This is an optimization exercise on Yosys and OpenROAD, whose aim is small area and a short achievable clock period, not a production implementation. Where RTL was checked, it was by simulation tests only, not by an equivalence proof against the original. The series may have gaps, and a smaller design here may also do less where the tests do not look. The RTL of run 2 was laid out without a check of its function.

Figure 1. Wiring by layer (run 1).
The bar under the picture is 100 µm long.
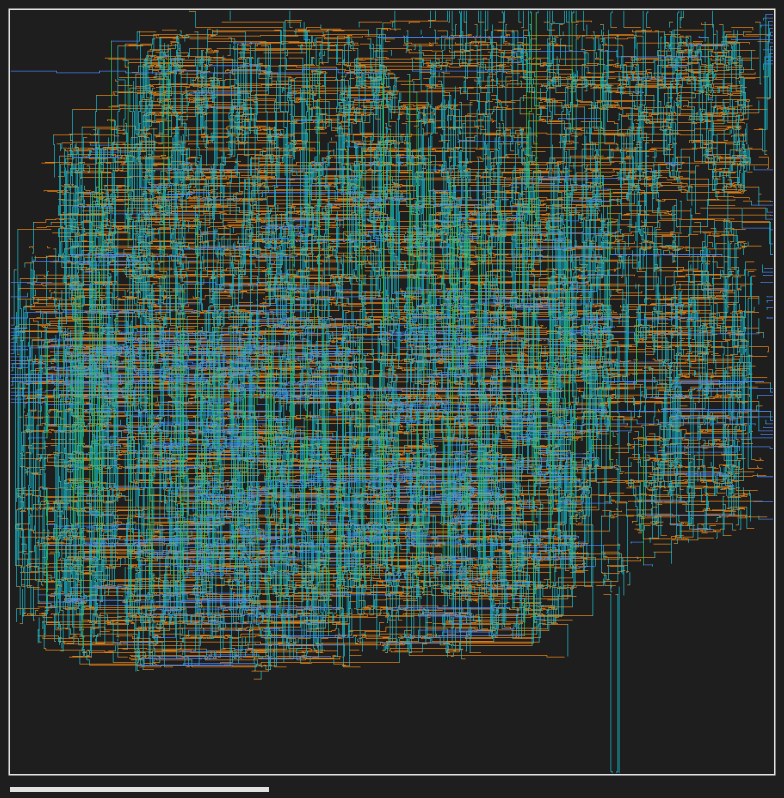
Figure 2. I/O pins on the die edge (run 1).
Pins as bars across the die edge, other pins in grey.
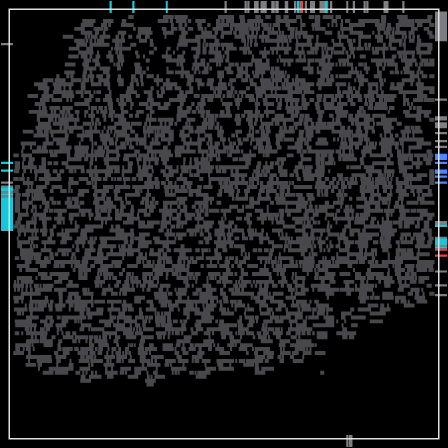
Figure 3. Port wiring (run 1).
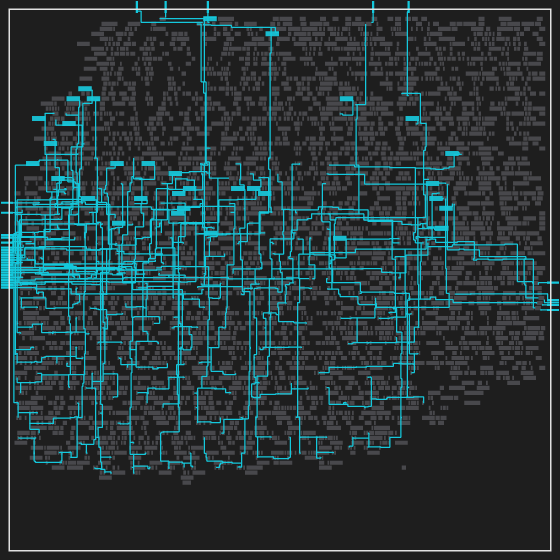
Figure 4. Sizing map (run 1).
The bar under the picture is 100 µm long.
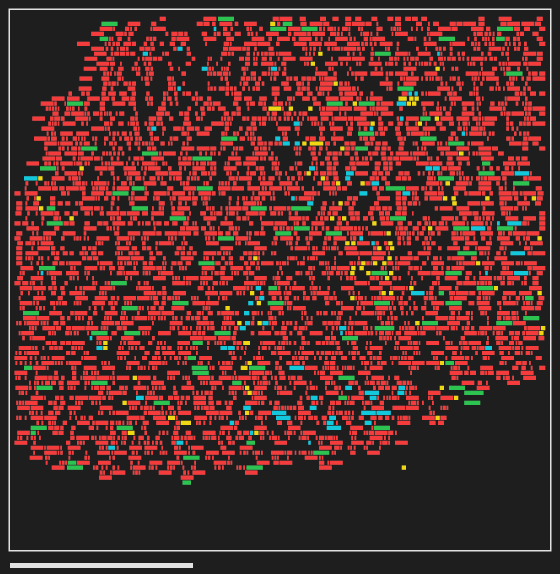
==> flow/design.v <==
module mux8to1_8bit( input [7:0] in0,in1,in2,in3,in4,in5,in6,in7, input [2:0] Sel, output reg [7:0] outBus );
	always@(in0 or in1 or in2 or in3 or in4 or in5 or in6 or in7 or Sel)
	case (Sel)
			3'b000: outBus=in0;
			3'b001: outBus=in1;
			3'b010: outBus=in2;
			3'b011: outBus=in3;
			3'b100: outBus=in4;
			3'b101: outBus=in5;
			3'b110: outBus=in6;
			3'b111: outBus=in7;
	endcase
endmodule
module mux4to1_8bit( input [7:0] in0,in1,in2,in3, input [1:0] Sel, output reg [7:0] outBus );
	always@(in0 or in1 or in2 or in3 or Sel)
	case (Sel)
			2'b00: outBus=in0;
			2'b01: outBus=in1;
			2'b10: outBus=in2;
			2'b11: outBus=in3;
	endcase
endmodule
module mux2to1_8bit( input [7:0] in0,in1, input Sel, output reg [7:0] outBus );
	always@(in0 or in1 or Sel)
	case (Sel)
			1'b0: outBus=in0;
			1'b1: outBus=in1;
	endcase
endmodule
module mux8to1_32bit( input [31:0] in0,in1,in2,in3,in4,in5,in6,in7, input [2:0] Sel, output reg [31:0] outBus );
	always@(in0 or in1 or in2 or in3 or in4 or in5 or in6 or in7 or Sel)
	case (Sel)
			3'b000: outBus=in0;
			3'b001: outBus=in1;
			3'b010: outBus=in2;
			3'b011: outBus=in3;
			3'b100: outBus=in4;
			3'b101: outBus=in5;
			3'b110: outBus=in6;
			3'b111: outBus=in7;
	endcase
endmodule
module mux4to1_32bit( input [31:0] in0,in1,in2,in3, input [1:0] Sel, output reg [31:0] outBus );
	always@(in0 or in1 or in2 or in3 or Sel)
	case (Sel)
			2'b00: outBus=in0;
			2'b01: outBus=in1;
			2'b10: outBus=in2;
			2'b11: outBus=in3;
	endcase
endmodule
module mux2to1_32bit( input [31:0] in0,in1, input Sel, output reg [31:0] outBus );
	always@(in0 or in1 or Sel)
	case (Sel)
			1'b0: outBus=in0;
			1'b1: outBus=in1;
	endcase
endmodule
module mux2to1_1bit( input in0, in1, input Sel, output reg outBus );
	always@(in0 or in1 or Sel)
	case (Sel)
			1'b0: outBus=in0;
			1'b1: outBus=in1;
	endcase
endmodule
module signExt3to32( input [2:0] offset, output reg [31:0] signExtOffset);
  always@(offset)
  begin
    case(offset[2])
      1'b0: signExtOffset = { 29'b00000000000000000000000000000, offset};
      1'b1: signExtOffset = { 29'b11111111111111111111111111111, offset};
    endcase
  end
endmodule
module signExt5to32( input [4:0] offset, output reg [31:0] signExtOffset);
  always@(offset)
  begin
    case(offset[4])
      1'b0: signExtOffset = { 27'b000000000000000000000000000, offset};
      1'b1: signExtOffset = { 27'b111111111111111111111111111, offset};
    endcase
  end
endmodule
module signExt8to32( input [7:0] offset, output reg [31:0] signExtOffset);
  always@(offset)
  begin
    case(offset[7])
      1'b0: signExtOffset = { 24'b00000000000000000000000, offset};
      1'b1: signExtOffset = { 24'b111111111111111111111111, offset};
    endcase
  end
endmodule
module signExt11to32( input [10:0] offset, output reg [31:0] signExtOffset);
  always@(offset)
  begin
    case(offset[10])
      1'b0: signExtOffset = { 21'b000000000000000000000, offset};
      1'b1: signExtOffset = { 21'b111111111111111111111, offset};
    endcase
  end
endmodule
module zeroExt8to32( input [7:0] offset, output reg [31:0] zeroExtOffset);
  always@(offset)
  begin
    zeroExtOffset = { 24'b000000000000000000000000, offset};
  end
endmodule
module decoder3to8( input [2:0] encoded, output reg [7:0] decOut);
	always@(encoded)
	begin
		case(encoded)
			3'b000: decOut=8'b00000001; 
			3'b001: decOut=8'b00000010;
			3'b010: decOut=8'b00000100;
			3'b011: decOut=8'b00001000;
			3'b100: decOut=8'b00010000;
			3'b101: decOut=8'b00100000;
			3'b110: decOut=8'b01000000;
			3'b111: decOut=8'b10000000;
		endcase
	end
endmodule
module alu(
		input [31:0] aluIn1, input [31:0] aluIn2, input aluOp, output reg [31:0] aluOut, 
		output reg flag_z, output reg flag_n, output reg flag_c, output reg flag_v
);
 	reg [31:0] signedAluIn2;
	always@(aluIn1 or aluIn2 or aluOp)
	begin
		case(aluOp)
			1'b0: signedAluIn2 = aluIn2;
			1'b1: signedAluIn2 = -aluIn2;
		endcase
		{flag_c,aluOut} = aluIn1 + signedAluIn2;
		flag_z = (aluOut == 0)?1'b1:1'b0;
		flag_n = aluOut[31];
		flag_v = ( (aluIn1[31]==0 && signedAluIn2[31]==0 && aluOut[31]==1 ) || (aluIn1[31]==1 && signedAluIn2[31]==1 && aluOut[31]==0 ) )?1:0;
	end
endmodule
module adder32bit(input [31:0] op1, input [31:0] op2, output reg [31:0] res);
	always@(op1 or op2)
		res = op1 + op2;
endmodule
module D_ff (input clk, input reset, input regWrite, input decOut1b, input d, output reg q);
	always @ (posedge clk)
	begin
	if(reset==1'b1)
		q<=0;
	else
		if(regWrite == 1'b1 && decOut1b==1'b1) begin q<=d; end
	end
endmodule
module register3bit( input clk, input reset, input regWrite, input decOut1b, input [2:0] writeData, output  [2:0] outR );
	D_ff d0(clk, reset, regWrite, decOut1b, writeData[0], outR[0]);
	D_ff d1(clk, reset, regWrite, decOut1b, writeData[1], outR[1]);
	D_ff d2(clk, reset, regWrite, decOut1b, writeData[2], outR[2]);
endmodule
module flagRegister4bit( 
	input clk, input reset, input regWrite, 
	input p4_flag_z, p4_flag_n, p4_flag_c, p4_flag_v,
	output flag_z, flag_n, flag_c, flag_v
);
	register1bit reg_flag_z( clk, reset, regWrite, 1'b1, p4_flag_z, flag_z);
	register1bit reg_flag_n( clk, reset, regWrite, 1'b1, p4_flag_n, flag_n);
	register1bit reg_flag_c( clk, reset, regWrite, 1'b1, p4_flag_c, flag_c);
	register1bit reg_flag_v( clk, reset, regWrite, 1'b1, p4_flag_v, flag_v);
endmodule
module register1bit( input clk, input reset, input regWrite, input decOut1b, input writeData, output  outR );
	D_ff d0(clk, reset, regWrite, decOut1b, writeData, outR);
endmodule
module register8bit( input clk, input reset, input regWrite, input decOut1b, input [7:0] writeData, output  [7:0] outR );
	D_ff d0(clk, reset, regWrite, decOut1b, writeData[0], outR[0]);
	D_ff d1(clk, reset, regWrite, decOut1b, writeData[1], outR[1]);
	D_ff d2(clk, reset, regWrite, decOut1b, writeData[2], outR[2]);
	D_ff d3(clk, reset, regWrite, decOut1b, writeData[3], outR[3]);
	D_ff d4(clk, reset, regWrite, decOut1b, writeData[4], outR[4]);
	D_ff d5(clk, reset, regWrite, decOut1b, writeData[5], outR[5]);
	D_ff d6(clk, reset, regWrite, decOut1b, writeData[6], outR[6]);
	D_ff d7(clk, reset, regWrite, decOut1b, writeData[7], outR[7]);
endmodule
module register16bit( input clk, input reset, input regWrite, input decOut1b, input [15:0] writeData, output  [15:0] outR );
	D_ff d0(clk, reset, regWrite, decOut1b, writeData[0], outR[0]);
	D_ff d1(clk, reset, regWrite, decOut1b, writeData[1], outR[1]);
	D_ff d2(clk, reset, regWrite, decOut1b, writeData[2], outR[2]);
	D_ff d3(clk, reset, regWrite, decOut1b, writeData[3], outR[3]);
	D_ff d4(clk, reset, regWrite, decOut1b, writeData[4], outR[4]);
	D_ff d5(clk, reset, regWrite, decOut1b, writeData[5], outR[5]);
	D_ff d6(clk, reset, regWrite, decOut1b, writeData[6], outR[6]);
	D_ff d7(clk, reset, regWrite, decOut1b, writeData[7], outR[7]);
	D_ff d8(clk, reset, regWrite, decOut1b, writeData[8], outR[8]);
	D_ff d9(clk, reset, regWrite, decOut1b, writeData[9], outR[9]);
	D_ff d10(clk, reset, regWrite, decOut1b, writeData[10], outR[10]);
	D_ff d11(clk, reset, regWrite, decOut1b, writeData[11], outR[11]);
	D_ff d12(clk, reset, regWrite, decOut1b, writeData[12], outR[12]);
	D_ff d13(clk, reset, regWrite, decOut1b, writeData[13], outR[13]);
	D_ff d14(clk, reset, regWrite, decOut1b, writeData[14], outR[14]);
	D_ff d15(clk, reset, regWrite, decOut1b, writeData[15], outR[15]);
endmodule
module register32bit( input clk, input reset, input regWrite, input decOut1b, input [31:0] writeData, output  [31:0] outR );
	D_ff d0(clk, reset, regWrite, decOut1b, writeData[0], outR[0]);
	D_ff d1(clk, reset, regWrite, decOut1b, writeData[1], outR[1]);
	D_ff d2(clk, reset, regWrite, decOut1b, writeData[2], outR[2]);
	D_ff d3(clk, reset, regWrite, decOut1b, writeData[3], outR[3]);
	D_ff d4(clk, reset, regWrite, decOut1b, writeData[4], outR[4]);
	D_ff d5(clk, reset, regWrite, decOut1b, writeData[5], outR[5]);
	D_ff d6(clk, reset, regWrite, decOut1b, writeData[6], outR[6]);
	D_ff d7(clk, reset, regWrite, decOut1b, writeData[7], outR[7]);
	D_ff d8(clk, reset, regWrite, decOut1b, writeData[8], outR[8]);
	D_ff d9(clk, reset, regWrite, decOut1b, writeData[9], outR[9]);
	D_ff d10(clk, reset, regWrite, decOut1b, writeData[10], outR[10]);
	D_ff d11(clk, reset, regWrite, decOut1b, writeData[11], outR[11]);
	D_ff d12(clk, reset, regWrite, decOut1b, writeData[12], outR[12]);
	D_ff d13(clk, reset, regWrite, decOut1b, writeData[13], outR[13]);
	D_ff d14(clk, reset, regWrite, decOut1b, writeData[14], outR[14]);
	D_ff d15(clk, reset, regWrite, decOut1b, writeData[15], outR[15]);
	D_ff d16(clk, reset, regWrite, decOut1b, writeData[16], outR[16]);
	D_ff d17(clk, reset, regWrite, decOut1b, writeData[17], outR[17]);
	D_ff d18(clk, reset, regWrite, decOut1b, writeData[18], outR[18]);
	D_ff d19(clk, reset, regWrite, decOut1b, writeData[19], outR[19]);
	D_ff d20(clk, reset, regWrite, decOut1b, writeData[20], outR[20]);
	D_ff d21(clk, reset, regWrite, decOut1b, writeData[21], outR[21]);
	D_ff d22(clk, reset, regWrite, decOut1b, writeData[22], outR[22]);
	D_ff d23(clk, reset, regWrite, decOut1b, writeData[23], outR[23]);
	D_ff d24(clk, reset, regWrite, decOut1b, writeData[24], outR[24]);
	D_ff d25(clk, reset, regWrite, decOut1b, writeData[25], outR[25]);
	D_ff d26(clk, reset, regWrite, decOut1b, writeData[26], outR[26]);
	D_ff d27(clk, reset, regWrite, decOut1b, writeData[27], outR[27]);
	D_ff d28(clk, reset, regWrite, decOut1b, writeData[28], outR[28]);
	D_ff d29(clk, reset, regWrite, decOut1b, writeData[29], outR[29]);
	D_ff d30(clk, reset, regWrite, decOut1b, writeData[30], outR[30]);
	D_ff d31(clk, reset, regWrite, decOut1b, writeData[31], outR[31]);
endmodule
module register32bit_2WriteData( input clk, input reset, input regWrite1, input regWrite2, input decOut1b, input writeData_sel, input [31:0] writeData_1, input [31:0] writeData_2, output  [31:0] outR );
	wire [31:0] writeData;
	wire regWrite;
	mux2to1_32bit mux_writeData(writeData_1, writeData_2, writeData_sel, writeData);	 
	mux2to1_1bit mux_regWrite(regWrite1, regWrite2,writeData_sel, regWrite);
	D_ff d0(clk, reset, regWrite, decOut1b, writeData[0], outR[0]);
	D_ff d1(clk, reset, regWrite, decOut1b, writeData[1], outR[1]);
	D_ff d2(clk, reset, regWrite, decOut1b, writeData[2], outR[2]);
	D_ff d3(clk, reset, regWrite, decOut1b, writeData[3], outR[3]);
	D_ff d4(clk, reset, regWrite, decOut1b, writeData[4], outR[4]);
	D_ff d5(clk, reset, regWrite, decOut1b, writeData[5], outR[5]);
	D_ff d6(clk, reset, regWrite, decOut1b, writeData[6], outR[6]);
	D_ff d7(clk, reset, regWrite, decOut1b, writeData[7], outR[7]);
	D_ff d8(clk, reset, regWrite, decOut1b, writeData[8], outR[8]);
	D_ff d9(clk, reset, regWrite, decOut1b, writeData[9], outR[9]);
	D_ff d10(clk, reset, regWrite, decOut1b, writeData[10], outR[10]);
	D_ff d11(clk, reset, regWrite, decOut1b, writeData[11], outR[11]);
	D_ff d12(clk, reset, regWrite, decOut1b, writeData[12], outR[12]);
	D_ff d13(clk, reset, regWrite, decOut1b, writeData[13], outR[13]);
	D_ff d14(clk, reset, regWrite, decOut1b, writeData[14], outR[14]);
	D_ff d15(clk, reset, regWrite, decOut1b, writeData[15], outR[15]);
	D_ff d16(clk, reset, regWrite, decOut1b, writeData[16], outR[16]);
	D_ff d17(clk, reset, regWrite, decOut1b, writeData[17], outR[17]);
	D_ff d18(clk, reset, regWrite, decOut1b, writeData[18], outR[18]);
	D_ff d19(clk, reset, regWrite, decOut1b, writeData[19], outR[19]);
	D_ff d20(clk, reset, regWrite, decOut1b, writeData[20], outR[20]);
	D_ff d21(clk, reset, regWrite, decOut1b, writeData[21], outR[21]);
	D_ff d22(clk, reset, regWrite, decOut1b, writeData[22], outR[22]);
	D_ff d23(clk, reset, regWrite, decOut1b, writeData[23], outR[23]);
	D_ff d24(clk, reset, regWrite, decOut1b, writeData[24], outR[24]);
	D_ff d25(clk, reset, regWrite, decOut1b, writeData[25], outR[25]);
	D_ff d26(clk, reset, regWrite, decOut1b, writeData[26], outR[26]);
	D_ff d27(clk, reset, regWrite, decOut1b, writeData[27], outR[27]);
	D_ff d28(clk, reset, regWrite, decOut1b, writeData[28], outR[28]);
	D_ff d29(clk, reset, regWrite, decOut1b, writeData[29], outR[29]);
	D_ff d30(clk, reset, regWrite, decOut1b, writeData[30], outR[30]);
	D_ff d31(clk, reset, regWrite, decOut1b, writeData[31], outR[31]);
endmodule
module pipleline_IF_ID( 
		input clk, input reset, input regWrite, input IF_flush,
		input [15:0] aluInstr, memInstr, input [31:0] pc_plus4, 
		output [15:0] p1_aluInstr, output [15:0] p1_memInstr, output [31:0] p1_pc_plus4
	);
	register16bit reg_aluInstr(clk, reset | IF_flush, regWrite, 1'b1, aluInstr, p1_aluInstr);
	register16bit reg_memInstr(clk, reset | IF_flush, regWrite, 1'b1, memInstr, p1_memInstr);
	register32bit reg_pc_plus4(clk, reset | IF_flush, regWrite, 1'b1, pc_plus4 , p1_pc_plus4);
endmodule
module pipeline_ID_EX( 
		input clk, input reset, input regWrite, input ID_flush, input p2_pipeline_stall,
		input [2:0] alu_rn, alu_rm, alu_rd, mem_rn, mem_rd,
		output [2:0] p2_alu_rn, p2_alu_rm, p2_alu_rd, p2_mem_rn, p2_mem_rd,
		input [31:0] alu_reg_rm, alu_reg_rn, mem_reg_rn, mem_reg_rd, 
		output [31:0] p2_alu_reg_rm, p2_alu_reg_rn, p2_mem_reg_rn, p2_mem_reg_rd, 
		input [31:0] ex_alu_reg_rm, ex_alu_reg_rn, ex_mem_reg_rn, input [7:0] ex_mem_reg_rd,
		input [31:0] alu_sextImm3, mem_sextImm5,
		output [31:0] p2_alu_sextImm3, p2_mem_sextImm5,
		input [31:0] mem_shiftedSext8_branchOffset,	
		output [31:0] p2_mem_shiftedSext8_branchOffset,
		input memRead, memWrite, alu_regWrite, mem_regWrite, flag_regWrite,
		input aluOp, aluSrcB,
		input isBranch, isJump,
		output p2_memRead, p2_memWrite, p2_alu_regWrite, p2_mem_regWrite, p2_flag_regWrite,
		output p2_aluOp, p2_aluSrcB,
		output p2_isBranch, p2_isJump
	);
	wire signal_reset = reset | ID_flush;
	wire valWrite = regWrite | p2_pipeline_stall;
	wire [31:0] v_alu_reg_rn = p2_pipeline_stall ? ex_alu_reg_rn : alu_reg_rn;
	wire [31:0] v_alu_reg_rm = p2_pipeline_stall ? ex_alu_reg_rm : alu_reg_rm;
	wire [31:0] v_mem_reg_rn = p2_pipeline_stall ? ex_mem_reg_rn : mem_reg_rn;
	wire [31:0] v_mem_reg_rd = p2_pipeline_stall ? {24'b0, ex_mem_reg_rd} : mem_reg_rd;
	register3bit reg_alu_rn( clk, reset, regWrite, 1'b1, alu_rn, p2_alu_rn );
	register3bit reg_alu_rm( clk, reset, regWrite, 1'b1, alu_rm, p2_alu_rm );
	register3bit reg_alu_rd( clk, reset, regWrite, 1'b1, alu_rd, p2_alu_rd );
	register3bit reg_mem_rn( clk, reset, regWrite, 1'b1, mem_rn, p2_mem_rn );
	register3bit reg_mem_rd( clk, reset, regWrite, 1'b1, mem_rd, p2_mem_rd );
	register32bit reg_alu_reg_rn( clk, reset, valWrite, 1'b1, v_alu_reg_rn, p2_alu_reg_rn );
	register32bit reg_alu_reg_rm( clk, reset, valWrite, 1'b1, v_alu_reg_rm, p2_alu_reg_rm );
	register32bit reg_mem_reg_rn( clk, reset, valWrite, 1'b1, v_mem_reg_rn, p2_mem_reg_rn );
	register32bit reg_mem_reg_rd( clk, reset, valWrite, 1'b1, v_mem_reg_rd, p2_mem_reg_rd );
	register32bit reg_alu_sextImm3( clk, reset, regWrite, 1'b1, alu_sextImm3, p2_alu_sextImm3 );
	register32bit reg_mem_sextImm5( clk, reset, regWrite, 1'b1, mem_sextImm5, p2_mem_sextImm5 );
	register32bit reg_mem_sextImm8( clk, reset, regWrite, 1'b1, mem_shiftedSext8_branchOffset, p2_mem_shiftedSext8_branchOffset ); 
	register1bit  reg_memRead( clk, signal_reset, regWrite, 1'b1, memRead, p2_memRead);
	register1bit  reg_memWrite( clk, signal_reset, regWrite, 1'b1, memWrite, p2_memWrite);
	register1bit  reg_alu_regWrite( clk, signal_reset, regWrite, 1'b1, alu_regWrite, p2_alu_regWrite);
	register1bit  reg_mem_regWrite( clk, signal_reset, regWrite, 1'b1, mem_regWrite, p2_mem_regWrite);
	register1bit  reg_mem_flag_regWrite( clk, signal_reset, regWrite, 1'b1, flag_regWrite, p2_flag_regWrite);
	register1bit  reg_aluOp( clk, signal_reset, regWrite, 1'b1, aluOp, p2_aluOp);
	register1bit  reg_aluSrcB( clk, signal_reset, regWrite, 1'b1, aluSrcB, p2_aluSrcB);
	register1bit  reg_isBranch( clk, signal_reset, regWrite, 1'b1, isBranch, p2_isBranch);
	register1bit  reg_isJump( clk, signal_reset, regWrite, 1'b1, isJump, p2_isJump);
endmodule
module pipeline_EX_MEM( 
	input clk, reset, regWrite, EX_flush, bubble,
	input p2_memRead, p2_memWrite, p2_alu_regWrite, p2_mem_regWrite, p2_flag_regWrite,
	input [2:0] alu_rd, mem_rd,
	input [7:0] mem_reg_rd,
	input [31:0] alu_aluOut,  mem_address,
	input alu_flag_z, alu_flag_n, alu_flag_c, alu_flag_v,
	output p3_memRead, p3_memWrite, p3_alu_regWrite, p3_mem_regWrite,
	output [2:0] p3_alu_rd, p3_mem_rd,
	output [7:0] p3_mem_reg_rd, 
	output [31:0] p3_alu_aluOut, p3_mem_address,
	output p3_flag_z, p3_flag_n, p3_flag_c, p3_flag_v
);
	wire signal_reset = reset | EX_flush | bubble;
	register1bit  reg_memRead( clk, signal_reset, regWrite, 1'b1, p2_memRead, p3_memRead );
	register1bit  reg_memWrite( clk, signal_reset, regWrite, 1'b1, p2_memWrite, p3_memWrite);
	register1bit  reg_alu_regWrite( clk, signal_reset, regWrite, 1'b1, p2_alu_regWrite, p3_alu_regWrite);
	register1bit  reg_mem_regWrite( clk, signal_reset, regWrite, 1'b1, p2_mem_regWrite, p3_mem_regWrite);
	register3bit reg_alu_rd( clk, reset | EX_flush, regWrite, 1'b1, alu_rd, p3_alu_rd );
	register3bit reg_mem_rd( clk, reset | EX_flush, regWrite, 1'b1, mem_rd, p3_mem_rd );
	register32bit reg_alu_aluOut( clk, reset | EX_flush, regWrite, 1'b1, alu_aluOut, p3_alu_aluOut );
	register8bit reg_mem_reg_rd( clk, reset | EX_flush, regWrite, 1'b1, mem_reg_rd, p3_mem_reg_rd );
	register32bit reg_mem_address( clk, reset | EX_flush, regWrite, 1'b1, mem_address, p3_mem_address );
	register1bit reg_flag_z( clk, reset | EX_flush, regWrite & p2_flag_regWrite & ~bubble , 1'b1, alu_flag_z, p3_flag_z);  
	register1bit reg_flag_n( clk, reset | EX_flush, regWrite & p2_flag_regWrite & ~bubble , 1'b1, alu_flag_n, p3_flag_n);  
	register1bit reg_flag_c( clk, reset | EX_flush, regWrite & p2_flag_regWrite & ~bubble , 1'b1, alu_flag_c, p3_flag_c);  
	register1bit reg_flag_v( clk, reset | EX_flush, regWrite & p2_flag_regWrite & ~bubble , 1'b1, alu_flag_v, p3_flag_v);  
endmodule
module pipeline_MEM_WB(
		input clk, reset, regWrite,
		input p3_alu_regWrite, p3_mem_regWrite,
		input [2:0]  alu_rd, mem_rd,
		input [31:0] alu_aluOut, mem_memOut,
		input p3_flag_z, p3_flag_n, p3_flag_c, p3_flag_v,
		output p4_alu_regWrite, p4_mem_regWrite,
		output [2:0] p4_alu_rd, p4_mem_rd,
		output [31:0] p4_alu_aluOut, p4_mem_memOut,
		output p4_flag_z, p4_flag_n, p4_flag_c, p4_flag_v
);
	register1bit  reg_alu_regWrite( clk, reset, regWrite, 1'b1, p3_alu_regWrite, p4_alu_regWrite);
	register1bit  reg_mem_regWrite( clk, reset, regWrite, 1'b1, p3_mem_regWrite, p4_mem_regWrite);
	register3bit reg_alu_rd( clk, reset, regWrite, 1'b1, alu_rd, p4_alu_rd );
	register3bit reg_mem_rd( clk, reset, regWrite, 1'b1, mem_rd, p4_mem_rd );
	register32bit reg_alu_aluOut( clk, reset, regWrite, 1'b1, alu_aluOut, p4_alu_aluOut );
	register32bit reg_mem_memOut( clk, reset, regWrite, 1'b1, mem_memOut, p4_mem_memOut );
	register1bit reg_flag_z( clk, reset, regWrite , 1'b1, p3_flag_z, p4_flag_z);  
	register1bit reg_flag_n( clk, reset, regWrite , 1'b1, p3_flag_n, p4_flag_n);  
	register1bit reg_flag_c( clk, reset, regWrite , 1'b1, p3_flag_c, p4_flag_c);  
	register1bit reg_flag_v( clk, reset, regWrite , 1'b1, p3_flag_v, p4_flag_v);  
endmodule
module dataMem(input clk, input reset, input regWrite, input [31:0] memAddress, input [7:0] writeData, output hit, output [7:0] memOut);
	assign hit = 1'b1;
	wire [7:0] decOut;
	wire [7:0] outR0, outR1, outR2, outR3, outR4, outR5, outR6, outR7;
	decoder3to8 dm_decoder( memAddress[2:0], decOut);
	register8bit dm0( clk, reset, regWrite, decOut[0], writeData, outR0 );
	register8bit dm1( clk, reset, regWrite, decOut[1], writeData, outR1 );
	register8bit dm2( clk, reset, regWrite, decOut[2], writeData, outR2 );
	register8bit dm3( clk, reset, regWrite, decOut[3], writeData, outR3 );
	register8bit dm4( clk, reset, regWrite, decOut[4], writeData, outR4 );
	register8bit dm5( clk, reset, regWrite, decOut[5], writeData, outR5 );
	register8bit dm6( clk, reset, regWrite, decOut[6], writeData, outR6 );
	register8bit dm7( clk, reset, regWrite, decOut[7], writeData, outR7 );
	mux8to1_8bit dm_mux( outR0, outR1, outR2, outR3, outR4, outR5, outR6, outR7, memAddress[2:0], memOut);
endmodule
module controlCircuit(
		input [6:0] p1_aluOpcode, input [4:0] p1_memOpcode, 
		input p3_flag_v, input p3_flag_n, input p2_isBranch,
		output reg memRead, output reg memWrite, output reg alu_regWrite,output reg mem_regWrite, output reg flag_regWrite,
		output reg aluOp, output reg aluSrcB, 
		output reg isBranch, output reg isJump,output reg [1:0] pcSrc,
		output reg IF_flush, output reg ID_flush, output reg EX_flush
	);
	reg undefined_instruction;
	always @ (*)
	begin
		undefined_instruction = 0;
		aluOp = p1_aluOpcode[5];
		aluSrcB = p1_aluOpcode[6];
		IF_flush=0; ID_flush=0; EX_flush=0; isBranch = 0; isJump = 0;
		case(p1_aluOpcode[4:0])
			5'b00011: 
				begin
					alu_regWrite = 1;	 
					flag_regWrite = 1;
				end
			5'b01000: 
				begin
					alu_regWrite = 0;	 
					flag_regWrite = 1;
				end
			5'b00000:  
				begin
					alu_regWrite = 0;	 
					flag_regWrite = 0;
				end
			default: 
				begin
					alu_regWrite = 0;
					flag_regWrite = 0;
					undefined_instruction = 1;
				end
		endcase
		case(p1_memOpcode[4:0])
			5'b01100:   
				begin
					memRead = 0;
					memWrite = 1;
					mem_regWrite = 0;
				end
			5'b01101:  
				begin
					memRead = 1;
					memWrite = 0;
					mem_regWrite = 1;
				end
			5'b11010:  
				begin
					memRead = 0;
					memWrite = 0;
					mem_regWrite = 0;
					isBranch = 1;
				end
			5'b11110:  
				begin
					memRead = 0;
					memWrite = 0;
					mem_regWrite = 0;
					isJump = 1;
				end
			5'b00000:  
				begin
					memRead = 0;
					memWrite = 0;
					mem_regWrite = 0;
				end
			default:
				begin
					memRead = 0;
					memWrite = 0;
					mem_regWrite = 0; 
					undefined_instruction = 1;
				end
		endcase
		if(p3_flag_v )  
			begin
				pcSrc = 3;
				IF_flush=1; ID_flush=1; EX_flush=1;
			end
		else if(p2_isBranch & p3_flag_n )  
			begin	
				pcSrc = 1;
				IF_flush=1; ID_flush=1;
			end
		else if (isJump)  
			begin
				pcSrc = 2;
				IF_flush=1;
			end
		else if(undefined_instruction)
			begin
				pcSrc = 3;
				IF_flush=1;
			end
		else
			pcSrc = 0;
	end
endmodule
module registerSet( 
		input clk, input reset,
		input alu_regWrite, input mem_regWrite, input [7:0] decOut1, input [7:0] decOut2, 
		input [31:0] writeData_1, input [31:0] writeData_2,  
		output [31:0] outR0,outR1,outR2,outR3,outR4,outR5,outR6,outR7 
	);
	wire [7:0] decOut;
	assign decOut[0] = decOut1[0] | decOut2[0];
	assign decOut[1] = decOut1[1] | decOut2[1];
	assign decOut[2] = decOut1[2] | decOut2[2];
	assign decOut[3] = decOut1[3] | decOut2[3];
	assign decOut[4] = decOut1[4] | decOut2[4];
	assign decOut[5] = decOut1[5] | decOut2[5];
	assign decOut[6] = decOut1[6] | decOut2[6];
	assign decOut[7] = decOut1[7] | decOut2[7];
	register32bit_2WriteData r0 (clk, reset, alu_regWrite, mem_regWrite, decOut[0] , decOut2[0], writeData_1, writeData_2 , outR0 );
	register32bit_2WriteData r1 (clk, reset, alu_regWrite, mem_regWrite, decOut[1] , decOut2[1], writeData_1, writeData_2 , outR1 );
	register32bit_2WriteData r2 (clk, reset, alu_regWrite, mem_regWrite, decOut[2] , decOut2[2], writeData_1, writeData_2 , outR2 );
	register32bit_2WriteData r3 (clk, reset, alu_regWrite, mem_regWrite, decOut[3] , decOut2[3], writeData_1, writeData_2 , outR3 );
	register32bit_2WriteData r4 (clk, reset, alu_regWrite, mem_regWrite, decOut[4] , decOut2[4], writeData_1, writeData_2 , outR4 );
	register32bit_2WriteData r5 (clk, reset, alu_regWrite, mem_regWrite, decOut[5] , decOut2[5], writeData_1, writeData_2 , outR5 );
	register32bit_2WriteData r6 (clk, reset, alu_regWrite, mem_regWrite, decOut[6] , decOut2[6], writeData_1, writeData_2 , outR6 );
	register32bit_2WriteData r7 (clk, reset, alu_regWrite, mem_regWrite, decOut[7] , decOut2[7], writeData_1, writeData_2 , outR7 );
endmodule
module registerFile(
	input clk, input reset, 
	input p4_mem_regWrite, input [2:0] mem_rn, mem_rd, p4_mem_rd, input [31:0] mem_writeData,
	input p4_alu_regWrite, input [2:0] alu_rm, alu_rn, alu_rd, p4_alu_rd, input [31:0] alu_writeData,
	output [31:0] mem_reg_rn, mem_reg_rd, 
	output [31:0] alu_reg_rm, alu_reg_rn
	);
	wire [31:0] outR0,outR1,outR2,outR3,outR4,outR5,outR6,outR7;
	wire [7:0] alu_decOut, mem_decOut;
	decoder3to8 alu_decoder(p4_alu_rd, alu_decOut);
	decoder3to8 mem_decoder(p4_mem_rd, mem_decOut);
	wire [7:0] mem_decOut_we = mem_decOut & {8{p4_mem_regWrite}};
	registerSet rSet0( clk, reset, p4_alu_regWrite, p4_mem_regWrite, alu_decOut, mem_decOut_we, alu_writeData, mem_writeData, outR0,outR1,outR2,outR3,outR4,outR5,outR6,outR7 ); 
	wire [31:0] file_mem_reg_rn, file_mem_reg_rd, file_alu_reg_rn, file_alu_reg_rm;
	mux8to1_32bit mux_mrn( outR0,outR1,outR2,outR3,outR4,outR5,outR6,outR7, mem_rn, file_mem_reg_rn );
	mux8to1_32bit mux_mrd( outR0,outR1,outR2,outR3,outR4,outR5,outR6,outR7, mem_rd, file_mem_reg_rd );
	mux8to1_32bit mux_arn( outR0,outR1,outR2,outR3,outR4,outR5,outR6,outR7,alu_rn, file_alu_reg_rn );
	mux8to1_32bit mux_arm( outR0,outR1,outR2,outR3,outR4,outR5,outR6,outR7,alu_rm, file_alu_reg_rm );
	assign mem_reg_rn = (p4_mem_regWrite && p4_mem_rd == mem_rn) ? mem_writeData : (p4_alu_regWrite && p4_alu_rd == mem_rn) ? alu_writeData : file_mem_reg_rn;
	assign mem_reg_rd = (p4_mem_regWrite && p4_mem_rd == mem_rd) ? mem_writeData : (p4_alu_regWrite && p4_alu_rd == mem_rd) ? alu_writeData : file_mem_reg_rd;
	assign alu_reg_rn = (p4_mem_regWrite && p4_mem_rd == alu_rn) ? mem_writeData : (p4_alu_regWrite && p4_alu_rd == alu_rn) ? alu_writeData : file_alu_reg_rn;
	assign alu_reg_rm = (p4_mem_regWrite && p4_mem_rd == alu_rm) ? mem_writeData : (p4_alu_regWrite && p4_alu_rd == alu_rm) ? alu_writeData : file_alu_reg_rm;
endmodule
module forwarding_unit(
		input p3_alu_regWrite, input p4_alu_regWrite, input p4_mem_regWrite,input p2_alu_regWrite,
		input [2:0] p4_mem_rd, input [2:0] p4_alu_rd, 
		input [2:0] p3_alu_rd, input [2:0] p3_mem_rd,
		input [2:0] p2_mem_rd,input [2:0] p2_alu_rm ,
		input [2:0] p2_alu_rn,input [2:0] p2_mem_rn,
		output reg [1:0] f_alu_reg_rn_sel , output reg [1:0] f_alu_reg_rm_sel, output reg [1:0] f_mem_reg_rn_sel, output reg [1:0] f_mem_reg_rd_sel, output reg f_memStage_mem_rd_sel  
	); 
		always @ (*)
		begin
		f_alu_reg_rn_sel = 0 ; f_alu_reg_rm_sel = 0 ; f_mem_reg_rn_sel = 0 ; f_mem_reg_rd_sel = 0; f_memStage_mem_rd_sel = 0; 
		if( p3_alu_regWrite == 1 && p3_alu_rd != 0 && p3_alu_rd == p2_alu_rn )	 
			f_alu_reg_rn_sel = 1;
		else if( p4_mem_regWrite == 1 && p4_mem_rd != 0 && p4_mem_rd == p2_alu_rn )	 
			f_alu_reg_rn_sel = 3;
		else if( p4_alu_regWrite == 1 && p4_alu_rd != 0 && p4_alu_rd == p2_alu_rn )	 
			f_alu_reg_rn_sel = 2;
		if( p3_alu_regWrite == 1 &&  p3_alu_rd != 0 && p3_alu_rd == p2_alu_rm )	 
			f_alu_reg_rm_sel = 1;
		else if( p4_mem_regWrite == 1 && p4_mem_rd != 0 && p4_mem_rd == p2_alu_rm )	 
			f_alu_reg_rm_sel = 3;
		else if( p4_alu_regWrite == 1 && p4_alu_rd != 0 && p4_alu_rd == p2_alu_rm )	 
			f_alu_reg_rm_sel = 2;
		if( p3_alu_regWrite == 1 &&  p3_alu_rd != 0 && p3_alu_rd == p2_mem_rn )		 
			f_mem_reg_rn_sel = 1;
		else if( p4_mem_regWrite == 1 && p4_mem_rd != 0 && p4_mem_rd == p2_mem_rn )	 
			f_mem_reg_rn_sel = 3;
		else if( p4_alu_regWrite == 1 && p4_alu_rd != 0 && p4_alu_rd == p2_mem_rn )	 
			f_mem_reg_rn_sel = 2;
		if( p3_alu_regWrite == 1 &&  p3_alu_rd != 0 && p3_alu_rd == p2_mem_rd )		 
			f_mem_reg_rd_sel = 1;
		else if( p4_mem_regWrite == 1 && p4_mem_rd != 0 && p4_mem_rd == p2_mem_rd )	 
			f_mem_reg_rd_sel = 3;
		else if( p4_alu_regWrite == 1 && p4_alu_rd != 0 && p4_alu_rd == p2_mem_rd )	 
			f_mem_reg_rd_sel = 2;
		if( p4_mem_regWrite == 1 && p4_mem_rd != 0 && p4_mem_rd == p3_mem_rd )  
			f_memStage_mem_rd_sel = 1;
	end
endmodule
module hazard_detection(
		input p3_mem_regWrite, input [2:0] p3_mem_rd,
		input [2:0] p2_alu_rm, input [2:0] p2_alu_rn, input [2:0] p2_mem_rn,
		output reg PCWrite_HU, output reg p1_regWrite_HU, output reg p2_stall
	);
		always @ (*)	  
		begin
			PCWrite_HU = 1;  p1_regWrite_HU = 1;  p2_stall = 0; 
			if ( p3_mem_regWrite == 1 && p3_mem_rd !=0 && (p2_alu_rm == p3_mem_rd || p2_alu_rn == p3_mem_rd || p2_mem_rn == p3_mem_rd ) )
				begin 
					PCWrite_HU = 0;  
					p1_regWrite_HU = 0;  
					p2_stall = 1; 
				end	
		end
endmodule
module IFStage(
		input clk, input reset, input p1_pipeline_regWrite, input IF_flush,
		input pcWrite, 	input [31:0] pc_branchTarget, pc_jumpTarget, 
		input [1:0] pcSrc,  
		output [15:0] p1_aluInstr, p1_memInstr, 
		output [31:0] p1_pc_plus4,
		output [31:0] imem_addr, input [31:0] imem_data
	);
	wire [31:0] pc_out;
	wire [31:0] pc_writeData;
	register32bit PC( clk, reset, pcWrite, 1'b1, pc_writeData, pc_out );
	wire [31:0] pc_plus4;
	adder32bit adder_pc( pc_out, 32'd4 , pc_plus4 );
	mux4to1_32bit mux_pc_writeData( pc_plus4, pc_branchTarget,  pc_jumpTarget, 32'b00000000_11111111_00000000_11111111, pcSrc, pc_writeData );
	wire [31:0] instr2Word;
	assign imem_addr = pc_out;
	assign instr2Word = imem_data;
	pipleline_IF_ID p1(
		clk, reset, p1_pipeline_regWrite, IF_flush,
		instr2Word[31:16], instr2Word[15:0], pc_plus4, 
		p1_memInstr, p1_aluInstr, p1_pc_plus4 
	);
endmodule
module IDStage(
		input clk, input reset, input p2_pipeline_regWrite, input p2_pipeline_stall,  
		input [15:0] p1_aluInstr, p1_memInstr,
		input p3_flag_v, p3_flag_n,  
		input p4_mem_regWrite, p4_alu_regWrite, 
		input [2:0] p4_alu_rd, p4_mem_rd, 
		input [31:0] p4_alu_writeData, p4_mem_writeData,
		input p4_flag_z, p4_flag_n, p4_flag_c, p4_flag_v,
		input [31:0] ex_alu_reg_rm, ex_alu_reg_rn, ex_mem_reg_rn, input [7:0] ex_mem_reg_rd,
		output [2:0] p2_alu_rm, p2_alu_rn, p2_alu_rd, p2_mem_rn, p2_mem_rd, 
		output [31:0] p2_alu_reg_rm, p2_alu_reg_rn, p2_mem_reg_rn, p2_mem_reg_rd, 
		output [31:0] p2_alu_sext3_imm, p2_mem_sext5_memOffset, p2_mem_shiftedSext8_branchOffset, 		
		output [31:0] mem_shiftedSext11_jumpOffset,
		output flag_z, flag_n, flag_c, flag_v, 	 
		output p2_memRead, p2_memWrite, p2_alu_regWrite, p2_mem_regWrite, p2_flag_regWrite,
		output p2_aluOp, p2_aluSrcB,
		output p2_isBranch, p2_isJump, output [1:0] pcSrc,														 
		output IF_flush, output ID_flush, output EX_flush
	);
	wire [31:0] mem_sext11_jumpOffset, mem_sext8_branchOffset;
	wire [31:0] mem_shiftedSext8_branchOffset;  
	signExt11to32 mem_signExt11( p1_memInstr[15:5], mem_sext11_jumpOffset );
	signExt8to32 mem_signExt8( p1_memInstr[15:8], mem_sext8_branchOffset );
	assign mem_shiftedSext11_jumpOffset = {mem_sext11_jumpOffset[30:0],1'b0};
	assign mem_shiftedSext8_branchOffset = {mem_sext8_branchOffset[30:0],1'b0};	
	wire memRead, memWrite, alu_regWrite, mem_regWrite, flag_regWrite;
	wire aluOp, aluSrcB; 
	wire isBranch, isJump;
	wire alu_undefinedInstruction, mem_undefinedInstruction;
	wire IF_flush_raw, ID_flush_raw;
	controlCircuit ctrlCkt(
		p1_aluInstr[6:0] , p1_memInstr[4:0],
		p3_flag_v, p3_flag_n, p2_isBranch,
		memRead, memWrite, alu_regWrite, mem_regWrite, flag_regWrite,
		aluOp, aluSrcB, 
		isBranch, isJump, pcSrc,
		IF_flush_raw, ID_flush_raw, EX_flush
	);
	wire redirect_ok = p3_flag_v | ~p2_pipeline_stall;
	assign IF_flush = IF_flush_raw & redirect_ok;
	assign ID_flush = ID_flush_raw & redirect_ok;
	wire ID_flush_eff = ID_flush;
	flagRegister4bit flag_register( clk, reset, 1'b1,
		p4_flag_z, p4_flag_n, p4_flag_c, p4_flag_v,
		flag_z, flag_n, flag_c, flag_v
	);
	wire [31:0] alu_reg_rm, alu_reg_rn, mem_reg_rn, mem_reg_rd;
	registerFile rFile( clk, reset, 
		p4_mem_regWrite, p1_memInstr[10:8], p1_memInstr[7:5], p4_mem_rd, p4_mem_writeData,
		p4_alu_regWrite, p1_aluInstr[15:13], p1_aluInstr[12:10], p1_aluInstr[9:7], p4_alu_rd, p4_alu_writeData,
		mem_reg_rn, mem_reg_rd, 
		alu_reg_rm, alu_reg_rn
	);
	wire [31:0] alu_sext3_imm, mem_sext5_memOffset;
	signExt3to32 alu_signExt3( p1_aluInstr[15:13], alu_sext3_imm );
	signExt5to32 mem_signExt5( p1_memInstr[15:11], mem_sext5_memOffset );
	pipeline_ID_EX p2( 
		clk, reset, p2_pipeline_regWrite, ID_flush_eff, p2_pipeline_stall,
		p1_aluInstr[15:13], p1_aluInstr[12:10], p1_aluInstr[9:7], p1_memInstr[10:8], p1_memInstr[7:5],	 
		p2_alu_rm, p2_alu_rn, p2_alu_rd, p2_mem_rn, p2_mem_rd,											 
		alu_reg_rm, alu_reg_rn, mem_reg_rn, mem_reg_rd, 							 
		p2_alu_reg_rm, p2_alu_reg_rn, p2_mem_reg_rn, p2_mem_reg_rd, 				 
		ex_alu_reg_rm, ex_alu_reg_rn, ex_mem_reg_rn, ex_mem_reg_rd,				 
		alu_sext3_imm, mem_sext5_memOffset, 			 
		p2_alu_sext3_imm, p2_mem_sext5_memOffset, 		 
		mem_shiftedSext8_branchOffset,		 
		p2_mem_shiftedSext8_branchOffset,	 
		memRead, memWrite, alu_regWrite, mem_regWrite, flag_regWrite,
		aluOp, aluSrcB, 
		isBranch, isJump, 
		p2_memRead, p2_memWrite, p2_alu_regWrite, p2_mem_regWrite, p2_flag_regWrite,
		p2_aluOp, p2_aluSrcB,
		p2_isBranch, p2_isJump
	);
endmodule
module EXStage(input clk, input reset, input p3_pipeline_regWrite, input EX_flush,
		input p2_memRead, p2_memWrite, p2_alu_regWrite, p2_mem_regWrite, p2_flag_regWrite,
		input p2_aluOp, p2_aluSrcB, 
		input [2:0] p2_alu_rn, p2_alu_rm, p2_alu_rd, p2_mem_rn, p2_mem_rd,
		input [31:0] p2_alu_reg_rm, p2_alu_reg_rn, p2_mem_reg_rn,
		input [7:0] p2_mem_reg_rd, 
		input [31:0] p2_alu_sextImm3, p2_mem_sextImm5,
		input [1:0]	 f_mem_reg_rd_sel, 										 
		input [1:0]  f_mem_reg_rn_sel, f_alu_reg_rm_sel, f_alu_reg_rn_sel,	 
		input [31:0] f_mem_reg_rn_1, f_mem_reg_rn_2, f_mem_reg_rn_3,	 
		input [7:0] f_mem_reg_rd_1, f_mem_reg_rd_2, f_mem_reg_rd_3,		 
		input [31:0] f_alu_reg_rm_1, f_alu_reg_rm_2, f_alu_reg_rm_3,	 
		input [31:0] f_alu_reg_rn_1, f_alu_reg_rn_2, f_alu_reg_rn_3, 	 
		output p3_memRead, p3_memWrite, p3_alu_regWrite, p3_mem_regWrite,
		output [2:0] p3_alu_rd, p3_mem_rd,
		output [7:0] p3_mem_reg_rd,
		output [31:0] p3_alu_aluOut, p3_mem_address,
		output p3_flag_z, p3_flag_n, p3_flag_c, p3_flag_v,
		input stall,
		output [31:0] ex_alu_reg_rm, ex_alu_reg_rn, ex_mem_reg_rn, output [7:0] ex_mem_reg_rd
);
	wire [31:0] selected_mem_reg_rn;
	mux4to1_32bit mux_mem_reg_rn( p2_mem_reg_rn, f_mem_reg_rn_1, f_mem_reg_rn_2, f_mem_reg_rn_3, f_mem_reg_rn_sel, selected_mem_reg_rn );
	wire [7:0] selected_mem_reg_rd;
	mux4to1_8bit mux_mem_reg_rd( p2_mem_reg_rd, f_mem_reg_rd_1, f_mem_reg_rd_2, f_mem_reg_rd_3, f_mem_reg_rd_sel, selected_mem_reg_rd );
	wire [31:0] mem_address;
	adder32bit memAddressAdder(p2_mem_sextImm5, selected_mem_reg_rn, mem_address);
	wire [31:0] aluIn1;
	mux4to1_32bit mux_alu_reg_rn( p2_alu_reg_rn, f_alu_reg_rn_1, f_alu_reg_rn_2, f_alu_reg_rn_3, f_alu_reg_rn_sel, aluIn1 );
	wire [31:0] selected_alu_reg_rm;
	wire [31:0] aluIn2;
	mux4to1_32bit mux_alu_reg_rm( p2_alu_reg_rm, f_alu_reg_rm_1, f_alu_reg_rm_2, f_alu_reg_rm_3, f_alu_reg_rm_sel, selected_alu_reg_rm );
	assign ex_alu_reg_rm = selected_alu_reg_rm;
	assign ex_alu_reg_rn = aluIn1;
	assign ex_mem_reg_rn = selected_mem_reg_rn;
	assign ex_mem_reg_rd = selected_mem_reg_rd;
	mux2to1_32bit mux_alu_rm_imm( selected_alu_reg_rm, p2_alu_sextImm3, p2_aluSrcB, aluIn2 );
	wire [31:0] aluOut;
	wire alu_flag_z, alu_flag_n, alu_flag_c, alu_flag_v;
	alu theALU(
		aluIn1, aluIn2, p2_aluOp, aluOut, 
		alu_flag_z, alu_flag_n, alu_flag_c, alu_flag_v
	);
	pipeline_EX_MEM p3( 
		clk, reset, p3_pipeline_regWrite, EX_flush, stall,
		p2_memRead, p2_memWrite, p2_alu_regWrite, p2_mem_regWrite, p2_flag_regWrite,
		p2_alu_rd, p2_mem_rd,
		p2_mem_reg_rd, 
		aluOut, mem_address,
		alu_flag_z, alu_flag_n, alu_flag_c, alu_flag_v,
		p3_memRead, p3_memWrite, p3_alu_regWrite, p3_mem_regWrite,
		p3_alu_rd, p3_mem_rd,
		p3_mem_reg_rd, 
		p3_alu_aluOut, p3_mem_address,
		p3_flag_z, p3_flag_n, p3_flag_c, p3_flag_v
	);	
endmodule
module MEMStage( 
		input clk, reset, p4_pipeline_regWrite, 
		input p3_memWrite, p3_alu_regWrite, p3_mem_regWrite,
		input [2:0] p3_alu_rd, p3_mem_rd,
		input [7:0] p3_mem_reg_rd, 
		input [31:0] p3_alu_aluOut, p3_mem_address,
		input f_memStage_mem_rd_sel,
		input [7:0] f_memStage_mem_reg_rd,
		input p3_flag_z, p3_flag_n, p3_flag_c, p3_flag_v,
		output p4_alu_regWrite, p4_mem_regWrite,
		output [2:0] p4_alu_rd, p4_mem_rd,
		output [31:0] p4_alu_aluOut, 
		output [31:0] p4_mem_memOut,
		output p4_flag_z, p4_flag_n, p4_flag_c, p4_flag_v
);
	wire [7:0] selected_mem_rd;
	mux2to1_8bit mux_f_memStage_mem_rd( p3_mem_reg_rd, f_memStage_mem_reg_rd, f_memStage_mem_rd_sel, selected_mem_rd );
	wire [7:0] mem_memOut_8bit;
	wire [31:0] mem_memOut;
	wire hit;
	dataMem dataMemory( clk, reset, p3_memWrite, p3_mem_address, selected_mem_rd, hit, mem_memOut_8bit );
	zeroExt8to32 zExt_memOut( mem_memOut_8bit, mem_memOut );
	pipeline_MEM_WB p4( 
		clk, reset, p4_pipeline_regWrite, 
		p3_alu_regWrite, p3_mem_regWrite,
		p3_alu_rd, p3_mem_rd,
		p3_alu_aluOut, mem_memOut,
		p3_flag_z, p3_flag_n, p3_flag_c, p3_flag_v,
		p4_alu_regWrite, p4_mem_regWrite,
		p4_alu_rd, p4_mem_rd,
		p4_alu_aluOut, p4_mem_memOut,
		p4_flag_z, p4_flag_n, p4_flag_c, p4_flag_v
	);
endmodule
module mainModule(
		input clk, input reset,
		output [31:0] imem_addr, input [31:0] imem_data,
		output wb_alu_we, output [2:0] wb_alu_rd, output [31:0] wb_alu_data,
		output wb_mem_we, output [2:0] wb_mem_rd, output [7:0] wb_mem_data,
		output [3:0] flags
	);
	wire IF_flush, ID_flush, EX_flush; 
	wire pcWrite, p1_pipeline_regWrite;
	wire p2_pipeline_regWrite, p2_pipeline_stall;
	wire hu_pcWrite, hu_p1_regWrite, hu_stall;
	wire p3_pipeline_regWrite = 1'b1;
	wire [1:0]  f_mem_reg_rn_sel, f_alu_reg_rm_sel, f_alu_reg_rn_sel;	 
	wire [1:0] f_mem_reg_rd_sel;
	wire f_memStage_mem_rd_sel;
	wire [31:0] p2_pc_branchTarget, pc_jumpTarget; 
	wire [1:0] pcSrc;
	wire [15:0] p1_aluInstr, p1_memInstr;  
	wire [31:0] p1_pc_plus4;
	IFStage the_IFStage(
		clk, reset, p1_pipeline_regWrite, IF_flush, 
		pcWrite, 	p2_pc_branchTarget, pc_jumpTarget, 
		pcSrc,  
		p1_aluInstr, p1_memInstr, p1_pc_plus4,
		imem_addr, imem_data
	);
	wire p2_memRead, p2_memWrite, p2_alu_regWrite, p2_mem_regWrite, p2_flag_regWrite;
	wire p2_aluOp, p2_aluSrcB;
	wire p2_isBranch, p2_isJump; 
	wire p3_memRead, p3_memWrite, p3_alu_regWrite, p3_mem_regWrite;
	wire p4_alu_regWrite, p4_mem_regWrite;
	wire [2:0] p2_alu_rm, p2_alu_rn, p2_alu_rd, p2_mem_rn, p2_mem_rd;
	wire [2:0] p3_alu_rd, p3_mem_rd;
	wire [2:0] p4_alu_rd, p4_mem_rd;
	wire [31:0] p2_alu_reg_rm, p2_alu_reg_rn, p2_mem_reg_rn, p2_mem_reg_rd;  
	wire [31:0] p2_alu_imm, p2_memOffset;
	wire [7:0] p3_mem_reg_rd;
	wire [31:0] p3_alu_aluOut, p3_mem_address;
	wire [31:0] p4_alu_aluOut, p4_mem_memOut;
	wire [31:0] f_mem_reg_rn_1, f_mem_reg_rn_2, f_mem_reg_rn_3;	 
	wire [7:0] f_mem_reg_rd_1, f_mem_reg_rd_2, f_mem_reg_rd_3;		 
	wire [31:0] f_alu_reg_rm_1, f_alu_reg_rm_2, f_alu_reg_rm_3;	 
	wire [31:0] f_alu_reg_rn_1, f_alu_reg_rn_2, f_alu_reg_rn_3; 	 
	wire [7:0] f_memStage_mem_reg_rd;	
	assign f_mem_reg_rn_1 = p3_alu_aluOut; assign f_mem_reg_rn_2 = p4_alu_aluOut; assign f_mem_reg_rn_3 = p4_mem_memOut;
	assign f_alu_reg_rm_1 = p3_alu_aluOut; assign f_alu_reg_rm_2 = p4_alu_aluOut; assign f_alu_reg_rm_3 = p4_mem_memOut;
	assign f_alu_reg_rn_1 = p3_alu_aluOut; assign f_alu_reg_rn_2 = p4_alu_aluOut; assign f_alu_reg_rn_3 = p4_mem_memOut;
	assign f_mem_reg_rd_1 = p3_alu_aluOut[7:0]; assign f_mem_reg_rd_2 = p4_alu_aluOut[7:0]; assign f_mem_reg_rd_3 = p4_mem_memOut[7:0];
	assign f_memStage_mem_reg_rd = p4_mem_memOut[7:0];
	wire [31:0] ex_alu_reg_rm, ex_alu_reg_rn, ex_mem_reg_rn;
	wire [7:0] ex_mem_reg_rd;
	wire flag_z, flag_n, flag_c, flag_v;
	wire p3_flag_z, p3_flag_n, p3_flag_c, p3_flag_v;
	wire p4_flag_z, p4_flag_n, p4_flag_c, p4_flag_v;
	IDStage theIDStage(
		clk, reset, p2_pipeline_regWrite, p2_pipeline_stall,  
		p1_aluInstr, p1_memInstr,
		p3_flag_v, p3_flag_n,  
		p4_mem_regWrite, p4_alu_regWrite,
		p4_alu_rd, p4_mem_rd,  
		p4_alu_aluOut, p4_mem_memOut,
		p4_flag_z, p4_flag_n, p4_flag_c, p4_flag_v,
		ex_alu_reg_rm, ex_alu_reg_rn, ex_mem_reg_rn, ex_mem_reg_rd,
		p2_alu_rm, p2_alu_rn, p2_alu_rd, p2_mem_rn, p2_mem_rd, 
		p2_alu_reg_rm, p2_alu_reg_rn, p2_mem_reg_rn, p2_mem_reg_rd, 
		p2_alu_imm, p2_memOffset, 
		p2_pc_branchTarget, pc_jumpTarget,
		flag_z, flag_n, flag_c, flag_v, 	 
		p2_memRead, p2_memWrite, p2_alu_regWrite, p2_mem_regWrite, p2_flag_regWrite,
		p2_aluOp, p2_aluSrcB,
		p2_isBranch, p2_isJump, pcSrc,															 
		IF_flush, ID_flush, EX_flush
	);
	EXStage theEXStage(clk, reset, p3_pipeline_regWrite, EX_flush,
		p2_memRead, p2_memWrite, p2_alu_regWrite, p2_mem_regWrite, p2_flag_regWrite,
		p2_aluOp, p2_aluSrcB, 
		p2_alu_rn, p2_alu_rm, p2_alu_rd, p2_mem_rn, p2_mem_rd,
		p2_alu_reg_rm, p2_alu_reg_rn, p2_mem_reg_rn, 
		p2_mem_reg_rd[7:0],  									 
		p2_alu_imm, p2_memOffset, 
		f_mem_reg_rd_sel, 										 
		f_mem_reg_rn_sel, f_alu_reg_rm_sel, f_alu_reg_rn_sel,	 
		f_mem_reg_rn_1, f_mem_reg_rn_2, f_mem_reg_rn_3,	 
		f_mem_reg_rd_1, f_mem_reg_rd_2, f_mem_reg_rd_3,	 
		f_alu_reg_rm_1, f_alu_reg_rm_2, f_alu_reg_rm_3,	 
		f_alu_reg_rn_1, f_alu_reg_rn_2, f_alu_reg_rn_3, 	 
		p3_memRead, p3_memWrite, p3_alu_regWrite, p3_mem_regWrite,
		p3_alu_rd, p3_mem_rd,
		p3_mem_reg_rd,
		p3_alu_aluOut, p3_mem_address,
		p3_flag_z, p3_flag_n, p3_flag_c, p3_flag_v,
		p2_pipeline_stall,
		ex_alu_reg_rm, ex_alu_reg_rn, ex_mem_reg_rn, ex_mem_reg_rd
	);
	MEMStage theMEMStage( 
		clk, reset, 1'b1,
		p3_memWrite, p3_alu_regWrite, p3_mem_regWrite,
		p3_alu_rd, p3_mem_rd,
		p3_mem_reg_rd, 
		p3_alu_aluOut, p3_mem_address,
		f_memStage_mem_rd_sel,
		f_memStage_mem_reg_rd[7:0],
		p3_flag_z, p3_flag_n, p3_flag_c, p3_flag_v,
		p4_alu_regWrite, p4_mem_regWrite,
		p4_alu_rd, p4_mem_rd,
		p4_alu_aluOut,
		p4_mem_memOut,
		p4_flag_z, p4_flag_n, p4_flag_c, p4_flag_v
	);
	forwarding_unit the_forwarding_unit(
		p3_alu_regWrite, p4_alu_regWrite, p4_mem_regWrite, p2_alu_regWrite,
		p4_mem_rd, p4_alu_rd, 
		p3_alu_rd, p3_mem_rd,
		p2_mem_rd, p2_alu_rm ,
		p2_alu_rn, p2_mem_rn,
		f_alu_reg_rn_sel , f_alu_reg_rm_sel, f_mem_reg_rn_sel, f_mem_reg_rd_sel, f_memStage_mem_rd_sel  
	); 	
	 hazard_detection the_hazard_detection(
		p3_mem_regWrite, p3_mem_rd,
		p2_alu_rm, p2_alu_rn, p2_mem_rn,
		hu_pcWrite, hu_p1_regWrite, hu_stall
	);	
	assign p2_pipeline_stall = hu_stall & ~p3_flag_v;
	assign pcWrite = ~p2_pipeline_stall;
	assign p1_pipeline_regWrite = ~p2_pipeline_stall;
	assign p2_pipeline_regWrite = ~p2_pipeline_stall;
	assign wb_alu_we = p4_alu_regWrite;
	assign wb_alu_rd = p4_alu_rd;
	assign wb_alu_data = p4_alu_aluOut;
	assign wb_mem_we = p4_mem_regWrite;
	assign wb_mem_rd = p4_mem_rd;
	assign wb_mem_data = p4_mem_memOut[7:0];
	assign flags = {flag_z, flag_n, flag_c, flag_v};
endmodule
==> flow/run.sh <==
#!/bin/bash
# synth_recipe.tcl (not shown) runs the flow's synth.tcl, then flattens the netlist and writes it again
# the make line also repeats each setting of config.mk as NAME=value (left out here)
make -C /OpenROAD-flow-scripts/flow DESIGN_CONFIG=/design/flow/config.mk WORK_HOME=/design/flow/orfs CLKGATE_MAP_FILE= SYNTH_SCRIPT=/design/flow/synth_recipe.tcl finish
==> flow/config.mk <==
export PLATFORM = sky130hd
export DESIGN_NAME = mainModule
export DESIGN_NICKNAME = mainModule
export VERILOG_FILES = /design/flow/design.v
export SDC_FILE = /design/flow/constraint.sdc
export NUM_CORES = 4
export LEC_CHECK = 0
export CAP_MARGIN = 20
export CORE_MARGIN = 2
export CORE_UTILIZATION = 40
export PLACE_DENSITY = 0.6
export SLEW_MARGIN = 20
==> flow/constraint.sdc <==
create_clock -name core_clock -period 10.0 [get_ports {clk}]
set_input_delay 2.0000 -clock core_clock [delete_from_list [all_inputs] [get_ports {clk}]]
set_output_delay 2.0000 -clock core_clock [all_outputs]
set_load 0.01 [all_outputs]
==> impl_metrics.tcl, run 1 <==
set metrics [dict create \
    row_count 106 \
    vias 33350 \
    cp_slowest_cell "dfxtp_1" \
    antenna_found_initial 1 \
    final_cell_mix "nand2_1 (884), dfxtp_1 (620), a21oi_1 (441)" \
    worstHoldEndpoint "theIDStage.flag_register.reg_flag_n.d0.q$_SDFF_PP0_" \
    firstDrtPassIters 8 \
    outcome "no timing/DRC/antenna violations" \
    r2r-start "theMEMStage.p4.reg_alu_regWrite.d0.q$_SDFF_PP0_" \
    ys_types 84 \
    wl_met3_um 12700 \
    hold_viol 0 \
    met1_usage 0.3892 \
    min_period_ns 8.062 \
    die_h_um 294.5 \
    crit_family "simple AND/OR/NAND/NOR gates" \
    drive_gt1_frac 0.06265 \
    synth_seq_cells 622 \
    port_buffers 117 \
    root_buffer "clkbuf_16" \
    met2WireLength_um 59610 \
    cts_buffers 70 \
    routed_via_density 6.242 \
    synthMostInstantiatedCell "nand2_1" \
    syn_inst 4433 \
    timing.critical_path.buf_inv 2 \
    endpoint_kind "flip-flop" \
    clock_latency_ns 0.66 \
    clkTransAtPathRegs_ns 0.06 \
    dpl_cell_area_mm2 0.03482 \
    cts_sinks 622 \
    drt-total-wl_um 133600 \
    first_global_vias 30620 \
    die_w_um 294.5 \
    yosysSeqAreaShare 0.3689 \
    r2r_setup_slack_ns 1.94 \
    syn_area_mm2 0.03376 \
    die_area_mm2 0.08673 \
    synthTopCellsByCount "nand2_1 (885), dfxtp_1 (622), a21oi_1 (441), clkbuf_1 (371), nor2_1 (338)" \
    startpoint "theMEMStage.p4.reg_alu_regWrite.d0.q$_SDFF_PP0_" \
    layout.nets 4281 \
    hold_depth 1 \
    grt_first_pass_wirelength_um 198500 \
    crit_path_max_incr_delay_ns 0.79 \
    grt_max_degree 87 \
    grt_overflow_total 0 \
    critical_path_arrival_ns 8.61 \
    hp-class "reg2reg" \
    synthArstFlopShare 0 \
    endpoint "theEXStage.p3.reg_flag_z.d0.q$_SDFFE_PP0P_" \
    post_cts_buffers 0 \
    drt_iter0_drc 3768 \
    clockBufferDepth 3 \
    coreArea_mm2 0.08356 \
    instances_no_fill 5342 \
    cts-resized-gates 0 \
    grt.total_usage 0.2990 \
    final_common_cell "nand2_1" \
    dp_cells 5216 \
    start_util 0.4040 \
    hpwl_um 84020 \
    critPathKind "reg2reg" \
    holdBufCountCts 0 \
    finalSetupViolCount 0 \
    ios 118 \
    yosys_warnings 19 \
    gp_congestion 0.9351 \
    hold_start "theMEMStage.p4.reg_flag_n.d0.q$_SDFF_PP0_" \
    cp_max_fo 34 \
    cp.depth 25 \
    yosys.area.top_type_share 0.3689 \
    fmax_ghz 0.1240 \
    drv_cap 0 \
    wl_met1_um 53520 \
    rr_endpoint "theEXStage.p3.reg_flag_z.d0.q$_SDFFE_PP0P_" \
    finClkSkew_ns 0.04673 \
    synth.largest_area_cell "dfxtp_1" \
    cp_common_cell "or4_1" \
    antenna_cells 0 \
    syn_area_per_cell_um2 7.615 \
    grt_util_met3 0.05626 \
    rsz0062_at_grt "false" \
    final.period_utilization 0.8062 \
    slew_violations 0 \
    cts_max_level 3 \
    synthTopCellsByArea "dfxtp_1 (37%), nand2_1 (9.8%), a21oi_1 (6.5%), clkbuf_1 (4.1%), nor2_1 (3.8%)" \
    required_ns 10.55 \
    finalSetupTns_ns 0 \
    areaGrowthSynthToFinish_pct 10.09 \
    worst_pin_slew_ns 1.135 \
    highest_layer "met4" \
    rr_worst_depth 25 \
    wl_per_cell_um 25.01 \
    cts_tree "yes" \
    crit_path_start_kind "flip-flop" \
    utilization 0.4448 \
    top_usage_layer "met2" \
    syn_nets 4505 \
    gr-usage-met2 0.4669 \
    synth_enable_flop_cells 0 \
    slew_headroom 0.2405 \
    fin_area_mm2 0.03716 \
    ant_nets 0 \
    synth-main-ff-cell "dfxtp_1" \
    drcViolationCount 0 \
]
Back to the opening pictures, Figure 1:
| layer | colour | wire length |
|---|---|---|
| met3 | blue | 12700 µm |
| met4 | green | 7770 µm |
| met1 | orange | 53.5 mm |
| met2 | cyan | 59.6 mm |

Back to the opening pictures, Figure 2:
| port | colour | pins | direction | edge |
|---|---|---|---|---|
| wb_mem_data | blue | 8 | output | east |
| wb_mem_rd | red | 3 | output | 2 east, 1 north |
| wb_alu_data | cyan | 32 | output | 22 west, 5 east, 5 north |

Back to the opening pictures, Figure 3:
| port | colour | bits | direction | edge | end cells | buffers | wire |
|---|---|---|---|---|---|---|---|
| wb_alu_data | cyan | 32 | output | 22 west, 5 east, 5 north | 32 | 39 | 10200 µm |

Back to the opening pictures, Figure 4:
| size | colour | cells | share | most used |
|---|---|---|---|---|
| drive 6 and up | green | 97 | 2.3% | clkbuf_16 |
| drive 3 to 4 | yellow | 93 | 2.2% | buf_4 |
| drive 2 | cyan | 77 | 1.8% | mux2_2 |
| drive 1 or less | red | 3995 | 94% | nand2_1 |

[run 1: final cells by class]
class	count	area (µm²)
Clock inverter	22	326.6
Sequential cell	622	12450
Multi-Input combinational cell	3260	19010
Clock buffer	103	2006
Tap cell	1080	1351
Inverter	54	202.7
Timing Repair Buffer	201	1814
Fill cell	8407	46390
[run 1: kinds of logic (layout without fill, tap and decap cells)]
family	count (synthesis)	count (layout)	synth area share
AOI/OAI and AO/OA	1340	1340	0.2600
and+or+nand+nor	1631	1631	0.2107
adders and majority gates	38	38	0.01453
xor gates and xnor gates	130	130	0.03373
DFF	622	622	0.3689
buffers and inverters	551	380	0.07120
muxes	121	121	0.04096
[run 1: metrics by stage]
step                      setup slack (ns)  hold slack, ns
after floorplan                      3.547          0.4138
after global placement               2.195          0.4199
after detailed placement             2.087          0.4218
after CTS                            2.012          0.4351
after global routing                 1.286          0.4460
final                                1.938          0.4330
## Run 2: files that changed since run 1, shown whole
==> flow/design.v <==
module mainModule(
		input clk, input reset,
		output [31:0] imem_addr, input [31:0] imem_data,
		output wb_alu_we, output [2:0] wb_alu_rd, output [31:0] wb_alu_data,
		output wb_mem_we, output [2:0] wb_mem_rd, output [7:0] wb_mem_data,
		output [3:0] flags
	);
	reg [31:0] pc;
	reg [31:0] ir;                                   
	reg [2:0] e_rm, e_rn, e_rd, e_mrn, e_mrd;
	reg [4:0] e_off;                                 
	reg e_aop, e_asrc;
	reg e_awe, e_fwe, e_ld, e_st, e_br;
	reg rm_p3, rm_wm, rm_wa, rn_p3, rn_wm, rn_wa;
	reg pstall;                                      
	reg m_awe, m_ld, m_st;
	reg [2:0] m_ard, m_mrd;
	reg [31:0] m_alu;
	reg [7:0] m_sd;
	reg [2:0] m_addr;
	reg m_z, m_n, m_c, m_v;
	reg w_awe, w_mwe;
	reg [2:0] w_ard, w_mrd;
	reg [31:0] w_alu;
	reg [7:0] w_mem;
	reg w_z, w_n, w_c, w_v;
	reg [3:0] fl;                                    
	reg [63:0]  rlo;                                 
	reg [191:0] rhi;                                 
	reg [7:0]  hz;
	reg [31:0] r0old;
	reg hz0old;
	reg [63:0] dm;                                   
	wire [15:0] ia = ir[15:0];
	wire [15:0] im = ir[31:16];
	wire a_wr  = ia[4:0] == 5'b00011;
	wire a_cmp = ia[4:0] == 5'b01000;
	wire a_nop = ia[4:0] == 5'b00000;
	wire o_st  = im[4:0] == 5'b01100;
	wire o_ld  = im[4:0] == 5'b01101;
	wire o_br  = im[4:0] == 5'b11010;
	wire o_jp  = im[4:0] == 5'b11110;
	wire o_nop = im[4:0] == 5'b00000;
	wire undef = ~(a_wr | a_cmp | a_nop) | ~(o_st | o_ld | o_br | o_jp | o_nop);
	wire v   = m_v;
	wire brt = e_br & m_n;
	wire hz_stall = m_ld & (m_mrd != 3'd0) &
		((e_rm == m_mrd) | (e_rn == m_mrd) | (e_mrn == m_mrd));
	wire stall = hz_stall & ~v;
	wire if_flush = (v | brt | o_jp | undef) & ~stall;
	wire id_flush = (v | brt) & ~stall;
	wire [31:0] btarget = {{23{e_off[4]}}, e_off, e_mrn, 1'b0};
	wire [31:0] jtarget = {{20{im[15]}}, im[15:5], 1'b0};
	wire [31:0] pc_next = v ? 32'h00FF00FF : brt ? btarget : o_jp ? jtarget :
		undef ? 32'h00FF00FF : pc + 32'd4;
	always @(posedge clk) begin
		if (reset) pc <= 32'd0;
		else if (~stall) pc <= pc_next;
		if (reset | if_flush) ir <= 32'd0;
		else if (~stall) ir <= imem_data;
		if (~stall) begin
			e_rm <= ia[15:13]; e_rn <= ia[12:10]; e_rd <= ia[9:7];
			e_mrn <= im[10:8]; e_mrd <= im[7:5]; e_off <= im[15:11];
			e_aop <= ia[5]; e_asrc <= ia[6];
		end
		if (reset | id_flush) {e_awe, e_fwe, e_ld, e_st, e_br} <= 5'd0;
		else if (~stall) {e_awe, e_fwe, e_ld, e_st, e_br} <= {a_wr, a_wr | a_cmp, o_ld, o_st, o_br};
		pstall <= stall & ~reset;
	end
	wire [2:0] n_rm = stall ? e_rm : ia[15:13];
	wire [2:0] n_rn = stall ? e_rn : ia[12:10];
	wire n_rm_p3 = ~stall & e_awe & (e_rd == n_rm) & (n_rm != 3'd0);
	wire n_rm_wm = m_ld & (m_mrd == n_rm) & (n_rm != 3'd0);
	wire n_rm_wa = m_awe & (m_ard == n_rm) & (n_rm != 3'd0);
	wire n_rn_p3 = ~stall & e_awe & (e_rd == n_rn) & (n_rn != 3'd0);
	wire n_rn_wm = m_ld & (m_mrd == n_rn) & (n_rn != 3'd0);
	wire n_rn_wa = m_awe & (m_ard == n_rn) & (n_rn != 3'd0);
	always @(posedge clk) begin
		rm_p3 <= n_rm_p3; rm_wm <= ~n_rm_p3 & n_rm_wm; rm_wa <= ~n_rm_p3 & ~n_rm_wm & n_rm_wa;
		rn_p3 <= n_rn_p3; rn_wm <= ~n_rn_p3 & n_rn_wm; rn_wa <= ~n_rn_p3 & ~n_rn_wm & n_rn_wa;
	end
	wire [7:0] r0lo_eff = pstall ? r0old[7:0] : rlo[0+:8];
	wire [23:0] r0hi_eff = pstall ? (hz0old ? 24'd0 : r0old[31:8]) : (hz[0] ? 24'd0 : rhi[0+:24]);
	wire [255:0] rf_eff;
	assign rf_eff[31:0] = {r0hi_eff, r0lo_eff};
	genvar ri;
	generate
		for (ri = 1; ri < 8; ri = ri + 1) begin : g_rd
			assign rf_eff[32*ri +: 32] = {hz[ri] ? 24'd0 : rhi[24*ri +: 24], rlo[8*ri +: 8]};
		end
	endgenerate
	wire [31:0] w_mem32 = {24'd0, w_mem};
	wire [31:0] rm_val = rm_p3 ? m_alu : rm_wm ? w_mem32 : rm_wa ? w_alu : rf_eff[32*e_rm +: 32];
	wire [31:0] rn_val = rn_p3 ? m_alu : rn_wm ? w_mem32 : rn_wa ? w_alu : rf_eff[32*e_rn +: 32];
	wire mrn_p3 = m_awe & (m_ard == e_mrn) & (e_mrn != 3'd0);
	wire mrn_wm = w_mwe & (w_mrd == e_mrn) & (e_mrn != 3'd0);
	wire mrn_wa = w_awe & (w_ard == e_mrn) & (e_mrn != 3'd0);
	wire [31:0] mrn_rf = rf_eff[32*e_mrn +: 32];
	wire [31:0] mrd_rf = rf_eff[32*e_mrd +: 32];
	wire [2:0] mrn_val = mrn_p3 ? m_alu[2:0] : mrn_wm ? w_mem[2:0] : mrn_wa ? w_alu[2:0] : mrn_rf[2:0];
	wire mrd_pf = pstall & w_awe & (w_ard == e_mrd) & (e_mrd != 3'd0);
	wire [7:0] mrd_val = mrd_pf ? w_alu[7:0] : mrd_rf[7:0];
	wire [31:0] A = rn_val;
	wire [31:0] B = e_asrc ? {{29{e_rm[2]}}, e_rm} : rm_val;
	wire sub = e_aop;
	wire [31:0] Bx = B ^ {32{sub}};
	wire [32:0] sum = {1'b0, A} + {1'b0, Bx} + {32'd0, sub};
	wire [31:0] out = sum[31:0];
	wire b_lo_zero = ~|B[30:0];
	wire f_c = sub ? (sum[32] & ~(b_lo_zero & ~B[31])) : sum[32];
	wire s31 = sub ? (~B[31] | b_lo_zero) : B[31];
	wire f_v = (A[31] == s31) & (out[31] != A[31]);
	wire f_n = out[31];
	wire [31:0] zk = A ^ Bx;
	wire [31:0] zo = {A[30:0] | Bx[30:0], sub};
	wire f_z = (zk == zo);
	wire [2:0] addr = e_off[2:0] + mrn_val;
	always @(posedge clk) begin
		if (reset | v | stall) {m_awe, m_ld, m_st} <= 3'd0;
		else {m_awe, m_ld, m_st} <= {e_awe, e_ld, e_st};
		m_ard <= e_rd; m_mrd <= e_mrd;
		m_alu <= out; m_sd <= mrd_val; m_addr <= addr;
		if (reset | v) {m_z, m_n, m_c, m_v} <= 4'd0;
		else if (e_fwe & ~stall) {m_z, m_n, m_c, m_v} <= {f_z, f_n, f_c, f_v};
	end
	wire st_fwd = w_mwe & (w_mrd != 3'd0) & (w_mrd == m_mrd);
	wire [7:0] st_data = reset ? 8'd0 : st_fwd ? w_mem : m_sd;
	wire [7:0] mem_out = dm[m_addr*8 +: 8];
	genvar gi;
	generate
		for (gi = 0; gi < 8; gi = gi + 1) begin : g_dm
			always @(posedge clk)
				if (reset | (m_st & (m_addr == gi))) dm[gi*8 +: 8] <= st_data;
		end
	endgenerate
	always @(posedge clk) begin
		w_awe <= m_awe & ~reset;
		w_mwe <= m_ld & ~reset;
		w_ard <= m_ard; w_mrd <= m_mrd;
		w_alu <= m_alu; w_mem <= mem_out;
		{w_z, w_n, w_c, w_v} <= reset ? 4'd0 : {m_z, m_n, m_c, m_v};
		fl <= reset ? 4'd0 : {w_z, w_n, w_c, w_v};
	end
	wire [7:0] wd_m = reset ? 8'd0 : w_mem;
	wire [7:0] wd_a = reset ? 8'd0 : w_alu[7:0];
	generate
		for (gi = 0; gi < 8; gi = gi + 1) begin : g_rf
			wire mw = w_mwe & (w_mrd == gi);
			wire aw = w_awe & (w_ard == gi);
			always @(posedge clk) begin
				if (reset | mw | aw) rlo[gi*8 +: 8] <= mw ? wd_m : wd_a;
				if (aw) rhi[gi*24 +: 24] <= w_alu[31:8];
				if (reset | mw) hz[gi] <= 1'b1;
				else if (aw) hz[gi] <= 1'b0;
			end
		end
	endgenerate
	always @(posedge clk) begin
		r0old <= {rhi[0+:24], rlo[0+:8]};
		hz0old <= hz[0];
	end
	assign imem_addr = pc;
	assign wb_alu_we = w_awe;
	assign wb_alu_rd = w_ard;
	assign wb_alu_data = w_alu;
	assign wb_mem_we = w_mwe;
	assign wb_mem_rd = w_mrd;
	assign wb_mem_data = w_mem;
	assign flags = fl;
endmodule
==> run 2 against run 1 <==
Critical endpoint is now m_c$_SDFFE_PP0P_; maximum frequency is 21% higher; clock skew is 0.022 ns lower; still clean on timing, DRC and antenna; synthesized area is 10% lower; global-route usage is 3.9 points lower; register-to-register slack better by 1.4 ns; sequential cell count is 51 lower; setup slack better by 1.4 ns; synthesized cell count is 33% lower; die area is 10% lower; clock-buffer cell count is 12 lower; largest cell class is now registers.
==> impl_metrics.tcl, run 2 <==
set metrics [dict create \
    outcome "no timing/DRC/antenna violations" \
    cts_sinks 571 \
    cts_max_level 3 \
    start_util 0.4050 \
    largest_reg_flops 192 \
    drv_cap 0 \
    comb.multi_input.count 2048 \
    fin_area_mm2 0.03463 \
    synth_seq_cells 571 \
    clockBufferDepth 3 \
    clock_latency_ns 0.63 \
    endpoint_kind "flip-flop" \
    crit_path_start_kind "flip-flop" \
    drive_gt1_frac 0.1083 \
    final-clk-cell-share 0.06822 \
    clkTransAtPathRegs_ns 0.06 \
    synth_top_family_by_area "compound AO/OA/AOI/OAI gates" \
    multiInputGateArea_mm2 0.01415 \
    antenna_cells 1 \
    routed_via_density 6.178 \
    hpwl_um 68580 \
    fillers 6774 \
    ys_types 83 \
    hold_depth 0 \
    die_area_mm2 0.07784 \
    yosys.area_share.simple 0.1499 \
    die_w_um 279.0 \
    fmax_ghz 0.1503 \
    ant_nets 0 \
    final-seq-area_mm2 0.01481 \
    crit_family "compound AO/OA/AOI/OAI gates" \
    drt_iter0_drc 2881 \
    seq_share 0.4276 \
    num-clock-buffers 91 \
    row_count 100 \
    layout.nets 3085 \
    synth_compound_area_frac 0.1599 \
    cp.depth 19 \
    slew_violations 0 \
    synth_xor_area_frac 0.03822 \
    required_ns 10.55 \
    final_cell_mix "nand2_1 (385), edfxtp_1 (336), a21oi_1 (267)" \
    synthArstFlopShare 0 \
    rr_worst_depth 19 \
    instances_no_fill 4009 \
    holdBufCountCts 0 \
    cp_slowest_cell "dfxtp_4" \
    n_tap_cell 969 \
    first_global_vias 24240 \
    synth.mux.area_fraction 0.09042 \
    synthTopCellsByCount "nand2_1 (385), edfxtp_1 (336), a21oi_1 (267), dfxtp_1 (235), nor2_1 (169)" \
    finClkSkew_ns 0.02455 \
    timing.critical_path.buf_inv 2 \
    cts_tree "yes" \
    post_cts_buffers 0 \
    finalSetupViolCount 0 \
    synthMostInstantiatedCell "nand2_1" \
    crit_path_max_incr_delay_ns 0.93 \
    antenna_found_initial 1 \
    grt_max_degree 94 \
    nNonClkInverters 113 \
    cp_max_fo 79 \
    critical_path_arrival_ns 7.20 \
    setup_ws_ns 3.349 \
    syn_nets 3059 \
    hold_viol 0 \
    drcViolationCount 0 \
    synth-main-ff-cell "edfxtp_1" \
    buffers 184 \
    worst_pin_slew_ns 1.113 \
    finalSetupTns_ns 0 \
    die_h_um 279.0 \
    synth.largest_area_cell "edfxtp_1" \
    yosys_warnings 1 \
    yosys.area.top_type_share 0.3336 \
    areaGrowthSynthToFinish_pct 14.47 \
    min_period_ns 6.651 \
    critPathKind "reg2reg" \
    firstDrtPassIters 8 \
    n_sequential_cell 571 \
    hp-class "reg2reg" \
    cts_buffers 67 \
    syn_area_per_cell_um2 10.22 \
    syn_inst 2959 \
    final.period_utilization 0.6651 \
    syn_area_mm2 0.03025 \
    largest_class "registers" \
    dp_cells 3885 \
    final_common_cell "nand2_1" \
    rsz0062_at_grt "false" \
    yosysSeqAreaShare 0.4891 \
    synthTopCellsByArea "edfxtp_1 (33%), dfxtp_1 (16%), mux4_2 (6.8%), nand2_1 (4.8%), a21oi_1 (4.4%)" \
    dp_slack_ns 3.500 \
    gp_congestion 0.9778 \
    root_buffer "clkbuf_16" \
    grt_overflow_total 0 \
    multi_input_area_share 0.4085 \
    utilization 0.4636 \
    cts-resized-gates 0 \
    synthAdderAreaFrac 0.02780 \
    synth_enable_flop_cells 336 \
    path_cells "clkinv_1, buf_4, mux4_2, mux2i_1, nor2_1, a211oi_1, a21oi_1, mux2_2, ha_1, nor2b_1, o21ai_0, a21boi_0, o31ai_1, o31ai_1, a31oi_1, o21ai_0, a211oi_1, o311ai_0, and4b_1" \
    finalHoldWorstSlack_ns 0.3666 \
    coreArea_mm2 0.07470 \
    grt_first_pass_wirelength_um 153900 \
    buf_share 0.04827 \
    top_register "rhi" \
    dpl_cell_area_mm2 0.03226 \
    slew_headroom 0.2525 \
]
[run 2: cell count changes in the layout (fill, tap and decap cells not counted), moves of 50 or more]
cell      delta
nand4_1     -50
a221oi_1    -57
edfxtp_1   +336
a311oi_1    -65
o21ai_0     -60
a21oi_1    -174
mux4_2      +79
a211oi_1    -61
nor2_1     -166
nand2_1    -499
a22oi_1     -84
inv_1       +55
nor3b_1     +62
dfxtp_1    -392
[run 2: routing by layer]
layer	routed length, µm	track usage	up-vias	part of all wire
li1	-	-	10930	-
met1	41690	0.3521	12120	0.41
met2	46600	0.4126	1439	0.46
met3	9164	0.03949	278	0.090
met4	4893	0.1199	0	0.048
met5	0	0	-	0
[run 2: worst paths after layout]
kind,slack (ns),endpoint,startpoint
setup / recovery,3.35,m_c$_SDFFE_PP0P_,e_rn[0]$_DFF_P_
hold / removal,0.37,r0old[9]$_DFF_P_,rhi[1]$_DFFE_PP_
setup reg to reg,3.35,m_c$_SDFFE_PP0P_,e_rn[0]$_DFF_P_
hold reg to reg,0.37,r0old[9]$_DFF_P_,rhi[1]$_DFFE_PP_
Figure 5. Port wiring (run 2).
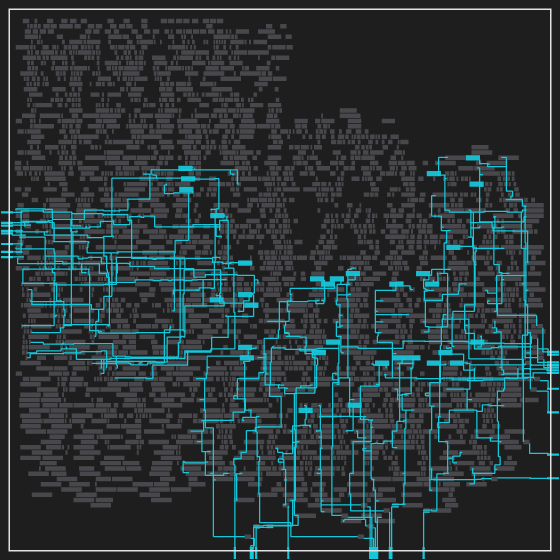
Boundary Pins: 118
IO Port Bufs: 117

Figure 6. I/O pins on the die edge (run 2).
Pins as bars across the die edge, other pins in grey.
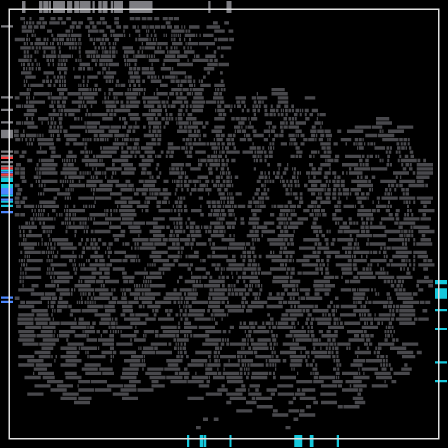
| port | colour | pins | direction | edge |
|---|---|---|---|---|
| wb_mem_data | blue | 8 | output | west |
| wb_mem_rd | red | 3 | output | west |
| wb_alu_data | cyan | 32 | output | 13 south, 11 east, 8 west |

Figure 7. Wiring by layer (run 2).
The bar under the picture is 100 µm long.
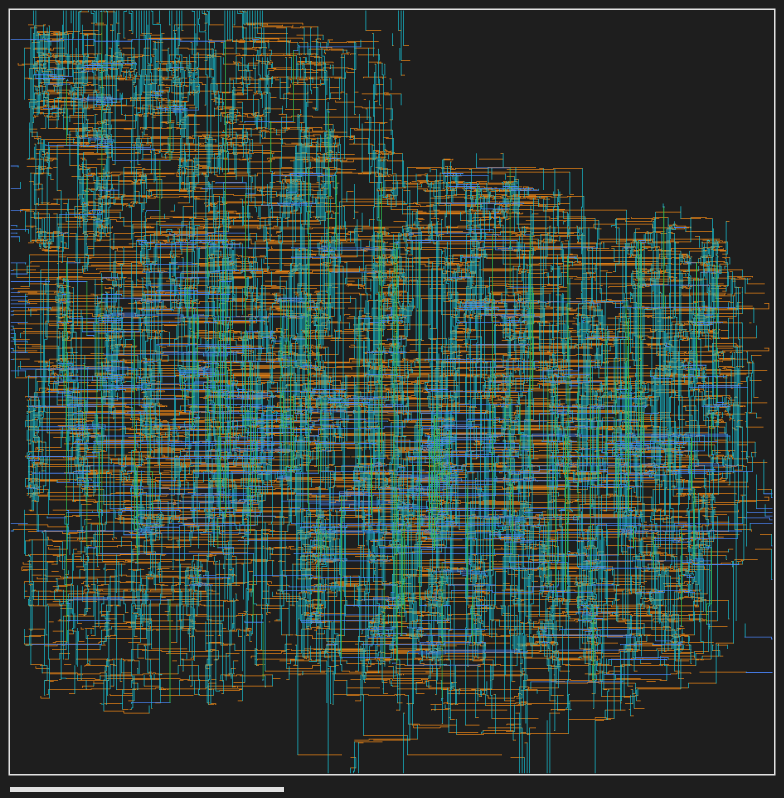
Tot GR Track Use: 0.2604
vias: 24770
Post-Route WL: 102400 µm
Avg WL per Cell: 25.53 µm

==> run 3, diff against run 2 <==
--- a/flow/design.v
+++ b/flow/design.v
@@ -12,5 +12,7 @@
 	reg e_aop, e_asrc;
 	reg e_awe, e_fwe, e_ld, e_st, e_br;
-	reg rm_p3, rm_wm, rm_wa, rn_p3, rn_wm, rn_wa;
+	reg [7:0] rm_sr, rn_sr;
+	reg rm_old, rm_p3, rm_wm, rm_wa, rm_imm;
+	reg rn_old, rn_p3, rn_wm, rn_wa;
 	reg pstall;                                      
 	reg m_awe, m_ld, m_st;
@@ -70,4 +72,5 @@
 	wire [2:0] n_rm = stall ? e_rm : ia[15:13];
 	wire [2:0] n_rn = stall ? e_rn : ia[12:10];
+	wire n_asrc = stall ? e_asrc : ia[6];
 	wire n_rm_p3 = ~stall & e_awe & (e_rd == n_rm) & (n_rm != 3'd0);
 	wire n_rm_wm = m_ld & (m_mrd == n_rm) & (n_rm != 3'd0);
@@ -76,7 +79,20 @@
 	wire n_rn_wm = m_ld & (m_mrd == n_rn) & (n_rn != 3'd0);
 	wire n_rn_wa = m_awe & (m_ard == n_rn) & (n_rn != 3'd0);
-	always @(posedge clk) begin
-		rm_p3 <= n_rm_p3; rm_wm <= ~n_rm_p3 & n_rm_wm; rm_wa <= ~n_rm_p3 & ~n_rm_wm & n_rm_wa;
-		rn_p3 <= n_rn_p3; rn_wm <= ~n_rn_p3 & n_rn_wm; rn_wa <= ~n_rn_p3 & ~n_rn_wm & n_rn_wa;
+	wire n_rm_rf = ~n_asrc & ~n_rm_p3 & ~n_rm_wm & ~n_rm_wa;
+	wire n_rn_rf = ~n_rn_p3 & ~n_rn_wm & ~n_rn_wa;
+	wire [7:0] n_rm_dec = 8'd1 << n_rm;
+	wire [7:0] n_rn_dec = 8'd1 << n_rn;
+	always @(posedge clk) begin
+		rm_imm <= n_asrc;
+		rm_p3 <= ~n_asrc & n_rm_p3;
+		rm_wm <= ~n_asrc & ~n_rm_p3 & n_rm_wm;
+		rm_wa <= ~n_asrc & ~n_rm_p3 & ~n_rm_wm & n_rm_wa;
+		rm_sr <= n_rm_dec & {8{n_rm_rf}} & {7'h7f, ~stall};
+		rm_old <= n_rm_dec[0] & n_rm_rf & stall;
+		rn_p3 <= n_rn_p3;
+		rn_wm <= ~n_rn_p3 & n_rn_wm;
+		rn_wa <= ~n_rn_p3 & ~n_rn_wm & n_rn_wa;
+		rn_sr <= n_rn_dec & {8{n_rn_rf}} & {7'h7f, ~stall};
+		rn_old <= n_rn_dec[0] & n_rn_rf & stall;
 	end
 	wire [7:0] r0lo_eff = pstall ? r0old[7:0] : rlo[0+:8];
@@ -90,7 +106,28 @@
 		end
 	endgenerate
-	wire [31:0] w_mem32 = {24'd0, w_mem};
-	wire [31:0] rm_val = rm_p3 ? m_alu : rm_wm ? w_mem32 : rm_wa ? w_alu : rf_eff[32*e_rm +: 32];
-	wire [31:0] rn_val = rn_p3 ? m_alu : rn_wm ? w_mem32 : rn_wa ? w_alu : rf_eff[32*e_rn +: 32];
+	wire [7:0] rm_sh = rm_sr & ~hz;
+	wire [7:0] rn_sh = rn_sr & ~hz;
+	wire rm_oldh = rm_old & ~hz0old;
+	wire rn_oldh = rn_old & ~hz0old;
+	reg [31:0] rm_or, rn_or;
+	integer k;
+	always @(*) begin
+		rm_or[7:0]  = ({8{rm_old}} & r0old[7:0]) | ({8{rm_p3}} & m_alu[7:0]) |
+			({8{rm_wm}} & w_mem) | ({8{rm_wa}} & w_alu[7:0]) | {{5{rm_imm & e_rm[2]}}, {3{rm_imm}} & e_rm};
+		rm_or[31:8] = ({24{rm_oldh}} & r0old[31:8]) | ({24{rm_p3}} & m_alu[31:8]) |
+			({24{rm_wa}} & w_alu[31:8]) | {24{rm_imm & e_rm[2]}};
+		rn_or[7:0]  = ({8{rn_old}} & r0old[7:0]) | ({8{rn_p3}} & m_alu[7:0]) |
+			({8{rn_wm}} & w_mem) | ({8{rn_wa}} & w_alu[7:0]);
+		rn_or[31:8] = ({24{rn_oldh}} & r0old[31:8]) | ({24{rn_p3}} & m_alu[31:8]) |
+			({24{rn_wa}} & w_alu[31:8]);
+		for (k = 0; k < 8; k = k + 1) begin
+			rm_or[7:0]  = rm_or[7:0]  | ({8{rm_sr[k]}}  & rlo[8*k +: 8]);
+			rm_or[31:8] = rm_or[31:8] | ({24{rm_sh[k]}} & rhi[24*k +: 24]);
+			rn_or[7:0]  = rn_or[7:0]  | ({8{rn_sr[k]}}  & rlo[8*k +: 8]);
+			rn_or[31:8] = rn_or[31:8] | ({24{rn_sh[k]}} & rhi[24*k +: 24]);
+		end
+	end
+	wire [31:0] rm_val = rm_or;
+	wire [31:0] rn_val = rn_or;
 	wire mrn_p3 = m_awe & (m_ard == e_mrn) & (e_mrn != 3'd0);
 	wire mrn_wm = w_mwe & (w_mrd == e_mrn) & (e_mrn != 3'd0);
@@ -102,5 +139,5 @@
 	wire [7:0] mrd_val = mrd_pf ? w_alu[7:0] : mrd_rf[7:0];
 	wire [31:0] A = rn_val;
-	wire [31:0] B = e_asrc ? {{29{e_rm[2]}}, e_rm} : rm_val;
+	wire [31:0] B = rm_val;
 	wire sub = e_aop;
 	wire [31:0] Bx = B ^ {32{sub}};
==> flow/flow/run.sh (new file) <==
#!/bin/bash
# Standard ORFS layout (standard.sh, standard synthesis unchanged) with a
# tighter timing-repair target, smaller port buffers and a denser floorplan.
# Each tool's full output stays in orfs/logs; make's own output goes to standard.log.
set -o pipefail
bash standard.sh \
  SETUP_SLACK_MARGIN=6.5 \
  "BUFFER_PORTS_ARGS=-buffer_cell sky130_fd_sc_hd__buf_2" \
  finish > standard.log 2>&1
==> flow/standard.sh (new file) <==
#!/bin/bash
# synth_recipe.tcl (not shown) runs the flow's synth.tcl, then flattens the netlist and writes it again
# the make line also repeats each setting of config.mk as NAME=value (left out here)
make -C /OpenROAD-flow-scripts/flow DESIGN_CONFIG=/design/flow/config.mk WORK_HOME=/design/flow/orfs CLKGATE_MAP_FILE= SYNTH_SCRIPT=/design/flow/synth_recipe.tcl "${@:-finish}"
--- a/flow/config.mk
+++ b/flow/config.mk
@@ -8,5 +8,5 @@
 export CAP_MARGIN = 20
 export CORE_MARGIN = 2
-export CORE_UTILIZATION = 40
-export PLACE_DENSITY = 0.6
+export CORE_UTILIZATION = 60
+export PLACE_DENSITY = 0.7
 export SLEW_MARGIN = 20
removed: flow/run.sh
Figure 8. Sequential cells coloured by netlist name (run 3).
Other sequential cells in the stronger grey, the rest of the logic in the fainter grey.
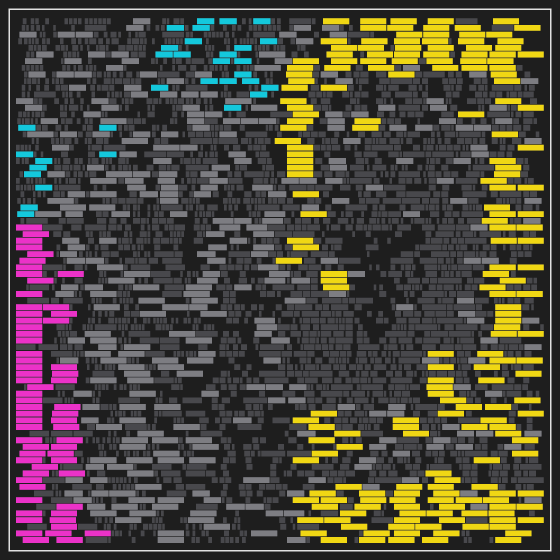
| netlist name | colour | sequential cells |
|---|---|---|
| rhi | yellow | 192 |
| ir | cyan | 32 |
| dm | magenta | 64 |

Figure 9. Wiring by layer (run 3).
The bar under the picture is 50 µm long.
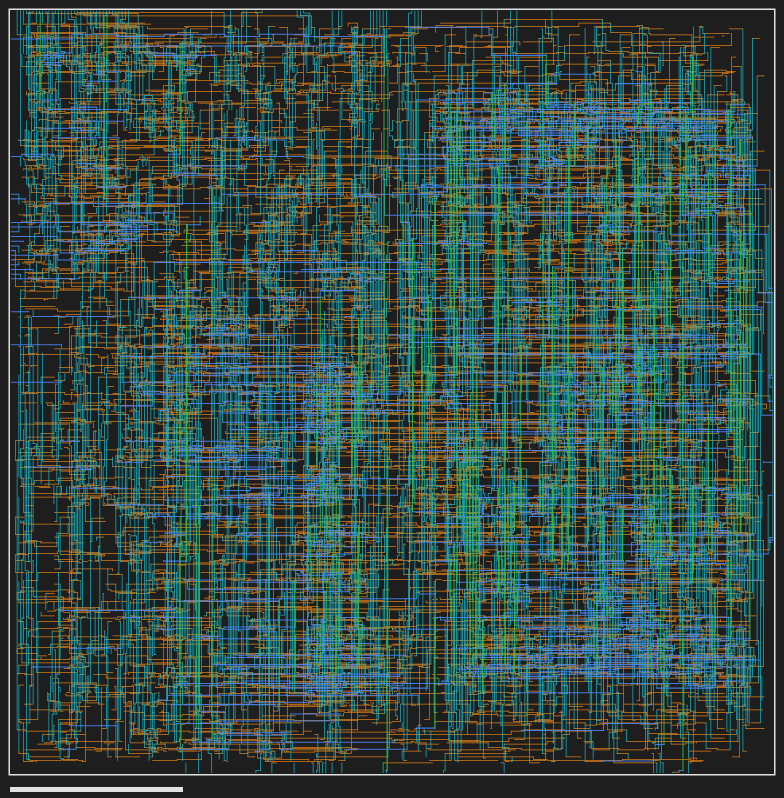
| layer | colour | wire length |
|---|---|---|
| met4 | green | 6880 µm |
| met1 | orange | 35.8 mm |
| met2 | cyan | 46.2 mm |
| met3 | blue | 10200 µm |

Figure 10. Port wiring (run 3).
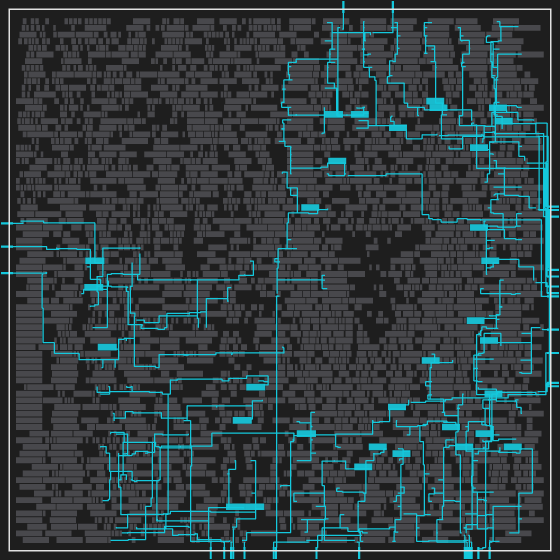
| port | colour | bits | direction | edge | end cells | buffers | wire |
|---|---|---|---|---|---|---|---|
| wb_alu_data | cyan | 32 | output | 15 south, 12 east, 3 west, 2 north | 32 | 32 | 5170 µm |

==> run 3 against run 2 <==
Still clean; core utilization rose by 26 points; cell area decreased by 2.7%; via count is 3.8% lower; die area is 37% lower; critical endpoint is now m_alu[30]$_DFF_P_.
==> impl_metrics.tcl, run 3 <==
set metrics [dict create \
    cts_tree "yes" \
    fin_area_mm2 0.03368 \
    drt-total-wl_um 99080 \
    cts_sinks 589 \
    slew_headroom 0.3160 \
    synth_compound_area_frac 0.1721 \
    outcome "no timing/DRC/antenna violations" \
    slew_violations 0 \
    cp_common_cell "xnor2_1" \
    vias 23830 \
    n_tap_cell 607 \
    first_global_vias 23070 \
    antenna_found_initial 2 \
    syn_area_per_cell_um2 10.64 \
    nNonClkInverters 101 \
    port_buffers 117 \
    setup_ws_ns 6.227 \
    cts-resized-gates 218 \
    hold_depth 0 \
    r2r_setup_slack_ns 6.23 \
    required_ns 10.57 \
    rr_endpoint "m_alu[30]$_DFF_P_" \
    firstDrtPassIters 8 \
    r2r-start "rlo[4]$_DFFE_PP_" \
    antenna_cells 2 \
    wl_per_cell_um 28.61 \
    drive_gt1_frac 0.2313 \
    die_w_um 220.9 \
    critical_path_arrival_ns 4.34 \
    start_util 0.6074 \
    layout.nets 2906 \
    clock_latency_ns 0.64 \
    finClkSkew_ns 0.02545 \
    final.period_utilization 0.3773 \
    synth_enable_flop_cells 335 \
    dp_slack_ns 5.385 \
    grt_first_pass_wirelength_um 144100 \
    die_h_um 220.9 \
    gp_congestion 0.9588 \
    fmax_ghz 0.2650 \
    path_cells "a222oi_1, nand3_1, a2111oi_4, xnor2_1, ha_2, and3_4, a221oi_4, a311oi_4, o2111ai_2, nand2_2, a211o_1, a21oi_2, xnor2_1" \
    timing.critical_path.buf_inv 0 \
    synthAdderAreaFrac 0.02980 \
    yosys.area_share.simple 0.1350 \
    hold_start "m_alu[13]$_DFF_P_" \
    dpl_cell_area_mm2 0.02934 \
    cts_buffers 59 \
    post_cts_buffers 81 \
    grt_overflow_total 0 \
    synth.mux.area_fraction 0.04594 \
    synth.largest_area_cell "edfxtp_1" \
    num-clock-buffers 78 \
    row_count 79 \
    drcViolationCount 0 \
    grt_max_degree 73 \
    hp-class "reg2reg" \
    multiInputGateArea_mm2 0.01329 \
    yosys.area.top_type_share 0.3565 \
    die_area_mm2 0.04878 \
    drv_cap 0 \
    rsz0062_at_grt "true" \
    synthTopCellsByCount "nand2_1 (410), edfxtp_1 (335), dfxtp_1 (254), a22oi_1 (196), clkbuf_1 (168)" \
    top_register "rhi" \
    final-clk-cell-share 0.05367 \
    coreArea_mm2 0.04646 \
    crit_path_start_kind "flip-flop" \
    utilization 0.7251 \
    endpoint_kind "flip-flop" \
    clkTransAtPathRegs_ns 0.06 \
    ys_types 78 \
    ios 118 \
    cp_max_fo 5 \
    buffers 269 \
    finalSetupViolCount 0 \
    buf_share 0.06526 \
    grt.total_usage 0.3895 \
    comb.multi_input.count 1786 \
    largest_reg_flops 192 \
    syn_inst 2653 \
    critPathKind "reg2reg" \
    synthArstFlopShare 0 \
    routed_via_density 6.882 \
    crit_family "compound AO/OA/AOI/OAI gates" \
    crit_path_max_incr_delay_ns 0.46 \
    drt_iter0_drc 3590 \
    clockBufferDepth 3 \
    synth_seq_cells 589 \
    synthMostInstantiatedCell "nand2_1" \
    rr_worst_depth 13 \
    synth-main-ff-cell "edfxtp_1" \
    areaGrowthSynthToFinish_pct 19.38 \
    synthTopCellsByArea "edfxtp_1 (36%), dfxtp_1 (18%), nand2_1 (5.5%), a22oi_1 (5.2%), xnor2_1 (3.4%)" \
    syn_nets 2753 \
    synth_xor_area_frac 0.04159 \
    hold_viol 0 \
    holdBufCountCts 0 \
    hpwl_um 60250 \
    dp_cells 3232 \
    worst_pin_slew_ns 1.020 \
    final-seq-area_mm2 0.01525 \
    final_common_cell "nand2_1" \
    largest_class "registers" \
    cts_max_level 2 \
    finalHoldWorstSlack_ns 0.3701 \
    yosysSeqAreaShare 0.5367 \
    finalSetupTns_ns 0 \
    synth_top_family_by_area "compound AO/OA/AOI/OAI gates" \
    cp_slowest_cell "edfxtp_1" \
    final_cell_mix "nand2_1 (406), edfxtp_1 (335), dfxtp_1 (203)" \
    yosys_warnings 1 \
    min_period_ns 3.773 \
    ant_nets 0 \
    fillers 3242 \
    root_buffer "clkbuf_16" \
    worstHoldEndpoint "w_alu[13]$_DFF_P_" \
    multi_input_area_share 0.3944 \
    instances_no_fill 3463 \
    seq_share 0.4527 \
]
[run 3: metal layers]
metal,track usage,share of wire
met3,0.08033,0.10
met2,0.6307,0.47
met1,0.4887,0.36
met5,0,0
met4,0.2219,0.069
[run 3: worst max path at each step]
stage	start	to	slack, ns	depth (start not counted)
floorplan	rn_sr[1]$_DFF_P_	m_c$_SDFFE_PP0P_	6.44	17
global placement	rm_sr[0]$_DFF_P_	m_c$_SDFFE_PP0P_	5.50	15
detailed placement	rm_old$_DFF_P_	m_c$_SDFFE_PP0P_	5.38	15
CTS	rn_sr[0]$_DFF_P_	m_c$_SDFFE_PP0P_	6.35	16
global route	rlo[4]$_DFFE_PP_	m_alu[20]$_DFF_P_	6.08	13
finish	rlo[4]$_DFFE_PP_	m_alu[30]$_DFF_P_	6.23	13
[run 3: logic make-up (layout without fill, tap and decap cells)]
logic type | Yosys count | count (layout)
compound gates | 684 | 684
xor+xnor | 134 | 134
fa+ha+maj | 66 | 66
buf+inv | 284 | 479
flops | 589 | 589
mux | 78 | 78
other cells | 0 | 2
simple gates | 818 | 824
==> run 4, diff against run 3 <==
--- a/flow/design.v
+++ b/flow/design.v
@@ -12,7 +12,8 @@
 	reg e_aop, e_asrc;
 	reg e_awe, e_fwe, e_ld, e_st, e_br;
-	reg [7:0] rm_sr, rn_sr;
-	reg rm_old, rm_p3, rm_wm, rm_wa, rm_imm;
-	reg rn_old, rn_p3, rn_wm, rn_wa;
+	reg [7:0] rm_sr, rn_sr;                          
+	reg [7:0] rm_sh, rn_sh;                          
+	reg rm_old, rm_oldh, rm_p3, rm_wm, rm_wa, rm_imm;
+	reg rn_old, rn_oldh, rn_p3, rn_wm, rn_wa;
 	reg pstall;                                      
 	reg m_awe, m_ld, m_st;
@@ -21,5 +22,11 @@
 	reg [7:0] m_sd;
 	reg [2:0] m_addr;
-	reg m_z, m_n, m_c, m_v;
+	reg m_fnew;                                      
+	reg [3:0] m_fold;                                
+	reg m_znew, m_vraw, m_vsp, m_a31, m_craw, m_cmask;
+	wire m_z = m_fnew ? m_znew : m_fold[3];
+	wire m_n = m_fnew ? m_alu[31] : m_fold[2];
+	wire m_c = m_fnew ? (m_craw & ~m_cmask) : m_fold[1];
+	wire m_v = m_fnew ? (m_vsp ? m_a31 : m_vraw) : m_fold[0];
 	reg w_awe, w_mwe;
 	reg [2:0] w_ard, w_mrd;
@@ -31,6 +38,6 @@
 	reg [191:0] rhi;                                 
 	reg [7:0]  hz;
+	wire [7:0] hz_nx;                                
 	reg [31:0] r0old;
-	reg hz0old;
 	reg [63:0] dm;                                   
 	wire [15:0] ia = ir[15:0];
@@ -89,13 +96,17 @@
 		rm_wa <= ~n_asrc & ~n_rm_p3 & ~n_rm_wm & n_rm_wa;
 		rm_sr <= n_rm_dec & {8{n_rm_rf}} & {7'h7f, ~stall};
+		rm_sh <= n_rm_dec & {8{n_rm_rf}} & {7'h7f, ~stall} & ~hz_nx;
 		rm_old <= n_rm_dec[0] & n_rm_rf & stall;
+		rm_oldh <= n_rm_dec[0] & n_rm_rf & stall & ~hz[0];
 		rn_p3 <= n_rn_p3;
 		rn_wm <= ~n_rn_p3 & n_rn_wm;
 		rn_wa <= ~n_rn_p3 & ~n_rn_wm & n_rn_wa;
 		rn_sr <= n_rn_dec & {8{n_rn_rf}} & {7'h7f, ~stall};
+		rn_sh <= n_rn_dec & {8{n_rn_rf}} & {7'h7f, ~stall} & ~hz_nx;
 		rn_old <= n_rn_dec[0] & n_rn_rf & stall;
+		rn_oldh <= n_rn_dec[0] & n_rn_rf & stall & ~hz[0];
 	end
 	wire [7:0] r0lo_eff = pstall ? r0old[7:0] : rlo[0+:8];
-	wire [23:0] r0hi_eff = pstall ? (hz0old ? 24'd0 : r0old[31:8]) : (hz[0] ? 24'd0 : rhi[0+:24]);
+	wire [23:0] r0hi_eff = pstall ? r0old[31:8] : (hz[0] ? 24'd0 : rhi[0+:24]);    
 	wire [255:0] rf_eff;
 	assign rf_eff[31:0] = {r0hi_eff, r0lo_eff};
@@ -106,8 +117,4 @@
 		end
 	endgenerate
-	wire [7:0] rm_sh = rm_sr & ~hz;
-	wire [7:0] rn_sh = rn_sr & ~hz;
-	wire rm_oldh = rm_old & ~hz0old;
-	wire rn_oldh = rn_old & ~hz0old;
 	reg [31:0] rm_or, rn_or;
 	integer k;
@@ -142,11 +149,30 @@
 	wire sub = e_aop;
 	wire [31:0] Bx = B ^ {32{sub}};
-	wire [32:0] sum = {1'b0, A} + {1'b0, Bx} + {32'd0, sub};
-	wire [31:0] out = sum[31:0];
-	wire b_lo_zero = ~|B[30:0];
-	wire f_c = sub ? (sum[32] & ~(b_lo_zero & ~B[31])) : sum[32];
-	wire s31 = sub ? (~B[31] | b_lo_zero) : B[31];
-	wire f_v = (A[31] == s31) & (out[31] != A[31]);
-	wire f_n = out[31];
+	wire [31:0] pp = A ^ Bx;
+	wire [31:0] gg = A & Bx;
+	reg [191:0] pg, pq;                                         
+	integer l, i, j;
+	always @(*) begin
+		pg[31:0] = {gg[31:1], gg[0] | (pp[0] & sub)};
+		pq[31:0] = pp;
+		for (l = 0; l < 5; l = l + 1) begin
+			for (i = 0; i < 32; i = i + 1) begin
+				if ((i >> l) & 1) begin
+					j = ((i >> l) << l) - 1;
+					pg[32*(l+1)+i] = pg[32*l+i] | (pq[32*l+i] & pg[32*l+j]);
+					pq[32*(l+1)+i] = pq[32*l+i] & pq[32*l+j];
+				end else begin
+					pg[32*(l+1)+i] = pg[32*l+i];
+					pq[32*(l+1)+i] = pq[32*l+i];
+				end
+			end
+		end
+	end
+	wire [31:0] cy = pg[160 +: 32];                                   
+	wire [31:0] out = pp ^ {cy[30:0], sub};
+	wire cout = cy[31];
+	wire bx_lo_ones = &Bx[30:0];
+	wire f_cmask = sub & bx_lo_ones & Bx[31];
+	wire f_vsp = sub & bx_lo_ones & ~Bx[31];
 	wire [31:0] zk = A ^ Bx;
 	wire [31:0] zo = {A[30:0] | Bx[30:0], sub};
@@ -158,6 +184,8 @@
 		m_ard <= e_rd; m_mrd <= e_mrd;
 		m_alu <= out; m_sd <= mrd_val; m_addr <= addr;
-		if (reset | v) {m_z, m_n, m_c, m_v} <= 4'd0;
-		else if (e_fwe & ~stall) {m_z, m_n, m_c, m_v} <= {f_z, f_n, f_c, f_v};
+		m_fnew <= e_fwe & ~stall & ~reset & ~v;
+		m_fold <= (reset | v) ? 4'd0 : {m_z, m_n, m_c, m_v};
+		m_znew <= f_z; m_vraw <= cy[30] ^ cy[31]; m_vsp <= f_vsp; m_a31 <= A[31];
+		m_craw <= cout; m_cmask <= f_cmask;
 	end
 	wire st_fwd = w_mwe & (w_mrd != 3'd0) & (w_mrd == m_mrd);
@@ -185,9 +213,9 @@
 			wire mw = w_mwe & (w_mrd == gi);
 			wire aw = w_awe & (w_ard == gi);
+			assign hz_nx[gi] = reset | mw | (hz[gi] & ~aw);
 			always @(posedge clk) begin
 				if (reset | mw | aw) rlo[gi*8 +: 8] <= mw ? wd_m : wd_a;
 				if (aw) rhi[gi*24 +: 24] <= w_alu[31:8];
-				if (reset | mw) hz[gi] <= 1'b1;
-				else if (aw) hz[gi] <= 1'b0;
+				hz[gi] <= hz_nx[gi];
 			end
 		end
@@ -195,5 +223,4 @@
 	always @(posedge clk) begin
 		r0old <= {rhi[0+:24], rlo[0+:8]};
-		hz0old <= hz[0];
 	end
 	assign imem_addr = pc;
Figure 11. Port wiring (run 4).
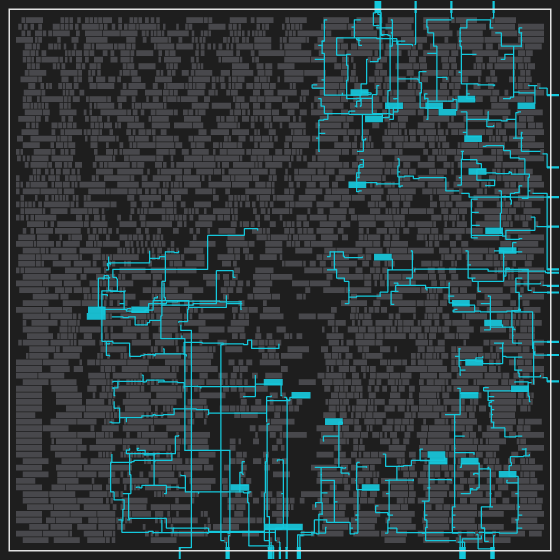
| port | colour | bits | direction | edge | end cells | buffers | wire |
|---|---|---|---|---|---|---|---|
| wb_alu_data | cyan | 32 | output | 15 south, 11 east, 6 north | 32 | 34 | 4410 µm |

Figure 12. I/O pins on the die edge (run 4).
Pins as bars across the die edge, other pins in grey.
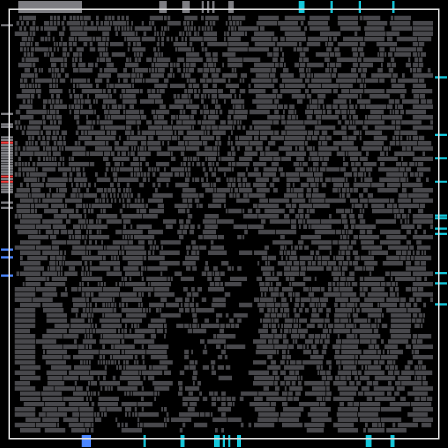
| port | colour | pins | direction | edge |
|---|---|---|---|---|
| wb_mem_rd | red | 3 | output | west |
| wb_alu_data | cyan | 32 | output | 15 south, 11 east, 6 north |
| wb_mem_data | blue | 8 | output | 5 south, 3 west |
all pins by edge: 56 north, 31 west, 20 south, 11 east

==> run 4 against run 3 <==
Worst hold slack barely moved; synthesized cell count decreased by 1.1%; setup slack better by 0.18 ns; via count shrank 1.8%; critical endpoint is now m_vraw$_DFF_P_; sequential share of layout area is 2.6 points higher; core utilization is 3.7 points lower; sequential cell count rose by 24.
==> impl_metrics.tcl, run 4 <==
set metrics [dict create \
    outcome "no timing/DRC/antenna violations" \
    finalSetupTns_ns 0 \
    hold_depth 0 \
    grt_first_pass_wirelength_um 139200 \
    hold_viol 0 \
    synth.mux.area_fraction 0.05062 \
    synth_seq_cells 613 \
    met1_usage 0.4801 \
    endpoint_kind "flip-flop" \
    min_period_ns 3.592 \
    wl_met1_um 35250 \
    finalSetupViolCount 0 \
    wl_per_cell_um 27.86 \
    clock_latency_ns 0.64 \
    crit_path_max_incr_delay_ns 0.42 \
    cts_max_level 2 \
    synthArstFlopShare 0 \
    cp_max_fo 7 \
    yosys_warnings 1 \
    grt_overflow_total 0 \
    syn_area_mm2 0.02882 \
    critical_path_arrival_ns 4.12 \
    hp-class "reg2reg" \
    top_usage_layer "met2" \
    die_area_mm2 0.04980 \
    antenna_cells 0 \
    die_h_um 223.2 \
    finalHoldWorstSlack_ns 0.3703 \
    synth_enable_flop_cells 335 \
    clkTransAtPathRegs_ns 0.07 \
    areaGrowthSynthToFinish_pct 13.58 \
    yosys.area_share.simple 0.1270 \
    finClkSkew_ns 0.01641 \
    r2r_setup_slack_ns 6.41 \
    cts_tree "yes" \
    instances_no_fill 3380 \
    drive_gt1_frac 0.1722 \
    dpl_cell_area_mm2 0.02986 \
    grt_util_met3 0.06783 \
    top_register "rhi" \
    syn_inst 2624 \
    cp_slowest_cell "and3_1" \
    dp_slack_ns 5.266 \
    root_buffer "clkbuf_16" \
    dp_cells 3237 \
    vias 23410 \
    cts_sinks 613 \
    cp_common_cell "a21o_1" \
    yosys.area.top_type_share 0.3490 \
    antenna_found_initial 0 \
    synthTopCellsByCount "nand2_1 (366), edfxtp_1 (335), dfxtp_1 (278), a21oi_1 (151), a22oi_1 (134)" \
    synthMostInstantiatedCell "nand2_1" \
    rsz0062_at_grt "true" \
    clockBufferDepth 3 \
    final_cell_mix "nand2_1 (365), edfxtp_1 (335), dfxtp_1 (252)" \
    hpwl_um 59870 \
    die_w_um 223.2 \
    fmax_ghz 0.2784 \
    synthAdderAreaFrac 0.03195 \
    path_cells "buf_12, buf_4, a22o_1, a221oi_1, and3_1, xnor2_1, ha_1, a21o_1, a21o_1, a21oi_1, o21ai_0, a21oi_2, o211ai_1, nand2_1, mux2_2" \
    slew_headroom 0.2408 \
    port_buffers 117 \
    synth_compound_area_frac 0.1708 \
    setup_ws_ns 6.408 \
    utilization 0.6885 \
    syn_area_per_cell_um2 10.98 \
    largest_reg_flops 192 \
    first_global_vias 22700 \
    rr_worst_depth 15 \
    ios 118 \
    ant_nets 0 \
    gr-usage-met2 0.5970 \
    required_ns 10.53 \
    drcViolationCount 0 \
    critPathKind "reg2reg" \
    row_count 80 \
    synth.largest_area_cell "edfxtp_1" \
    syn_nets 2728 \
    routed_via_density 6.925 \
    grt_max_degree 73 \
    slew_violations 0 \
    crit_path_start_kind "flip-flop" \
    layout.nets 2817 \
    synth_top_family_by_area "compound AO/OA/AOI/OAI gates" \
    synth-main-ff-cell "edfxtp_1" \
    synthTopCellsByArea "edfxtp_1 (35%), dfxtp_1 (19%), nand2_1 (4.8%), a22oi_1 (3.5%), mux4_2 (3.4%)" \
    ys_types 88 \
    worst_pin_slew_ns 1.130 \
    yosysSeqAreaShare 0.5422 \
    cts_buffers 61 \
    coreArea_mm2 0.04755 \
    synth_xor_area_frac 0.04133 \
    firstDrtPassIters 8 \
]
Figure 13. The routed nets (run 4).
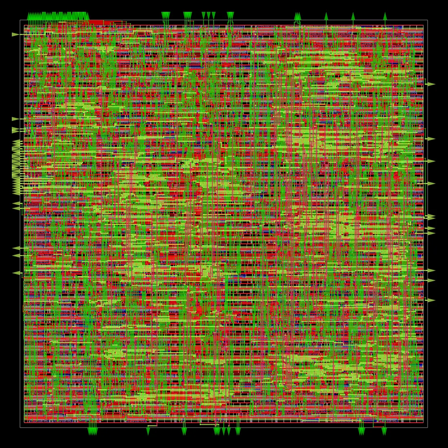
Post-Route WL: 94180 µm
top layer in use: met4
Tot GR Track Use: 0.3699
met2 routed WL: 43810 µm

[run 4: layout make-up]
cell class                 count  area (µm²)
inverter                     102       382.9
multi-input combinational   1749       12520
timing repair buffer         186        1219
clock buffer                  85        1795
sequential                   613       15670
clock inverter                30       382.9
fill                        3488       14810
tap                          615       769.5
[run 4: worst max-delay path, delay by kind of cell (launching register included)]
kind / cells / cell delay [ns]
flops: 1 / 0.36
simple gates: 2 / 0.54
buf+inv: 2 / 0.31
fa+ha+maj: 1 / 0.41
xor+xnor: 1 / 0.15
compound gates: 8 / 1.36
mux: 1 / 0.34
[run 4: final timing paths]
kind                          from               end
hold / removal    m_alu[6]$_DFF_P_  w_alu[6]$_DFF_P_
hold reg to reg   m_alu[6]$_DFF_P_  w_alu[6]$_DFF_P_
setup / recovery     rm_wa$_DFF_P_    m_vraw$_DFF_P_
setup reg to reg     rm_wa$_DFF_P_    m_vraw$_DFF_P_
[run 4: repair_timing]
item | CTS | global route
buffers inserted | 14 | 10
endpoints found under the setup margin | 72 | 50
gates cloned | 2 | 2
gates resized for setup | 85 | 21
pin swaps | 20 | 25
Figure 14. Sequential cells coloured by netlist name (run 4).
Other sequential cells in the stronger grey, the rest of the logic in the fainter grey.
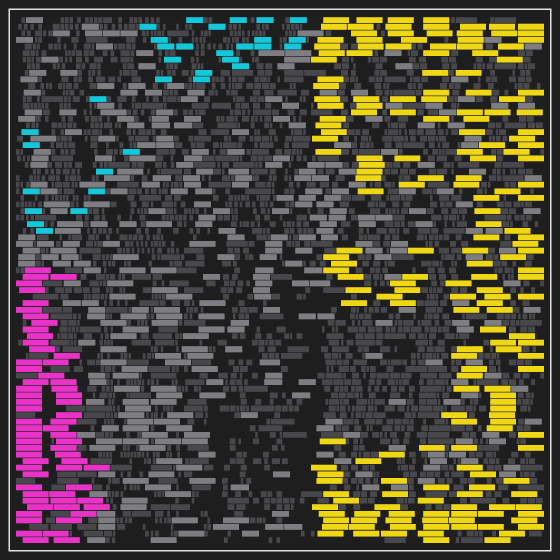

==> run 5, diff against run 4 <==
--- a/flow/design.v
+++ b/flow/design.v
@@ -8,4 +8,5 @@
 	reg [31:0] pc;
 	reg [31:0] ir;                                   
+	reg iv;                                          
 	reg [2:0] e_rm, e_rn, e_rd, e_mrn, e_mrd;
 	reg [4:0] e_off;                                 
@@ -43,13 +44,15 @@
 	wire [15:0] ia = ir[15:0];
 	wire [15:0] im = ir[31:16];
-	wire a_wr  = ia[4:0] == 5'b00011;
-	wire a_cmp = ia[4:0] == 5'b01000;
-	wire a_nop = ia[4:0] == 5'b00000;
-	wire o_st  = im[4:0] == 5'b01100;
-	wire o_ld  = im[4:0] == 5'b01101;
-	wire o_br  = im[4:0] == 5'b11010;
-	wire o_jp  = im[4:0] == 5'b11110;
-	wire o_nop = im[4:0] == 5'b00000;
-	wire undef = ~(a_wr | a_cmp | a_nop) | ~(o_st | o_ld | o_br | o_jp | o_nop);
+	wire a_wr0  = ia[4:0] == 5'b00011;
+	wire a_cmp0 = ia[4:0] == 5'b01000;
+	wire a_nop0 = ia[4:0] == 5'b00000;
+	wire o_st0  = im[4:0] == 5'b01100;
+	wire o_ld0  = im[4:0] == 5'b01101;
+	wire o_br0  = im[4:0] == 5'b11010;
+	wire o_jp0  = im[4:0] == 5'b11110;
+	wire o_nop0 = im[4:0] == 5'b00000;
+	wire a_wr = iv & a_wr0, a_cmp = iv & a_cmp0;
+	wire o_st = iv & o_st0, o_ld = iv & o_ld0, o_br = iv & o_br0, o_jp = iv & o_jp0;
+	wire undef = iv & (~(a_wr0 | a_cmp0 | a_nop0) | ~(o_st0 | o_ld0 | o_br0 | o_jp0 | o_nop0));
 	wire v   = m_v;
 	wire brt = e_br & m_n;
@@ -66,14 +69,15 @@
 		if (reset) pc <= 32'd0;
 		else if (~stall) pc <= pc_next;
-		if (reset | if_flush) ir <= 32'd0;
-		else if (~stall) ir <= imem_data;
+		if (~stall) ir <= imem_data;
+		if (reset | if_flush) iv <= 1'b0;
+		else if (~stall) iv <= 1'b1;
 		if (~stall) begin
-			e_rm <= ia[15:13]; e_rn <= ia[12:10]; e_rd <= ia[9:7];
-			e_mrn <= im[10:8]; e_mrd <= im[7:5]; e_off <= im[15:11];
+			e_rm <= ia[15:13] & {3{iv}}; e_rn <= ia[12:10] & {3{iv}}; e_rd <= ia[9:7];
+			e_mrn <= im[10:8] & {3{iv}}; e_mrd <= im[7:5]; e_off <= im[15:11];
 			e_aop <= ia[5]; e_asrc <= ia[6];
 		end
 		if (reset | id_flush) {e_awe, e_fwe, e_ld, e_st, e_br} <= 5'd0;
 		else if (~stall) {e_awe, e_fwe, e_ld, e_st, e_br} <= {a_wr, a_wr | a_cmp, o_ld, o_st, o_br};
-		pstall <= stall & ~reset;
+		pstall <= stall;
 	end
 	wire [2:0] n_rm = stall ? e_rm : ia[15:13];
--- a/flow/config.mk
+++ b/flow/config.mk
@@ -9,4 +9,6 @@
 export CORE_MARGIN = 2
 export CORE_UTILIZATION = 60
+export CTS_CLUSTER_DIAMETER = 80
+export CTS_CLUSTER_SIZE = 20
 export PLACE_DENSITY = 0.7
 export SLEW_MARGIN = 20
Figure 15. Sequential cells coloured by netlist name (run 5).
Other sequential cells in the stronger grey, the rest of the logic in the fainter grey.
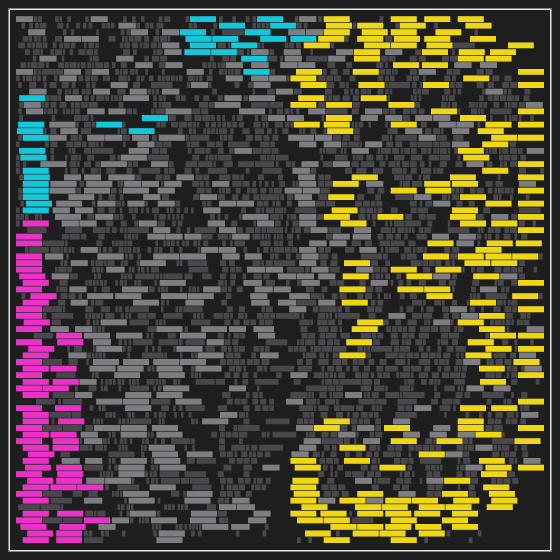
register area: 0.01607 mm²
fin util: 0.6729
register share of the cell area: 0.5033

Figure 16. I/O pins on the die edge (run 5).
Pins as bars across the die edge, other pins in grey.
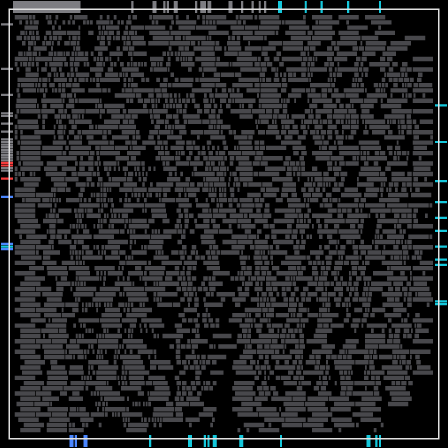
Die Span X: 222.7 µm
die height: 222.7 µm

==> run 5 against run 4 <==
Still clean on timing, DRC and antenna; synthesized cell count decreased by 3.5%; via count down 4.4%; clock-buffer cell count down 22; die area shrank 0.43%; sequential share of layout area is 2.5 points higher; critical endpoint unchanged; largest cell class unchanged.
==> impl_metrics.tcl, run 5 <==
set metrics [dict create \
    synthTopCellsByCount "edfxtp_1 (373), nand2_1 (309), dfxtp_1 (241), a22oi_1 (183), clkbuf_1 (129)" \
    finalSetupTns_ns 0 \
    slew_headroom 0.2965 \
    syn_nets 2636 \
    gr-usage-met2 0.5674 \
    coreArea_mm2 0.04745 \
    fin_area_mm2 0.03193 \
    synthAdderAreaFrac 0.03209 \
    endpoint_kind "flip-flop" \
    syn_area_mm2 0.02870 \
    met2WireLength_um 41430 \
    final.period_utilization 0.3682 \
    hold_depth 0 \
    critPathKind "reg2reg" \
    grt_util_met3 0.06387 \
    drt_iter0_drc 3248 \
    start_util 0.6048 \
    first_global_vias 21750 \
    die_area_mm2 0.04959 \
    synth_xor_area_frac 0.04090 \
    wl_met1_um 33040 \
    yosys.area_share.simple 0.1266 \
    port_buffers 117 \
    clockBufferDepth 3 \
    crit_path_start_kind "flip-flop" \
    finalHoldWorstSlack_ns 0.3623 \
    outcome "no timing/DRC/antenna violations" \
    synthArstFlopShare 0 \
    yosys_warnings 1 \
    met1_usage 0.4576 \
    cp_common_cell "a21o_1" \
    top_usage_layer "met2" \
    cts_buffers 39 \
    timing.critical_path.buf_inv 2 \
    gp_congestion 0.9683 \
    slew_violations 0 \
    routed_via_density 6.847 \
    root_buffer "clkbuf_16" \
    synthTopCellsByArea "edfxtp_1 (39%), dfxtp_1 (17%), a22oi_1 (4.8%), nand2_1 (4.0%), mux4_2 (3.2%)" \
    rsz0062_at_grt "true" \
    synth_enable_flop_cells 373 \
    drive_gt1_frac 0.1690 \
    cp_slowest_cell "edfxtp_1" \
    grt_first_pass_wirelength_um 131300 \
    synth-main-ff-cell "edfxtp_1" \
    top_register "rhi" \
    hpwl_um 55920 \
    cts_sinks 614 \
    syn_area_per_cell_um2 11.33 \
    dp_slack_ns 5.090 \
    wl_per_cell_um 26.70 \
    wl_met3_um 8846 \
    highest_layer "met4" \
    synth.mux.area_fraction 0.05381 \
    ios 118 \
    drt-total-wl_um 87260 \
    synth_compound_area_frac 0.1533 \
    syn_inst 2532 \
    largest_reg_flops 192 \
    path_cells "and2_4, buf_12, buf_4, a211oi_1, and3_1, xnor2_1, ha_1, a21o_1, a21o_1, a21oi_2, o21ai_0, a21oi_2, o21ai_2, a21o_1, a21oi_4, mux2_4" \
    areaGrowthSynthToFinish_pct 11.26 \
    layout.nets 2725 \
    dpl_cell_area_mm2 0.02971 \
    critical_path_arrival_ns 4.18 \
    synth.largest_area_cell "edfxtp_1" \
    r2r-start "e_rm[2]$_DFFE_PN_" \
    vias 22380 \
    cp.depth 16 \
    required_ns 10.50 \
    clkTransAtPathRegs_ns 0.09 \
    firstDrtPassIters 7 \
    finalSetupViolCount 0 \
    grt.total_usage 0.3468 \
    final_cell_mix "edfxtp_1 (373), nand2_1 (308), dfxtp_1 (212)" \
    ant_nets 0 \
    fmax_ghz 0.2716 \
    yosysSeqAreaShare 0.5585 \
    antenna_found_initial 1 \
    crit_path_max_incr_delay_ns 0.43 \
    grt_overflow_total 0 \
    drv_cap 0 \
    synthMostInstantiatedCell "edfxtp_1" \
    dp_cells 3139 \
    hold_viol 0 \
    holdBufCountCts 0 \
    startpoint "e_rm[2]$_DFFE_PN_" \
    finClkSkew_ns 0.02791 \
    yosys.area.top_type_share 0.3903 \
    cts_max_level 2 \
    synth_top_family_by_area "compound AO/OA/AOI/OAI gates" \
    grt_max_degree 78 \
    ys_types 76 \
    clock_latency_ns 0.60 \
    hold_start "m_alu[18]$_DFF_P_" \
    drcViolationCount 0 \
    min_period_ns 3.682 \
    hp-class "reg2reg" \
    row_count 80 \
    rr_worst_depth 16 \
    worst_pin_slew_ns 1.055 \
    synth_seq_cells 614 \
    cts_tree "yes" \
    instances_no_fill 3268 \
    crit_family "compound AO/OA/AOI/OAI gates" \
    setup_ws_ns 6.318 \
    cp_max_fo 10 \
    final_common_cell "edfxtp_1" \
]
Figure 17. Wiring by layer (run 5).
The bar under the picture is 50 µm long.
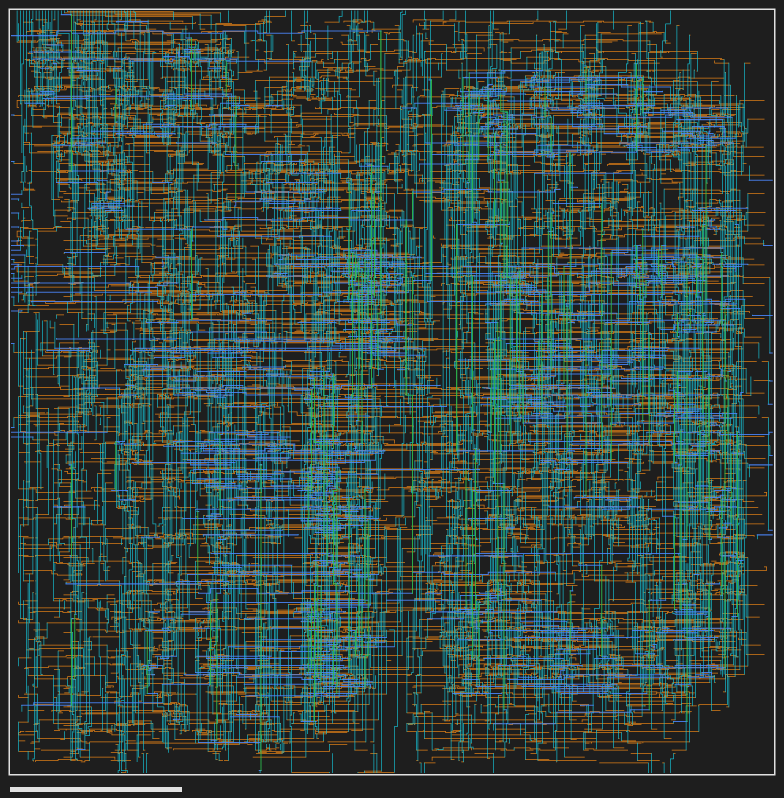
| layer | colour | wire length |
|---|---|---|
| met2 | cyan | 41.4 mm |
| met1 | orange | 33.0 mm |
| met4 | green | 3950 µm |
| met3 | blue | 8850 µm |

[run 5: layout make-up]
cell class,count,area (µm²)
diodes,2,5.005
clock buffers,63,1130
clock inverters,8,100.1
fillers,3604,15520
inverters,85,332.8
multi-input cells,1675,12180
flip-flops and latches,614,16070
well taps,615,769.5
repair buffers,206,1336
[run 5: path summary, 6_finish.rpt]
kind                       endpoint  slack [ns]
setup / recovery     m_vraw$_DFF_P_        6.32
hold / removal    w_alu[18]$_DFF_P_        0.36
setup reg to reg     m_vraw$_DFF_P_        6.32
hold reg to reg   w_alu[18]$_DFF_P_        0.36
[run 5: timing repair]
item                                    CTS  global route
buffers inserted                         39            13
pin swaps                                48            24
endpoints found under the setup margin  168            90
resized for setup                        93            43
cloned                                    2             2
==> run 6, diff against run 5 <==
--- a/flow/config.mk
+++ b/flow/config.mk
@@ -9,6 +9,6 @@
 export CORE_MARGIN = 2
 export CORE_UTILIZATION = 60
-export CTS_CLUSTER_DIAMETER = 80
-export CTS_CLUSTER_SIZE = 20
+export CTS_CLUSTER_DIAMETER = 90
+export CTS_CLUSTER_SIZE = 25
 export PLACE_DENSITY = 0.7
 export SLEW_MARGIN = 20
Figure 18. Wiring by layer (run 6).
The bar under the picture is 50 µm long.
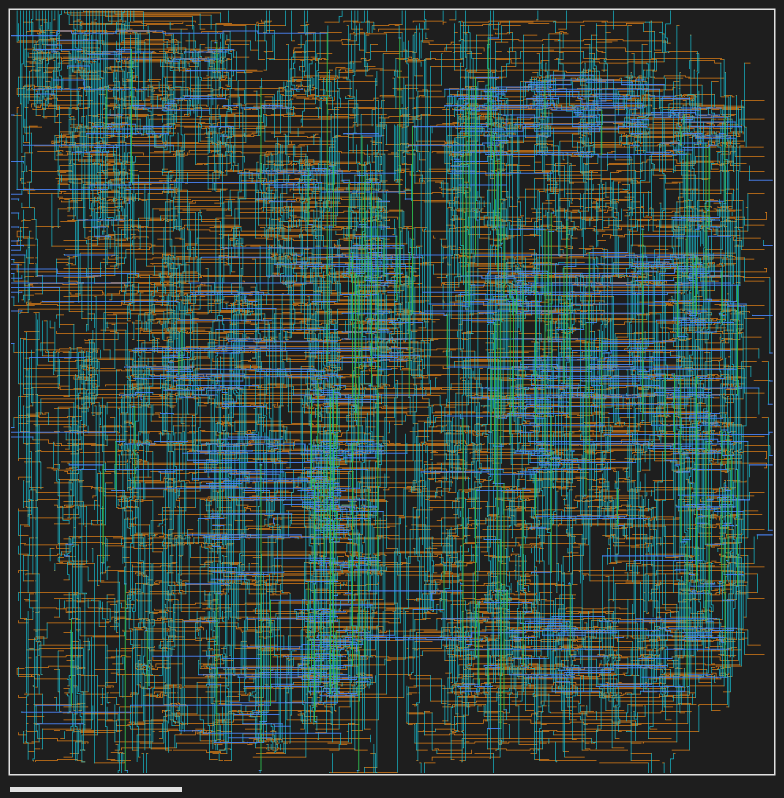
| layer | colour | wire length |
|---|---|---|
| met3 | blue | 8740 µm |
| met1 | orange | 32.5 mm |
| met4 | green | 4200 µm |
| met2 | cyan | 41.3 mm |

Figure 19. The routed nets (run 6).
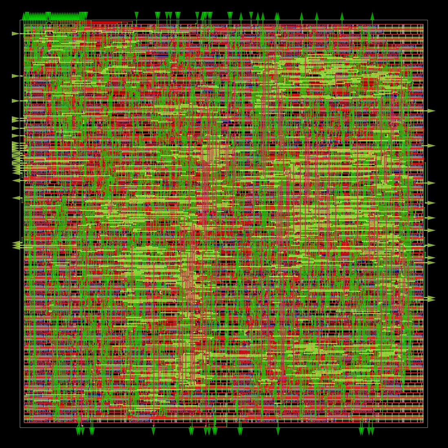
met1 wire length: 32500 µm
Post-Route WL: 86740 µm

Figure 20. Port wiring (run 6).
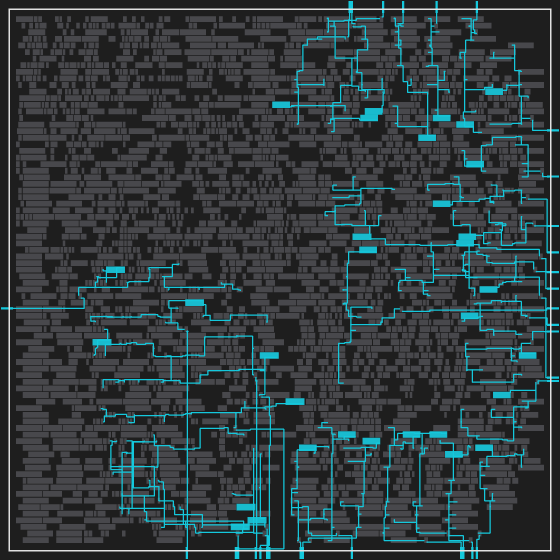

==> run 6 against run 5 <==
Non-clock buffer count is 1 lower; setup slack worse by 0.059 ns; synthesized cell count stayed put; wire length is 0.59% lower; critical path depth is 2 lower; cell area is 0.88% lower; clock skew is 0.0045 ns higher; sequential share of layout area is 0.46 points higher; highest routed layer unchanged; still clean on timing, DRC and antenna; first-iteration DRC count is 0.65% lower.
==> impl_metrics.tcl, run 6 <==
set metrics [dict create \
    crit_family "compound AO/OA/AOI/OAI gates" \
    final_cell_mix "edfxtp_1 (373), nand2_1 (307), dfxtp_1 (210)" \
    hold_depth 0 \
    die_h_um 222.7 \
    post_cts_buffers 39 \
    holdBufCountCts 0 \
    dpl_cell_area_mm2 0.02971 \
    hpwl_um 55920 \
    hold_start "m_alu[22]$_DFF_P_" \
    drcViolationCount 0 \
    cp_max_fo 4 \
    cp.depth 14 \
    synthTopCellsByArea "edfxtp_1 (39%), dfxtp_1 (17%), a22oi_1 (4.8%), nand2_1 (4.0%), mux4_2 (3.2%)" \
    endpoint "m_vraw$_DFF_P_" \
    yosys.area.top_type_share 0.3903 \
    yosys_warnings 1 \
    synthTopCellsByCount "edfxtp_1 (373), nand2_1 (309), dfxtp_1 (241), a22oi_1 (183), clkbuf_1 (129)" \
    layout.nets 2715 \
    path_cells "a222oi_1, nand3_1, a2111oi_4, xnor2_2, ha_4, a21oi_4, o211ai_1, o221ai_2, o21ai_4, a21oi_2, o21ai_2, a21o_1, a21oi_4, mux2_4" \
    r2r-start "rlo[5]$_DFFE_PP_" \
    final.period_utilization 0.3741 \
    syn_area_mm2 0.02870 \
    grt_first_pass_wirelength_um 130300 \
    instances_no_fill 3251 \
    crit_path_max_incr_delay_ns 0.44 \
    fmax_ghz 0.2673 \
    clockBufferDepth 3 \
    cp_common_cell "a21oi_4" \
    start_util 0.6048 \
    port_buffers 117 \
    rsz0062_at_grt "true" \
    vias 22330 \
    root_buffer "clkbuf_16" \
    die_w_um 222.7 \
    clock_latency_ns 0.64 \
    ant_nets 0 \
    largest_reg_flops 192 \
    endpoint_kind "flip-flop" \
    synth_seq_cells 614 \
    ios 118 \
    areaGrowthSynthToFinish_pct 10.28 \
    startpoint "rlo[5]$_DFFE_PP_" \
    required_ns 10.53 \
    fillers 3626 \
    first_global_vias 21720 \
    grt_max_degree 78 \
    drive_gt1_frac 0.1677 \
    cts-resized-gates 95 \
    crit_path_start_kind "flip-flop" \
    gp_congestion 0.9683 \
    dp_slack_ns 5.090 \
    worstHoldEndpoint "w_alu[22]$_DFF_P_" \
    synth.largest_area_cell "edfxtp_1" \
    dp_cells 3139 \
    drv_cap 0 \
    setup_ws_ns 6.259 \
    synth_enable_flop_cells 373 \
    finClkSkew_ns 0.03243 \
    hp-class "reg2reg" \
    critical_path_arrival_ns 4.27 \
    timing.critical_path.buf_inv 0 \
    final_common_cell "edfxtp_1" \
    grt_overflow_total 0 \
    grt.total_usage 0.3421 \
    slew_violations 0 \
    clkTransAtPathRegs_ns 0.11 \
    die_area_mm2 0.04959 \
    worst_pin_slew_ns 1.086 \
    slew_headroom 0.2761 \
    syn_inst 2532 \
    critPathKind "reg2reg" \
    finalSetupTns_ns 0 \
    rr_endpoint "m_vraw$_DFF_P_" \
    routed_via_density 6.868 \
    cp_slowest_cell "edfxtp_1" \
    cts_sinks 614 \
    finalSetupViolCount 0 \
    wl_per_cell_um 26.68 \
    utilization 0.6670 \
    cts_max_level 1 \
    synthArstFlopShare 0 \
    syn_nets 2636 \
    drt_iter0_drc 3227 \
    hold_viol 0 \
    firstDrtPassIters 9 \
    fin_area_mm2 0.03164 \
    cts_tree "yes" \
    yosysSeqAreaShare 0.5585 \
    synthMostInstantiatedCell "edfxtp_1" \
    ys_types 76 \
    cts_buffers 30 \
    row_count 80 \
    outcome "no timing/DRC/antenna violations" \
    min_period_ns 3.741 \
    top_register "rhi" \
    rr_worst_depth 14 \
    synth-main-ff-cell "edfxtp_1" \
    coreArea_mm2 0.04745 \
    r2r_setup_slack_ns 6.26 \
    antenna_found_initial 1 \
    syn_area_per_cell_um2 11.33 \
    finalHoldWorstSlack_ns 0.3744 \
]
==> run 6: cell counts after synthesis <==
No cell type changed its count.
==> run 6: kinds of logic after synthesis <==
kind of cell | after synthesis | share of synthesized area
AO/OA/AOI/OAI | 606 | 0.1533
adder cells (fa/ha/maj) | 70 | 0.03209
AND/OR/NAND/NOR | 760 | 0.1266
other | 1 | 0.0001307
multiplexers | 100 | 0.05381
XOR/XNOR | 134 | 0.04090
flip-flops | 614 | 0.5585
buffers and inverters | 247 | 0.03471
==> run 6: cell type report <==
| type | instances | area [µm²] | area share |
|---|---|---|---|
| clock inverter | 10 | 78.83 | 0.002491 |
| antenna | 1 | 2.502 | 0.00007908 |
| multi-input combinational | 1675 | 12240 | 0.3868 |
| sequential | 614 | 16070 | 0.5079 |
| timing repair buffer | 205 | 1320 | 0.04171 |
| clock buffer | 46 | 832.0 | 0.02629 |
| tap | 615 | 769.5 | 0.02432 |
| inverter | 85 | 330.3 | 0.01044 |
==> run 6: per-layer routing <==
layer / vias to the layer above / routed length [µm] / global-route usage
met5: - / 0 / 0
li1: 9686 / - / -
met1: 10810 / 32500 / 0.4491
met3: 310 / 8737 / 0.05845
met2: 1523 / 41310 / 0.5636
met4: 0 / 4195 / 0.1470
==> run 7, diff against run 6 <==
--- a/flow/design.v
+++ b/flow/design.v
@@ -39,5 +39,5 @@
 	reg [191:0] rhi;                                 
 	reg [7:0]  hz;
-	wire [7:0] hz_nx;                                
+	wire [7:0] hz_sel;                               
 	reg [31:0] r0old;
 	reg [63:0] dm;                                   
@@ -100,5 +100,5 @@
 		rm_wa <= ~n_asrc & ~n_rm_p3 & ~n_rm_wm & n_rm_wa;
 		rm_sr <= n_rm_dec & {8{n_rm_rf}} & {7'h7f, ~stall};
-		rm_sh <= n_rm_dec & {8{n_rm_rf}} & {7'h7f, ~stall} & ~hz_nx;
+		rm_sh <= n_rm_dec & {8{n_rm_rf}} & {7'h7f, ~stall} & ~hz_sel;
 		rm_old <= n_rm_dec[0] & n_rm_rf & stall;
 		rm_oldh <= n_rm_dec[0] & n_rm_rf & stall & ~hz[0];
@@ -107,5 +107,5 @@
 		rn_wa <= ~n_rn_p3 & ~n_rn_wm & n_rn_wa;
 		rn_sr <= n_rn_dec & {8{n_rn_rf}} & {7'h7f, ~stall};
-		rn_sh <= n_rn_dec & {8{n_rn_rf}} & {7'h7f, ~stall} & ~hz_nx;
+		rn_sh <= n_rn_dec & {8{n_rn_rf}} & {7'h7f, ~stall} & ~hz_sel;
 		rn_old <= n_rn_dec[0] & n_rn_rf & stall;
 		rn_oldh <= n_rn_dec[0] & n_rn_rf & stall & ~hz[0];
@@ -217,9 +217,9 @@
 			wire mw = w_mwe & (w_mrd == gi);
 			wire aw = w_awe & (w_ard == gi);
-			assign hz_nx[gi] = reset | mw | (hz[gi] & ~aw);
+			assign hz_sel[gi] = mw | (hz[gi] & ~aw);
 			always @(posedge clk) begin
 				if (reset | mw | aw) rlo[gi*8 +: 8] <= mw ? wd_m : wd_a;
 				if (aw) rhi[gi*24 +: 24] <= w_alu[31:8];
-				hz[gi] <= hz_nx[gi];
+				hz[gi] <= reset | hz_sel[gi];
 			end
 		end
--- a/flow/config.mk
+++ b/flow/config.mk
@@ -6,9 +6,10 @@
 export NUM_CORES = 4
 export LEC_CHECK = 0
+export ABC_AREA = 1
 export CAP_MARGIN = 20
 export CORE_MARGIN = 2
 export CORE_UTILIZATION = 60
-export CTS_CLUSTER_DIAMETER = 90
-export CTS_CLUSTER_SIZE = 25
+export CTS_CLUSTER_DIAMETER = 80
+export CTS_CLUSTER_SIZE = 20
 export PLACE_DENSITY = 0.7
 export SLEW_MARGIN = 20
Figure 21. Sequential cells coloured by netlist name (run 7).
Other sequential cells in the stronger grey, the rest of the logic in the fainter grey.
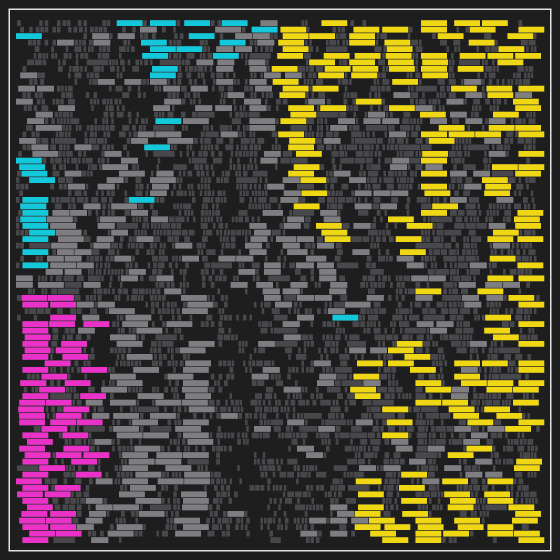
| netlist name | colour | sequential cells |
|---|---|---|
| dm | magenta | 64 |
| ir | cyan | 32 |
| rhi | yellow | 192 |

Figure 22. The routed nets (run 7).
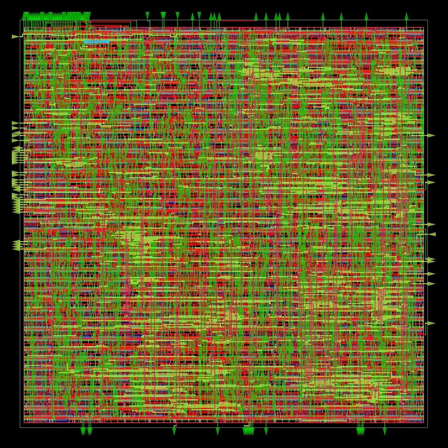
Avg WL per Cell: 24.32 µm
top layer in use: met5
met1 wire length: 36230 µm
vias: 24730

==> run 7 against run 6 <==
Via count is 11% higher; register-to-register slack better by 0.33 ns; die area is 1.5% higher; highest routed layer is now met5; maximum frequency is 8.4% higher; first-iteration DRC count is 12% lower; cell count is 20% higher; sequential cell count stayed put; critical path depth is 13 lower; critical endpoint is now wb_mem_data[2]; sequential share of layout area is 0.72 points lower; worst hold slack worse by 0.0079 ns; non-clock buffer count is 32 lower.
==> impl_metrics.tcl, run 7 <==
set metrics [dict create \
    drcViolationCount 0 \
    synth.mux.area_fraction 0 \
    drt-total-wl_um 95030 \
    fillers 3814 \
    ios 118 \
    ant_nets 0 \
    largest_class "registers" \
    met1_usage 0.4799 \
    comb.multi_input.count 2126 \
    dpl_cell_area_mm2 0.03030 \
    root_buffer "clkbuf_16" \
    drt_iter0_drc 2845 \
    layout.nets 3366 \
    cts_max_level 2 \
    hpwl_um 63340 \
    cts_buffers 38 \
    clkTransAtPathRegs_ns 0.09 \
    top_register "rhi" \
    required_ns 8.00 \
    endpoint_kind "primary output" \
    synth_xor_area_frac 0.03156 \
    antenna_cells 1 \
    gp_congestion 0.9927 \
    die_h_um 224.4 \
    num-clock-buffers 65 \
    min_period_ns 3.452 \
    yosys.area.top_type_share 0.3844 \
    yosys.area_share.simple 0.1963 \
    cp_max_fo 6 \
    synthTopCellsByArea "edfxtp_1 (38%), dfxtp_1 (17%), nand2_1 (11%), inv_1 (3.9%), o21ai_0 (3.4%)" \
    areaGrowthSynthToFinish_pct 9.961 \
    row_count 80 \
    synthMostInstantiatedCell "nand2_1" \
    crit_family "flip-flops" \
    syn_nets 3281 \
    grt_util_met3 0.07146 \
    dp_slack_ns 5.709 \
    start_util 0.6091 \
    synthAdderAreaFrac 0.03160 \
    dp_cells 3815 \
    antenna_found_initial 2 \
    buf_share 0.03491 \
    slew_headroom 0.2029 \
    cts_sinks 614 \
    final-clk-cell-share 0.03682 \
    crit_path_max_incr_delay_ns 0.64 \
    finalSetupViolCount 0 \
    synth.largest_area_cell "edfxtp_1" \
    coreArea_mm2 0.04785 \
    routed_via_density 6.329 \
    syn_area_per_cell_um2 9.173 \
    syn_area_mm2 0.02914 \
    path_cells "buf_2" \
    slew_violations 0 \
    yosysSeqAreaShare 0.5499 \
    wl_met3_um 9375 \
    seq_share 0.5006 \
    synth_enable_flop_cells 373 \
    finClkSkew_ns 0.02101 \
    gr-usage-met2 0.6009 \
    fmax_ghz 0.2897 \
    synth_top_family_by_area "simple AND/OR/NAND/NOR gates" \
    firstDrtPassIters 6 \
    syn_inst 3177 \
    final.period_utilization 0.3452 \
    finalHoldWorstSlack_ns 0.3664 \
    nNonClkInverters 309 \
    setup_ws_ns 6.548 \
    finalSetupTns_ns 0 \
    critPathKind "reg2out" \
    synthArstFlopShare 0 \
    yosys_warnings 1 \
    grt_overflow_total 0 \
    timing.critical_path.buf_inv 1 \
    largest_reg_flops 192 \
    final-seq-area_mm2 0.01604 \
    drv_cap 0 \
    clock_latency_ns 0.60 \
    n_tap_cell 615 \
    multi_input_area_share 0.3672 \
    outcome "no timing/DRC/antenna violations" \
    final_cell_mix "nand2_1 (836), edfxtp_1 (373), inv_1 (296)" \
    synth-main-ff-cell "edfxtp_1" \
    die_area_mm2 0.05035 \
    ys_types 54 \
    cts_tree "yes" \
    final_common_cell "nand2_1" \
    crit_path_start_kind "flip-flop" \
    first_global_vias 23400 \
    synthTopCellsByCount "nand2_1 (839), edfxtp_1 (373), inv_1 (299), dfxtp_1 (241), nor2_1 (210)" \
    port_buffers 117 \
    die_w_um 224.4 \
    utilization 0.6697 \
    multiInputGateArea_mm2 0.01177 \
    met2WireLength_um 43890 \
    fin_area_mm2 0.03204 \
    grt_max_degree 73 \
    drive_gt1_frac 0.09842 \
    rsz0062_at_grt "true" \
    clockBufferDepth 3 \
    holdBufCountCts 0 \
    top_usage_layer "met2" \
    worst_pin_slew_ns 1.193 \
    synth_seq_cells 614 \
    cp_slowest_cell "dfxtp_1" \
    hp-class "reg2reg" \
    hold_viol 0 \
    grt_first_pass_wirelength_um 140600 \
    grt.total_usage 0.3718 \
    n_sequential_cell 614 \
    buffers 173 \
]
Figure 23. I/O pins on the die edge (run 7).
Pins as bars across the die edge, other pins in grey.
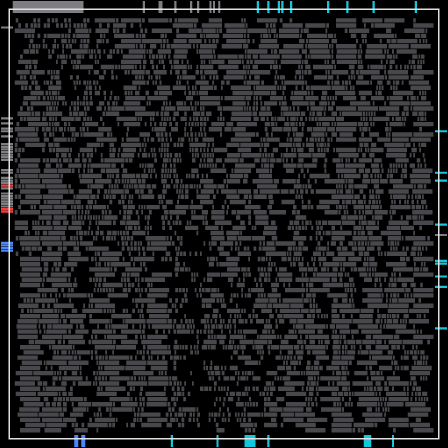
| port | colour | pins | direction | edge |
|---|---|---|---|---|
| wb_mem_data | blue | 8 | output | 4 west, 4 south |
| wb_alu_data | cyan | 32 | output | 14 south, 9 north, 9 east |
| wb_mem_rd | red | 3 | output | west |
all pins by edge: 58 north, 32 west, 18 south, 10 east

==> run 7: what timing repair did <==
item,4_1_cts,5_1_grt
resized for setup,36,39
setup buffers,7,13
setup endpoints to repair,193,101
cloned,1,1
pin swaps,3,8
==> run 7: worst reg2reg max path, cell delays in order (launching register included) <==
cell and delay [ns]:
dfxtp_1 0.33, buf_12 0.17, clkinvlp_4 0.21, o22ai_1 0.09
a221oi_1 0.24, nand2_1 0.17, nor4_4 0.27, inv_1 0.07
ha_1 0.30, nand3_1 0.10, nand2_1 0.09, nand2_1 0.07
nand2_1 0.09, nand3_1 0.10, nand2_2 0.11, a21oi_4 0.24
o21ai_4 0.12, fa_2 0.40, xor2_1 0.15
==> run 7: path summary, 6_finish.rpt <==
check / start / to / slack [ns] / cells past startpoint
setup / recovery: w_mem[2]$_DFF_P_ / wb_mem_data[2] / 6.55 / 1
hold reg to reg: m_alu[30]$_DFF_P_ / w_alu[30]$_DFF_P_ / 0.37 / 0
hold / removal: m_alu[30]$_DFF_P_ / w_alu[30]$_DFF_P_ / 0.37 / 0
setup reg to reg: rn_wa$_DFF_P_ / m_alu[17]$_DFF_P_ / 6.59 / 18
Figure 24. Port wiring (run 7).
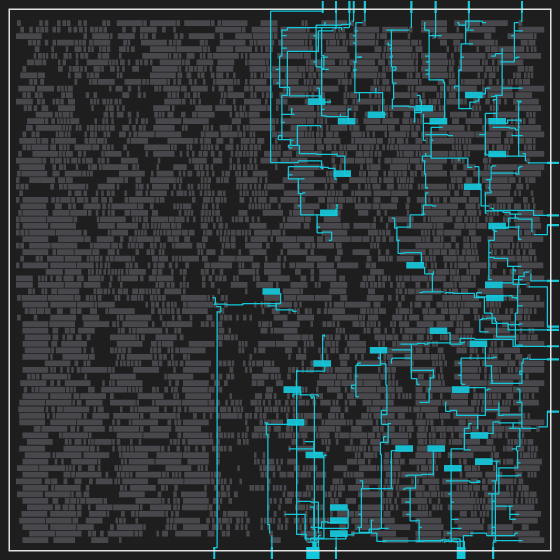

==> run 8, diff against run 7 <==
--- a/flow/design.v
+++ b/flow/design.v
@@ -25,6 +25,6 @@
 	reg m_fnew;                                      
 	reg [3:0] m_fold;                                
-	reg m_znew, m_vraw, m_vsp, m_a31, m_craw, m_cmask;
-	wire m_z = m_fnew ? m_znew : m_fold[3];
+	reg m_vraw, m_vsp, m_a31, m_craw, m_cmask;
+	wire m_z = m_fnew ? (m_alu == 32'd0) : m_fold[3];
 	wire m_n = m_fnew ? m_alu[31] : m_fold[2];
 	wire m_c = m_fnew ? (m_craw & ~m_cmask) : m_fold[1];
@@ -179,7 +179,4 @@
 	wire f_cmask = sub & bx_lo_ones & Bx[31];
 	wire f_vsp = sub & bx_lo_ones & ~Bx[31];
-	wire [31:0] zk = A ^ Bx;
-	wire [31:0] zo = {A[30:0] | Bx[30:0], sub};
-	wire f_z = (zk == zo);
 	wire [2:0] addr = e_off[2:0] + mrn_val;
 	always @(posedge clk) begin
@@ -190,5 +187,5 @@
 		m_fnew <= e_fwe & ~stall & ~reset & ~v;
 		m_fold <= (reset | v) ? 4'd0 : {m_z, m_n, m_c, m_v};
-		m_znew <= f_z; m_vraw <= cy[30] ^ cy[31]; m_vsp <= f_vsp; m_a31 <= A[31];
+		m_vraw <= cy[30] ^ cy[31]; m_vsp <= f_vsp; m_a31 <= A[31];
 		m_craw <= cout; m_cmask <= f_cmask;
 	end
Figure 25. Port wiring (run 8).
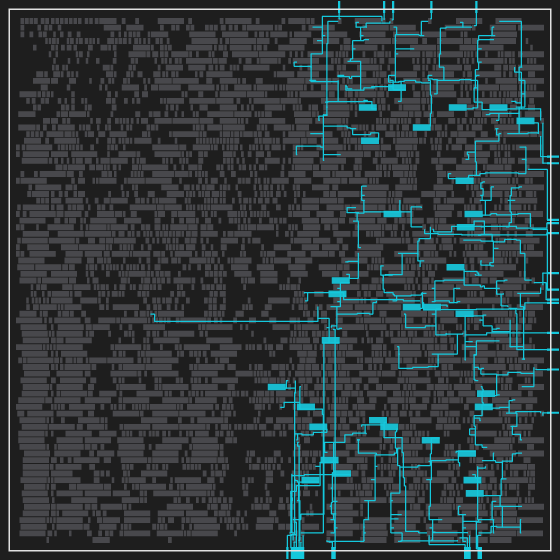
| port | colour | bits | direction | edge | end cells | buffers | wire |
|---|---|---|---|---|---|---|---|
| wb_alu_data | cyan | 32 | output | 14 south, 13 east, 5 north | 32 | 32 | 3590 µm |

Figure 26. I/O pins on the die edge (run 8).
Pins as bars across the die edge, other pins in grey.
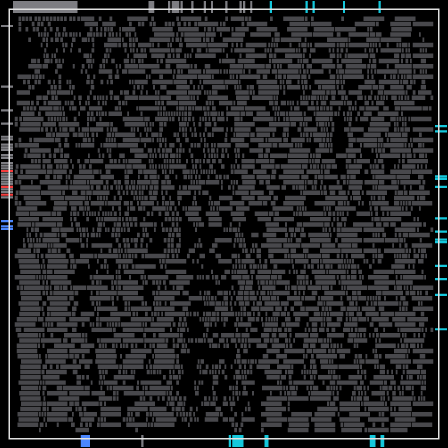
| port | colour | pins | direction | edge |
|---|---|---|---|---|
| wb_alu_data | cyan | 32 | output | 14 south, 13 east, 5 north |
| wb_mem_rd | red | 3 | output | west |
| wb_mem_data | blue | 8 | output | 5 south, 3 west |
all pins by edge: 57 north, 28 west, 20 south, 13 east

Figure 27. Wiring by layer (run 8).
The bar under the picture is 50 µm long.
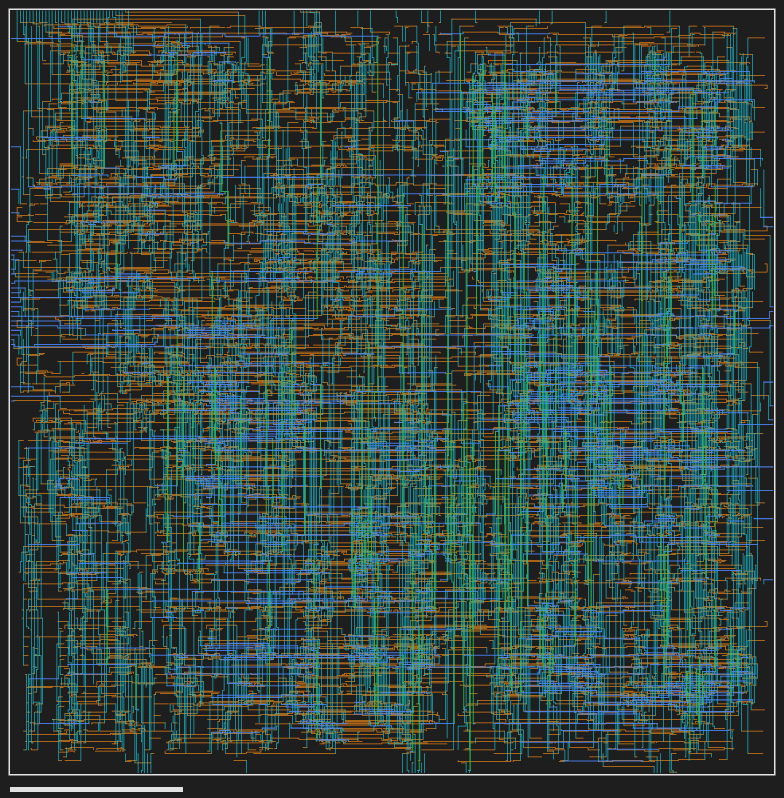
Tot GR Track Use: 0.3667
vias: 24170

==> run 8 against run 7 <==
Still clean; synthesized cell count is 3.9% lower; critical path depth is 26 higher; setup slack worse by 0.083 ns; via count is 2.3% lower; clock-buffer cell count is 4 lower; maximum frequency is 2.4% lower; non-clock buffer count is 30 higher; synthesized area is 3.3% lower; sequential cell count is 1 lower.
==> impl_metrics.tcl, run 8 <==
set metrics [dict create \
    r2r-start "rn_p3$_DFF_P_" \
    drt-total-wl_um 90840 \
    antenna_cells 0 \
    synthAdderAreaFrac 0.01847 \
    top_usage_layer "met2" \
    antenna_found_initial 0 \
    yosys.area.top_type_share 0.3974 \
    synth_xor_area_frac 0.02237 \
    worstHoldEndpoint "w_ard[2]$_DFF_P_" \
    hold_depth 0 \
    met1_usage 0.4649 \
    clkTransAtPathRegs_ns 0.08 \
    synthTopCellsByArea "edfxtp_1 (40%), dfxtp_1 (17%), nand2_1 (12%), a221oi_1 (4.1%), o21ai_0 (3.3%)" \
    dp_slack_ns 5.613 \
    coreArea_mm2 0.04646 \
    wl_met3_um 9553 \
    syn_inst 3054 \
    synth_enable_flop_cells 373 \
    post_cts_buffers 28 \
    cts_max_level 2 \
    synthTopCellsByCount "nand2_1 (876), edfxtp_1 (373), dfxtp_1 (240), inv_1 (233), nor2_1 (192)" \
    top_register "rhi" \
    drcViolationCount 0 \
    rsz0062_at_grt "true" \
    die_w_um 220.7 \
    rr_worst_depth 27 \
    crit_path_max_incr_delay_ns 0.36 \
    ios 118 \
    grt_util_met3 0.07574 \
    grt_overflow_total 0 \
    yosys_warnings 1 \
    first_global_vias 22980 \
    hold_start "m_ard[2]$_DFF_P_" \
    worst_pin_slew_ns 1.034 \
    cp_max_fo 5 \
    hp-class "reg2reg" \
    setup_ws_ns 6.464 \
    cts_sinks 613 \
    crit_family "buffers and inverters" \
    synth_seq_cells 613 \
    min_period_ns 3.536 \
    row_count 79 \
    die_h_um 220.7 \
    grt_first_pass_wirelength_um 133800 \
    clock_latency_ns 0.59 \
    synth-main-ff-cell "edfxtp_1" \
    finalSetupTns_ns 0 \
    syn_area_mm2 0.02819 \
    instances_no_fill 3797 \
    ys_types 53 \
    synth.mux.area_fraction 0.0007103 \
    yosys.area_share.simple 0.2069 \
    final_common_cell "nand2_1" \
    dp_cells 3682 \
    ant_nets 0 \
    synth.largest_area_cell "edfxtp_1" \
    finalSetupViolCount 0 \
    holdBufCountCts 0 \
    r2r_setup_slack_ns 6.46 \
    outcome "no timing/DRC/antenna violations" \
    layout.nets 3233 \
    rr_endpoint "m_alu[0]$_DFF_P_" \
    gp_congestion 0.9495 \
    synth_compound_area_frac 0.1314 \
    synthArstFlopShare 0 \
    final_cell_mix "nand2_1 (872), edfxtp_1 (373), dfxtp_1 (236)" \
    slew_headroom 0.3041 \
    highest_layer "met4" \
    timing.critical_path.buf_inv 19 \
    die_area_mm2 0.04873 \
    synthMostInstantiatedCell "nand2_1" \
    cp_common_cell "buf_6" \
    routed_via_density 6.364 \
    drive_gt1_frac 0.1110 \
    critPathKind "reg2reg" \
    wl_met1_um 33970 \
    cts-resized-gates 44 \
    final.period_utilization 0.3536 \
    synth_top_family_by_area "simple AND/OR/NAND/NOR gates" \
    syn_nets 3126 \
    wl_per_cell_um 23.92 \
    port_buffers 117 \
    dpl_cell_area_mm2 0.02932 \
    areaGrowthSynthToFinish_pct 10.53 \
    drv_cap 0 \
    crit_path_start_kind "flip-flop" \
    cts_buffers 38 \
    utilization 0.6706 \
    gr-usage-met2 0.5958 \
    finClkSkew_ns 0.01968 \
    root_buffer "clkbuf_16" \
    drt_iter0_drc 2987 \
    start_util 0.6067 \
    critical_path_arrival_ns 4.00 \
    syn_area_per_cell_um2 9.229 \
    grt_max_degree 75 \
    endpoint_kind "flip-flop" \
    finalHoldWorstSlack_ns 0.3926 \
    yosysSeqAreaShare 0.5679 \
    hpwl_um 60100 \
    met2WireLength_um 42450 \
    clockBufferDepth 3 \
]
==> run 8: cell types whose count changed after synthesis, moves of 24 or more <==
cell,previous run,this run
a221oi_1,103,132
a22o_1,47,23
ha_1,64,32
inv_1,299,233
nand2_1,839,876
xor2_1,84,52
==> run 8: worst max path at each step <==
| stage | from | end | slack, ns | cells after the start |
|---|---|---|---|---|
| 2_1_floorplan | reset | dm[0]$_DFFE_PP_ | 6.48 | 5 |
| 3_3_place_gp | reset | dm[12]$_DFFE_PP_ | 5.66 | 5 |
| 3_5_place_dp | reset | dm[29]$_DFFE_PP_ | 5.61 | 6 |
| 4_1_cts | rn_p3$_DFF_P_ | m_alu[0]$_DFF_P_ | 6.42 | 27 |
| 5_1_grt | rn_p3$_DFF_P_ | m_alu[0]$_DFF_P_ | 6.31 | 27 |
| 6_report | rn_p3$_DFF_P_ | m_alu[0]$_DFF_P_ | 6.46 | 27 |
==> run 8: area by class of cell <==
type / count / area, µm²
flip-flops and latches: 613 / 16010
fillers: 3748 / 15300
multi-input cells: 2059 / 10940
repair buffers: 203 / 1363
clock buffers: 61 / 1059
inverters: 245 / 942.2
well taps: 607 / 759.5
clock inverters: 8 / 71.32
repair inverters: 1 / 5.005
==> run 9, diff against run 8 <==
--- a/flow/flow/run.sh
+++ b/flow/flow/run.sh
@@ -5,5 +5,5 @@
 set -o pipefail
 bash standard.sh \
-  SETUP_SLACK_MARGIN=6.5 \
+  SETUP_SLACK_MARGIN=6.7 \
   "BUFFER_PORTS_ARGS=-buffer_cell sky130_fd_sc_hd__buf_2" \
   finish > standard.log 2>&1
==> run 9 against run 8 <==
Still clean on timing, DRC and antenna; register-to-register slack better by 0.05 ns; cell count rose by 0.29%; non-clock buffer count increased by 11; die area is the same; core utilization up 1.4 points; critical path type unchanged; critical endpoint is now m_alu[17]$_DFF_P_; highest routed layer unchanged.
==> impl_metrics.tcl, run 9 <==
set metrics [dict create \
    synthTopCellsByCount "nand2_1 (876), edfxtp_1 (373), dfxtp_1 (240), inv_1 (233), nor2_1 (192)" \
    drive_gt1_frac 0.1500 \
    hp-class "reg2reg" \
    synth_enable_flop_cells 373 \
    coreArea_mm2 0.04646 \
    die_w_um 220.7 \
    grt.total_usage 0.3666 \
    slew_violations 0 \
    cts-resized-gates 101 \
    seq_share 0.5059 \
    worst_pin_slew_ns 1.199 \
    r2r_setup_slack_ns 6.51 \
    cp_slowest_cell "fa_2" \
    fillers 3615 \
    port_buffers 117 \
    buffers 214 \
    yosys_warnings 1 \
    finalSetupTns_ns 0 \
    rr_worst_depth 20 \
    finalHoldWorstSlack_ns 0.3580 \
    syn_area_mm2 0.02819 \
    final_cell_mix "nand2_1 (862), edfxtp_1 (373), inv_1 (226)" \
    instances_no_fill 3808 \
    firstDrtPassIters 7 \
    grt_overflow_total 0 \
    finalSetupViolCount 0 \
    rr_endpoint "m_alu[17]$_DFF_P_" \
    layout.nets 3244 \
    antenna_cells 0 \
    top_register "rhi" \
    endpoint_kind "flip-flop" \
    yosys.area.top_type_share 0.3974 \
    row_count 79 \
    gp_congestion 0.9598 \
    final-seq-area_mm2 0.01609 \
    largest_reg_flops 192 \
    routed_via_density 6.330 \
    drcViolationCount 0 \
    startpoint "rn_p3$_DFF_P_" \
    root_buffer "clkbuf_16" \
    ys_types 53 \
    multi_input_area_share 0.3568 \
    min_period_ns 3.490 \
    fmax_ghz 0.2866 \
    required_ns 10.50 \
    syn_nets 3126 \
    r2r-start "rn_p3$_DFF_P_" \
    multiInputGateArea_mm2 0.01135 \
    start_util 0.6067 \
    final-clk-cell-share 0.03592 \
    nNonClkInverters 245 \
    drt_iter0_drc 3218 \
    crit_family "compound AO/OA/AOI/OAI gates" \
    cts_buffers 38 \
    endpoint "m_alu[17]$_DFF_P_" \
    crit_path_max_incr_delay_ns 0.40 \
    cts_sinks 613 \
    clkTransAtPathRegs_ns 0.08 \
    worstHoldEndpoint "w_alu[2]$_DFF_P_" \
    synth_seq_cells 613 \
    largest_class "registers" \
    syn_inst 3054 \
    holdBufCountCts 0 \
    n_sequential_cell 613 \
    antenna_found_initial 0 \
    die_area_mm2 0.04873 \
    final.period_utilization 0.3490 \
    crit_path_start_kind "flip-flop" \
    dp_cells 3675 \
    hpwl_um 59380 \
    rsz0062_at_grt "true" \
    critPathKind "reg2reg" \
    ios 118 \
    post_cts_buffers 37 \
    cp.depth 20 \
    synthTopCellsByArea "edfxtp_1 (40%), dfxtp_1 (17%), nand2_1 (12%), a221oi_1 (4.1%), o21ai_0 (3.3%)" \
    n_tap_cell 607 \
    finClkSkew_ns 0.02680 \
    clock_latency_ns 0.61 \
    drv_cap 0 \
    path_cells "buf_12, buf_4, nand2_1, o211ai_1, a221oi_1, nand3_1, a221oi_1, nand4_1, fa_2, nand3_2, nand2_2, nand2_1, nand2_2, nand3_2, nand2_4, a21oi_4, o21ai_4, buf_12, fa_2, xor2_1" \
    num-clock-buffers 61 \
    synthArstFlopShare 0 \
    comb.multi_input.count 2060 \
    syn_area_per_cell_um2 9.229 \
    die_h_um 220.7 \
    synthMostInstantiatedCell "nand2_1" \
    buf_share 0.04784 \
    clockBufferDepth 3 \
    synth-main-ff-cell "edfxtp_1" \
    first_global_vias 22820 \
    areaGrowthSynthToFinish_pct 12.84 \
    hold_start "m_alu[2]$_DFF_P_" \
    timing.critical_path.buf_inv 3 \
    grt_max_degree 65 \
    slew_headroom 0.1989 \
    yosysSeqAreaShare 0.5679 \
    grt_first_pass_wirelength_um 134200 \
    cp_max_fo 5 \
    ant_nets 0 \
    cts_tree "yes" \
    critical_path_arrival_ns 3.99 \
    outcome "no timing/DRC/antenna violations" \
    final_common_cell "nand2_1" \
    cts_max_level 2 \
    hold_viol 0 \
    hold_depth 0 \
    synth.largest_area_cell "edfxtp_1" \
]
run 9: cell count changes in the layout (fill, tap and decap cells not counted), moves of 10 or more:
cell	previous run	this run
dfxtp_2	3	52
nand3_2	6	17
nand3_1	136	122
nand2_1	872	862
dfxtp_1	236	183
run 9: per-stage QoR:
stage / cell area, µm² / util / setup slack [ns]
final: 31810 / 0.6846 / 6.510
after global routing: 31810 / 0.6846 / 6.428
after CTS: 31070 / 0.6689 / 6.538
after detailed placement: 29320 / 0.6311 / 5.800
after global placement: 29310 / 0.6309 / 5.877
after floorplan: 28230 / - / 6.608
run 9: layer usage:
layer	global-route usage	wire length [µm]	up-vias
met5	0	0	-
met1	0.4696	34460	11360
met2	0.6025	42530	1478
met4	0.1616	5095	0
li1	-	-	10880
met3	0.07711	9333	387
run 9: cells by family after synthesis:
group,synth area share
AOI/OAI and AO/OA,0.1314
DFF,0.5679
other,0.0001330
adders and majority gates,0.01847
xor gates and xnor gates,0.02237
and+or+nand+nor,0.2069
muxes,0.0007103
buffers and inverters,0.05225
Figure 28. Port wiring (run 9).
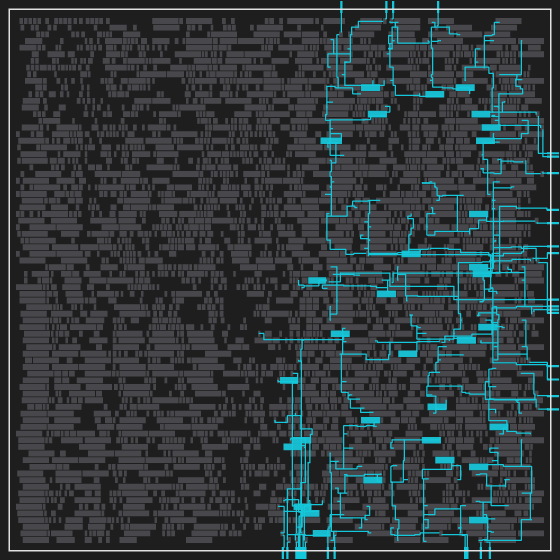
| port | colour | bits | direction | edge | end cells | buffers | wire |
|---|---|---|---|---|---|---|---|
| wb_alu_data | cyan | 32 | output | 15 east, 13 south, 4 north | 32 | 32 | 3500 µm |

Figure 29. Wiring by layer (run 9).
The bar under the picture is 50 µm long.
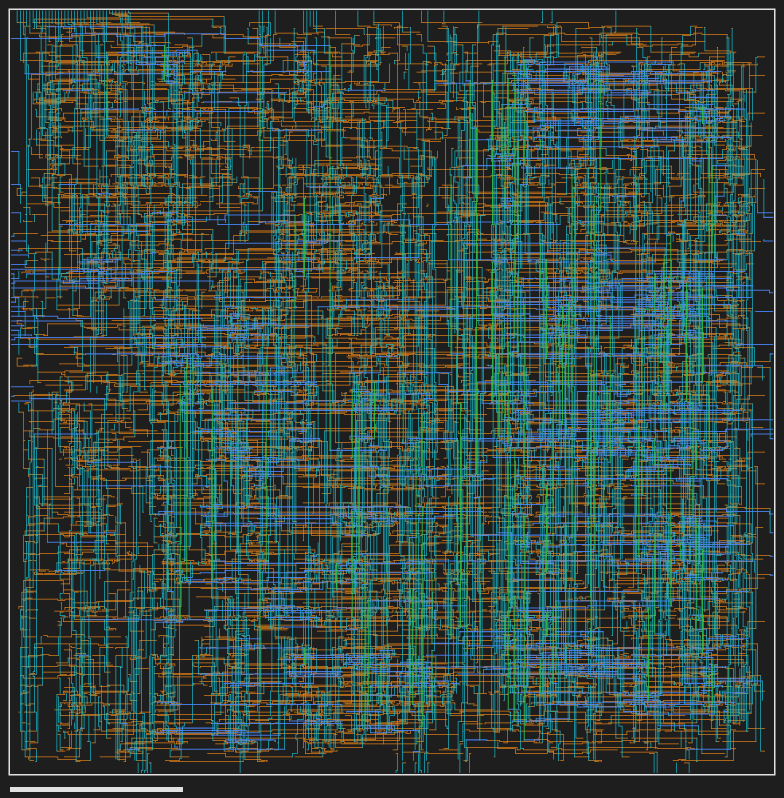
Avg WL per Cell: 24.01 µm
vias: 24100

Figure 30. The routed nets (run 9).
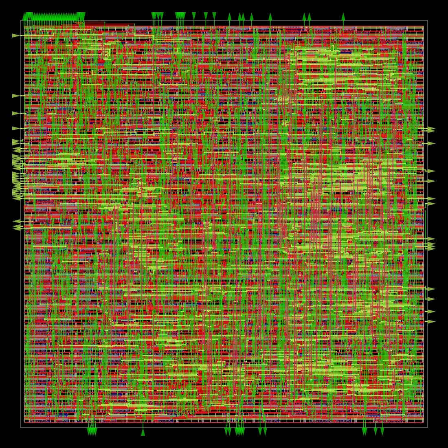
Post-Route WL: 91410 µm
met2 routed WL: 42530 µm
routed wl met3: 9333 µm
met1 wire length: 34460 µm

==> run 10, diff against run 9 <==
--- a/flow/flow/run.sh
+++ b/flow/flow/run.sh
@@ -5,5 +5,5 @@
 set -o pipefail
 bash standard.sh \
-  SETUP_SLACK_MARGIN=6.7 \
+  SETUP_SLACK_MARGIN=6.5 \
   "BUFFER_PORTS_ARGS=-buffer_cell sky130_fd_sc_hd__buf_2" \
   finish > standard.log 2>&1
--- a/flow/config.mk
+++ b/flow/config.mk
@@ -10,6 +10,6 @@
 export CORE_MARGIN = 2
 export CORE_UTILIZATION = 60
-export CTS_CLUSTER_DIAMETER = 80
-export CTS_CLUSTER_SIZE = 20
+export CTS_CLUSTER_DIAMETER = 90
+export CTS_CLUSTER_SIZE = 25
 export PLACE_DENSITY = 0.7
 export SLEW_MARGIN = 20
Figure 31. I/O pins on the die edge (run 10).
Pins as bars across the die edge, other pins in grey.
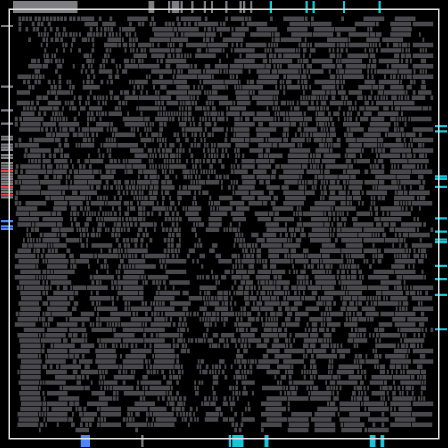
die height: 220.7 µm
Die Span X: 220.7 µm

Figure 32. The routed nets (run 10).
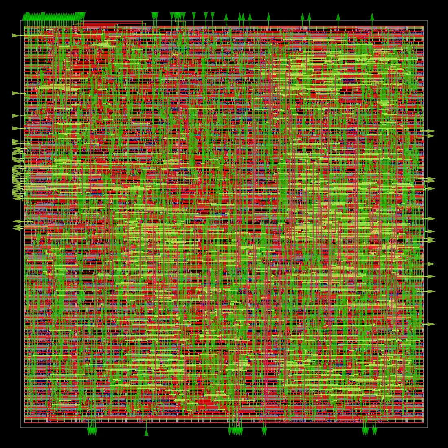
met2 routed WL: 42710 µm
met1 wire length: 34840 µm
top layer in use: met4
vias: 24190

==> run 10 against run 9 <==
Critical path depth is 6 higher; worst hold slack better by 0.038 ns; die area stayed put; synthesized cell count stayed put; maximum frequency is 0.35% lower; first-iteration DRC count is 3.1% higher; critical path type unchanged; wire length is 0.20% lower; setup slack worse by 0.012 ns; non-clock buffer count is 5 lower; still clean; core utilization is 1.3 points lower.
==> impl_metrics.tcl, run 10 <==
set metrics [dict create \
    outcome "no timing/DRC/antenna violations" \
    final_cell_mix "nand2_1 (871), edfxtp_1 (373), dfxtp_1 (235)" \
    ant_nets 0 \
    yosys_warnings 1 \
    min_period_ns 3.502 \
    critPathKind "reg2reg" \
    hp-class "reg2reg" \
    largest_reg_flops 192 \
    grt.total_usage 0.3625 \
    coreArea_mm2 0.04646 \
    grt_overflow_total 0 \
    first_global_vias 22790 \
    rr_worst_depth 26 \
    n_sequential_cell 613 \
    finalSetupTns_ns 0 \
    finClkSkew_ns 0.02268 \
    wl_per_cell_um 24.07 \
    fillers 3741 \
    met1_usage 0.4712 \
    synthArstFlopShare 0 \
    worst_pin_slew_ns 1.078 \
    worstHoldEndpoint "w_ard[2]$_DFF_P_" \
    final_common_cell "nand2_1" \
    fmax_ghz 0.2856 \
    r2r_setup_slack_ns 6.50 \
    required_ns 10.52 \
    grt_max_degree 75 \
    row_count 79 \
    top_usage_layer "met2" \
    buffers 209 \
    r2r-start "rn_old$_DFF_P_" \
    start_util 0.6067 \
    synth.largest_area_cell "edfxtp_1" \
    gp_congestion 0.9495 \
    synthAdderAreaFrac 0.01847 \
    finalHoldWorstSlack_ns 0.3964 \
    endpoint_kind "flip-flop" \
    hold_viol 0 \
    grt_util_met3 0.06158 \
    yosys.area_share.simple 0.2069 \
    yosysSeqAreaShare 0.5679 \
    drive_gt1_frac 0.1140 \
    clock_latency_ns 0.63 \
    endpoint "m_alu[0]$_DFF_P_" \
    drcViolationCount 0 \
    cts_tree "yes" \
    firstDrtPassIters 8 \
    num-clock-buffers 47 \
    antenna_cells 0 \
    clkTransAtPathRegs_ns 0.09 \
    largest_class "registers" \
    synth_compound_area_frac 0.1314 \
    root_buffer "clkbuf_16" \
    hpwl_um 60100 \
    seq_share 0.5137 \
    synth_enable_flop_cells 373 \
    synthTopCellsByCount "nand2_1 (876), edfxtp_1 (373), dfxtp_1 (240), inv_1 (233), nor2_1 (192)" \
    wl_met3_um 9034 \
    drv_cap 0 \
    drt_iter0_drc 3317 \
    synth.mux.area_fraction 0.0007103 \
    rr_endpoint "m_alu[0]$_DFF_P_" \
    cp_max_fo 8 \
    dp_slack_ns 5.613 \
    syn_nets 3126 \
    dp_cells 3682 \
    areaGrowthSynthToFinish_pct 10.63 \
    ys_types 53 \
    routed_via_density 6.381 \
    rsz0062_at_grt "true" \
    clockBufferDepth 3 \
    fin_area_mm2 0.03118 \
    instances_no_fill 3791 \
    startpoint "rn_old$_DFF_P_" \
    final-clk-cell-share 0.02997 \
    synth_top_family_by_area "simple AND/OR/NAND/NOR gates" \
    finalSetupViolCount 0 \
    nNonClkInverters 246 \
    multiInputGateArea_mm2 0.01104 \
    synth-main-ff-cell "edfxtp_1" \
    syn_inst 3054 \
    crit_path_start_kind "flip-flop" \
    slew_headroom 0.2746 \
    syn_area_mm2 0.02819 \
    slew_violations 0 \
    layout.nets 3232 \
    cts_buffers 30 \
    cts_sinks 613 \
    critical_path_arrival_ns 4.02 \
    utilization 0.6712 \
    yosys.area.top_type_share 0.3974 \
    die_area_mm2 0.04873 \
    grt_first_pass_wirelength_um 133000 \
    final.period_utilization 0.3502 \
    setup_ws_ns 6.498 \
    comb.multi_input.count 2060 \
    n_tap_cell 607 \
    synthTopCellsByArea "edfxtp_1 (40%), dfxtp_1 (17%), nand2_1 (12%), a221oi_1 (4.1%), o21ai_0 (3.3%)" \
    synthMostInstantiatedCell "nand2_1" \
    final-seq-area_mm2 0.01602 \
    gr-usage-met2 0.5950 \
    ios 118 \
    synth_seq_cells 613 \
    antenna_found_initial 0 \
    hold_depth 0 \
    cts_max_level 1 \
    synth_xor_area_frac 0.02237 \
    top_register "rhi" \
    multi_input_area_share 0.3541 \
    dpl_cell_area_mm2 0.02932 \
    syn_area_per_cell_um2 9.229 \
]
Figure 33. Sequential cells coloured by netlist name (run 10).
Other sequential cells in the stronger grey, the rest of the logic in the fainter grey.
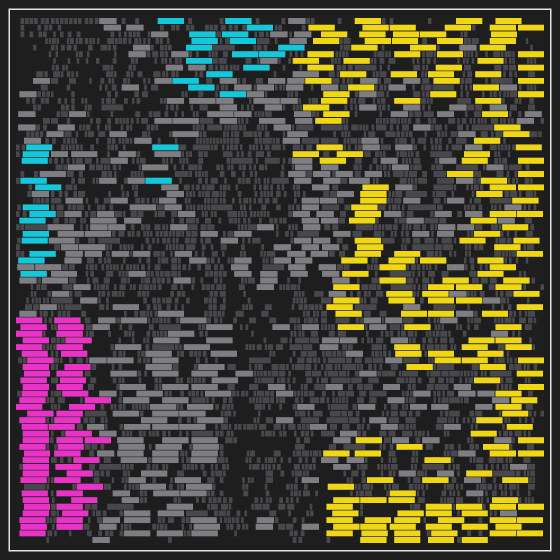
| netlist name | colour | sequential cells |
|---|---|---|
| rhi | yellow | 192 |
| ir | cyan | 32 |
| dm | magenta | 64 |
not coloured: 325

==> run 10: changes by cell type in the layout (fill, tap and decap cells not counted), sizes merged <==
cell | before | now
bufinv | 0 | 1
clkbuf | 64 | 49
clkinv | 7 | 4
o21bai | 2 | 3
buf | 210 | 206
o21ai | 192 | 191
clkinvlp | 4 | 3
inv | 242 | 247
==> run 10: critical path, cell delays in order, from the launching register on <==
cell	delay (ns)
dfxtp_2	0.40
nand2_1	0.14
o21ai_4	0.07
a21oi_2	0.12
o2111ai_2	0.13
a21oi_2	0.13
nand2_1	0.08
a21oi_2	0.10
nand4_1	0.14
buf_4	0.17
buf_4	0.12
buf_4	0.12
buf_4	0.12
buf_4	0.12
buf_4	0.12
buf_4	0.12
buf_4	0.12
buf_4	0.12
buf_6	0.10
buf_6	0.10
buf_6	0.10
buf_6	0.10
buf_6	0.10
buf_6	0.11
buf_6	0.11
buf_6	0.10
xor2_1	0.14
==> run 10: what timing repair did <==
item | in CTS | in global routing
gates cloned | 2 | 3
endpoints found under the setup margin | 237 | 143
pin swaps | 5 | 23
setup buffers | 25 | 22
endpoints found under the hold margin | 0 | 0
resized for setup | 40 | 66
hold buffers | 0 | 0
==> run 11, diff against run 10 <==
--- a/flow/design.v
+++ b/flow/design.v
@@ -16,4 +16,5 @@
 	reg [7:0] rm_sh, rn_sh;                          
 	reg rm_old, rm_oldh, rm_p3, rm_wm, rm_wa, rm_imm;
+	reg rm_ineg;                                     
 	reg rn_old, rn_oldh, rn_p3, rn_wm, rn_wa;
 	reg pstall;                                      
@@ -96,4 +97,5 @@
 	always @(posedge clk) begin
 		rm_imm <= n_asrc;
+		rm_ineg <= n_asrc & n_rm[2];
 		rm_p3 <= ~n_asrc & n_rm_p3;
 		rm_wm <= ~n_asrc & ~n_rm_p3 & n_rm_wm;
@@ -125,7 +127,7 @@
 	always @(*) begin
 		rm_or[7:0]  = ({8{rm_old}} & r0old[7:0]) | ({8{rm_p3}} & m_alu[7:0]) |
-			({8{rm_wm}} & w_mem) | ({8{rm_wa}} & w_alu[7:0]) | {{5{rm_imm & e_rm[2]}}, {3{rm_imm}} & e_rm};
+			({8{rm_wm}} & w_mem) | ({8{rm_wa}} & w_alu[7:0]) | {{5{rm_ineg}}, {3{rm_imm}} & e_rm};
 		rm_or[31:8] = ({24{rm_oldh}} & r0old[31:8]) | ({24{rm_p3}} & m_alu[31:8]) |
-			({24{rm_wa}} & w_alu[31:8]) | {24{rm_imm & e_rm[2]}};
+			({24{rm_wa}} & w_alu[31:8]) | {24{rm_ineg}};
 		rn_or[7:0]  = ({8{rn_old}} & r0old[7:0]) | ({8{rn_p3}} & m_alu[7:0]) |
 			({8{rn_wm}} & w_mem) | ({8{rn_wa}} & w_alu[7:0]);
--- a/flow/config.mk
+++ b/flow/config.mk
@@ -10,6 +10,6 @@
 export CORE_MARGIN = 2
 export CORE_UTILIZATION = 60
-export CTS_CLUSTER_DIAMETER = 90
-export CTS_CLUSTER_SIZE = 25
+export CTS_CLUSTER_DIAMETER = 80
+export CTS_CLUSTER_SIZE = 20
 export PLACE_DENSITY = 0.7
 export SLEW_MARGIN = 20
==> run 11 against run 10 <==
Via count decreased by 0.63%; highest routed layer unchanged; cell count decreased by 0.74%; worst hold slack got worse by 0.032 ns; largest cell class unchanged; maximum frequency increased by 1.7%; critical path depth decreased by 25; setup slack improved by 0.058 ns; critical endpoint is now wb_mem_data[2].
==> impl_metrics.tcl, run 11 <==
set metrics [dict create \
    fmax_ghz 0.2904 \
    rr_worst_depth 18 \
    largest_reg_flops 192 \
    port_buffers 117 \
    num-clock-buffers 60 \
    coreArea_mm2 0.04656 \
    hp-class "reg2reg" \
    drv_cap 0 \
    slew_headroom 0.2284 \
    r2r-start "rm_p3$_DFF_P_" \
    synth_enable_flop_cells 373 \
    fillers 3734 \
    yosys.area.top_type_share 0.3960 \
    syn_area_per_cell_um2 9.267 \
    multi_input_area_share 0.3544 \
    cp.depth 1 \
    hold_start "m_alu[9]$_DFF_P_" \
    critPathKind "reg2out" \
    root_buffer "clkbuf_16" \
    top_register "rhi" \
    finClkSkew_ns 0.02819 \
    clkTransAtPathRegs_ns 0.09 \
    synth-main-ff-cell "edfxtp_1" \
    path_cells "buf_2" \
    crit_family "flip-flops" \
    multiInputGateArea_mm2 0.01100 \
    first_global_vias 23140 \
    outcome "no timing/DRC/antenna violations" \
    finalSetupTns_ns 0 \
    grt_first_pass_wirelength_um 136300 \
    rr_endpoint "m_alu[17]$_DFF_P_" \
    layout.nets 3199 \
    synthMostInstantiatedCell "nand2_1" \
    setup_ws_ns 6.556 \
    timing.critical_path.buf_inv 1 \
    synth.largest_area_cell "edfxtp_1" \
    syn_inst 3052 \
    start_util 0.6075 \
    final.period_utilization 0.3444 \
    synth.mux.area_fraction 0 \
    synthTopCellsByCount "nand2_1 (859), edfxtp_1 (373), dfxtp_1 (241), inv_1 (234), nor2_1 (193)" \
    synth_xor_area_frac 0.02292 \
    dp_slack_ns 5.440 \
    slew_violations 0 \
    synthAdderAreaFrac 0.01840 \
    required_ns 8.00 \
    gp_congestion 0.9541 \
    ios 118 \
    firstDrtPassIters 8 \
    ys_types 59 \
    finalSetupViolCount 0 \
    final-seq-area_mm2 0.01604 \
    n_tap_cell 607 \
    synthArstFlopShare 0 \
    rsz0062_at_grt "true" \
    yosys_warnings 1 \
    crit_path_start_kind "flip-flop" \
    worstHoldEndpoint "w_alu[9]$_DFF_P_" \
    fin_area_mm2 0.03105 \
    buffers 166 \
    drt_iter0_drc 3233 \
    yosys.area_share.simple 0.2075 \
    cts_buffers 39 \
    synth_compound_area_frac 0.1315 \
    final_cell_mix "nand2_1 (856), edfxtp_1 (373), inv_1 (231), dfxtp_1 (231), nor2_1 (185)" \
    syn_area_mm2 0.02828 \
    hold_depth 0 \
    final-clk-cell-share 0.03800 \
    cts_tree "yes" \
    nNonClkInverters 250 \
    cp_max_fo 6 \
    cts_max_level 2 \
    routed_via_density 6.388 \
    comb.multi_input.count 2056 \
    worst_pin_slew_ns 1.155 \
    antenna_found_initial 0 \
    hpwl_um 59950 \
    cts_sinks 614 \
    drcViolationCount 0 \
    row_count 79 \
    r2r_setup_slack_ns 6.58 \
    critical_path_arrival_ns 1.44 \
    cp_slowest_cell "dfxtp_1" \
    ant_nets 0 \
    endpoint_kind "primary output" \
    die_h_um 221.1 \
    hold_viol 0 \
    crit_path_max_incr_delay_ns 0.64 \
    finalHoldWorstSlack_ns 0.3647 \
    drive_gt1_frac 0.1042 \
    antenna_cells 0 \
    grt_overflow_total 0 \
    die_area_mm2 0.04889 \
    instances_no_fill 3763 \
    grt_max_degree 45 \
    synth_top_family_by_area "simple AND/OR/NAND/NOR gates" \
    synthTopCellsByArea "edfxtp_1 (40%), dfxtp_1 (17%), nand2_1 (11%), a221oi_1 (4.1%), o21ai_0 (3.3%)" \
    holdBufCountCts 0 \
    areaGrowthSynthToFinish_pct 9.772 \
    buf_share 0.03470 \
    min_period_ns 3.444 \
    clockBufferDepth 3 \
    syn_nets 3124 \
    dp_cells 3677 \
]
-- run 11: changes by cell type after synthesis, moves of 3 or more --
cell,previous run,this run
nand2_1,876,859
a21oi_1,137,142
nand2_2,13,10
nand4_1,90,79
xor2_1,52,56
o211ai_1,18,12
nand4_2,0,6
-- run 11: how the worst max path moves through the flow --
| stage | from | endpoint | slack, ns |
|---|---|---|---|
| after floorplan | reset | dm[0]$_DFFE_PP_ | 6.48 |
| after global placement | reset | dm[3]$_DFFE_PP_ | 5.52 |
| after detailed placement | reset | dm[35]$_DFFE_PP_ | 5.44 |
| after CTS | reset | dm[25]$_DFFE_PP_ | 6.44 |
| after global routing | rm_p3$_DFF_P_ | m_alu[17]$_DFF_P_ | 6.43 |
| final | w_mem[2]$_DFF_P_ | wb_mem_data[2] | 6.56 |
-- run 11: layer usage --
metal | GRT usage | wire length [µm]
met1 | 0.4777 | 35240
met2 | 0.5736 | 40830
met3 | 0.07117 | 9169
met4 | 0.1964 | 5678
met5 | 0 | 0
-- run 11: repair_timing --
action / 4_1_cts / 5_1_grt
endpoints found under the setup margin: 307 / 254
setup buffers: 7 / 4
gates resized for setup: 48 / 31
pin swaps: 4 / 5
gates cloned: 4 / 1
Figure 34. Wiring by layer (run 11).
The bar under the picture is 50 µm long.
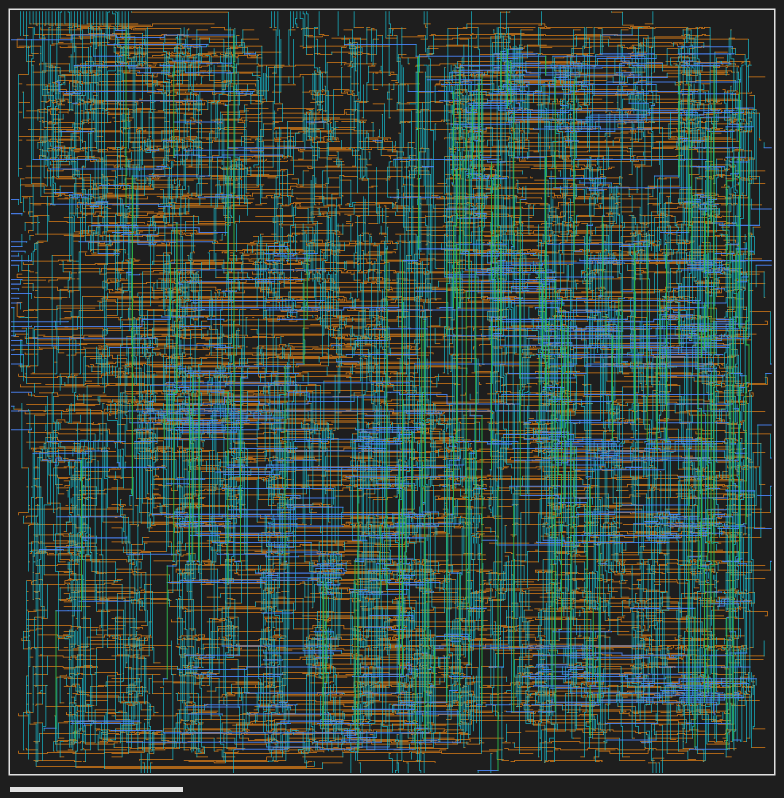
vias: 24040
Tot GR Track Use: 0.3641

Figure 35. The routed nets (run 11).
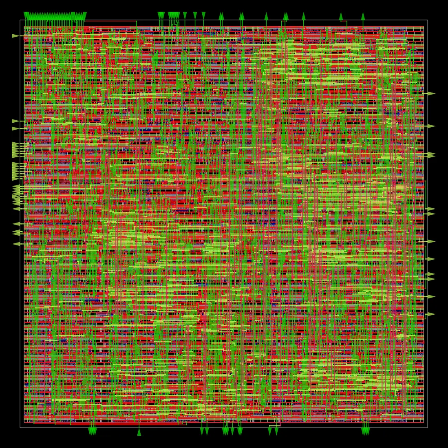
met1 wire length: 35240 µm
Post-Route WL: 90910 µm
routed wl met3: 9169 µm
Avg WL per Cell: 24.16 µm
met2 routed WL: 40830 µm

Figure 36. Sequential cells coloured by netlist name (run 11).
Other sequential cells in the stronger grey, the rest of the logic in the fainter grey.
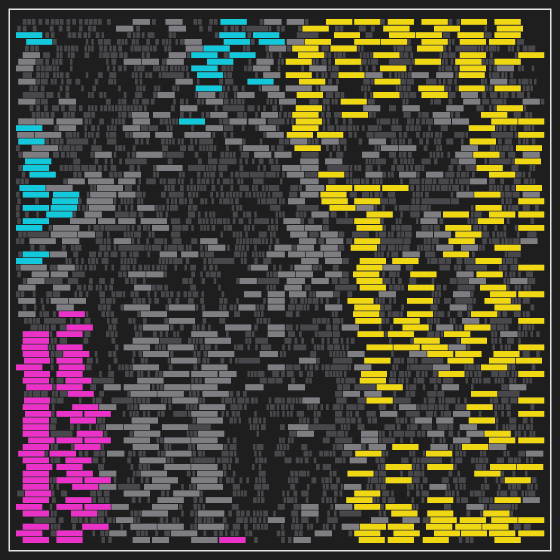
register share of the cell area: 0.5166
fin util: 0.6669

==> run 12, diff against run 11 <==
--- a/flow/design.v
+++ b/flow/design.v
@@ -164,5 +164,11 @@
 		for (l = 0; l < 5; l = l + 1) begin
 			for (i = 0; i < 32; i = i + 1) begin
-				if ((i >> l) & 1) begin
+				if (i == 1) begin
+					pg[32*(l+1)+i] = gg[1] | (pp[1] & gg[0]) | (pp[1] & pp[0] & sub);
+					pq[32*(l+1)+i] = pq[32*l+i] & pq[32*l+0];
+				end else if (i == (1 << l)) begin
+					pg[32*(l+1)+i] = gg[i] | (pp[i] & gg[i-1]) | (pp[i] & pp[i-1] & pg[32*l+i-2]);
+					pq[32*(l+1)+i] = pq[32*l+i] & pq[32*l+i-1];
+				end else if ((i >> l) & 1) begin
 					j = ((i >> l) << l) - 1;
 					pg[32*(l+1)+i] = pg[32*l+i] | (pq[32*l+i] & pg[32*l+j]);
Figure 37. The routed nets (run 12).
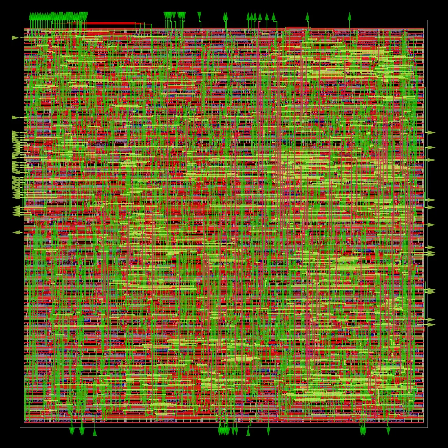
Avg WL per Cell: 23.45 µm
Tot GR Track Use: 0.3623
vias: 24470

Figure 38. Wiring by layer (run 12).
The bar under the picture is 50 µm long.
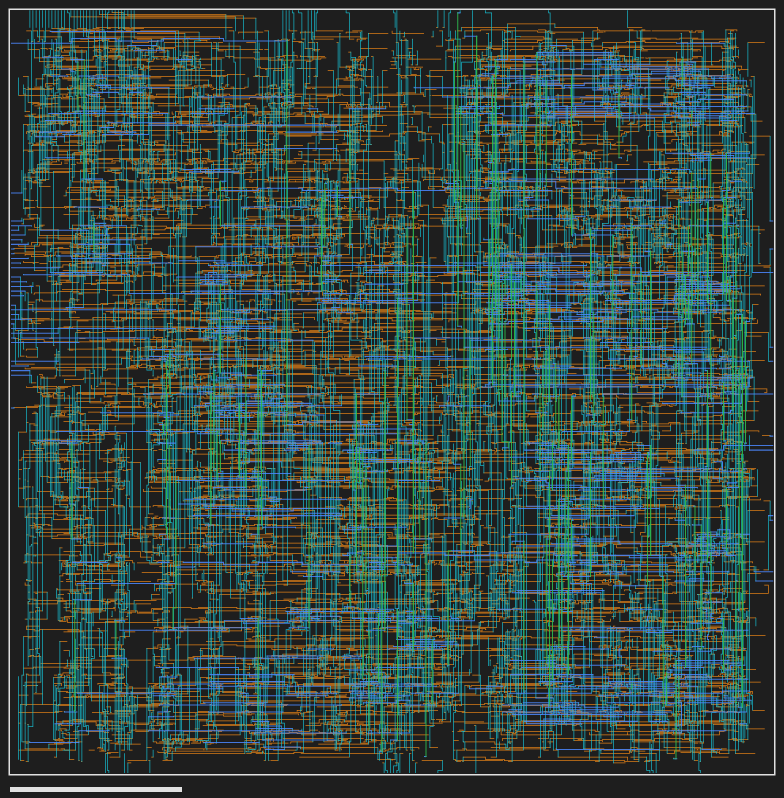
| layer | colour | wire length |
|---|---|---|
| met1 | orange | 35.2 mm |
| met4 | green | 4730 µm |
| met2 | cyan | 41.6 mm |
| met3 | blue | 9590 µm |

Figure 39. Port wiring (run 12).
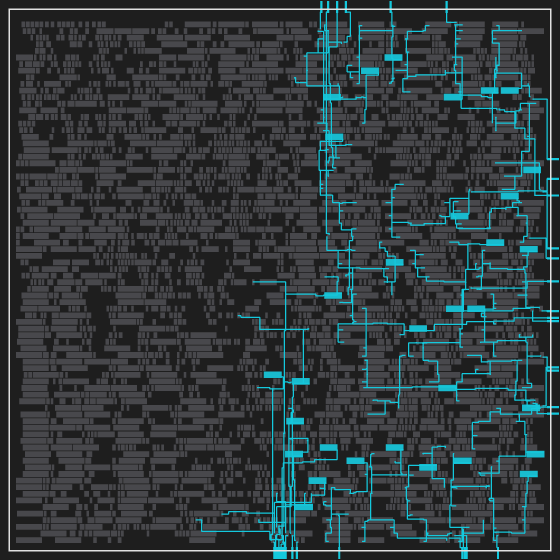
| port | colour | bits | direction | edge | end cells | buffers | wire |
|---|---|---|---|---|---|---|---|
| wb_alu_data | cyan | 32 | output | 13 south, 13 east, 6 north | 32 | 32 | 3760 µm |

==> run 12 against run 11 <==
Still clean; maximum frequency shrank 1.3%; worst hold slack gained 0.011 ns; synthesized cell count grew 3.7%; setup slack lost 0.044 ns; clock skew shrank 0.0056 ns; critical path type is now in2reg; critical endpoint is now dm[23]$_DFFE_PP_.
==> impl_metrics.tcl, run 12 <==
set metrics [dict create \
    instances_no_fill 3888 \
    clockBufferDepth 3 \
    crit_path_max_incr_delay_ns 0.53 \
    final_cell_mix "nand2_1 (908), edfxtp_1 (373), inv_1 (283)" \
    top_usage_layer "met2" \
    firstDrtPassIters 10 \
    hold_viol 0 \
    ios 118 \
    finalSetupViolCount 0 \
    startpoint "reset" \
    utilization 0.6683 \
    highest_layer "met4" \
    finalSetupTns_ns 0 \
    root_buffer "clkbuf_16" \
    fin_area_mm2 0.03124 \
    endpoint_kind "flip-flop" \
    cp_max_fo 54 \
    r2r_setup_slack_ns 6.61 \
    final_common_cell "nand2_1" \
    synth-main-ff-cell "edfxtp_1" \
    path_cells "buf_2, buf_4, clkinv_1, buf_6, o21ai_1" \
    grt_max_degree 55 \
    slew_violations 0 \
    r2r-start "rn_wa$_DFF_P_" \
    ant_nets 0 \
    cts_buffers 38 \
    gp_congestion 0.9737 \
    syn_area_mm2 0.02856 \
    wl_met1_um 35230 \
    antenna_cells 0 \
    rr_endpoint "m_alu[27]$_DFF_P_" \
    required_ns 10.21 \
    hold_depth 0 \
    synth_seq_cells 614 \
    ys_types 59 \
    port_buffers 117 \
    grt_overflow_total 0 \
    holdBufCountCts 0 \
    die_area_mm2 0.04936 \
    worst_pin_slew_ns 0.9527 \
    hp-class "reg2reg" \
    hold_start "m_alu[17]$_DFF_P_" \
    first_global_vias 23200 \
    crit_family "buffers and inverters" \
    drive_gt1_frac 0.09631 \
    met2WireLength_um 41620 \
    cts_sinks 614 \
    dpl_cell_area_mm2 0.02968 \
    top_register "rhi" \
    coreArea_mm2 0.04675 \
    die_w_um 222.2 \
    rr_worst_depth 19 \
    cts_tree "yes" \
    yosys_warnings 1 \
    rsz0062_at_grt "true" \
    slew_headroom 0.3648 \
    finClkSkew_ns 0.02259 \
    met1_usage 0.4788 \
    critPathKind "in2reg" \
    setup_ws_ns 6.513 \
    start_util 0.6109 \
    largest_reg_flops 192 \
    clkTransAtPathRegs_ns 0.08 \
    crit_path_start_kind "input port" \
    antenna_found_initial 1 \
    synthTopCellsByArea "edfxtp_1 (39%), dfxtp_1 (17%), nand2_1 (12%), inv_1 (3.8%), o21ai_0 (3.6%)" \
    cp_slowest_cell "o21ai_1" \
    finalHoldWorstSlack_ns 0.3758 \
    routed_via_density 6.294 \
    drcViolationCount 0 \
    yosysSeqAreaShare 0.5611 \
    layout.nets 3321 \
    dp_slack_ns 5.844 \
    worstHoldEndpoint "w_alu[17]$_DFF_P_" \
    outcome "no timing/DRC/antenna violations" \
    synthMostInstantiatedCell "nand2_1" \
    synth.largest_area_cell "edfxtp_1" \
    post_cts_buffers 11 \
    critical_path_arrival_ns 3.70 \
    hpwl_um 59920 \
    syn_area_per_cell_um2 9.024 \
    areaGrowthSynthToFinish_pct 9.397 \
    gr-usage-met2 0.5849 \
    clock_latency_ns 0.60 \
    timing.critical_path.buf_inv 4 \
    synthTopCellsByCount "nand2_1 (908), edfxtp_1 (373), inv_1 (287), dfxtp_1 (241), o21ai_0 (207)" \
    syn_nets 3234 \
    synth_enable_flop_cells 373 \
    synthArstFlopShare 0 \
    cts_max_level 2 \
    drt-total-wl_um 91180 \
    die_h_um 222.2 \
    syn_inst 3165 \
    drt_iter0_drc 3409 \
    fmax_ghz 0.2868 \
    dp_cells 3795 \
    wl_met3_um 9591 \
    row_count 79 \
    min_period_ns 3.487 \
    grt_util_met3 0.06612 \
    yosys.area.top_type_share 0.3922 \
    drv_cap 0 \
    cts-resized-gates 11 \
    grt_first_pass_wirelength_um 136600 \
    final.period_utilization 0.3487 \
]
## run 12: cell families after synthesis
logic type / synth area share
adder cells (fa/ha/maj): 0.01560
other: 0.0001313
flip-flops: 0.5611
AND/OR/NAND/NOR: 0.2106
AO/OA/AOI/OAI: 0.1370
XOR/XNOR: 0.01748
buffers and inverters: 0.05805
## run 12: worst max-delay path by stage
| stage | end | depth (start not counted) |
|---|---|---|
| 4_1_cts | dm[6]$_DFFE_PP_ | 6 |
| 2_1_floorplan | dm[0]$_DFFE_PP_ | 5 |
| 6_report | dm[23]$_DFFE_PP_ | 5 |
| 3_3_place_gp | dm[28]$_DFFE_PP_ | 5 |
| 3_5_place_dp | dm[33]$_DFFE_PP_ | 6 |
| 5_1_grt | m_alu[29]$_DFF_P_ | 19 |
## run 12: area by class of cell
class	count	area, µm²
multi-input cells	2124	11060
clock inverters	6	55.05
repair buffers	177	1092
flip-flops and latches	614	16030
inverters	297	1125
clock buffers	63	1122
well taps	607	759.5
fillers	3717	15510
==> run 13, diff against run 12 <==
--- a/flow/flow/run.sh
+++ b/flow/flow/run.sh
@@ -5,5 +5,5 @@
 set -o pipefail
 bash standard.sh \
-  SETUP_SLACK_MARGIN=6.5 \
+  SETUP_SLACK_MARGIN=6.7 \
   "BUFFER_PORTS_ARGS=-buffer_cell sky130_fd_sc_hd__buf_2" \
   finish > standard.log 2>&1
Figure 40. Sequential cells coloured by netlist name (run 13).
Other sequential cells in the stronger grey, the rest of the logic in the fainter grey.
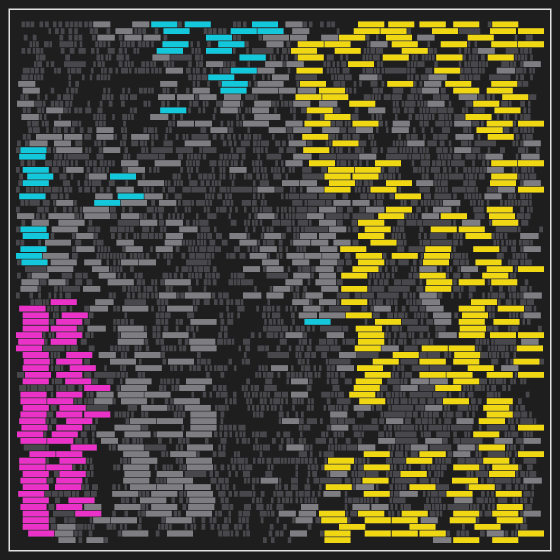
fin util: 0.6884
register share of the cell area: 0.4998
register area: 0.01609 mm²

Figure 41. Port wiring (run 13).
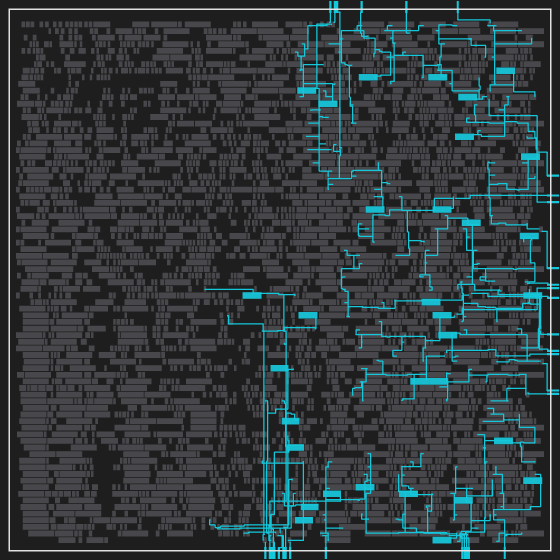

Figure 42. Wiring by layer (run 13).
The bar under the picture is 50 µm long.
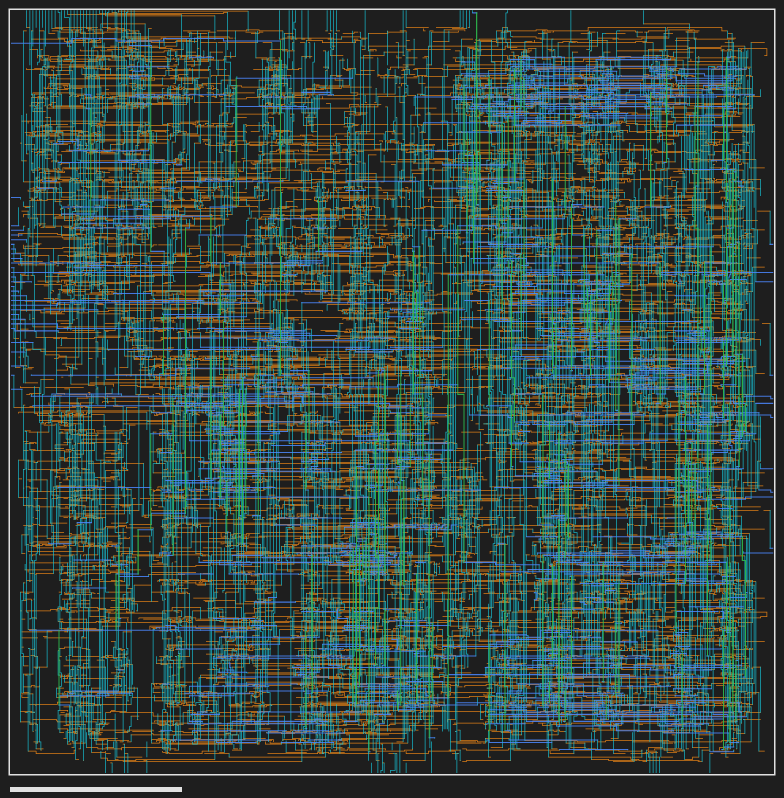
| layer | colour | wire length |
|---|---|---|
| met2 | cyan | 43.0 mm |
| met4 | green | 4790 µm |
| met1 | orange | 34.8 mm |
| met3 | blue | 9740 µm |

==> run 13 against run 12 <==
Worst hold slack worse by 0.0018 ns; first-iteration DRC count increased by 5.1%; cell count up 0.80%; core utilization is 2.0 points higher; global-route usage shrank 0.074 points; critical path depth shrank 4; die area stayed put; critical endpoint is now imem_addr[20].
==> impl_metrics.tcl, run 13 <==
set metrics [dict create \
    outcome "no timing/DRC/antenna violations" \
    synth_enable_flop_cells 373 \
    met2WireLength_um 43020 \
    instances_no_fill 3919 \
    first_global_vias 23370 \
    clock_latency_ns 0.59 \
    rr_endpoint "m_vraw$_DFF_P_" \
    synthArstFlopShare 0 \
    finClkSkew_ns 0.03010 \
    gr-usage-met2 0.5842 \
    met1_usage 0.4682 \
    path_cells "buf_2" \
    gp_congestion 0.9890 \
    dp_cells 3797 \
    vias 24850 \
    grt_first_pass_wirelength_um 136400 \
    ant_nets 0 \
    hold_start "m_alu[18]$_DFF_P_" \
    syn_nets 3234 \
    crit_path_start_kind "flip-flop" \
    wl_met3_um 9743 \
    dp_slack_ns 5.312 \
    crit_family "flip-flops" \
    cts_buffers 38 \
    r2r_setup_slack_ns 6.74 \
    grt_util_met3 0.07048 \
    slew_headroom 0.3819 \
    endpoint_kind "primary output" \
    drcViolationCount 0 \
    wl_met1_um 34830 \
    holdBufCountCts 0 \
    r2r-start "rn_p3$_DFF_P_" \
    grt.total_usage 0.3615 \
    fillers 3660 \
    yosysSeqAreaShare 0.5611 \
    worst_pin_slew_ns 0.9271 \
    startpoint "pc[20]$_SDFFE_PP0N_" \
    die_area_mm2 0.04936 \
    drt-total-wl_um 92390 \
    setup_ws_ns 6.724 \
    final.period_utilization 0.3276 \
    routed_via_density 6.342 \
    layout.nets 3352 \
    grt_max_degree 49 \
    wl_per_cell_um 23.57 \
    clkTransAtPathRegs_ns 0.08 \
    row_count 79 \
    rsz0062_at_grt "true" \
    finalHoldWorstSlack_ns 0.3740 \
    largest_reg_flops 192 \
    yosys_warnings 1 \
    synthMostInstantiatedCell "nand2_1" \
    worstHoldEndpoint "w_alu[18]$_DFF_P_" \
    finalSetupTns_ns 0 \
    syn_inst 3165 \
    hpwl_um 59710 \
    areaGrowthSynthToFinish_pct 12.69 \
    syn_area_per_cell_um2 9.024 \
    ys_types 59 \
    timing.critical_path.buf_inv 1 \
    hold_depth 0 \
    die_w_um 222.2 \
    cp_max_fo 8 \
    synth-main-ff-cell "edfxtp_1" \
    drive_gt1_frac 0.1383 \
    critPathKind "reg2out" \
    multiInputGateArea_mm2 0.01159 \
    coreArea_mm2 0.04675 \
    crit_path_max_incr_delay_ns 0.49 \
    hp-class "reg2reg" \
    top_usage_layer "met2" \
    highest_layer "met4" \
    fin_area_mm2 0.03218 \
    endpoint "imem_addr[20]" \
    required_ns 8.00 \
    finalSetupViolCount 0 \
    synth.largest_area_cell "edfxtp_1" \
    cts_tree "yes" \
    cts_max_level 2 \
    ios 118 \
    die_h_um 222.2 \
    rr_worst_depth 22 \
    top_register "rhi" \
    hold_viol 0 \
    clockBufferDepth 3 \
    port_buffers 117 \
    fmax_ghz 0.3053 \
    syn_area_mm2 0.02856 \
    final_cell_mix "nand2_1 (900), edfxtp_1 (373), inv_1 (281)" \
    root_buffer "clkbuf_16" \
    dpl_cell_area_mm2 0.02972 \
    start_util 0.6109 \
    slew_violations 0 \
    antenna_cells 0 \
    cp.depth 1 \
    synth_seq_cells 614 \
    cp_slowest_cell "dfxtp_1" \
]
==> run 13: kinds of logic (layout without fill, tap and decap cells) <==
logic type	Yosys count	in the layout	synth area share
adder cells (fa/ha/maj)	35	35	0.01560
flip-flops	614	614	0.5611
XOR/XNOR	57	57	0.01748
other	1	1	0.0001313
AND/OR/NAND/NOR	1412	1415	0.2106
AO/OA/AOI/OAI	618	618	0.1370
buffers and inverters	428	572	0.05805
==> run 13: what timing repair did <==
item	in CTS	in global routing
pin swaps	7	37
buffers inserted	12	34
resized for setup	89	120
setup endpoints to repair	402	148
cloned	3	2
==> run 13: cell type report <==
| class | count | share of cell area |
|---|---|---|
| sequential | 614 | 0.4998 |
| multi-input combinational | 2126 | 0.3602 |
| timing repair buffer | 206 | 0.04564 |
| inverter | 297 | 0.03526 |
| clock buffer | 63 | 0.03343 |
| tap | 607 | 0.02360 |
| clock inverter | 6 | 0.002060 |
==> run 14, diff against run 13 <==
--- a/flow/flow/run.sh
+++ b/flow/flow/run.sh
@@ -5,5 +5,5 @@
 set -o pipefail
 bash standard.sh \
-  SETUP_SLACK_MARGIN=6.7 \
+  SETUP_SLACK_MARGIN=6.9 \
   "BUFFER_PORTS_ARGS=-buffer_cell sky130_fd_sc_hd__buf_2" \
   finish > standard.log 2>&1
Figure 43. Port wiring (run 14).
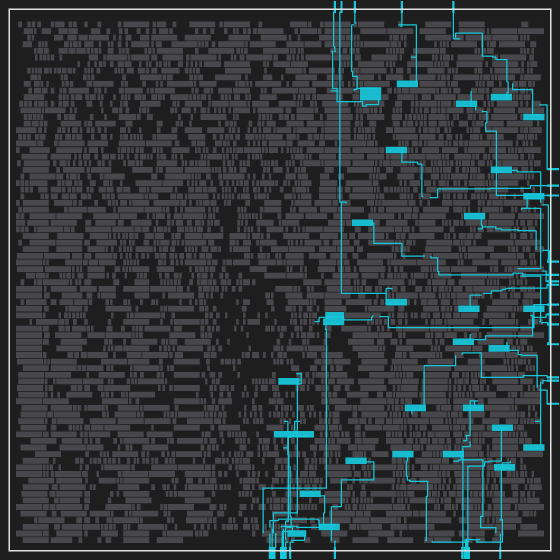
| port | colour | bits | direction | edge | end cells | buffers | wire |
|---|---|---|---|---|---|---|---|
| wb_alu_data | cyan | 32 | output | 14 east, 13 south, 5 north | 32 | 32 | 2090 µm |

Figure 44. Sequential cells coloured by netlist name (run 14).
Other sequential cells in the stronger grey, the rest of the logic in the fainter grey.
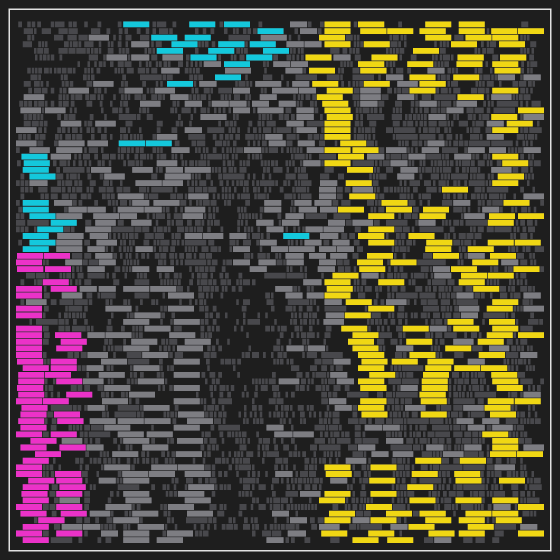
| netlist name | colour | sequential cells |
|---|---|---|
| rhi | yellow | 192 |
| ir | cyan | 32 |
| dm | magenta | 64 |

==> run 14 against run 13 <==
Synthesized cell count unchanged; cell count rose by 1.8%; maximum frequency is 0.37% lower; first-iteration DRC count is 3.4% higher; non-clock buffer count rose by 71; core utilization up 2.4 points; synthesized area stayed put; sequential cell count stayed put; wire length up 6.7%; cell area up 3.5%; clock skew shrank 0.0042 ns; critical path type is now reg2reg; critical endpoint is now m_vraw$_DFF_P_.
==> impl_metrics.tcl, run 14 <==
set metrics [dict create \
    root_buffer "clkbuf_16" \
    dp_cells 3799 \
    grt.total_usage 0.3867 \
    num-clock-buffers 61 \
    utilization 0.7126 \
    critical_path_arrival_ns 3.78 \
    nNonClkInverters 298 \
    r2r_setup_slack_ns 6.71 \
    n_tap_cell 607 \
    final_common_cell "nand2_1" \
    syn_area_mm2 0.02856 \
    met1_usage 0.4922 \
    rsz0062_at_grt "true" \
    die_w_um 222.2 \
    first_global_vias 24660 \
    ios 118 \
    firstDrtPassIters 9 \
    syn_nets 3234 \
    n_sequential_cell 614 \
    highest_layer "met4" \
    synth.largest_area_cell "edfxtp_1" \
    final-clk-cell-share 0.03459 \
    synth_enable_flop_cells 373 \
    syn_inst 3165 \
    multiInputGateArea_mm2 0.01171 \
    clkTransAtPathRegs_ns 0.08 \
    setup_ws_ns 6.712 \
    largest_class "registers" \
    hpwl_um 60800 \
    r2r-start "rn_sh[0]$_DFF_P_" \
    hold_start "m_alu[17]$_DFF_P_" \
    crit_path_start_kind "flip-flop" \
    synthTopCellsByArea "edfxtp_1 (39%), dfxtp_1 (17%), nand2_1 (12%), inv_1 (3.8%), o21ai_0 (3.6%)" \
    cts_sinks 614 \
    rr_worst_depth 17 \
    required_ns 10.49 \
    path_cells "buf_4, a221oi_1, nand4_1, a221oi_1, nand3_1, ha_1, nand2_1, inv_1, nand3_2, inv_2, nand3_1, nor3_1, nand2_2, nand3_4, inv_2, nand2_1, nand2_1" \
    yosysSeqAreaShare 0.5611 \
    synth_seq_cells 614 \
    layout.nets 3425 \
    die_area_mm2 0.04936 \
    gr-usage-met2 0.6197 \
    timing.critical_path.buf_inv 4 \
    die_h_um 222.2 \
    yosys_warnings 1 \
    top_usage_layer "met2" \
    dp_slack_ns 5.792 \
    met2WireLength_um 45030 \
    finalSetupTns_ns 0 \
    fillers 3504 \
    cts_max_level 2 \
    wl_per_cell_um 24.70 \
    top_register "rhi" \
    areaGrowthSynthToFinish_pct 16.66 \
    hp-class "reg2reg" \
    cp_common_cell "nand2_1" \
    crit_family "simple AND/OR/NAND/NOR gates" \
    antenna_cells 0 \
    grt_util_met3 0.08225 \
    cts_buffers 38 \
    ys_types 59 \
    finalSetupViolCount 0 \
    clock_latency_ns 0.60 \
    dpl_cell_area_mm2 0.02982 \
    comb.multi_input.count 2127 \
    hold_depth 0 \
    slew_headroom 0.2958 \
    vias 25780 \
    worst_pin_slew_ns 1.056 \
    min_period_ns 3.288 \
    row_count 79 \
    finalHoldWorstSlack_ns 0.3760 \
    endpoint "m_vraw$_DFF_P_" \
    buffers 277 \
    outcome "no timing/DRC/antenna violations" \
    wl_met3_um 10970 \
    synthTopCellsByCount "nand2_1 (908), edfxtp_1 (373), inv_1 (287), dfxtp_1 (241), o21ai_0 (207)" \
    yosys.area.top_type_share 0.3922 \
    drive_gt1_frac 0.1735 \
    wl_met1_um 35980 \
    worstHoldEndpoint "w_alu[17]$_DFF_P_" \
    ant_nets 0 \
    fin_area_mm2 0.03332 \
    instances_no_fill 3990 \
    final-seq-area_mm2 0.01631 \
    clockBufferDepth 3 \
    buf_share 0.06748 \
    cp_slowest_cell "ha_1" \
    start_util 0.6109 \
    synthMostInstantiatedCell "nand2_1" \
    coreArea_mm2 0.04675 \
    rr_endpoint "m_vraw$_DFF_P_" \
    cp_max_fo 24 \
    seq_share 0.4896 \
    largest_reg_flops 192 \
    cts_tree "yes" \
    drt-total-wl_um 98550 \
    finClkSkew_ns 0.02591 \
    final.period_utilization 0.3288 \
    synth-main-ff-cell "edfxtp_1" \
    startpoint "rn_sh[0]$_DFF_P_" \
    gp_congestion 0.9755 \
    fmax_ghz 0.3041 \
    cp.depth 17 \
    crit_path_max_incr_delay_ns 0.40 \
    grt_max_degree 49 \
    multi_input_area_share 0.3515 \
    routed_via_density 6.460 \
    syn_area_per_cell_um2 9.024 \
    slew_violations 0 \
    port_buffers 117 \
    grt_overflow_total 0 \
    hold_viol 0 \
    grt_first_pass_wirelength_um 145500 \
    antenna_found_initial 0 \
    synthArstFlopShare 0 \
    drcViolationCount 0 \
    critPathKind "reg2reg" \
    final_cell_mix "nand2_1 (897), edfxtp_1 (373), inv_1 (277)" \
    drt_iter0_drc 3705 \
    endpoint_kind "flip-flop" \
    drv_cap 0 \
]
Figure 45. I/O pins on the die edge (run 14).
Pins as bars across the die edge, other pins in grey.
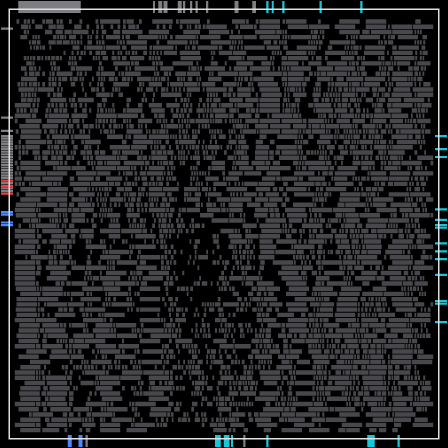
| port | colour | pins | direction | edge |
|---|---|---|---|---|
| wb_alu_data | cyan | 32 | output | 14 east, 13 south, 5 north |
| wb_mem_data | blue | 8 | output | 4 west, 4 south |
| wb_mem_rd | red | 3 | output | west |
all pins by edge: 55 north, 30 west, 19 south, 14 east

## run 14: what timing repair did
| item | 4_1_cts | 5_1_grt |
|---|---|---|
| setup endpoints to repair | 372 | 118 |
| hold buffers | 0 | 0 |
| setup buffers | 98 | 17 |
| gates cloned | 6 | 2 |
| pin swaps | 16 | 38 |
| endpoints found under the hold margin | 0 | 0 |
| gates resized for setup | 255 | 118 |
## run 14: logic make-up after synthesis
group,Yosys count,share of synthesized area
AND/OR/NAND/NOR,1412,0.2106
AO/OA/AOI/OAI,618,0.1370
flip-flops,614,0.5611
buffers and inverters,428,0.05805
XOR/XNOR,57,0.01748
adder cells (fa/ha/maj),35,0.01560
other,1,0.0001313
==> run 15, diff against run 14 <==
--- a/flow/flow/run.sh
+++ b/flow/flow/run.sh
@@ -5,5 +5,5 @@
 set -o pipefail
 bash standard.sh \
-  SETUP_SLACK_MARGIN=6.9 \
+  SETUP_SLACK_MARGIN=7.1 \
   "BUFFER_PORTS_ARGS=-buffer_cell sky130_fd_sc_hd__buf_2" \
   finish > standard.log 2>&1
Figure 46. Sequential cells coloured by netlist name (run 15).
Other sequential cells in the stronger grey, the rest of the logic in the fainter grey.
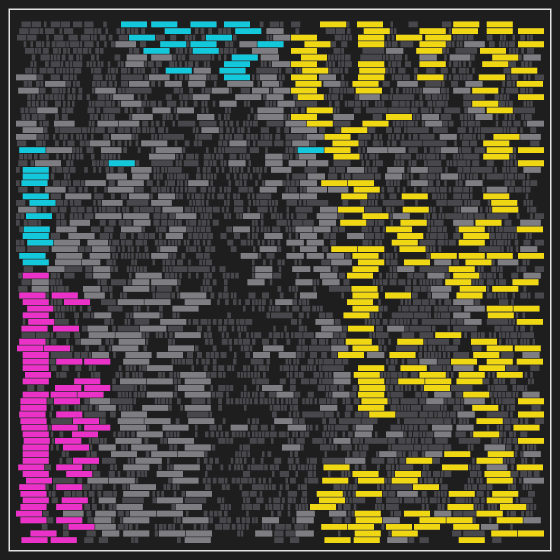
| netlist name | colour | sequential cells |
|---|---|---|
| rhi | yellow | 192 |
| dm | magenta | 64 |
| ir | cyan | 32 |
not coloured: 326

Figure 47. I/O pins on the die edge (run 15).
Pins as bars across the die edge, other pins in grey.
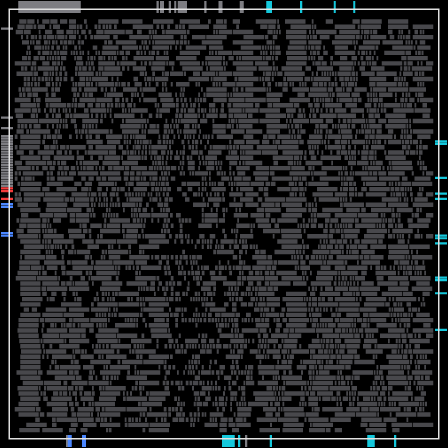
Die Span X: 222.2 µm
die height: 222.2 µm

==> run 15 against run 14 <==
Sequential cell count stayed put; worst hold slack worse by 0.0089 ns; cell area is 2.7% higher; wire length is 1.0% lower; synthesized area stayed put; cell count is 0.68% higher; core utilization is 1.9 points higher; critical endpoint is now m_alu[31]$_DFF_P_; largest cell class unchanged.
==> impl_metrics.tcl, run 15 <==
set metrics [dict create \
    finalSetupViolCount 0 \
    clockBufferDepth 3 \
    fillers 3358 \
    setup_ws_ns 6.759 \
    synth_compound_area_frac 0.1370 \
    grt.total_usage 0.3821 \
    synth-main-ff-cell "edfxtp_1" \
    drive_gt1_frac 0.1974 \
    synthAdderAreaFrac 0.01560 \
    finalSetupTns_ns 0 \
    slew_violations 0 \
    synthTopCellsByArea "edfxtp_1 (39%), dfxtp_1 (17%), nand2_1 (12%), inv_1 (3.8%), o21ai_0 (3.6%)" \
    ant_nets 0 \
    syn_area_per_cell_um2 9.024 \
    r2r-start "rm_p3$_DFF_P_" \
    cp_max_fo 5 \
    fin_area_mm2 0.03423 \
    yosys.area_share.simple 0.2106 \
    root_buffer "clkbuf_16" \
    top_register "rhi" \
    dpl_cell_area_mm2 0.02989 \
    critical_path_arrival_ns 3.73 \
    grt_overflow_total 0 \
    syn_nets 3234 \
    endpoint_kind "flip-flop" \
    firstDrtPassIters 6 \
    worstHoldEndpoint "w_alu[19]$_DFF_P_" \
    antenna_cells 0 \
    yosys_warnings 1 \
    drcViolationCount 0 \
    outcome "no timing/DRC/antenna violations" \
    hp-class "reg2reg" \
    drt_iter0_drc 3406 \
    finalHoldWorstSlack_ns 0.3671 \
    slew_headroom 0.3766 \
    utilization 0.7320 \
    syn_inst 3165 \
    die_area_mm2 0.04936 \
    port_buffers 117 \
    gp_congestion 0.9751 \
    synthTopCellsByCount "nand2_1 (908), edfxtp_1 (373), inv_1 (287), dfxtp_1 (241), o21ai_0 (207)" \
    coreArea_mm2 0.04675 \
    cts_max_level 2 \
    row_count 79 \
    rr_endpoint "m_alu[31]$_DFF_P_" \
    finClkSkew_ns 0.03478 \
    fmax_ghz 0.3086 \
    synthArstFlopShare 0 \
    hold_viol 0 \
    ys_types 59 \
    ios 118 \
    cp_common_cell "o21bai_4" \
    crit_family "compound AO/OA/AOI/OAI gates" \
    r2r_setup_slack_ns 6.76 \
    rsz0062_at_grt "true" \
    grt_max_degree 60 \
    worst_pin_slew_ns 0.9351 \
    final.period_utilization 0.3241 \
    endpoint "m_alu[31]$_DFF_P_" \
    instances_no_fill 4017 \
    cts_buffers 38 \
    dp_slack_ns 5.918 \
    hold_start "m_alu[19]$_DFF_P_" \
    final_common_cell "nand2_1" \
    timing.critical_path.buf_inv 4 \
    hold_depth 0 \
    antenna_found_initial 0 \
    cp_slowest_cell "dfxtp_4" \
    top_usage_layer "met2" \
    yosysSeqAreaShare 0.5611 \
    required_ns 10.49 \
    drt-total-wl_um 97520 \
    grt_util_met3 0.08225 \
    cp.depth 19 \
    gr-usage-met2 0.6131 \
]
Figure 48. Wiring by layer (run 15).
The bar under the picture is 50 µm long.
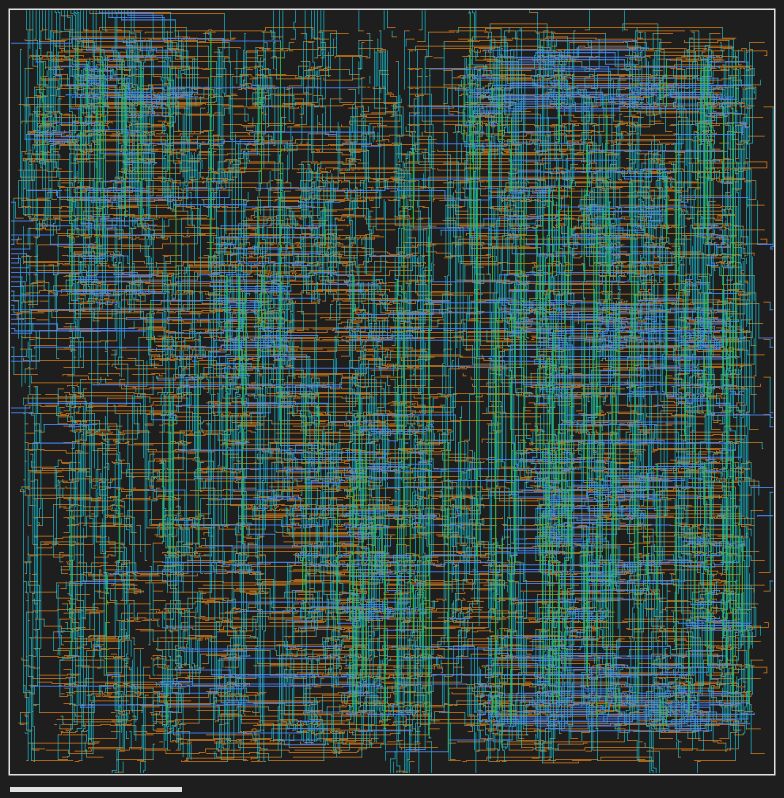
| layer | colour | wire length |
|---|---|---|
| met3 | blue | 11100 µm |
| met1 | orange | 35.4 mm |
| met2 | cyan | 44.5 mm |
| met4 | green | 6540 µm |

## run 15: changes by cell type in the layout (fill, tap and decap cells not counted), sizes merged
| cell | delta |
|---|---|
| buf | +22 |
| clkbuf | +2 |
| clkinvlp | +2 |
| inv | -2 |
| bufbuf | +1 |
| bufinv | +1 |
| nand2 | +1 |
## run 15: routing by layer
layer	share of wire	vias up	wire length, µm
met5	0	-	0
met4	0.067	0	6538
met2	0.46	1798	44490
li1	-	11430	-
met1	0.36	11970	35380
met3	0.11	486	11120
## run 15: final cells by class
| type | count | area (µm²) | area share |
|---|---|---|---|
| Sequential cell | 614 | 16340 | 0.4773 |
| Clock buffer | 63 | 1130 | 0.03301 |
| Clock inverter | 7 | 81.33 | 0.002376 |
| Timing Repair Buffer | 300 | 2738 | 0.07999 |
| Tap cell | 607 | 759.5 | 0.02219 |
| Timing Repair inverter | 1 | 5.005 | 0.0001462 |
| Inverter | 297 | 1161 | 0.03393 |
| Multi-Input combinational cell | 2128 | 12010 | 0.3510 |
## run 15: repair_timing
action	in CTS	in global routing
resized for setup	375	109
hold buffers	0	0
pin swaps	38	63
setup endpoints to repair	460	172
gates cloned	8	3
buffers inserted	126	13
hold endpoints to repair	0	0
==> run 16, diff against run 15 <==
--- a/flow/flow/run.sh
+++ b/flow/flow/run.sh
@@ -5,5 +5,5 @@
 set -o pipefail
 bash standard.sh \
-  SETUP_SLACK_MARGIN=7.1 \
+  SETUP_SLACK_MARGIN=6.8 \
   "BUFFER_PORTS_ARGS=-buffer_cell sky130_fd_sc_hd__buf_2" \
   finish > standard.log 2>&1
Figure 49. I/O pins on the die edge (run 16).
Pins as bars across the die edge, other pins in grey.
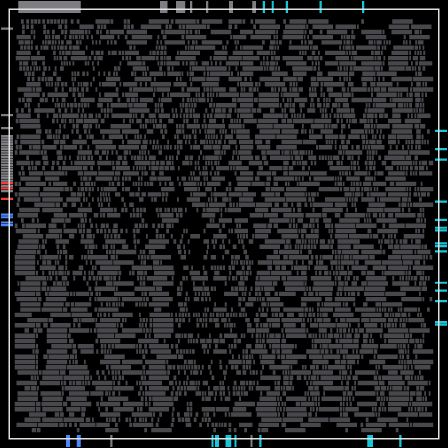
| port | colour | pins | direction | edge |
|---|---|---|---|---|
| wb_alu_data | cyan | 32 | output | 15 east, 12 south, 5 north |
| wb_mem_data | blue | 8 | output | 4 west, 4 south |
| wb_mem_rd | red | 3 | output | west |

Figure 50. Sequential cells coloured by netlist name (run 16).
Other sequential cells in the stronger grey, the rest of the logic in the fainter grey.
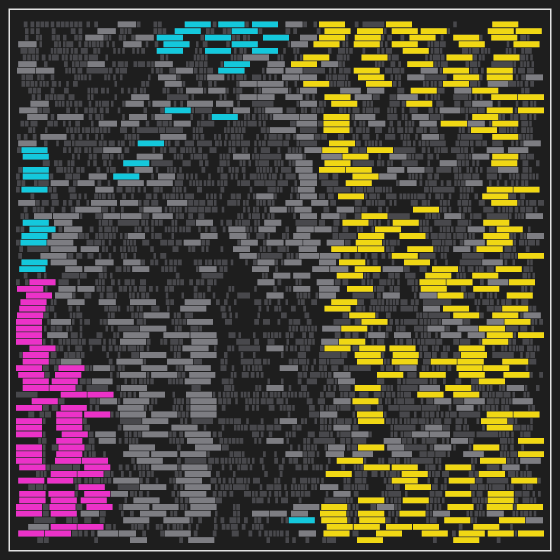
| netlist name | colour | sequential cells |
|---|---|---|
| dm | magenta | 64 |
| ir | cyan | 32 |
| rhi | yellow | 192 |
not coloured: 326

==> run 16 against run 15 <==
Sequential share of layout area grew 2.7 points; critical path depth fell by 2; first-iteration DRC count increased by 4.1%; core utilization fell by 4.4 points; clock skew is 0.0093 ns lower; worst hold slack worse by 0.0019 ns; cell area shrank 6.0%; non-clock buffer count down 92; largest cell class unchanged.
==> impl_metrics.tcl, run 16 <==
set metrics [dict create \
    crit_path_max_incr_delay_ns 0.36 \
    syn_area_mm2 0.02856 \
    areaGrowthSynthToFinish_pct 12.67 \
    grt_first_pass_wirelength_um 140500 \
    synth_compound_area_frac 0.1370 \
    drt_iter0_drc 3544 \
    buffers 208 \
    crit_family "compound AO/OA/AOI/OAI gates" \
    r2r_setup_slack_ns 6.65 \
    synth_xor_area_frac 0.01748 \
    vias 25000 \
    holdBufCountCts 0 \
    finClkSkew_ns 0.02553 \
    drive_gt1_frac 0.1454 \
    clkTransAtPathRegs_ns 0.09 \
    outcome "no timing/DRC/antenna violations" \
    timing.critical_path.buf_inv 4 \
    setup_ws_ns 6.650 \
    startpoint "rn_oldh$_DFF_P_" \
    synthTopCellsByArea "edfxtp_1 (39%), dfxtp_1 (17%), nand2_1 (12%), inv_1 (3.8%), o21ai_0 (3.6%)" \
    routed_via_density 6.373 \
    final-seq-area_mm2 0.01622 \
    nNonClkInverters 298 \
    dp_cells 3801 \
    n_sequential_cell 614 \
    endpoint "m_alu[18]$_DFF_P_" \
    synth_seq_cells 614 \
    wl_met3_um 10380 \
    crit_path_start_kind "flip-flop" \
    drv_cap 0 \
    yosys_warnings 1 \
    synth_top_family_by_area "simple AND/OR/NAND/NOR gates" \
    gr-usage-met2 0.5980 \
    largest_class "registers" \
    antenna_found_initial 0 \
    final_common_cell "nand2_1" \
    fin_area_mm2 0.03218 \
    drt-total-wl_um 94170 \
    buf_share 0.04429 \
    row_count 79 \
    rr_worst_depth 17 \
    multiInputGateArea_mm2 0.01142 \
    min_period_ns 3.350 \
    synth.mux.area_fraction 0 \
    layout.nets 3357 \
    antenna_cells 0 \
    met2WireLength_um 43440 \
    cp.depth 17 \
    synth_enable_flop_cells 373 \
    yosys.area_share.simple 0.2106 \
    instances_no_fill 3923 \
    met1_usage 0.4929 \
    rsz0062_at_grt "true" \
    critPathKind "reg2reg" \
    final-clk-cell-share 0.03737 \
    synthMostInstantiatedCell "nand2_1" \
    cts_sinks 614 \
    fmax_ghz 0.2986 \
    synthTopCellsByCount "nand2_1 (908), edfxtp_1 (373), inv_1 (287), dfxtp_1 (241), o21ai_0 (207)" \
    syn_area_per_cell_um2 9.024 \
    finalSetupTns_ns 0 \
    wl_per_cell_um 24.00 \
    die_area_mm2 0.04936 \
    dp_slack_ns 5.863 \
    yosys.area.top_type_share 0.3922 \
    largest_reg_flops 192 \
    ys_types 59 \
    slew_violations 0 \
    root_buffer "clkbuf_16" \
    synth-main-ff-cell "edfxtp_1" \
    clock_latency_ns 0.60 \
    n_tap_cell 607 \
    dpl_cell_area_mm2 0.02978 \
    coreArea_mm2 0.04675 \
    die_w_um 222.2 \
    final_cell_mix "nand2_1 (904), edfxtp_1 (373), inv_1 (279)" \
    top_usage_layer "met2" \
    seq_share 0.5042 \
    grt.total_usage 0.3723 \
    top_register "rhi" \
    yosysSeqAreaShare 0.5611 \
    syn_inst 3165 \
    cp_slowest_cell "dfxtp_4" \
    cts_buffers 39 \
    start_util 0.6109 \
    port_buffers 117 \
    num-clock-buffers 61 \
    worst_pin_slew_ns 1.018 \
    slew_headroom 0.3211 \
    critical_path_arrival_ns 3.83 \
    synthArstFlopShare 0 \
    syn_nets 3234 \
    cp_max_fo 12 \
    hold_viol 0 \
    hpwl_um 60280 \
    finalHoldWorstSlack_ns 0.3652 \
    hp-class "reg2reg" \
    endpoint_kind "flip-flop" \
    cts_max_level 2 \
    highest_layer "met4" \
    die_h_um 222.2 \
    cts_tree "yes" \
    r2r-start "rn_oldh$_DFF_P_" \
    finalSetupViolCount 0 \
    path_cells "buf_12, a22o_1, a221oi_2, nand3_1, a221oi_2, nand4_1, ha_4, a21oi_2, inv_1, a21oi_2, inv_2, a221oi_4, buf_6, nand2_8, nand2_2, nand2_1, xor2_1" \
    firstDrtPassIters 7 \
    grt_max_degree 49 \
    first_global_vias 23700 \
    fillers 3573 \
    grt_overflow_total 0 \
    synthAdderAreaFrac 0.01560 \
    multi_input_area_share 0.3550 \
    rr_endpoint "m_alu[18]$_DFF_P_" \
    comb.multi_input.count 2127 \
    final.period_utilization 0.3350 \
    synth.largest_area_cell "edfxtp_1" \
    wl_met1_um 35630 \
    drcViolationCount 0 \
    gp_congestion 0.9930 \
    required_ns 10.48 \
    utilization 0.6882 \
    clockBufferDepth 3 \
    grt_util_met3 0.07154 \
    ant_nets 0 \
    ios 118 \
]
Figure 51. Port wiring (run 16).
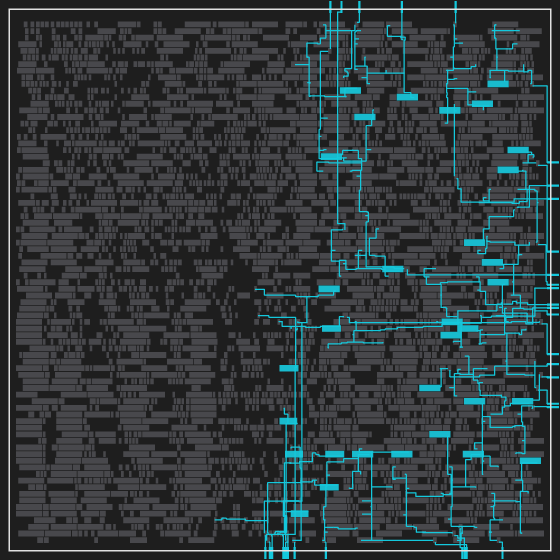
| port | colour | bits | direction | edge | end cells | buffers | wire |
|---|---|---|---|---|---|---|---|
| wb_alu_data | cyan | 32 | output | 15 east, 12 south, 5 north | 32 | 32 | 3280 µm |

-- run 16: cell counts after synthesis --
Identical to the previous run, type by type.
-- run 16: repair_timing --
item                                    CTS  global route
buffers inserted                         16            30
endpoints found under the setup margin  318           110
cloned                                    3             4
pin swaps                                 7            22
resized for setup                       154            73
-- run 16: how the worst min path moves through the flow --
| stage | to | start | slack [ns] | depth (start not counted) |
|---|---|---|---|---|
| after global placement | w_alu[18]$_DFF_P_ | m_alu[18]$_DFF_P_ | 0.36 | 0 |
| final | w_alu[18]$_DFF_P_ | m_alu[18]$_DFF_P_ | 0.37 | 0 |
| after CTS | w_alu[18]$_DFF_P_ | m_alu[18]$_DFF_P_ | 0.36 | 0 |
| after detailed placement | w_alu[18]$_DFF_P_ | m_alu[18]$_DFF_P_ | 0.36 | 0 |
| after floorplan | w_mrd[0]$_DFF_P_ | m_mrd[0]$_DFF_P_ | 0.33 | 0 |
| after global routing | w_alu[18]$_DFF_P_ | m_alu[18]$_DFF_P_ | 0.38 | 0 |
==> run 17, diff against run 16 <==
--- a/flow/flow/run.sh
+++ b/flow/flow/run.sh
@@ -5,5 +5,5 @@
 set -o pipefail
 bash standard.sh \
-  SETUP_SLACK_MARGIN=6.8 \
+  SETUP_SLACK_MARGIN=6.7 \
   "BUFFER_PORTS_ARGS=-buffer_cell sky130_fd_sc_hd__buf_2" \
   finish > standard.log 2>&1
--- a/flow/config.mk
+++ b/flow/config.mk
@@ -10,6 +10,4 @@
 export CORE_MARGIN = 2
 export CORE_UTILIZATION = 60
-export CTS_CLUSTER_DIAMETER = 80
-export CTS_CLUSTER_SIZE = 20
 export PLACE_DENSITY = 0.7
 export SLEW_MARGIN = 20
Figure 52. I/O pins on the die edge (run 17).
Pins as bars across the die edge, other pins in grey.
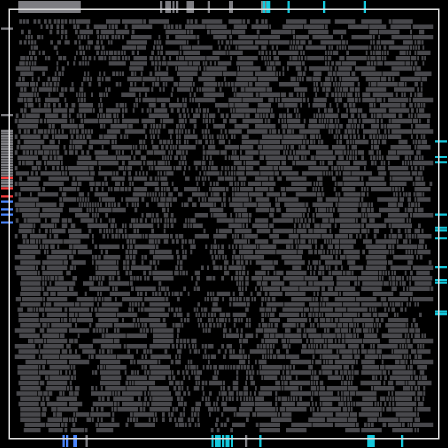

Figure 53. Sequential cells coloured by netlist name (run 17).
Other sequential cells in the stronger grey, the rest of the logic in the fainter grey.
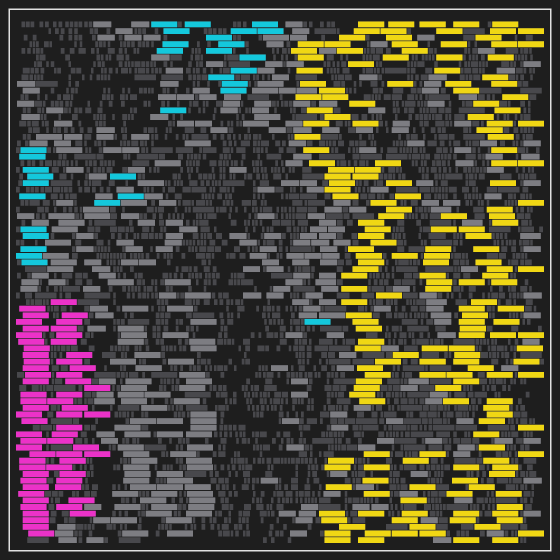
| netlist name | colour | sequential cells |
|---|---|---|
| dm | magenta | 64 |
| ir | cyan | 32 |
| rhi | yellow | 192 |
not coloured: 326

Figure 54. Port wiring (run 17).
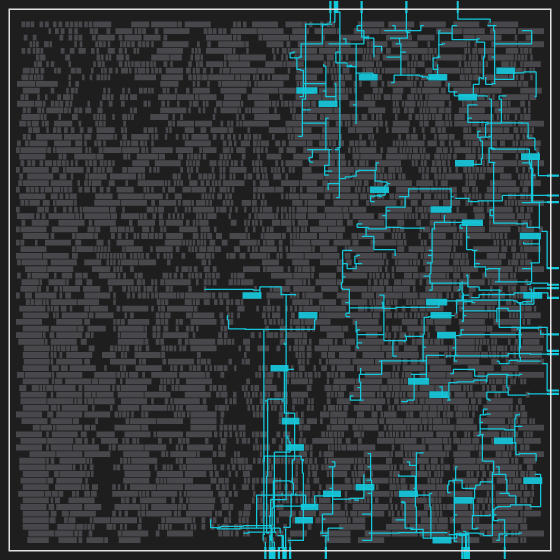
| port | colour | bits | direction | edge | end cells | buffers | wire |
|---|---|---|---|---|---|---|---|
| wb_alu_data | cyan | 32 | output | 14 south, 12 east, 6 north | 32 | 32 | 3740 µm |

==> run 17 against run 16 <==
Clock-buffer cell count is 27 higher; first-iteration DRC count is 2.9% lower; critical endpoint is now wb_alu_data[23].
==> impl_metrics.tcl, run 17 <==
set metrics [dict create \
    ant_nets 0 \
    nNonClkInverters 297 \
    synth-main-ff-cell "edfxtp_1" \
    antenna_found_initial 0 \
    port_buffers 117 \
    final-seq-area_mm2 0.01612 \
    synthMostInstantiatedCell "nand2_1" \
    grt.total_usage 0.3655 \
    outcome "no timing/DRC/antenna violations" \
    buffers 201 \
    synth_enable_flop_cells 373 \
    grt_overflow_total 0 \
    instances_no_fill 3961 \
    required_ns 8.00 \
    clkTransAtPathRegs_ns 0.06 \
    syn_inst 3165 \
    ios 118 \
    drv_cap 0 \
    finClkSkew_ns 0.02122 \
    cts_buffers 61 \
    largest_class "registers" \
    num-clock-buffers 88 \
    r2r_setup_slack_ns 6.71 \
    crit_path_start_kind "flip-flop" \
    yosys.area.top_type_share 0.3922 \
    final-clk-cell-share 0.06418 \
    synth.largest_area_cell "edfxtp_1" \
    die_h_um 222.2 \
    yosysSeqAreaShare 0.5611 \
    synthTopCellsByArea "edfxtp_1 (39%), dfxtp_1 (17%), nand2_1 (12%), inv_1 (3.8%), o21ai_0 (3.6%)" \
    top_register "rhi" \
    slew_headroom 0.1894 \
    r2r-start "rn_p3$_DFF_P_" \
    crit_path_max_incr_delay_ns 0.44 \
    startpoint "w_alu[23]$_DFF_P_" \
    holdBufCountCts 0 \
    cts_max_level 2 \
    coreArea_mm2 0.04675 \
    clockBufferDepth 3 \
    min_period_ns 3.296 \
    fmax_ghz 0.3034 \
    crit_family "flip-flops" \
    dp_slack_ns 5.312 \
    utilization 0.7072 \
    n_tap_cell 607 \
    post_cts_buffers 16 \
    drt_iter0_drc 3440 \
    final.period_utilization 0.3296 \
    cts_sinks 614 \
    critical_path_arrival_ns 1.30 \
    largest_reg_flops 192 \
    cts_tree "yes" \
    buf_share 0.04140 \
    row_count 79 \
    cp_max_fo 11 \
    worst_pin_slew_ns 1.213 \
    rr_worst_depth 18 \
    cts-resized-gates 101 \
    die_area_mm2 0.04936 \
    setup_ws_ns 6.704 \
    gp_congestion 0.9890 \
    vias 24910 \
    multi_input_area_share 0.3495 \
    synthTopCellsByCount "nand2_1 (908), edfxtp_1 (373), inv_1 (287), dfxtp_1 (241), o21ai_0 (207)" \
    cp.depth 1 \
    dp_cells 3797 \
    antenna_cells 0 \
    cp_slowest_cell "dfxtp_2" \
    endpoint "wb_alu_data[23]" \
    hold_depth 0 \
    drt-total-wl_um 93310 \
    syn_nets 3234 \
    clock_latency_ns 0.65 \
    firstDrtPassIters 6 \
    worstHoldEndpoint "w_alu[18]$_DFF_P_" \
    final_common_cell "nand2_1" \
    grt_max_degree 49 \
    finalSetupViolCount 0 \
    areaGrowthSynthToFinish_pct 15.77 \
    drcViolationCount 0 \
    path_cells "buf_2" \
    fillers 3526 \
    drive_gt1_frac 0.1532 \
    yosys_warnings 1 \
    critPathKind "reg2out" \
]
[run 17: changes by cell type in the layout (fill, tap and decap cells not counted), sizes merged]
cell	delta
clkinvlp	+3
o21bai	-1
buf	-6
bufinv	+5
inv	-1
clkbuf	+26
clkinv	+12
[run 17: per-stage QoR]
step | hold WS [ns] | cell area (µm²)
3_3_place_gp | 0.3626 | 29700
4_1_cts | 0.3679 | 32280
3_5_place_dp | 0.3661 | 29720
2_1_floorplan | 0.3319 | 28570
6_report | 0.3677 | 33060
5_1_grt | 0.3827 | 33060
[run 17: cells by family after synthesis]
group | count (synthesis) | synth area share
flops | 614 | 0.5611
other cells | 1 | 0.0001313
fa+ha+maj | 35 | 0.01560
xor+xnor | 57 | 0.01748
buf+inv | 428 | 0.05805
simple gates | 1412 | 0.2106
compound gates | 618 | 0.1370
[run 17: routing by layer]
metal | GRT usage | part of all wire | vias up
met3 | 0.06784 | 0.11 | 365
met1 | 0.4735 | 0.37 | 11680
met5 | 0 | 0 | -
met4 | 0.1905 | 0.055 | 0
met2 | 0.5892 | 0.46 | 1616
li1 | - | - | 11250

==> screenshots <==
The routed nets.
picture 1
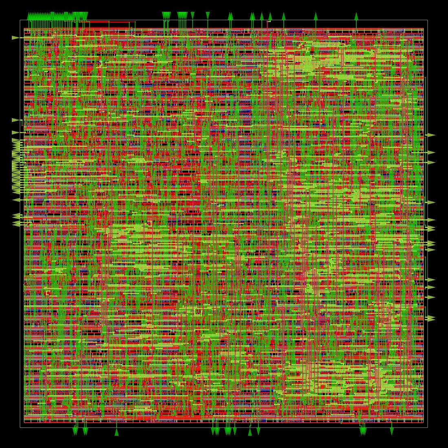
picture 2
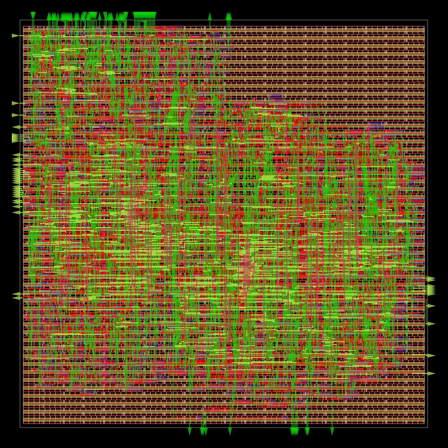
picture 3
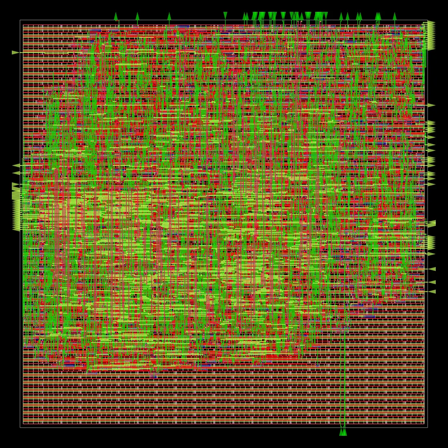
- run 16 = picture 1
- run 1 = picture 3
- run 2 = picture 2


## Gallery

Sequential cells coloured by netlist name.
Other sequential cells in the stronger grey, the rest of the logic in the fainter grey.
shot_01.png
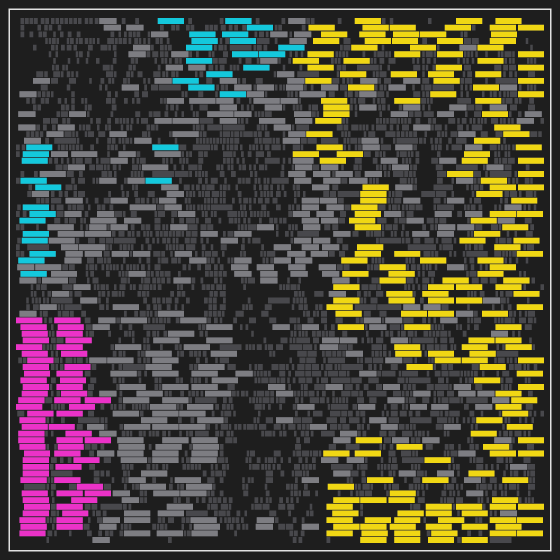
shot_02.png
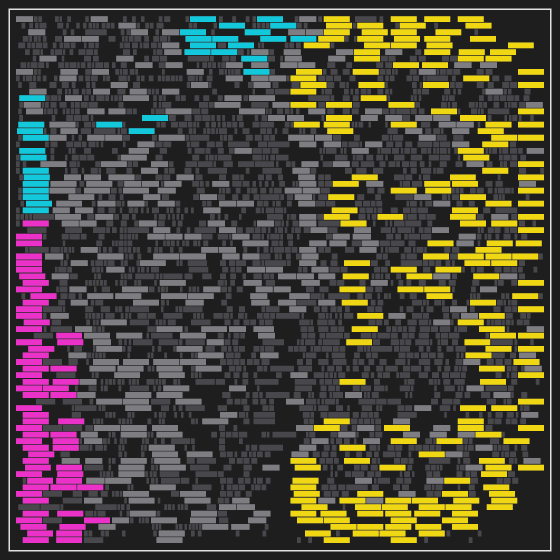
shot_03.png
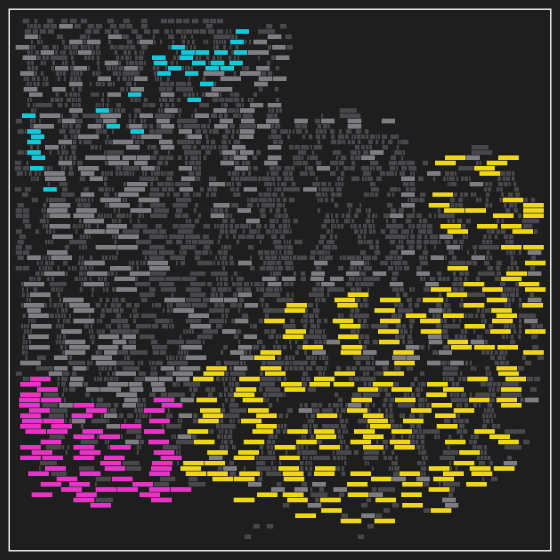
- run 6 = shot_02.png
- run 8 = shot_01.png
- run 2 = shot_03.png
Of these, fewest cells: shot_02.png

Key to shot_03.png:
| netlist name | colour | sequential cells |
|---|---|---|
| ir | cyan | 32 |
| dm | magenta | 64 |
| rhi | yellow | 192 |
not coloured: 283

[static timing again, ports no longer ideal]
How much do the figures lean on ideal ports? The routed layouts below were timed once more, with nothing changed but the port constraints.
Step 1: set_driving_cell puts a clkbuf_16 on clk and a buf_2 on each other input, an assumption about the parent block.
Step 2, shift: input delay + t, output delay - t, t = (earliest + latest rising clock arrival at the registers) / 2. This alone moves slack from input paths to output paths.
Three values: no drivers, after step 1, after step 2; two values: the first two.
run	shift t [ns]	setup slack, ns	worst setup path after step 2	worst data-port slew with drivers (ns)	cell pins on the clock port's net
run 1	0.705	1.938 / 1.938 / 1.938	register to register	0.07	1
run 2	0.688	3.349 / 3.349 / 3.349	register to register	0.05	1
run 3	0.689	6.227 / 6.227 / 6.040	input to register	0.06	1
run 4	0.698	6.408 / 6.408 / 5.936	input to register	0.06	1
run 5	0.644	6.318 / 6.318 / 6.063	input to register	0.08	1
run 6	0.680	6.259 / 6.259 / 6.074	input to register	0.08	1
run 7	0.644	6.548 / 6.490 / 5.994	input to register	0.07	1
run 8	0.647	6.464 / 6.464 / 5.987	input to register	0.09	1
run 9	0.655	6.510 / 6.510 / 6.143	input to register	0.08	1
run 10	0.679	6.498 / 6.490 / 5.988	input to register	0.10	1
run 11	0.644	6.556 / 6.495 / 6.049	input to register	0.06	1
run 12	0.649	6.513 / 6.513 / 5.906	input to register	0.07	1
run 13	0.638	6.724 / 6.664 / 6.243	input to register	0.06	1
run 14	0.645	6.712 / 6.712 / 6.366	input to register	0.06	1
run 15	0.645	6.759 / 6.759 / 6.563	input to register	0.06	1
run 16	0.643	6.650 / 6.650 / 6.340	input to register	0.06	1
run 17	0.697	6.704 / 6.642 / 6.248	input to register	0.06	1
After both steps setup and hold are still met in every run listed. For run 12, which loses most, drivers alone change the setup slack by 0.000 ns; drivers and shift together by -0.607 ns.
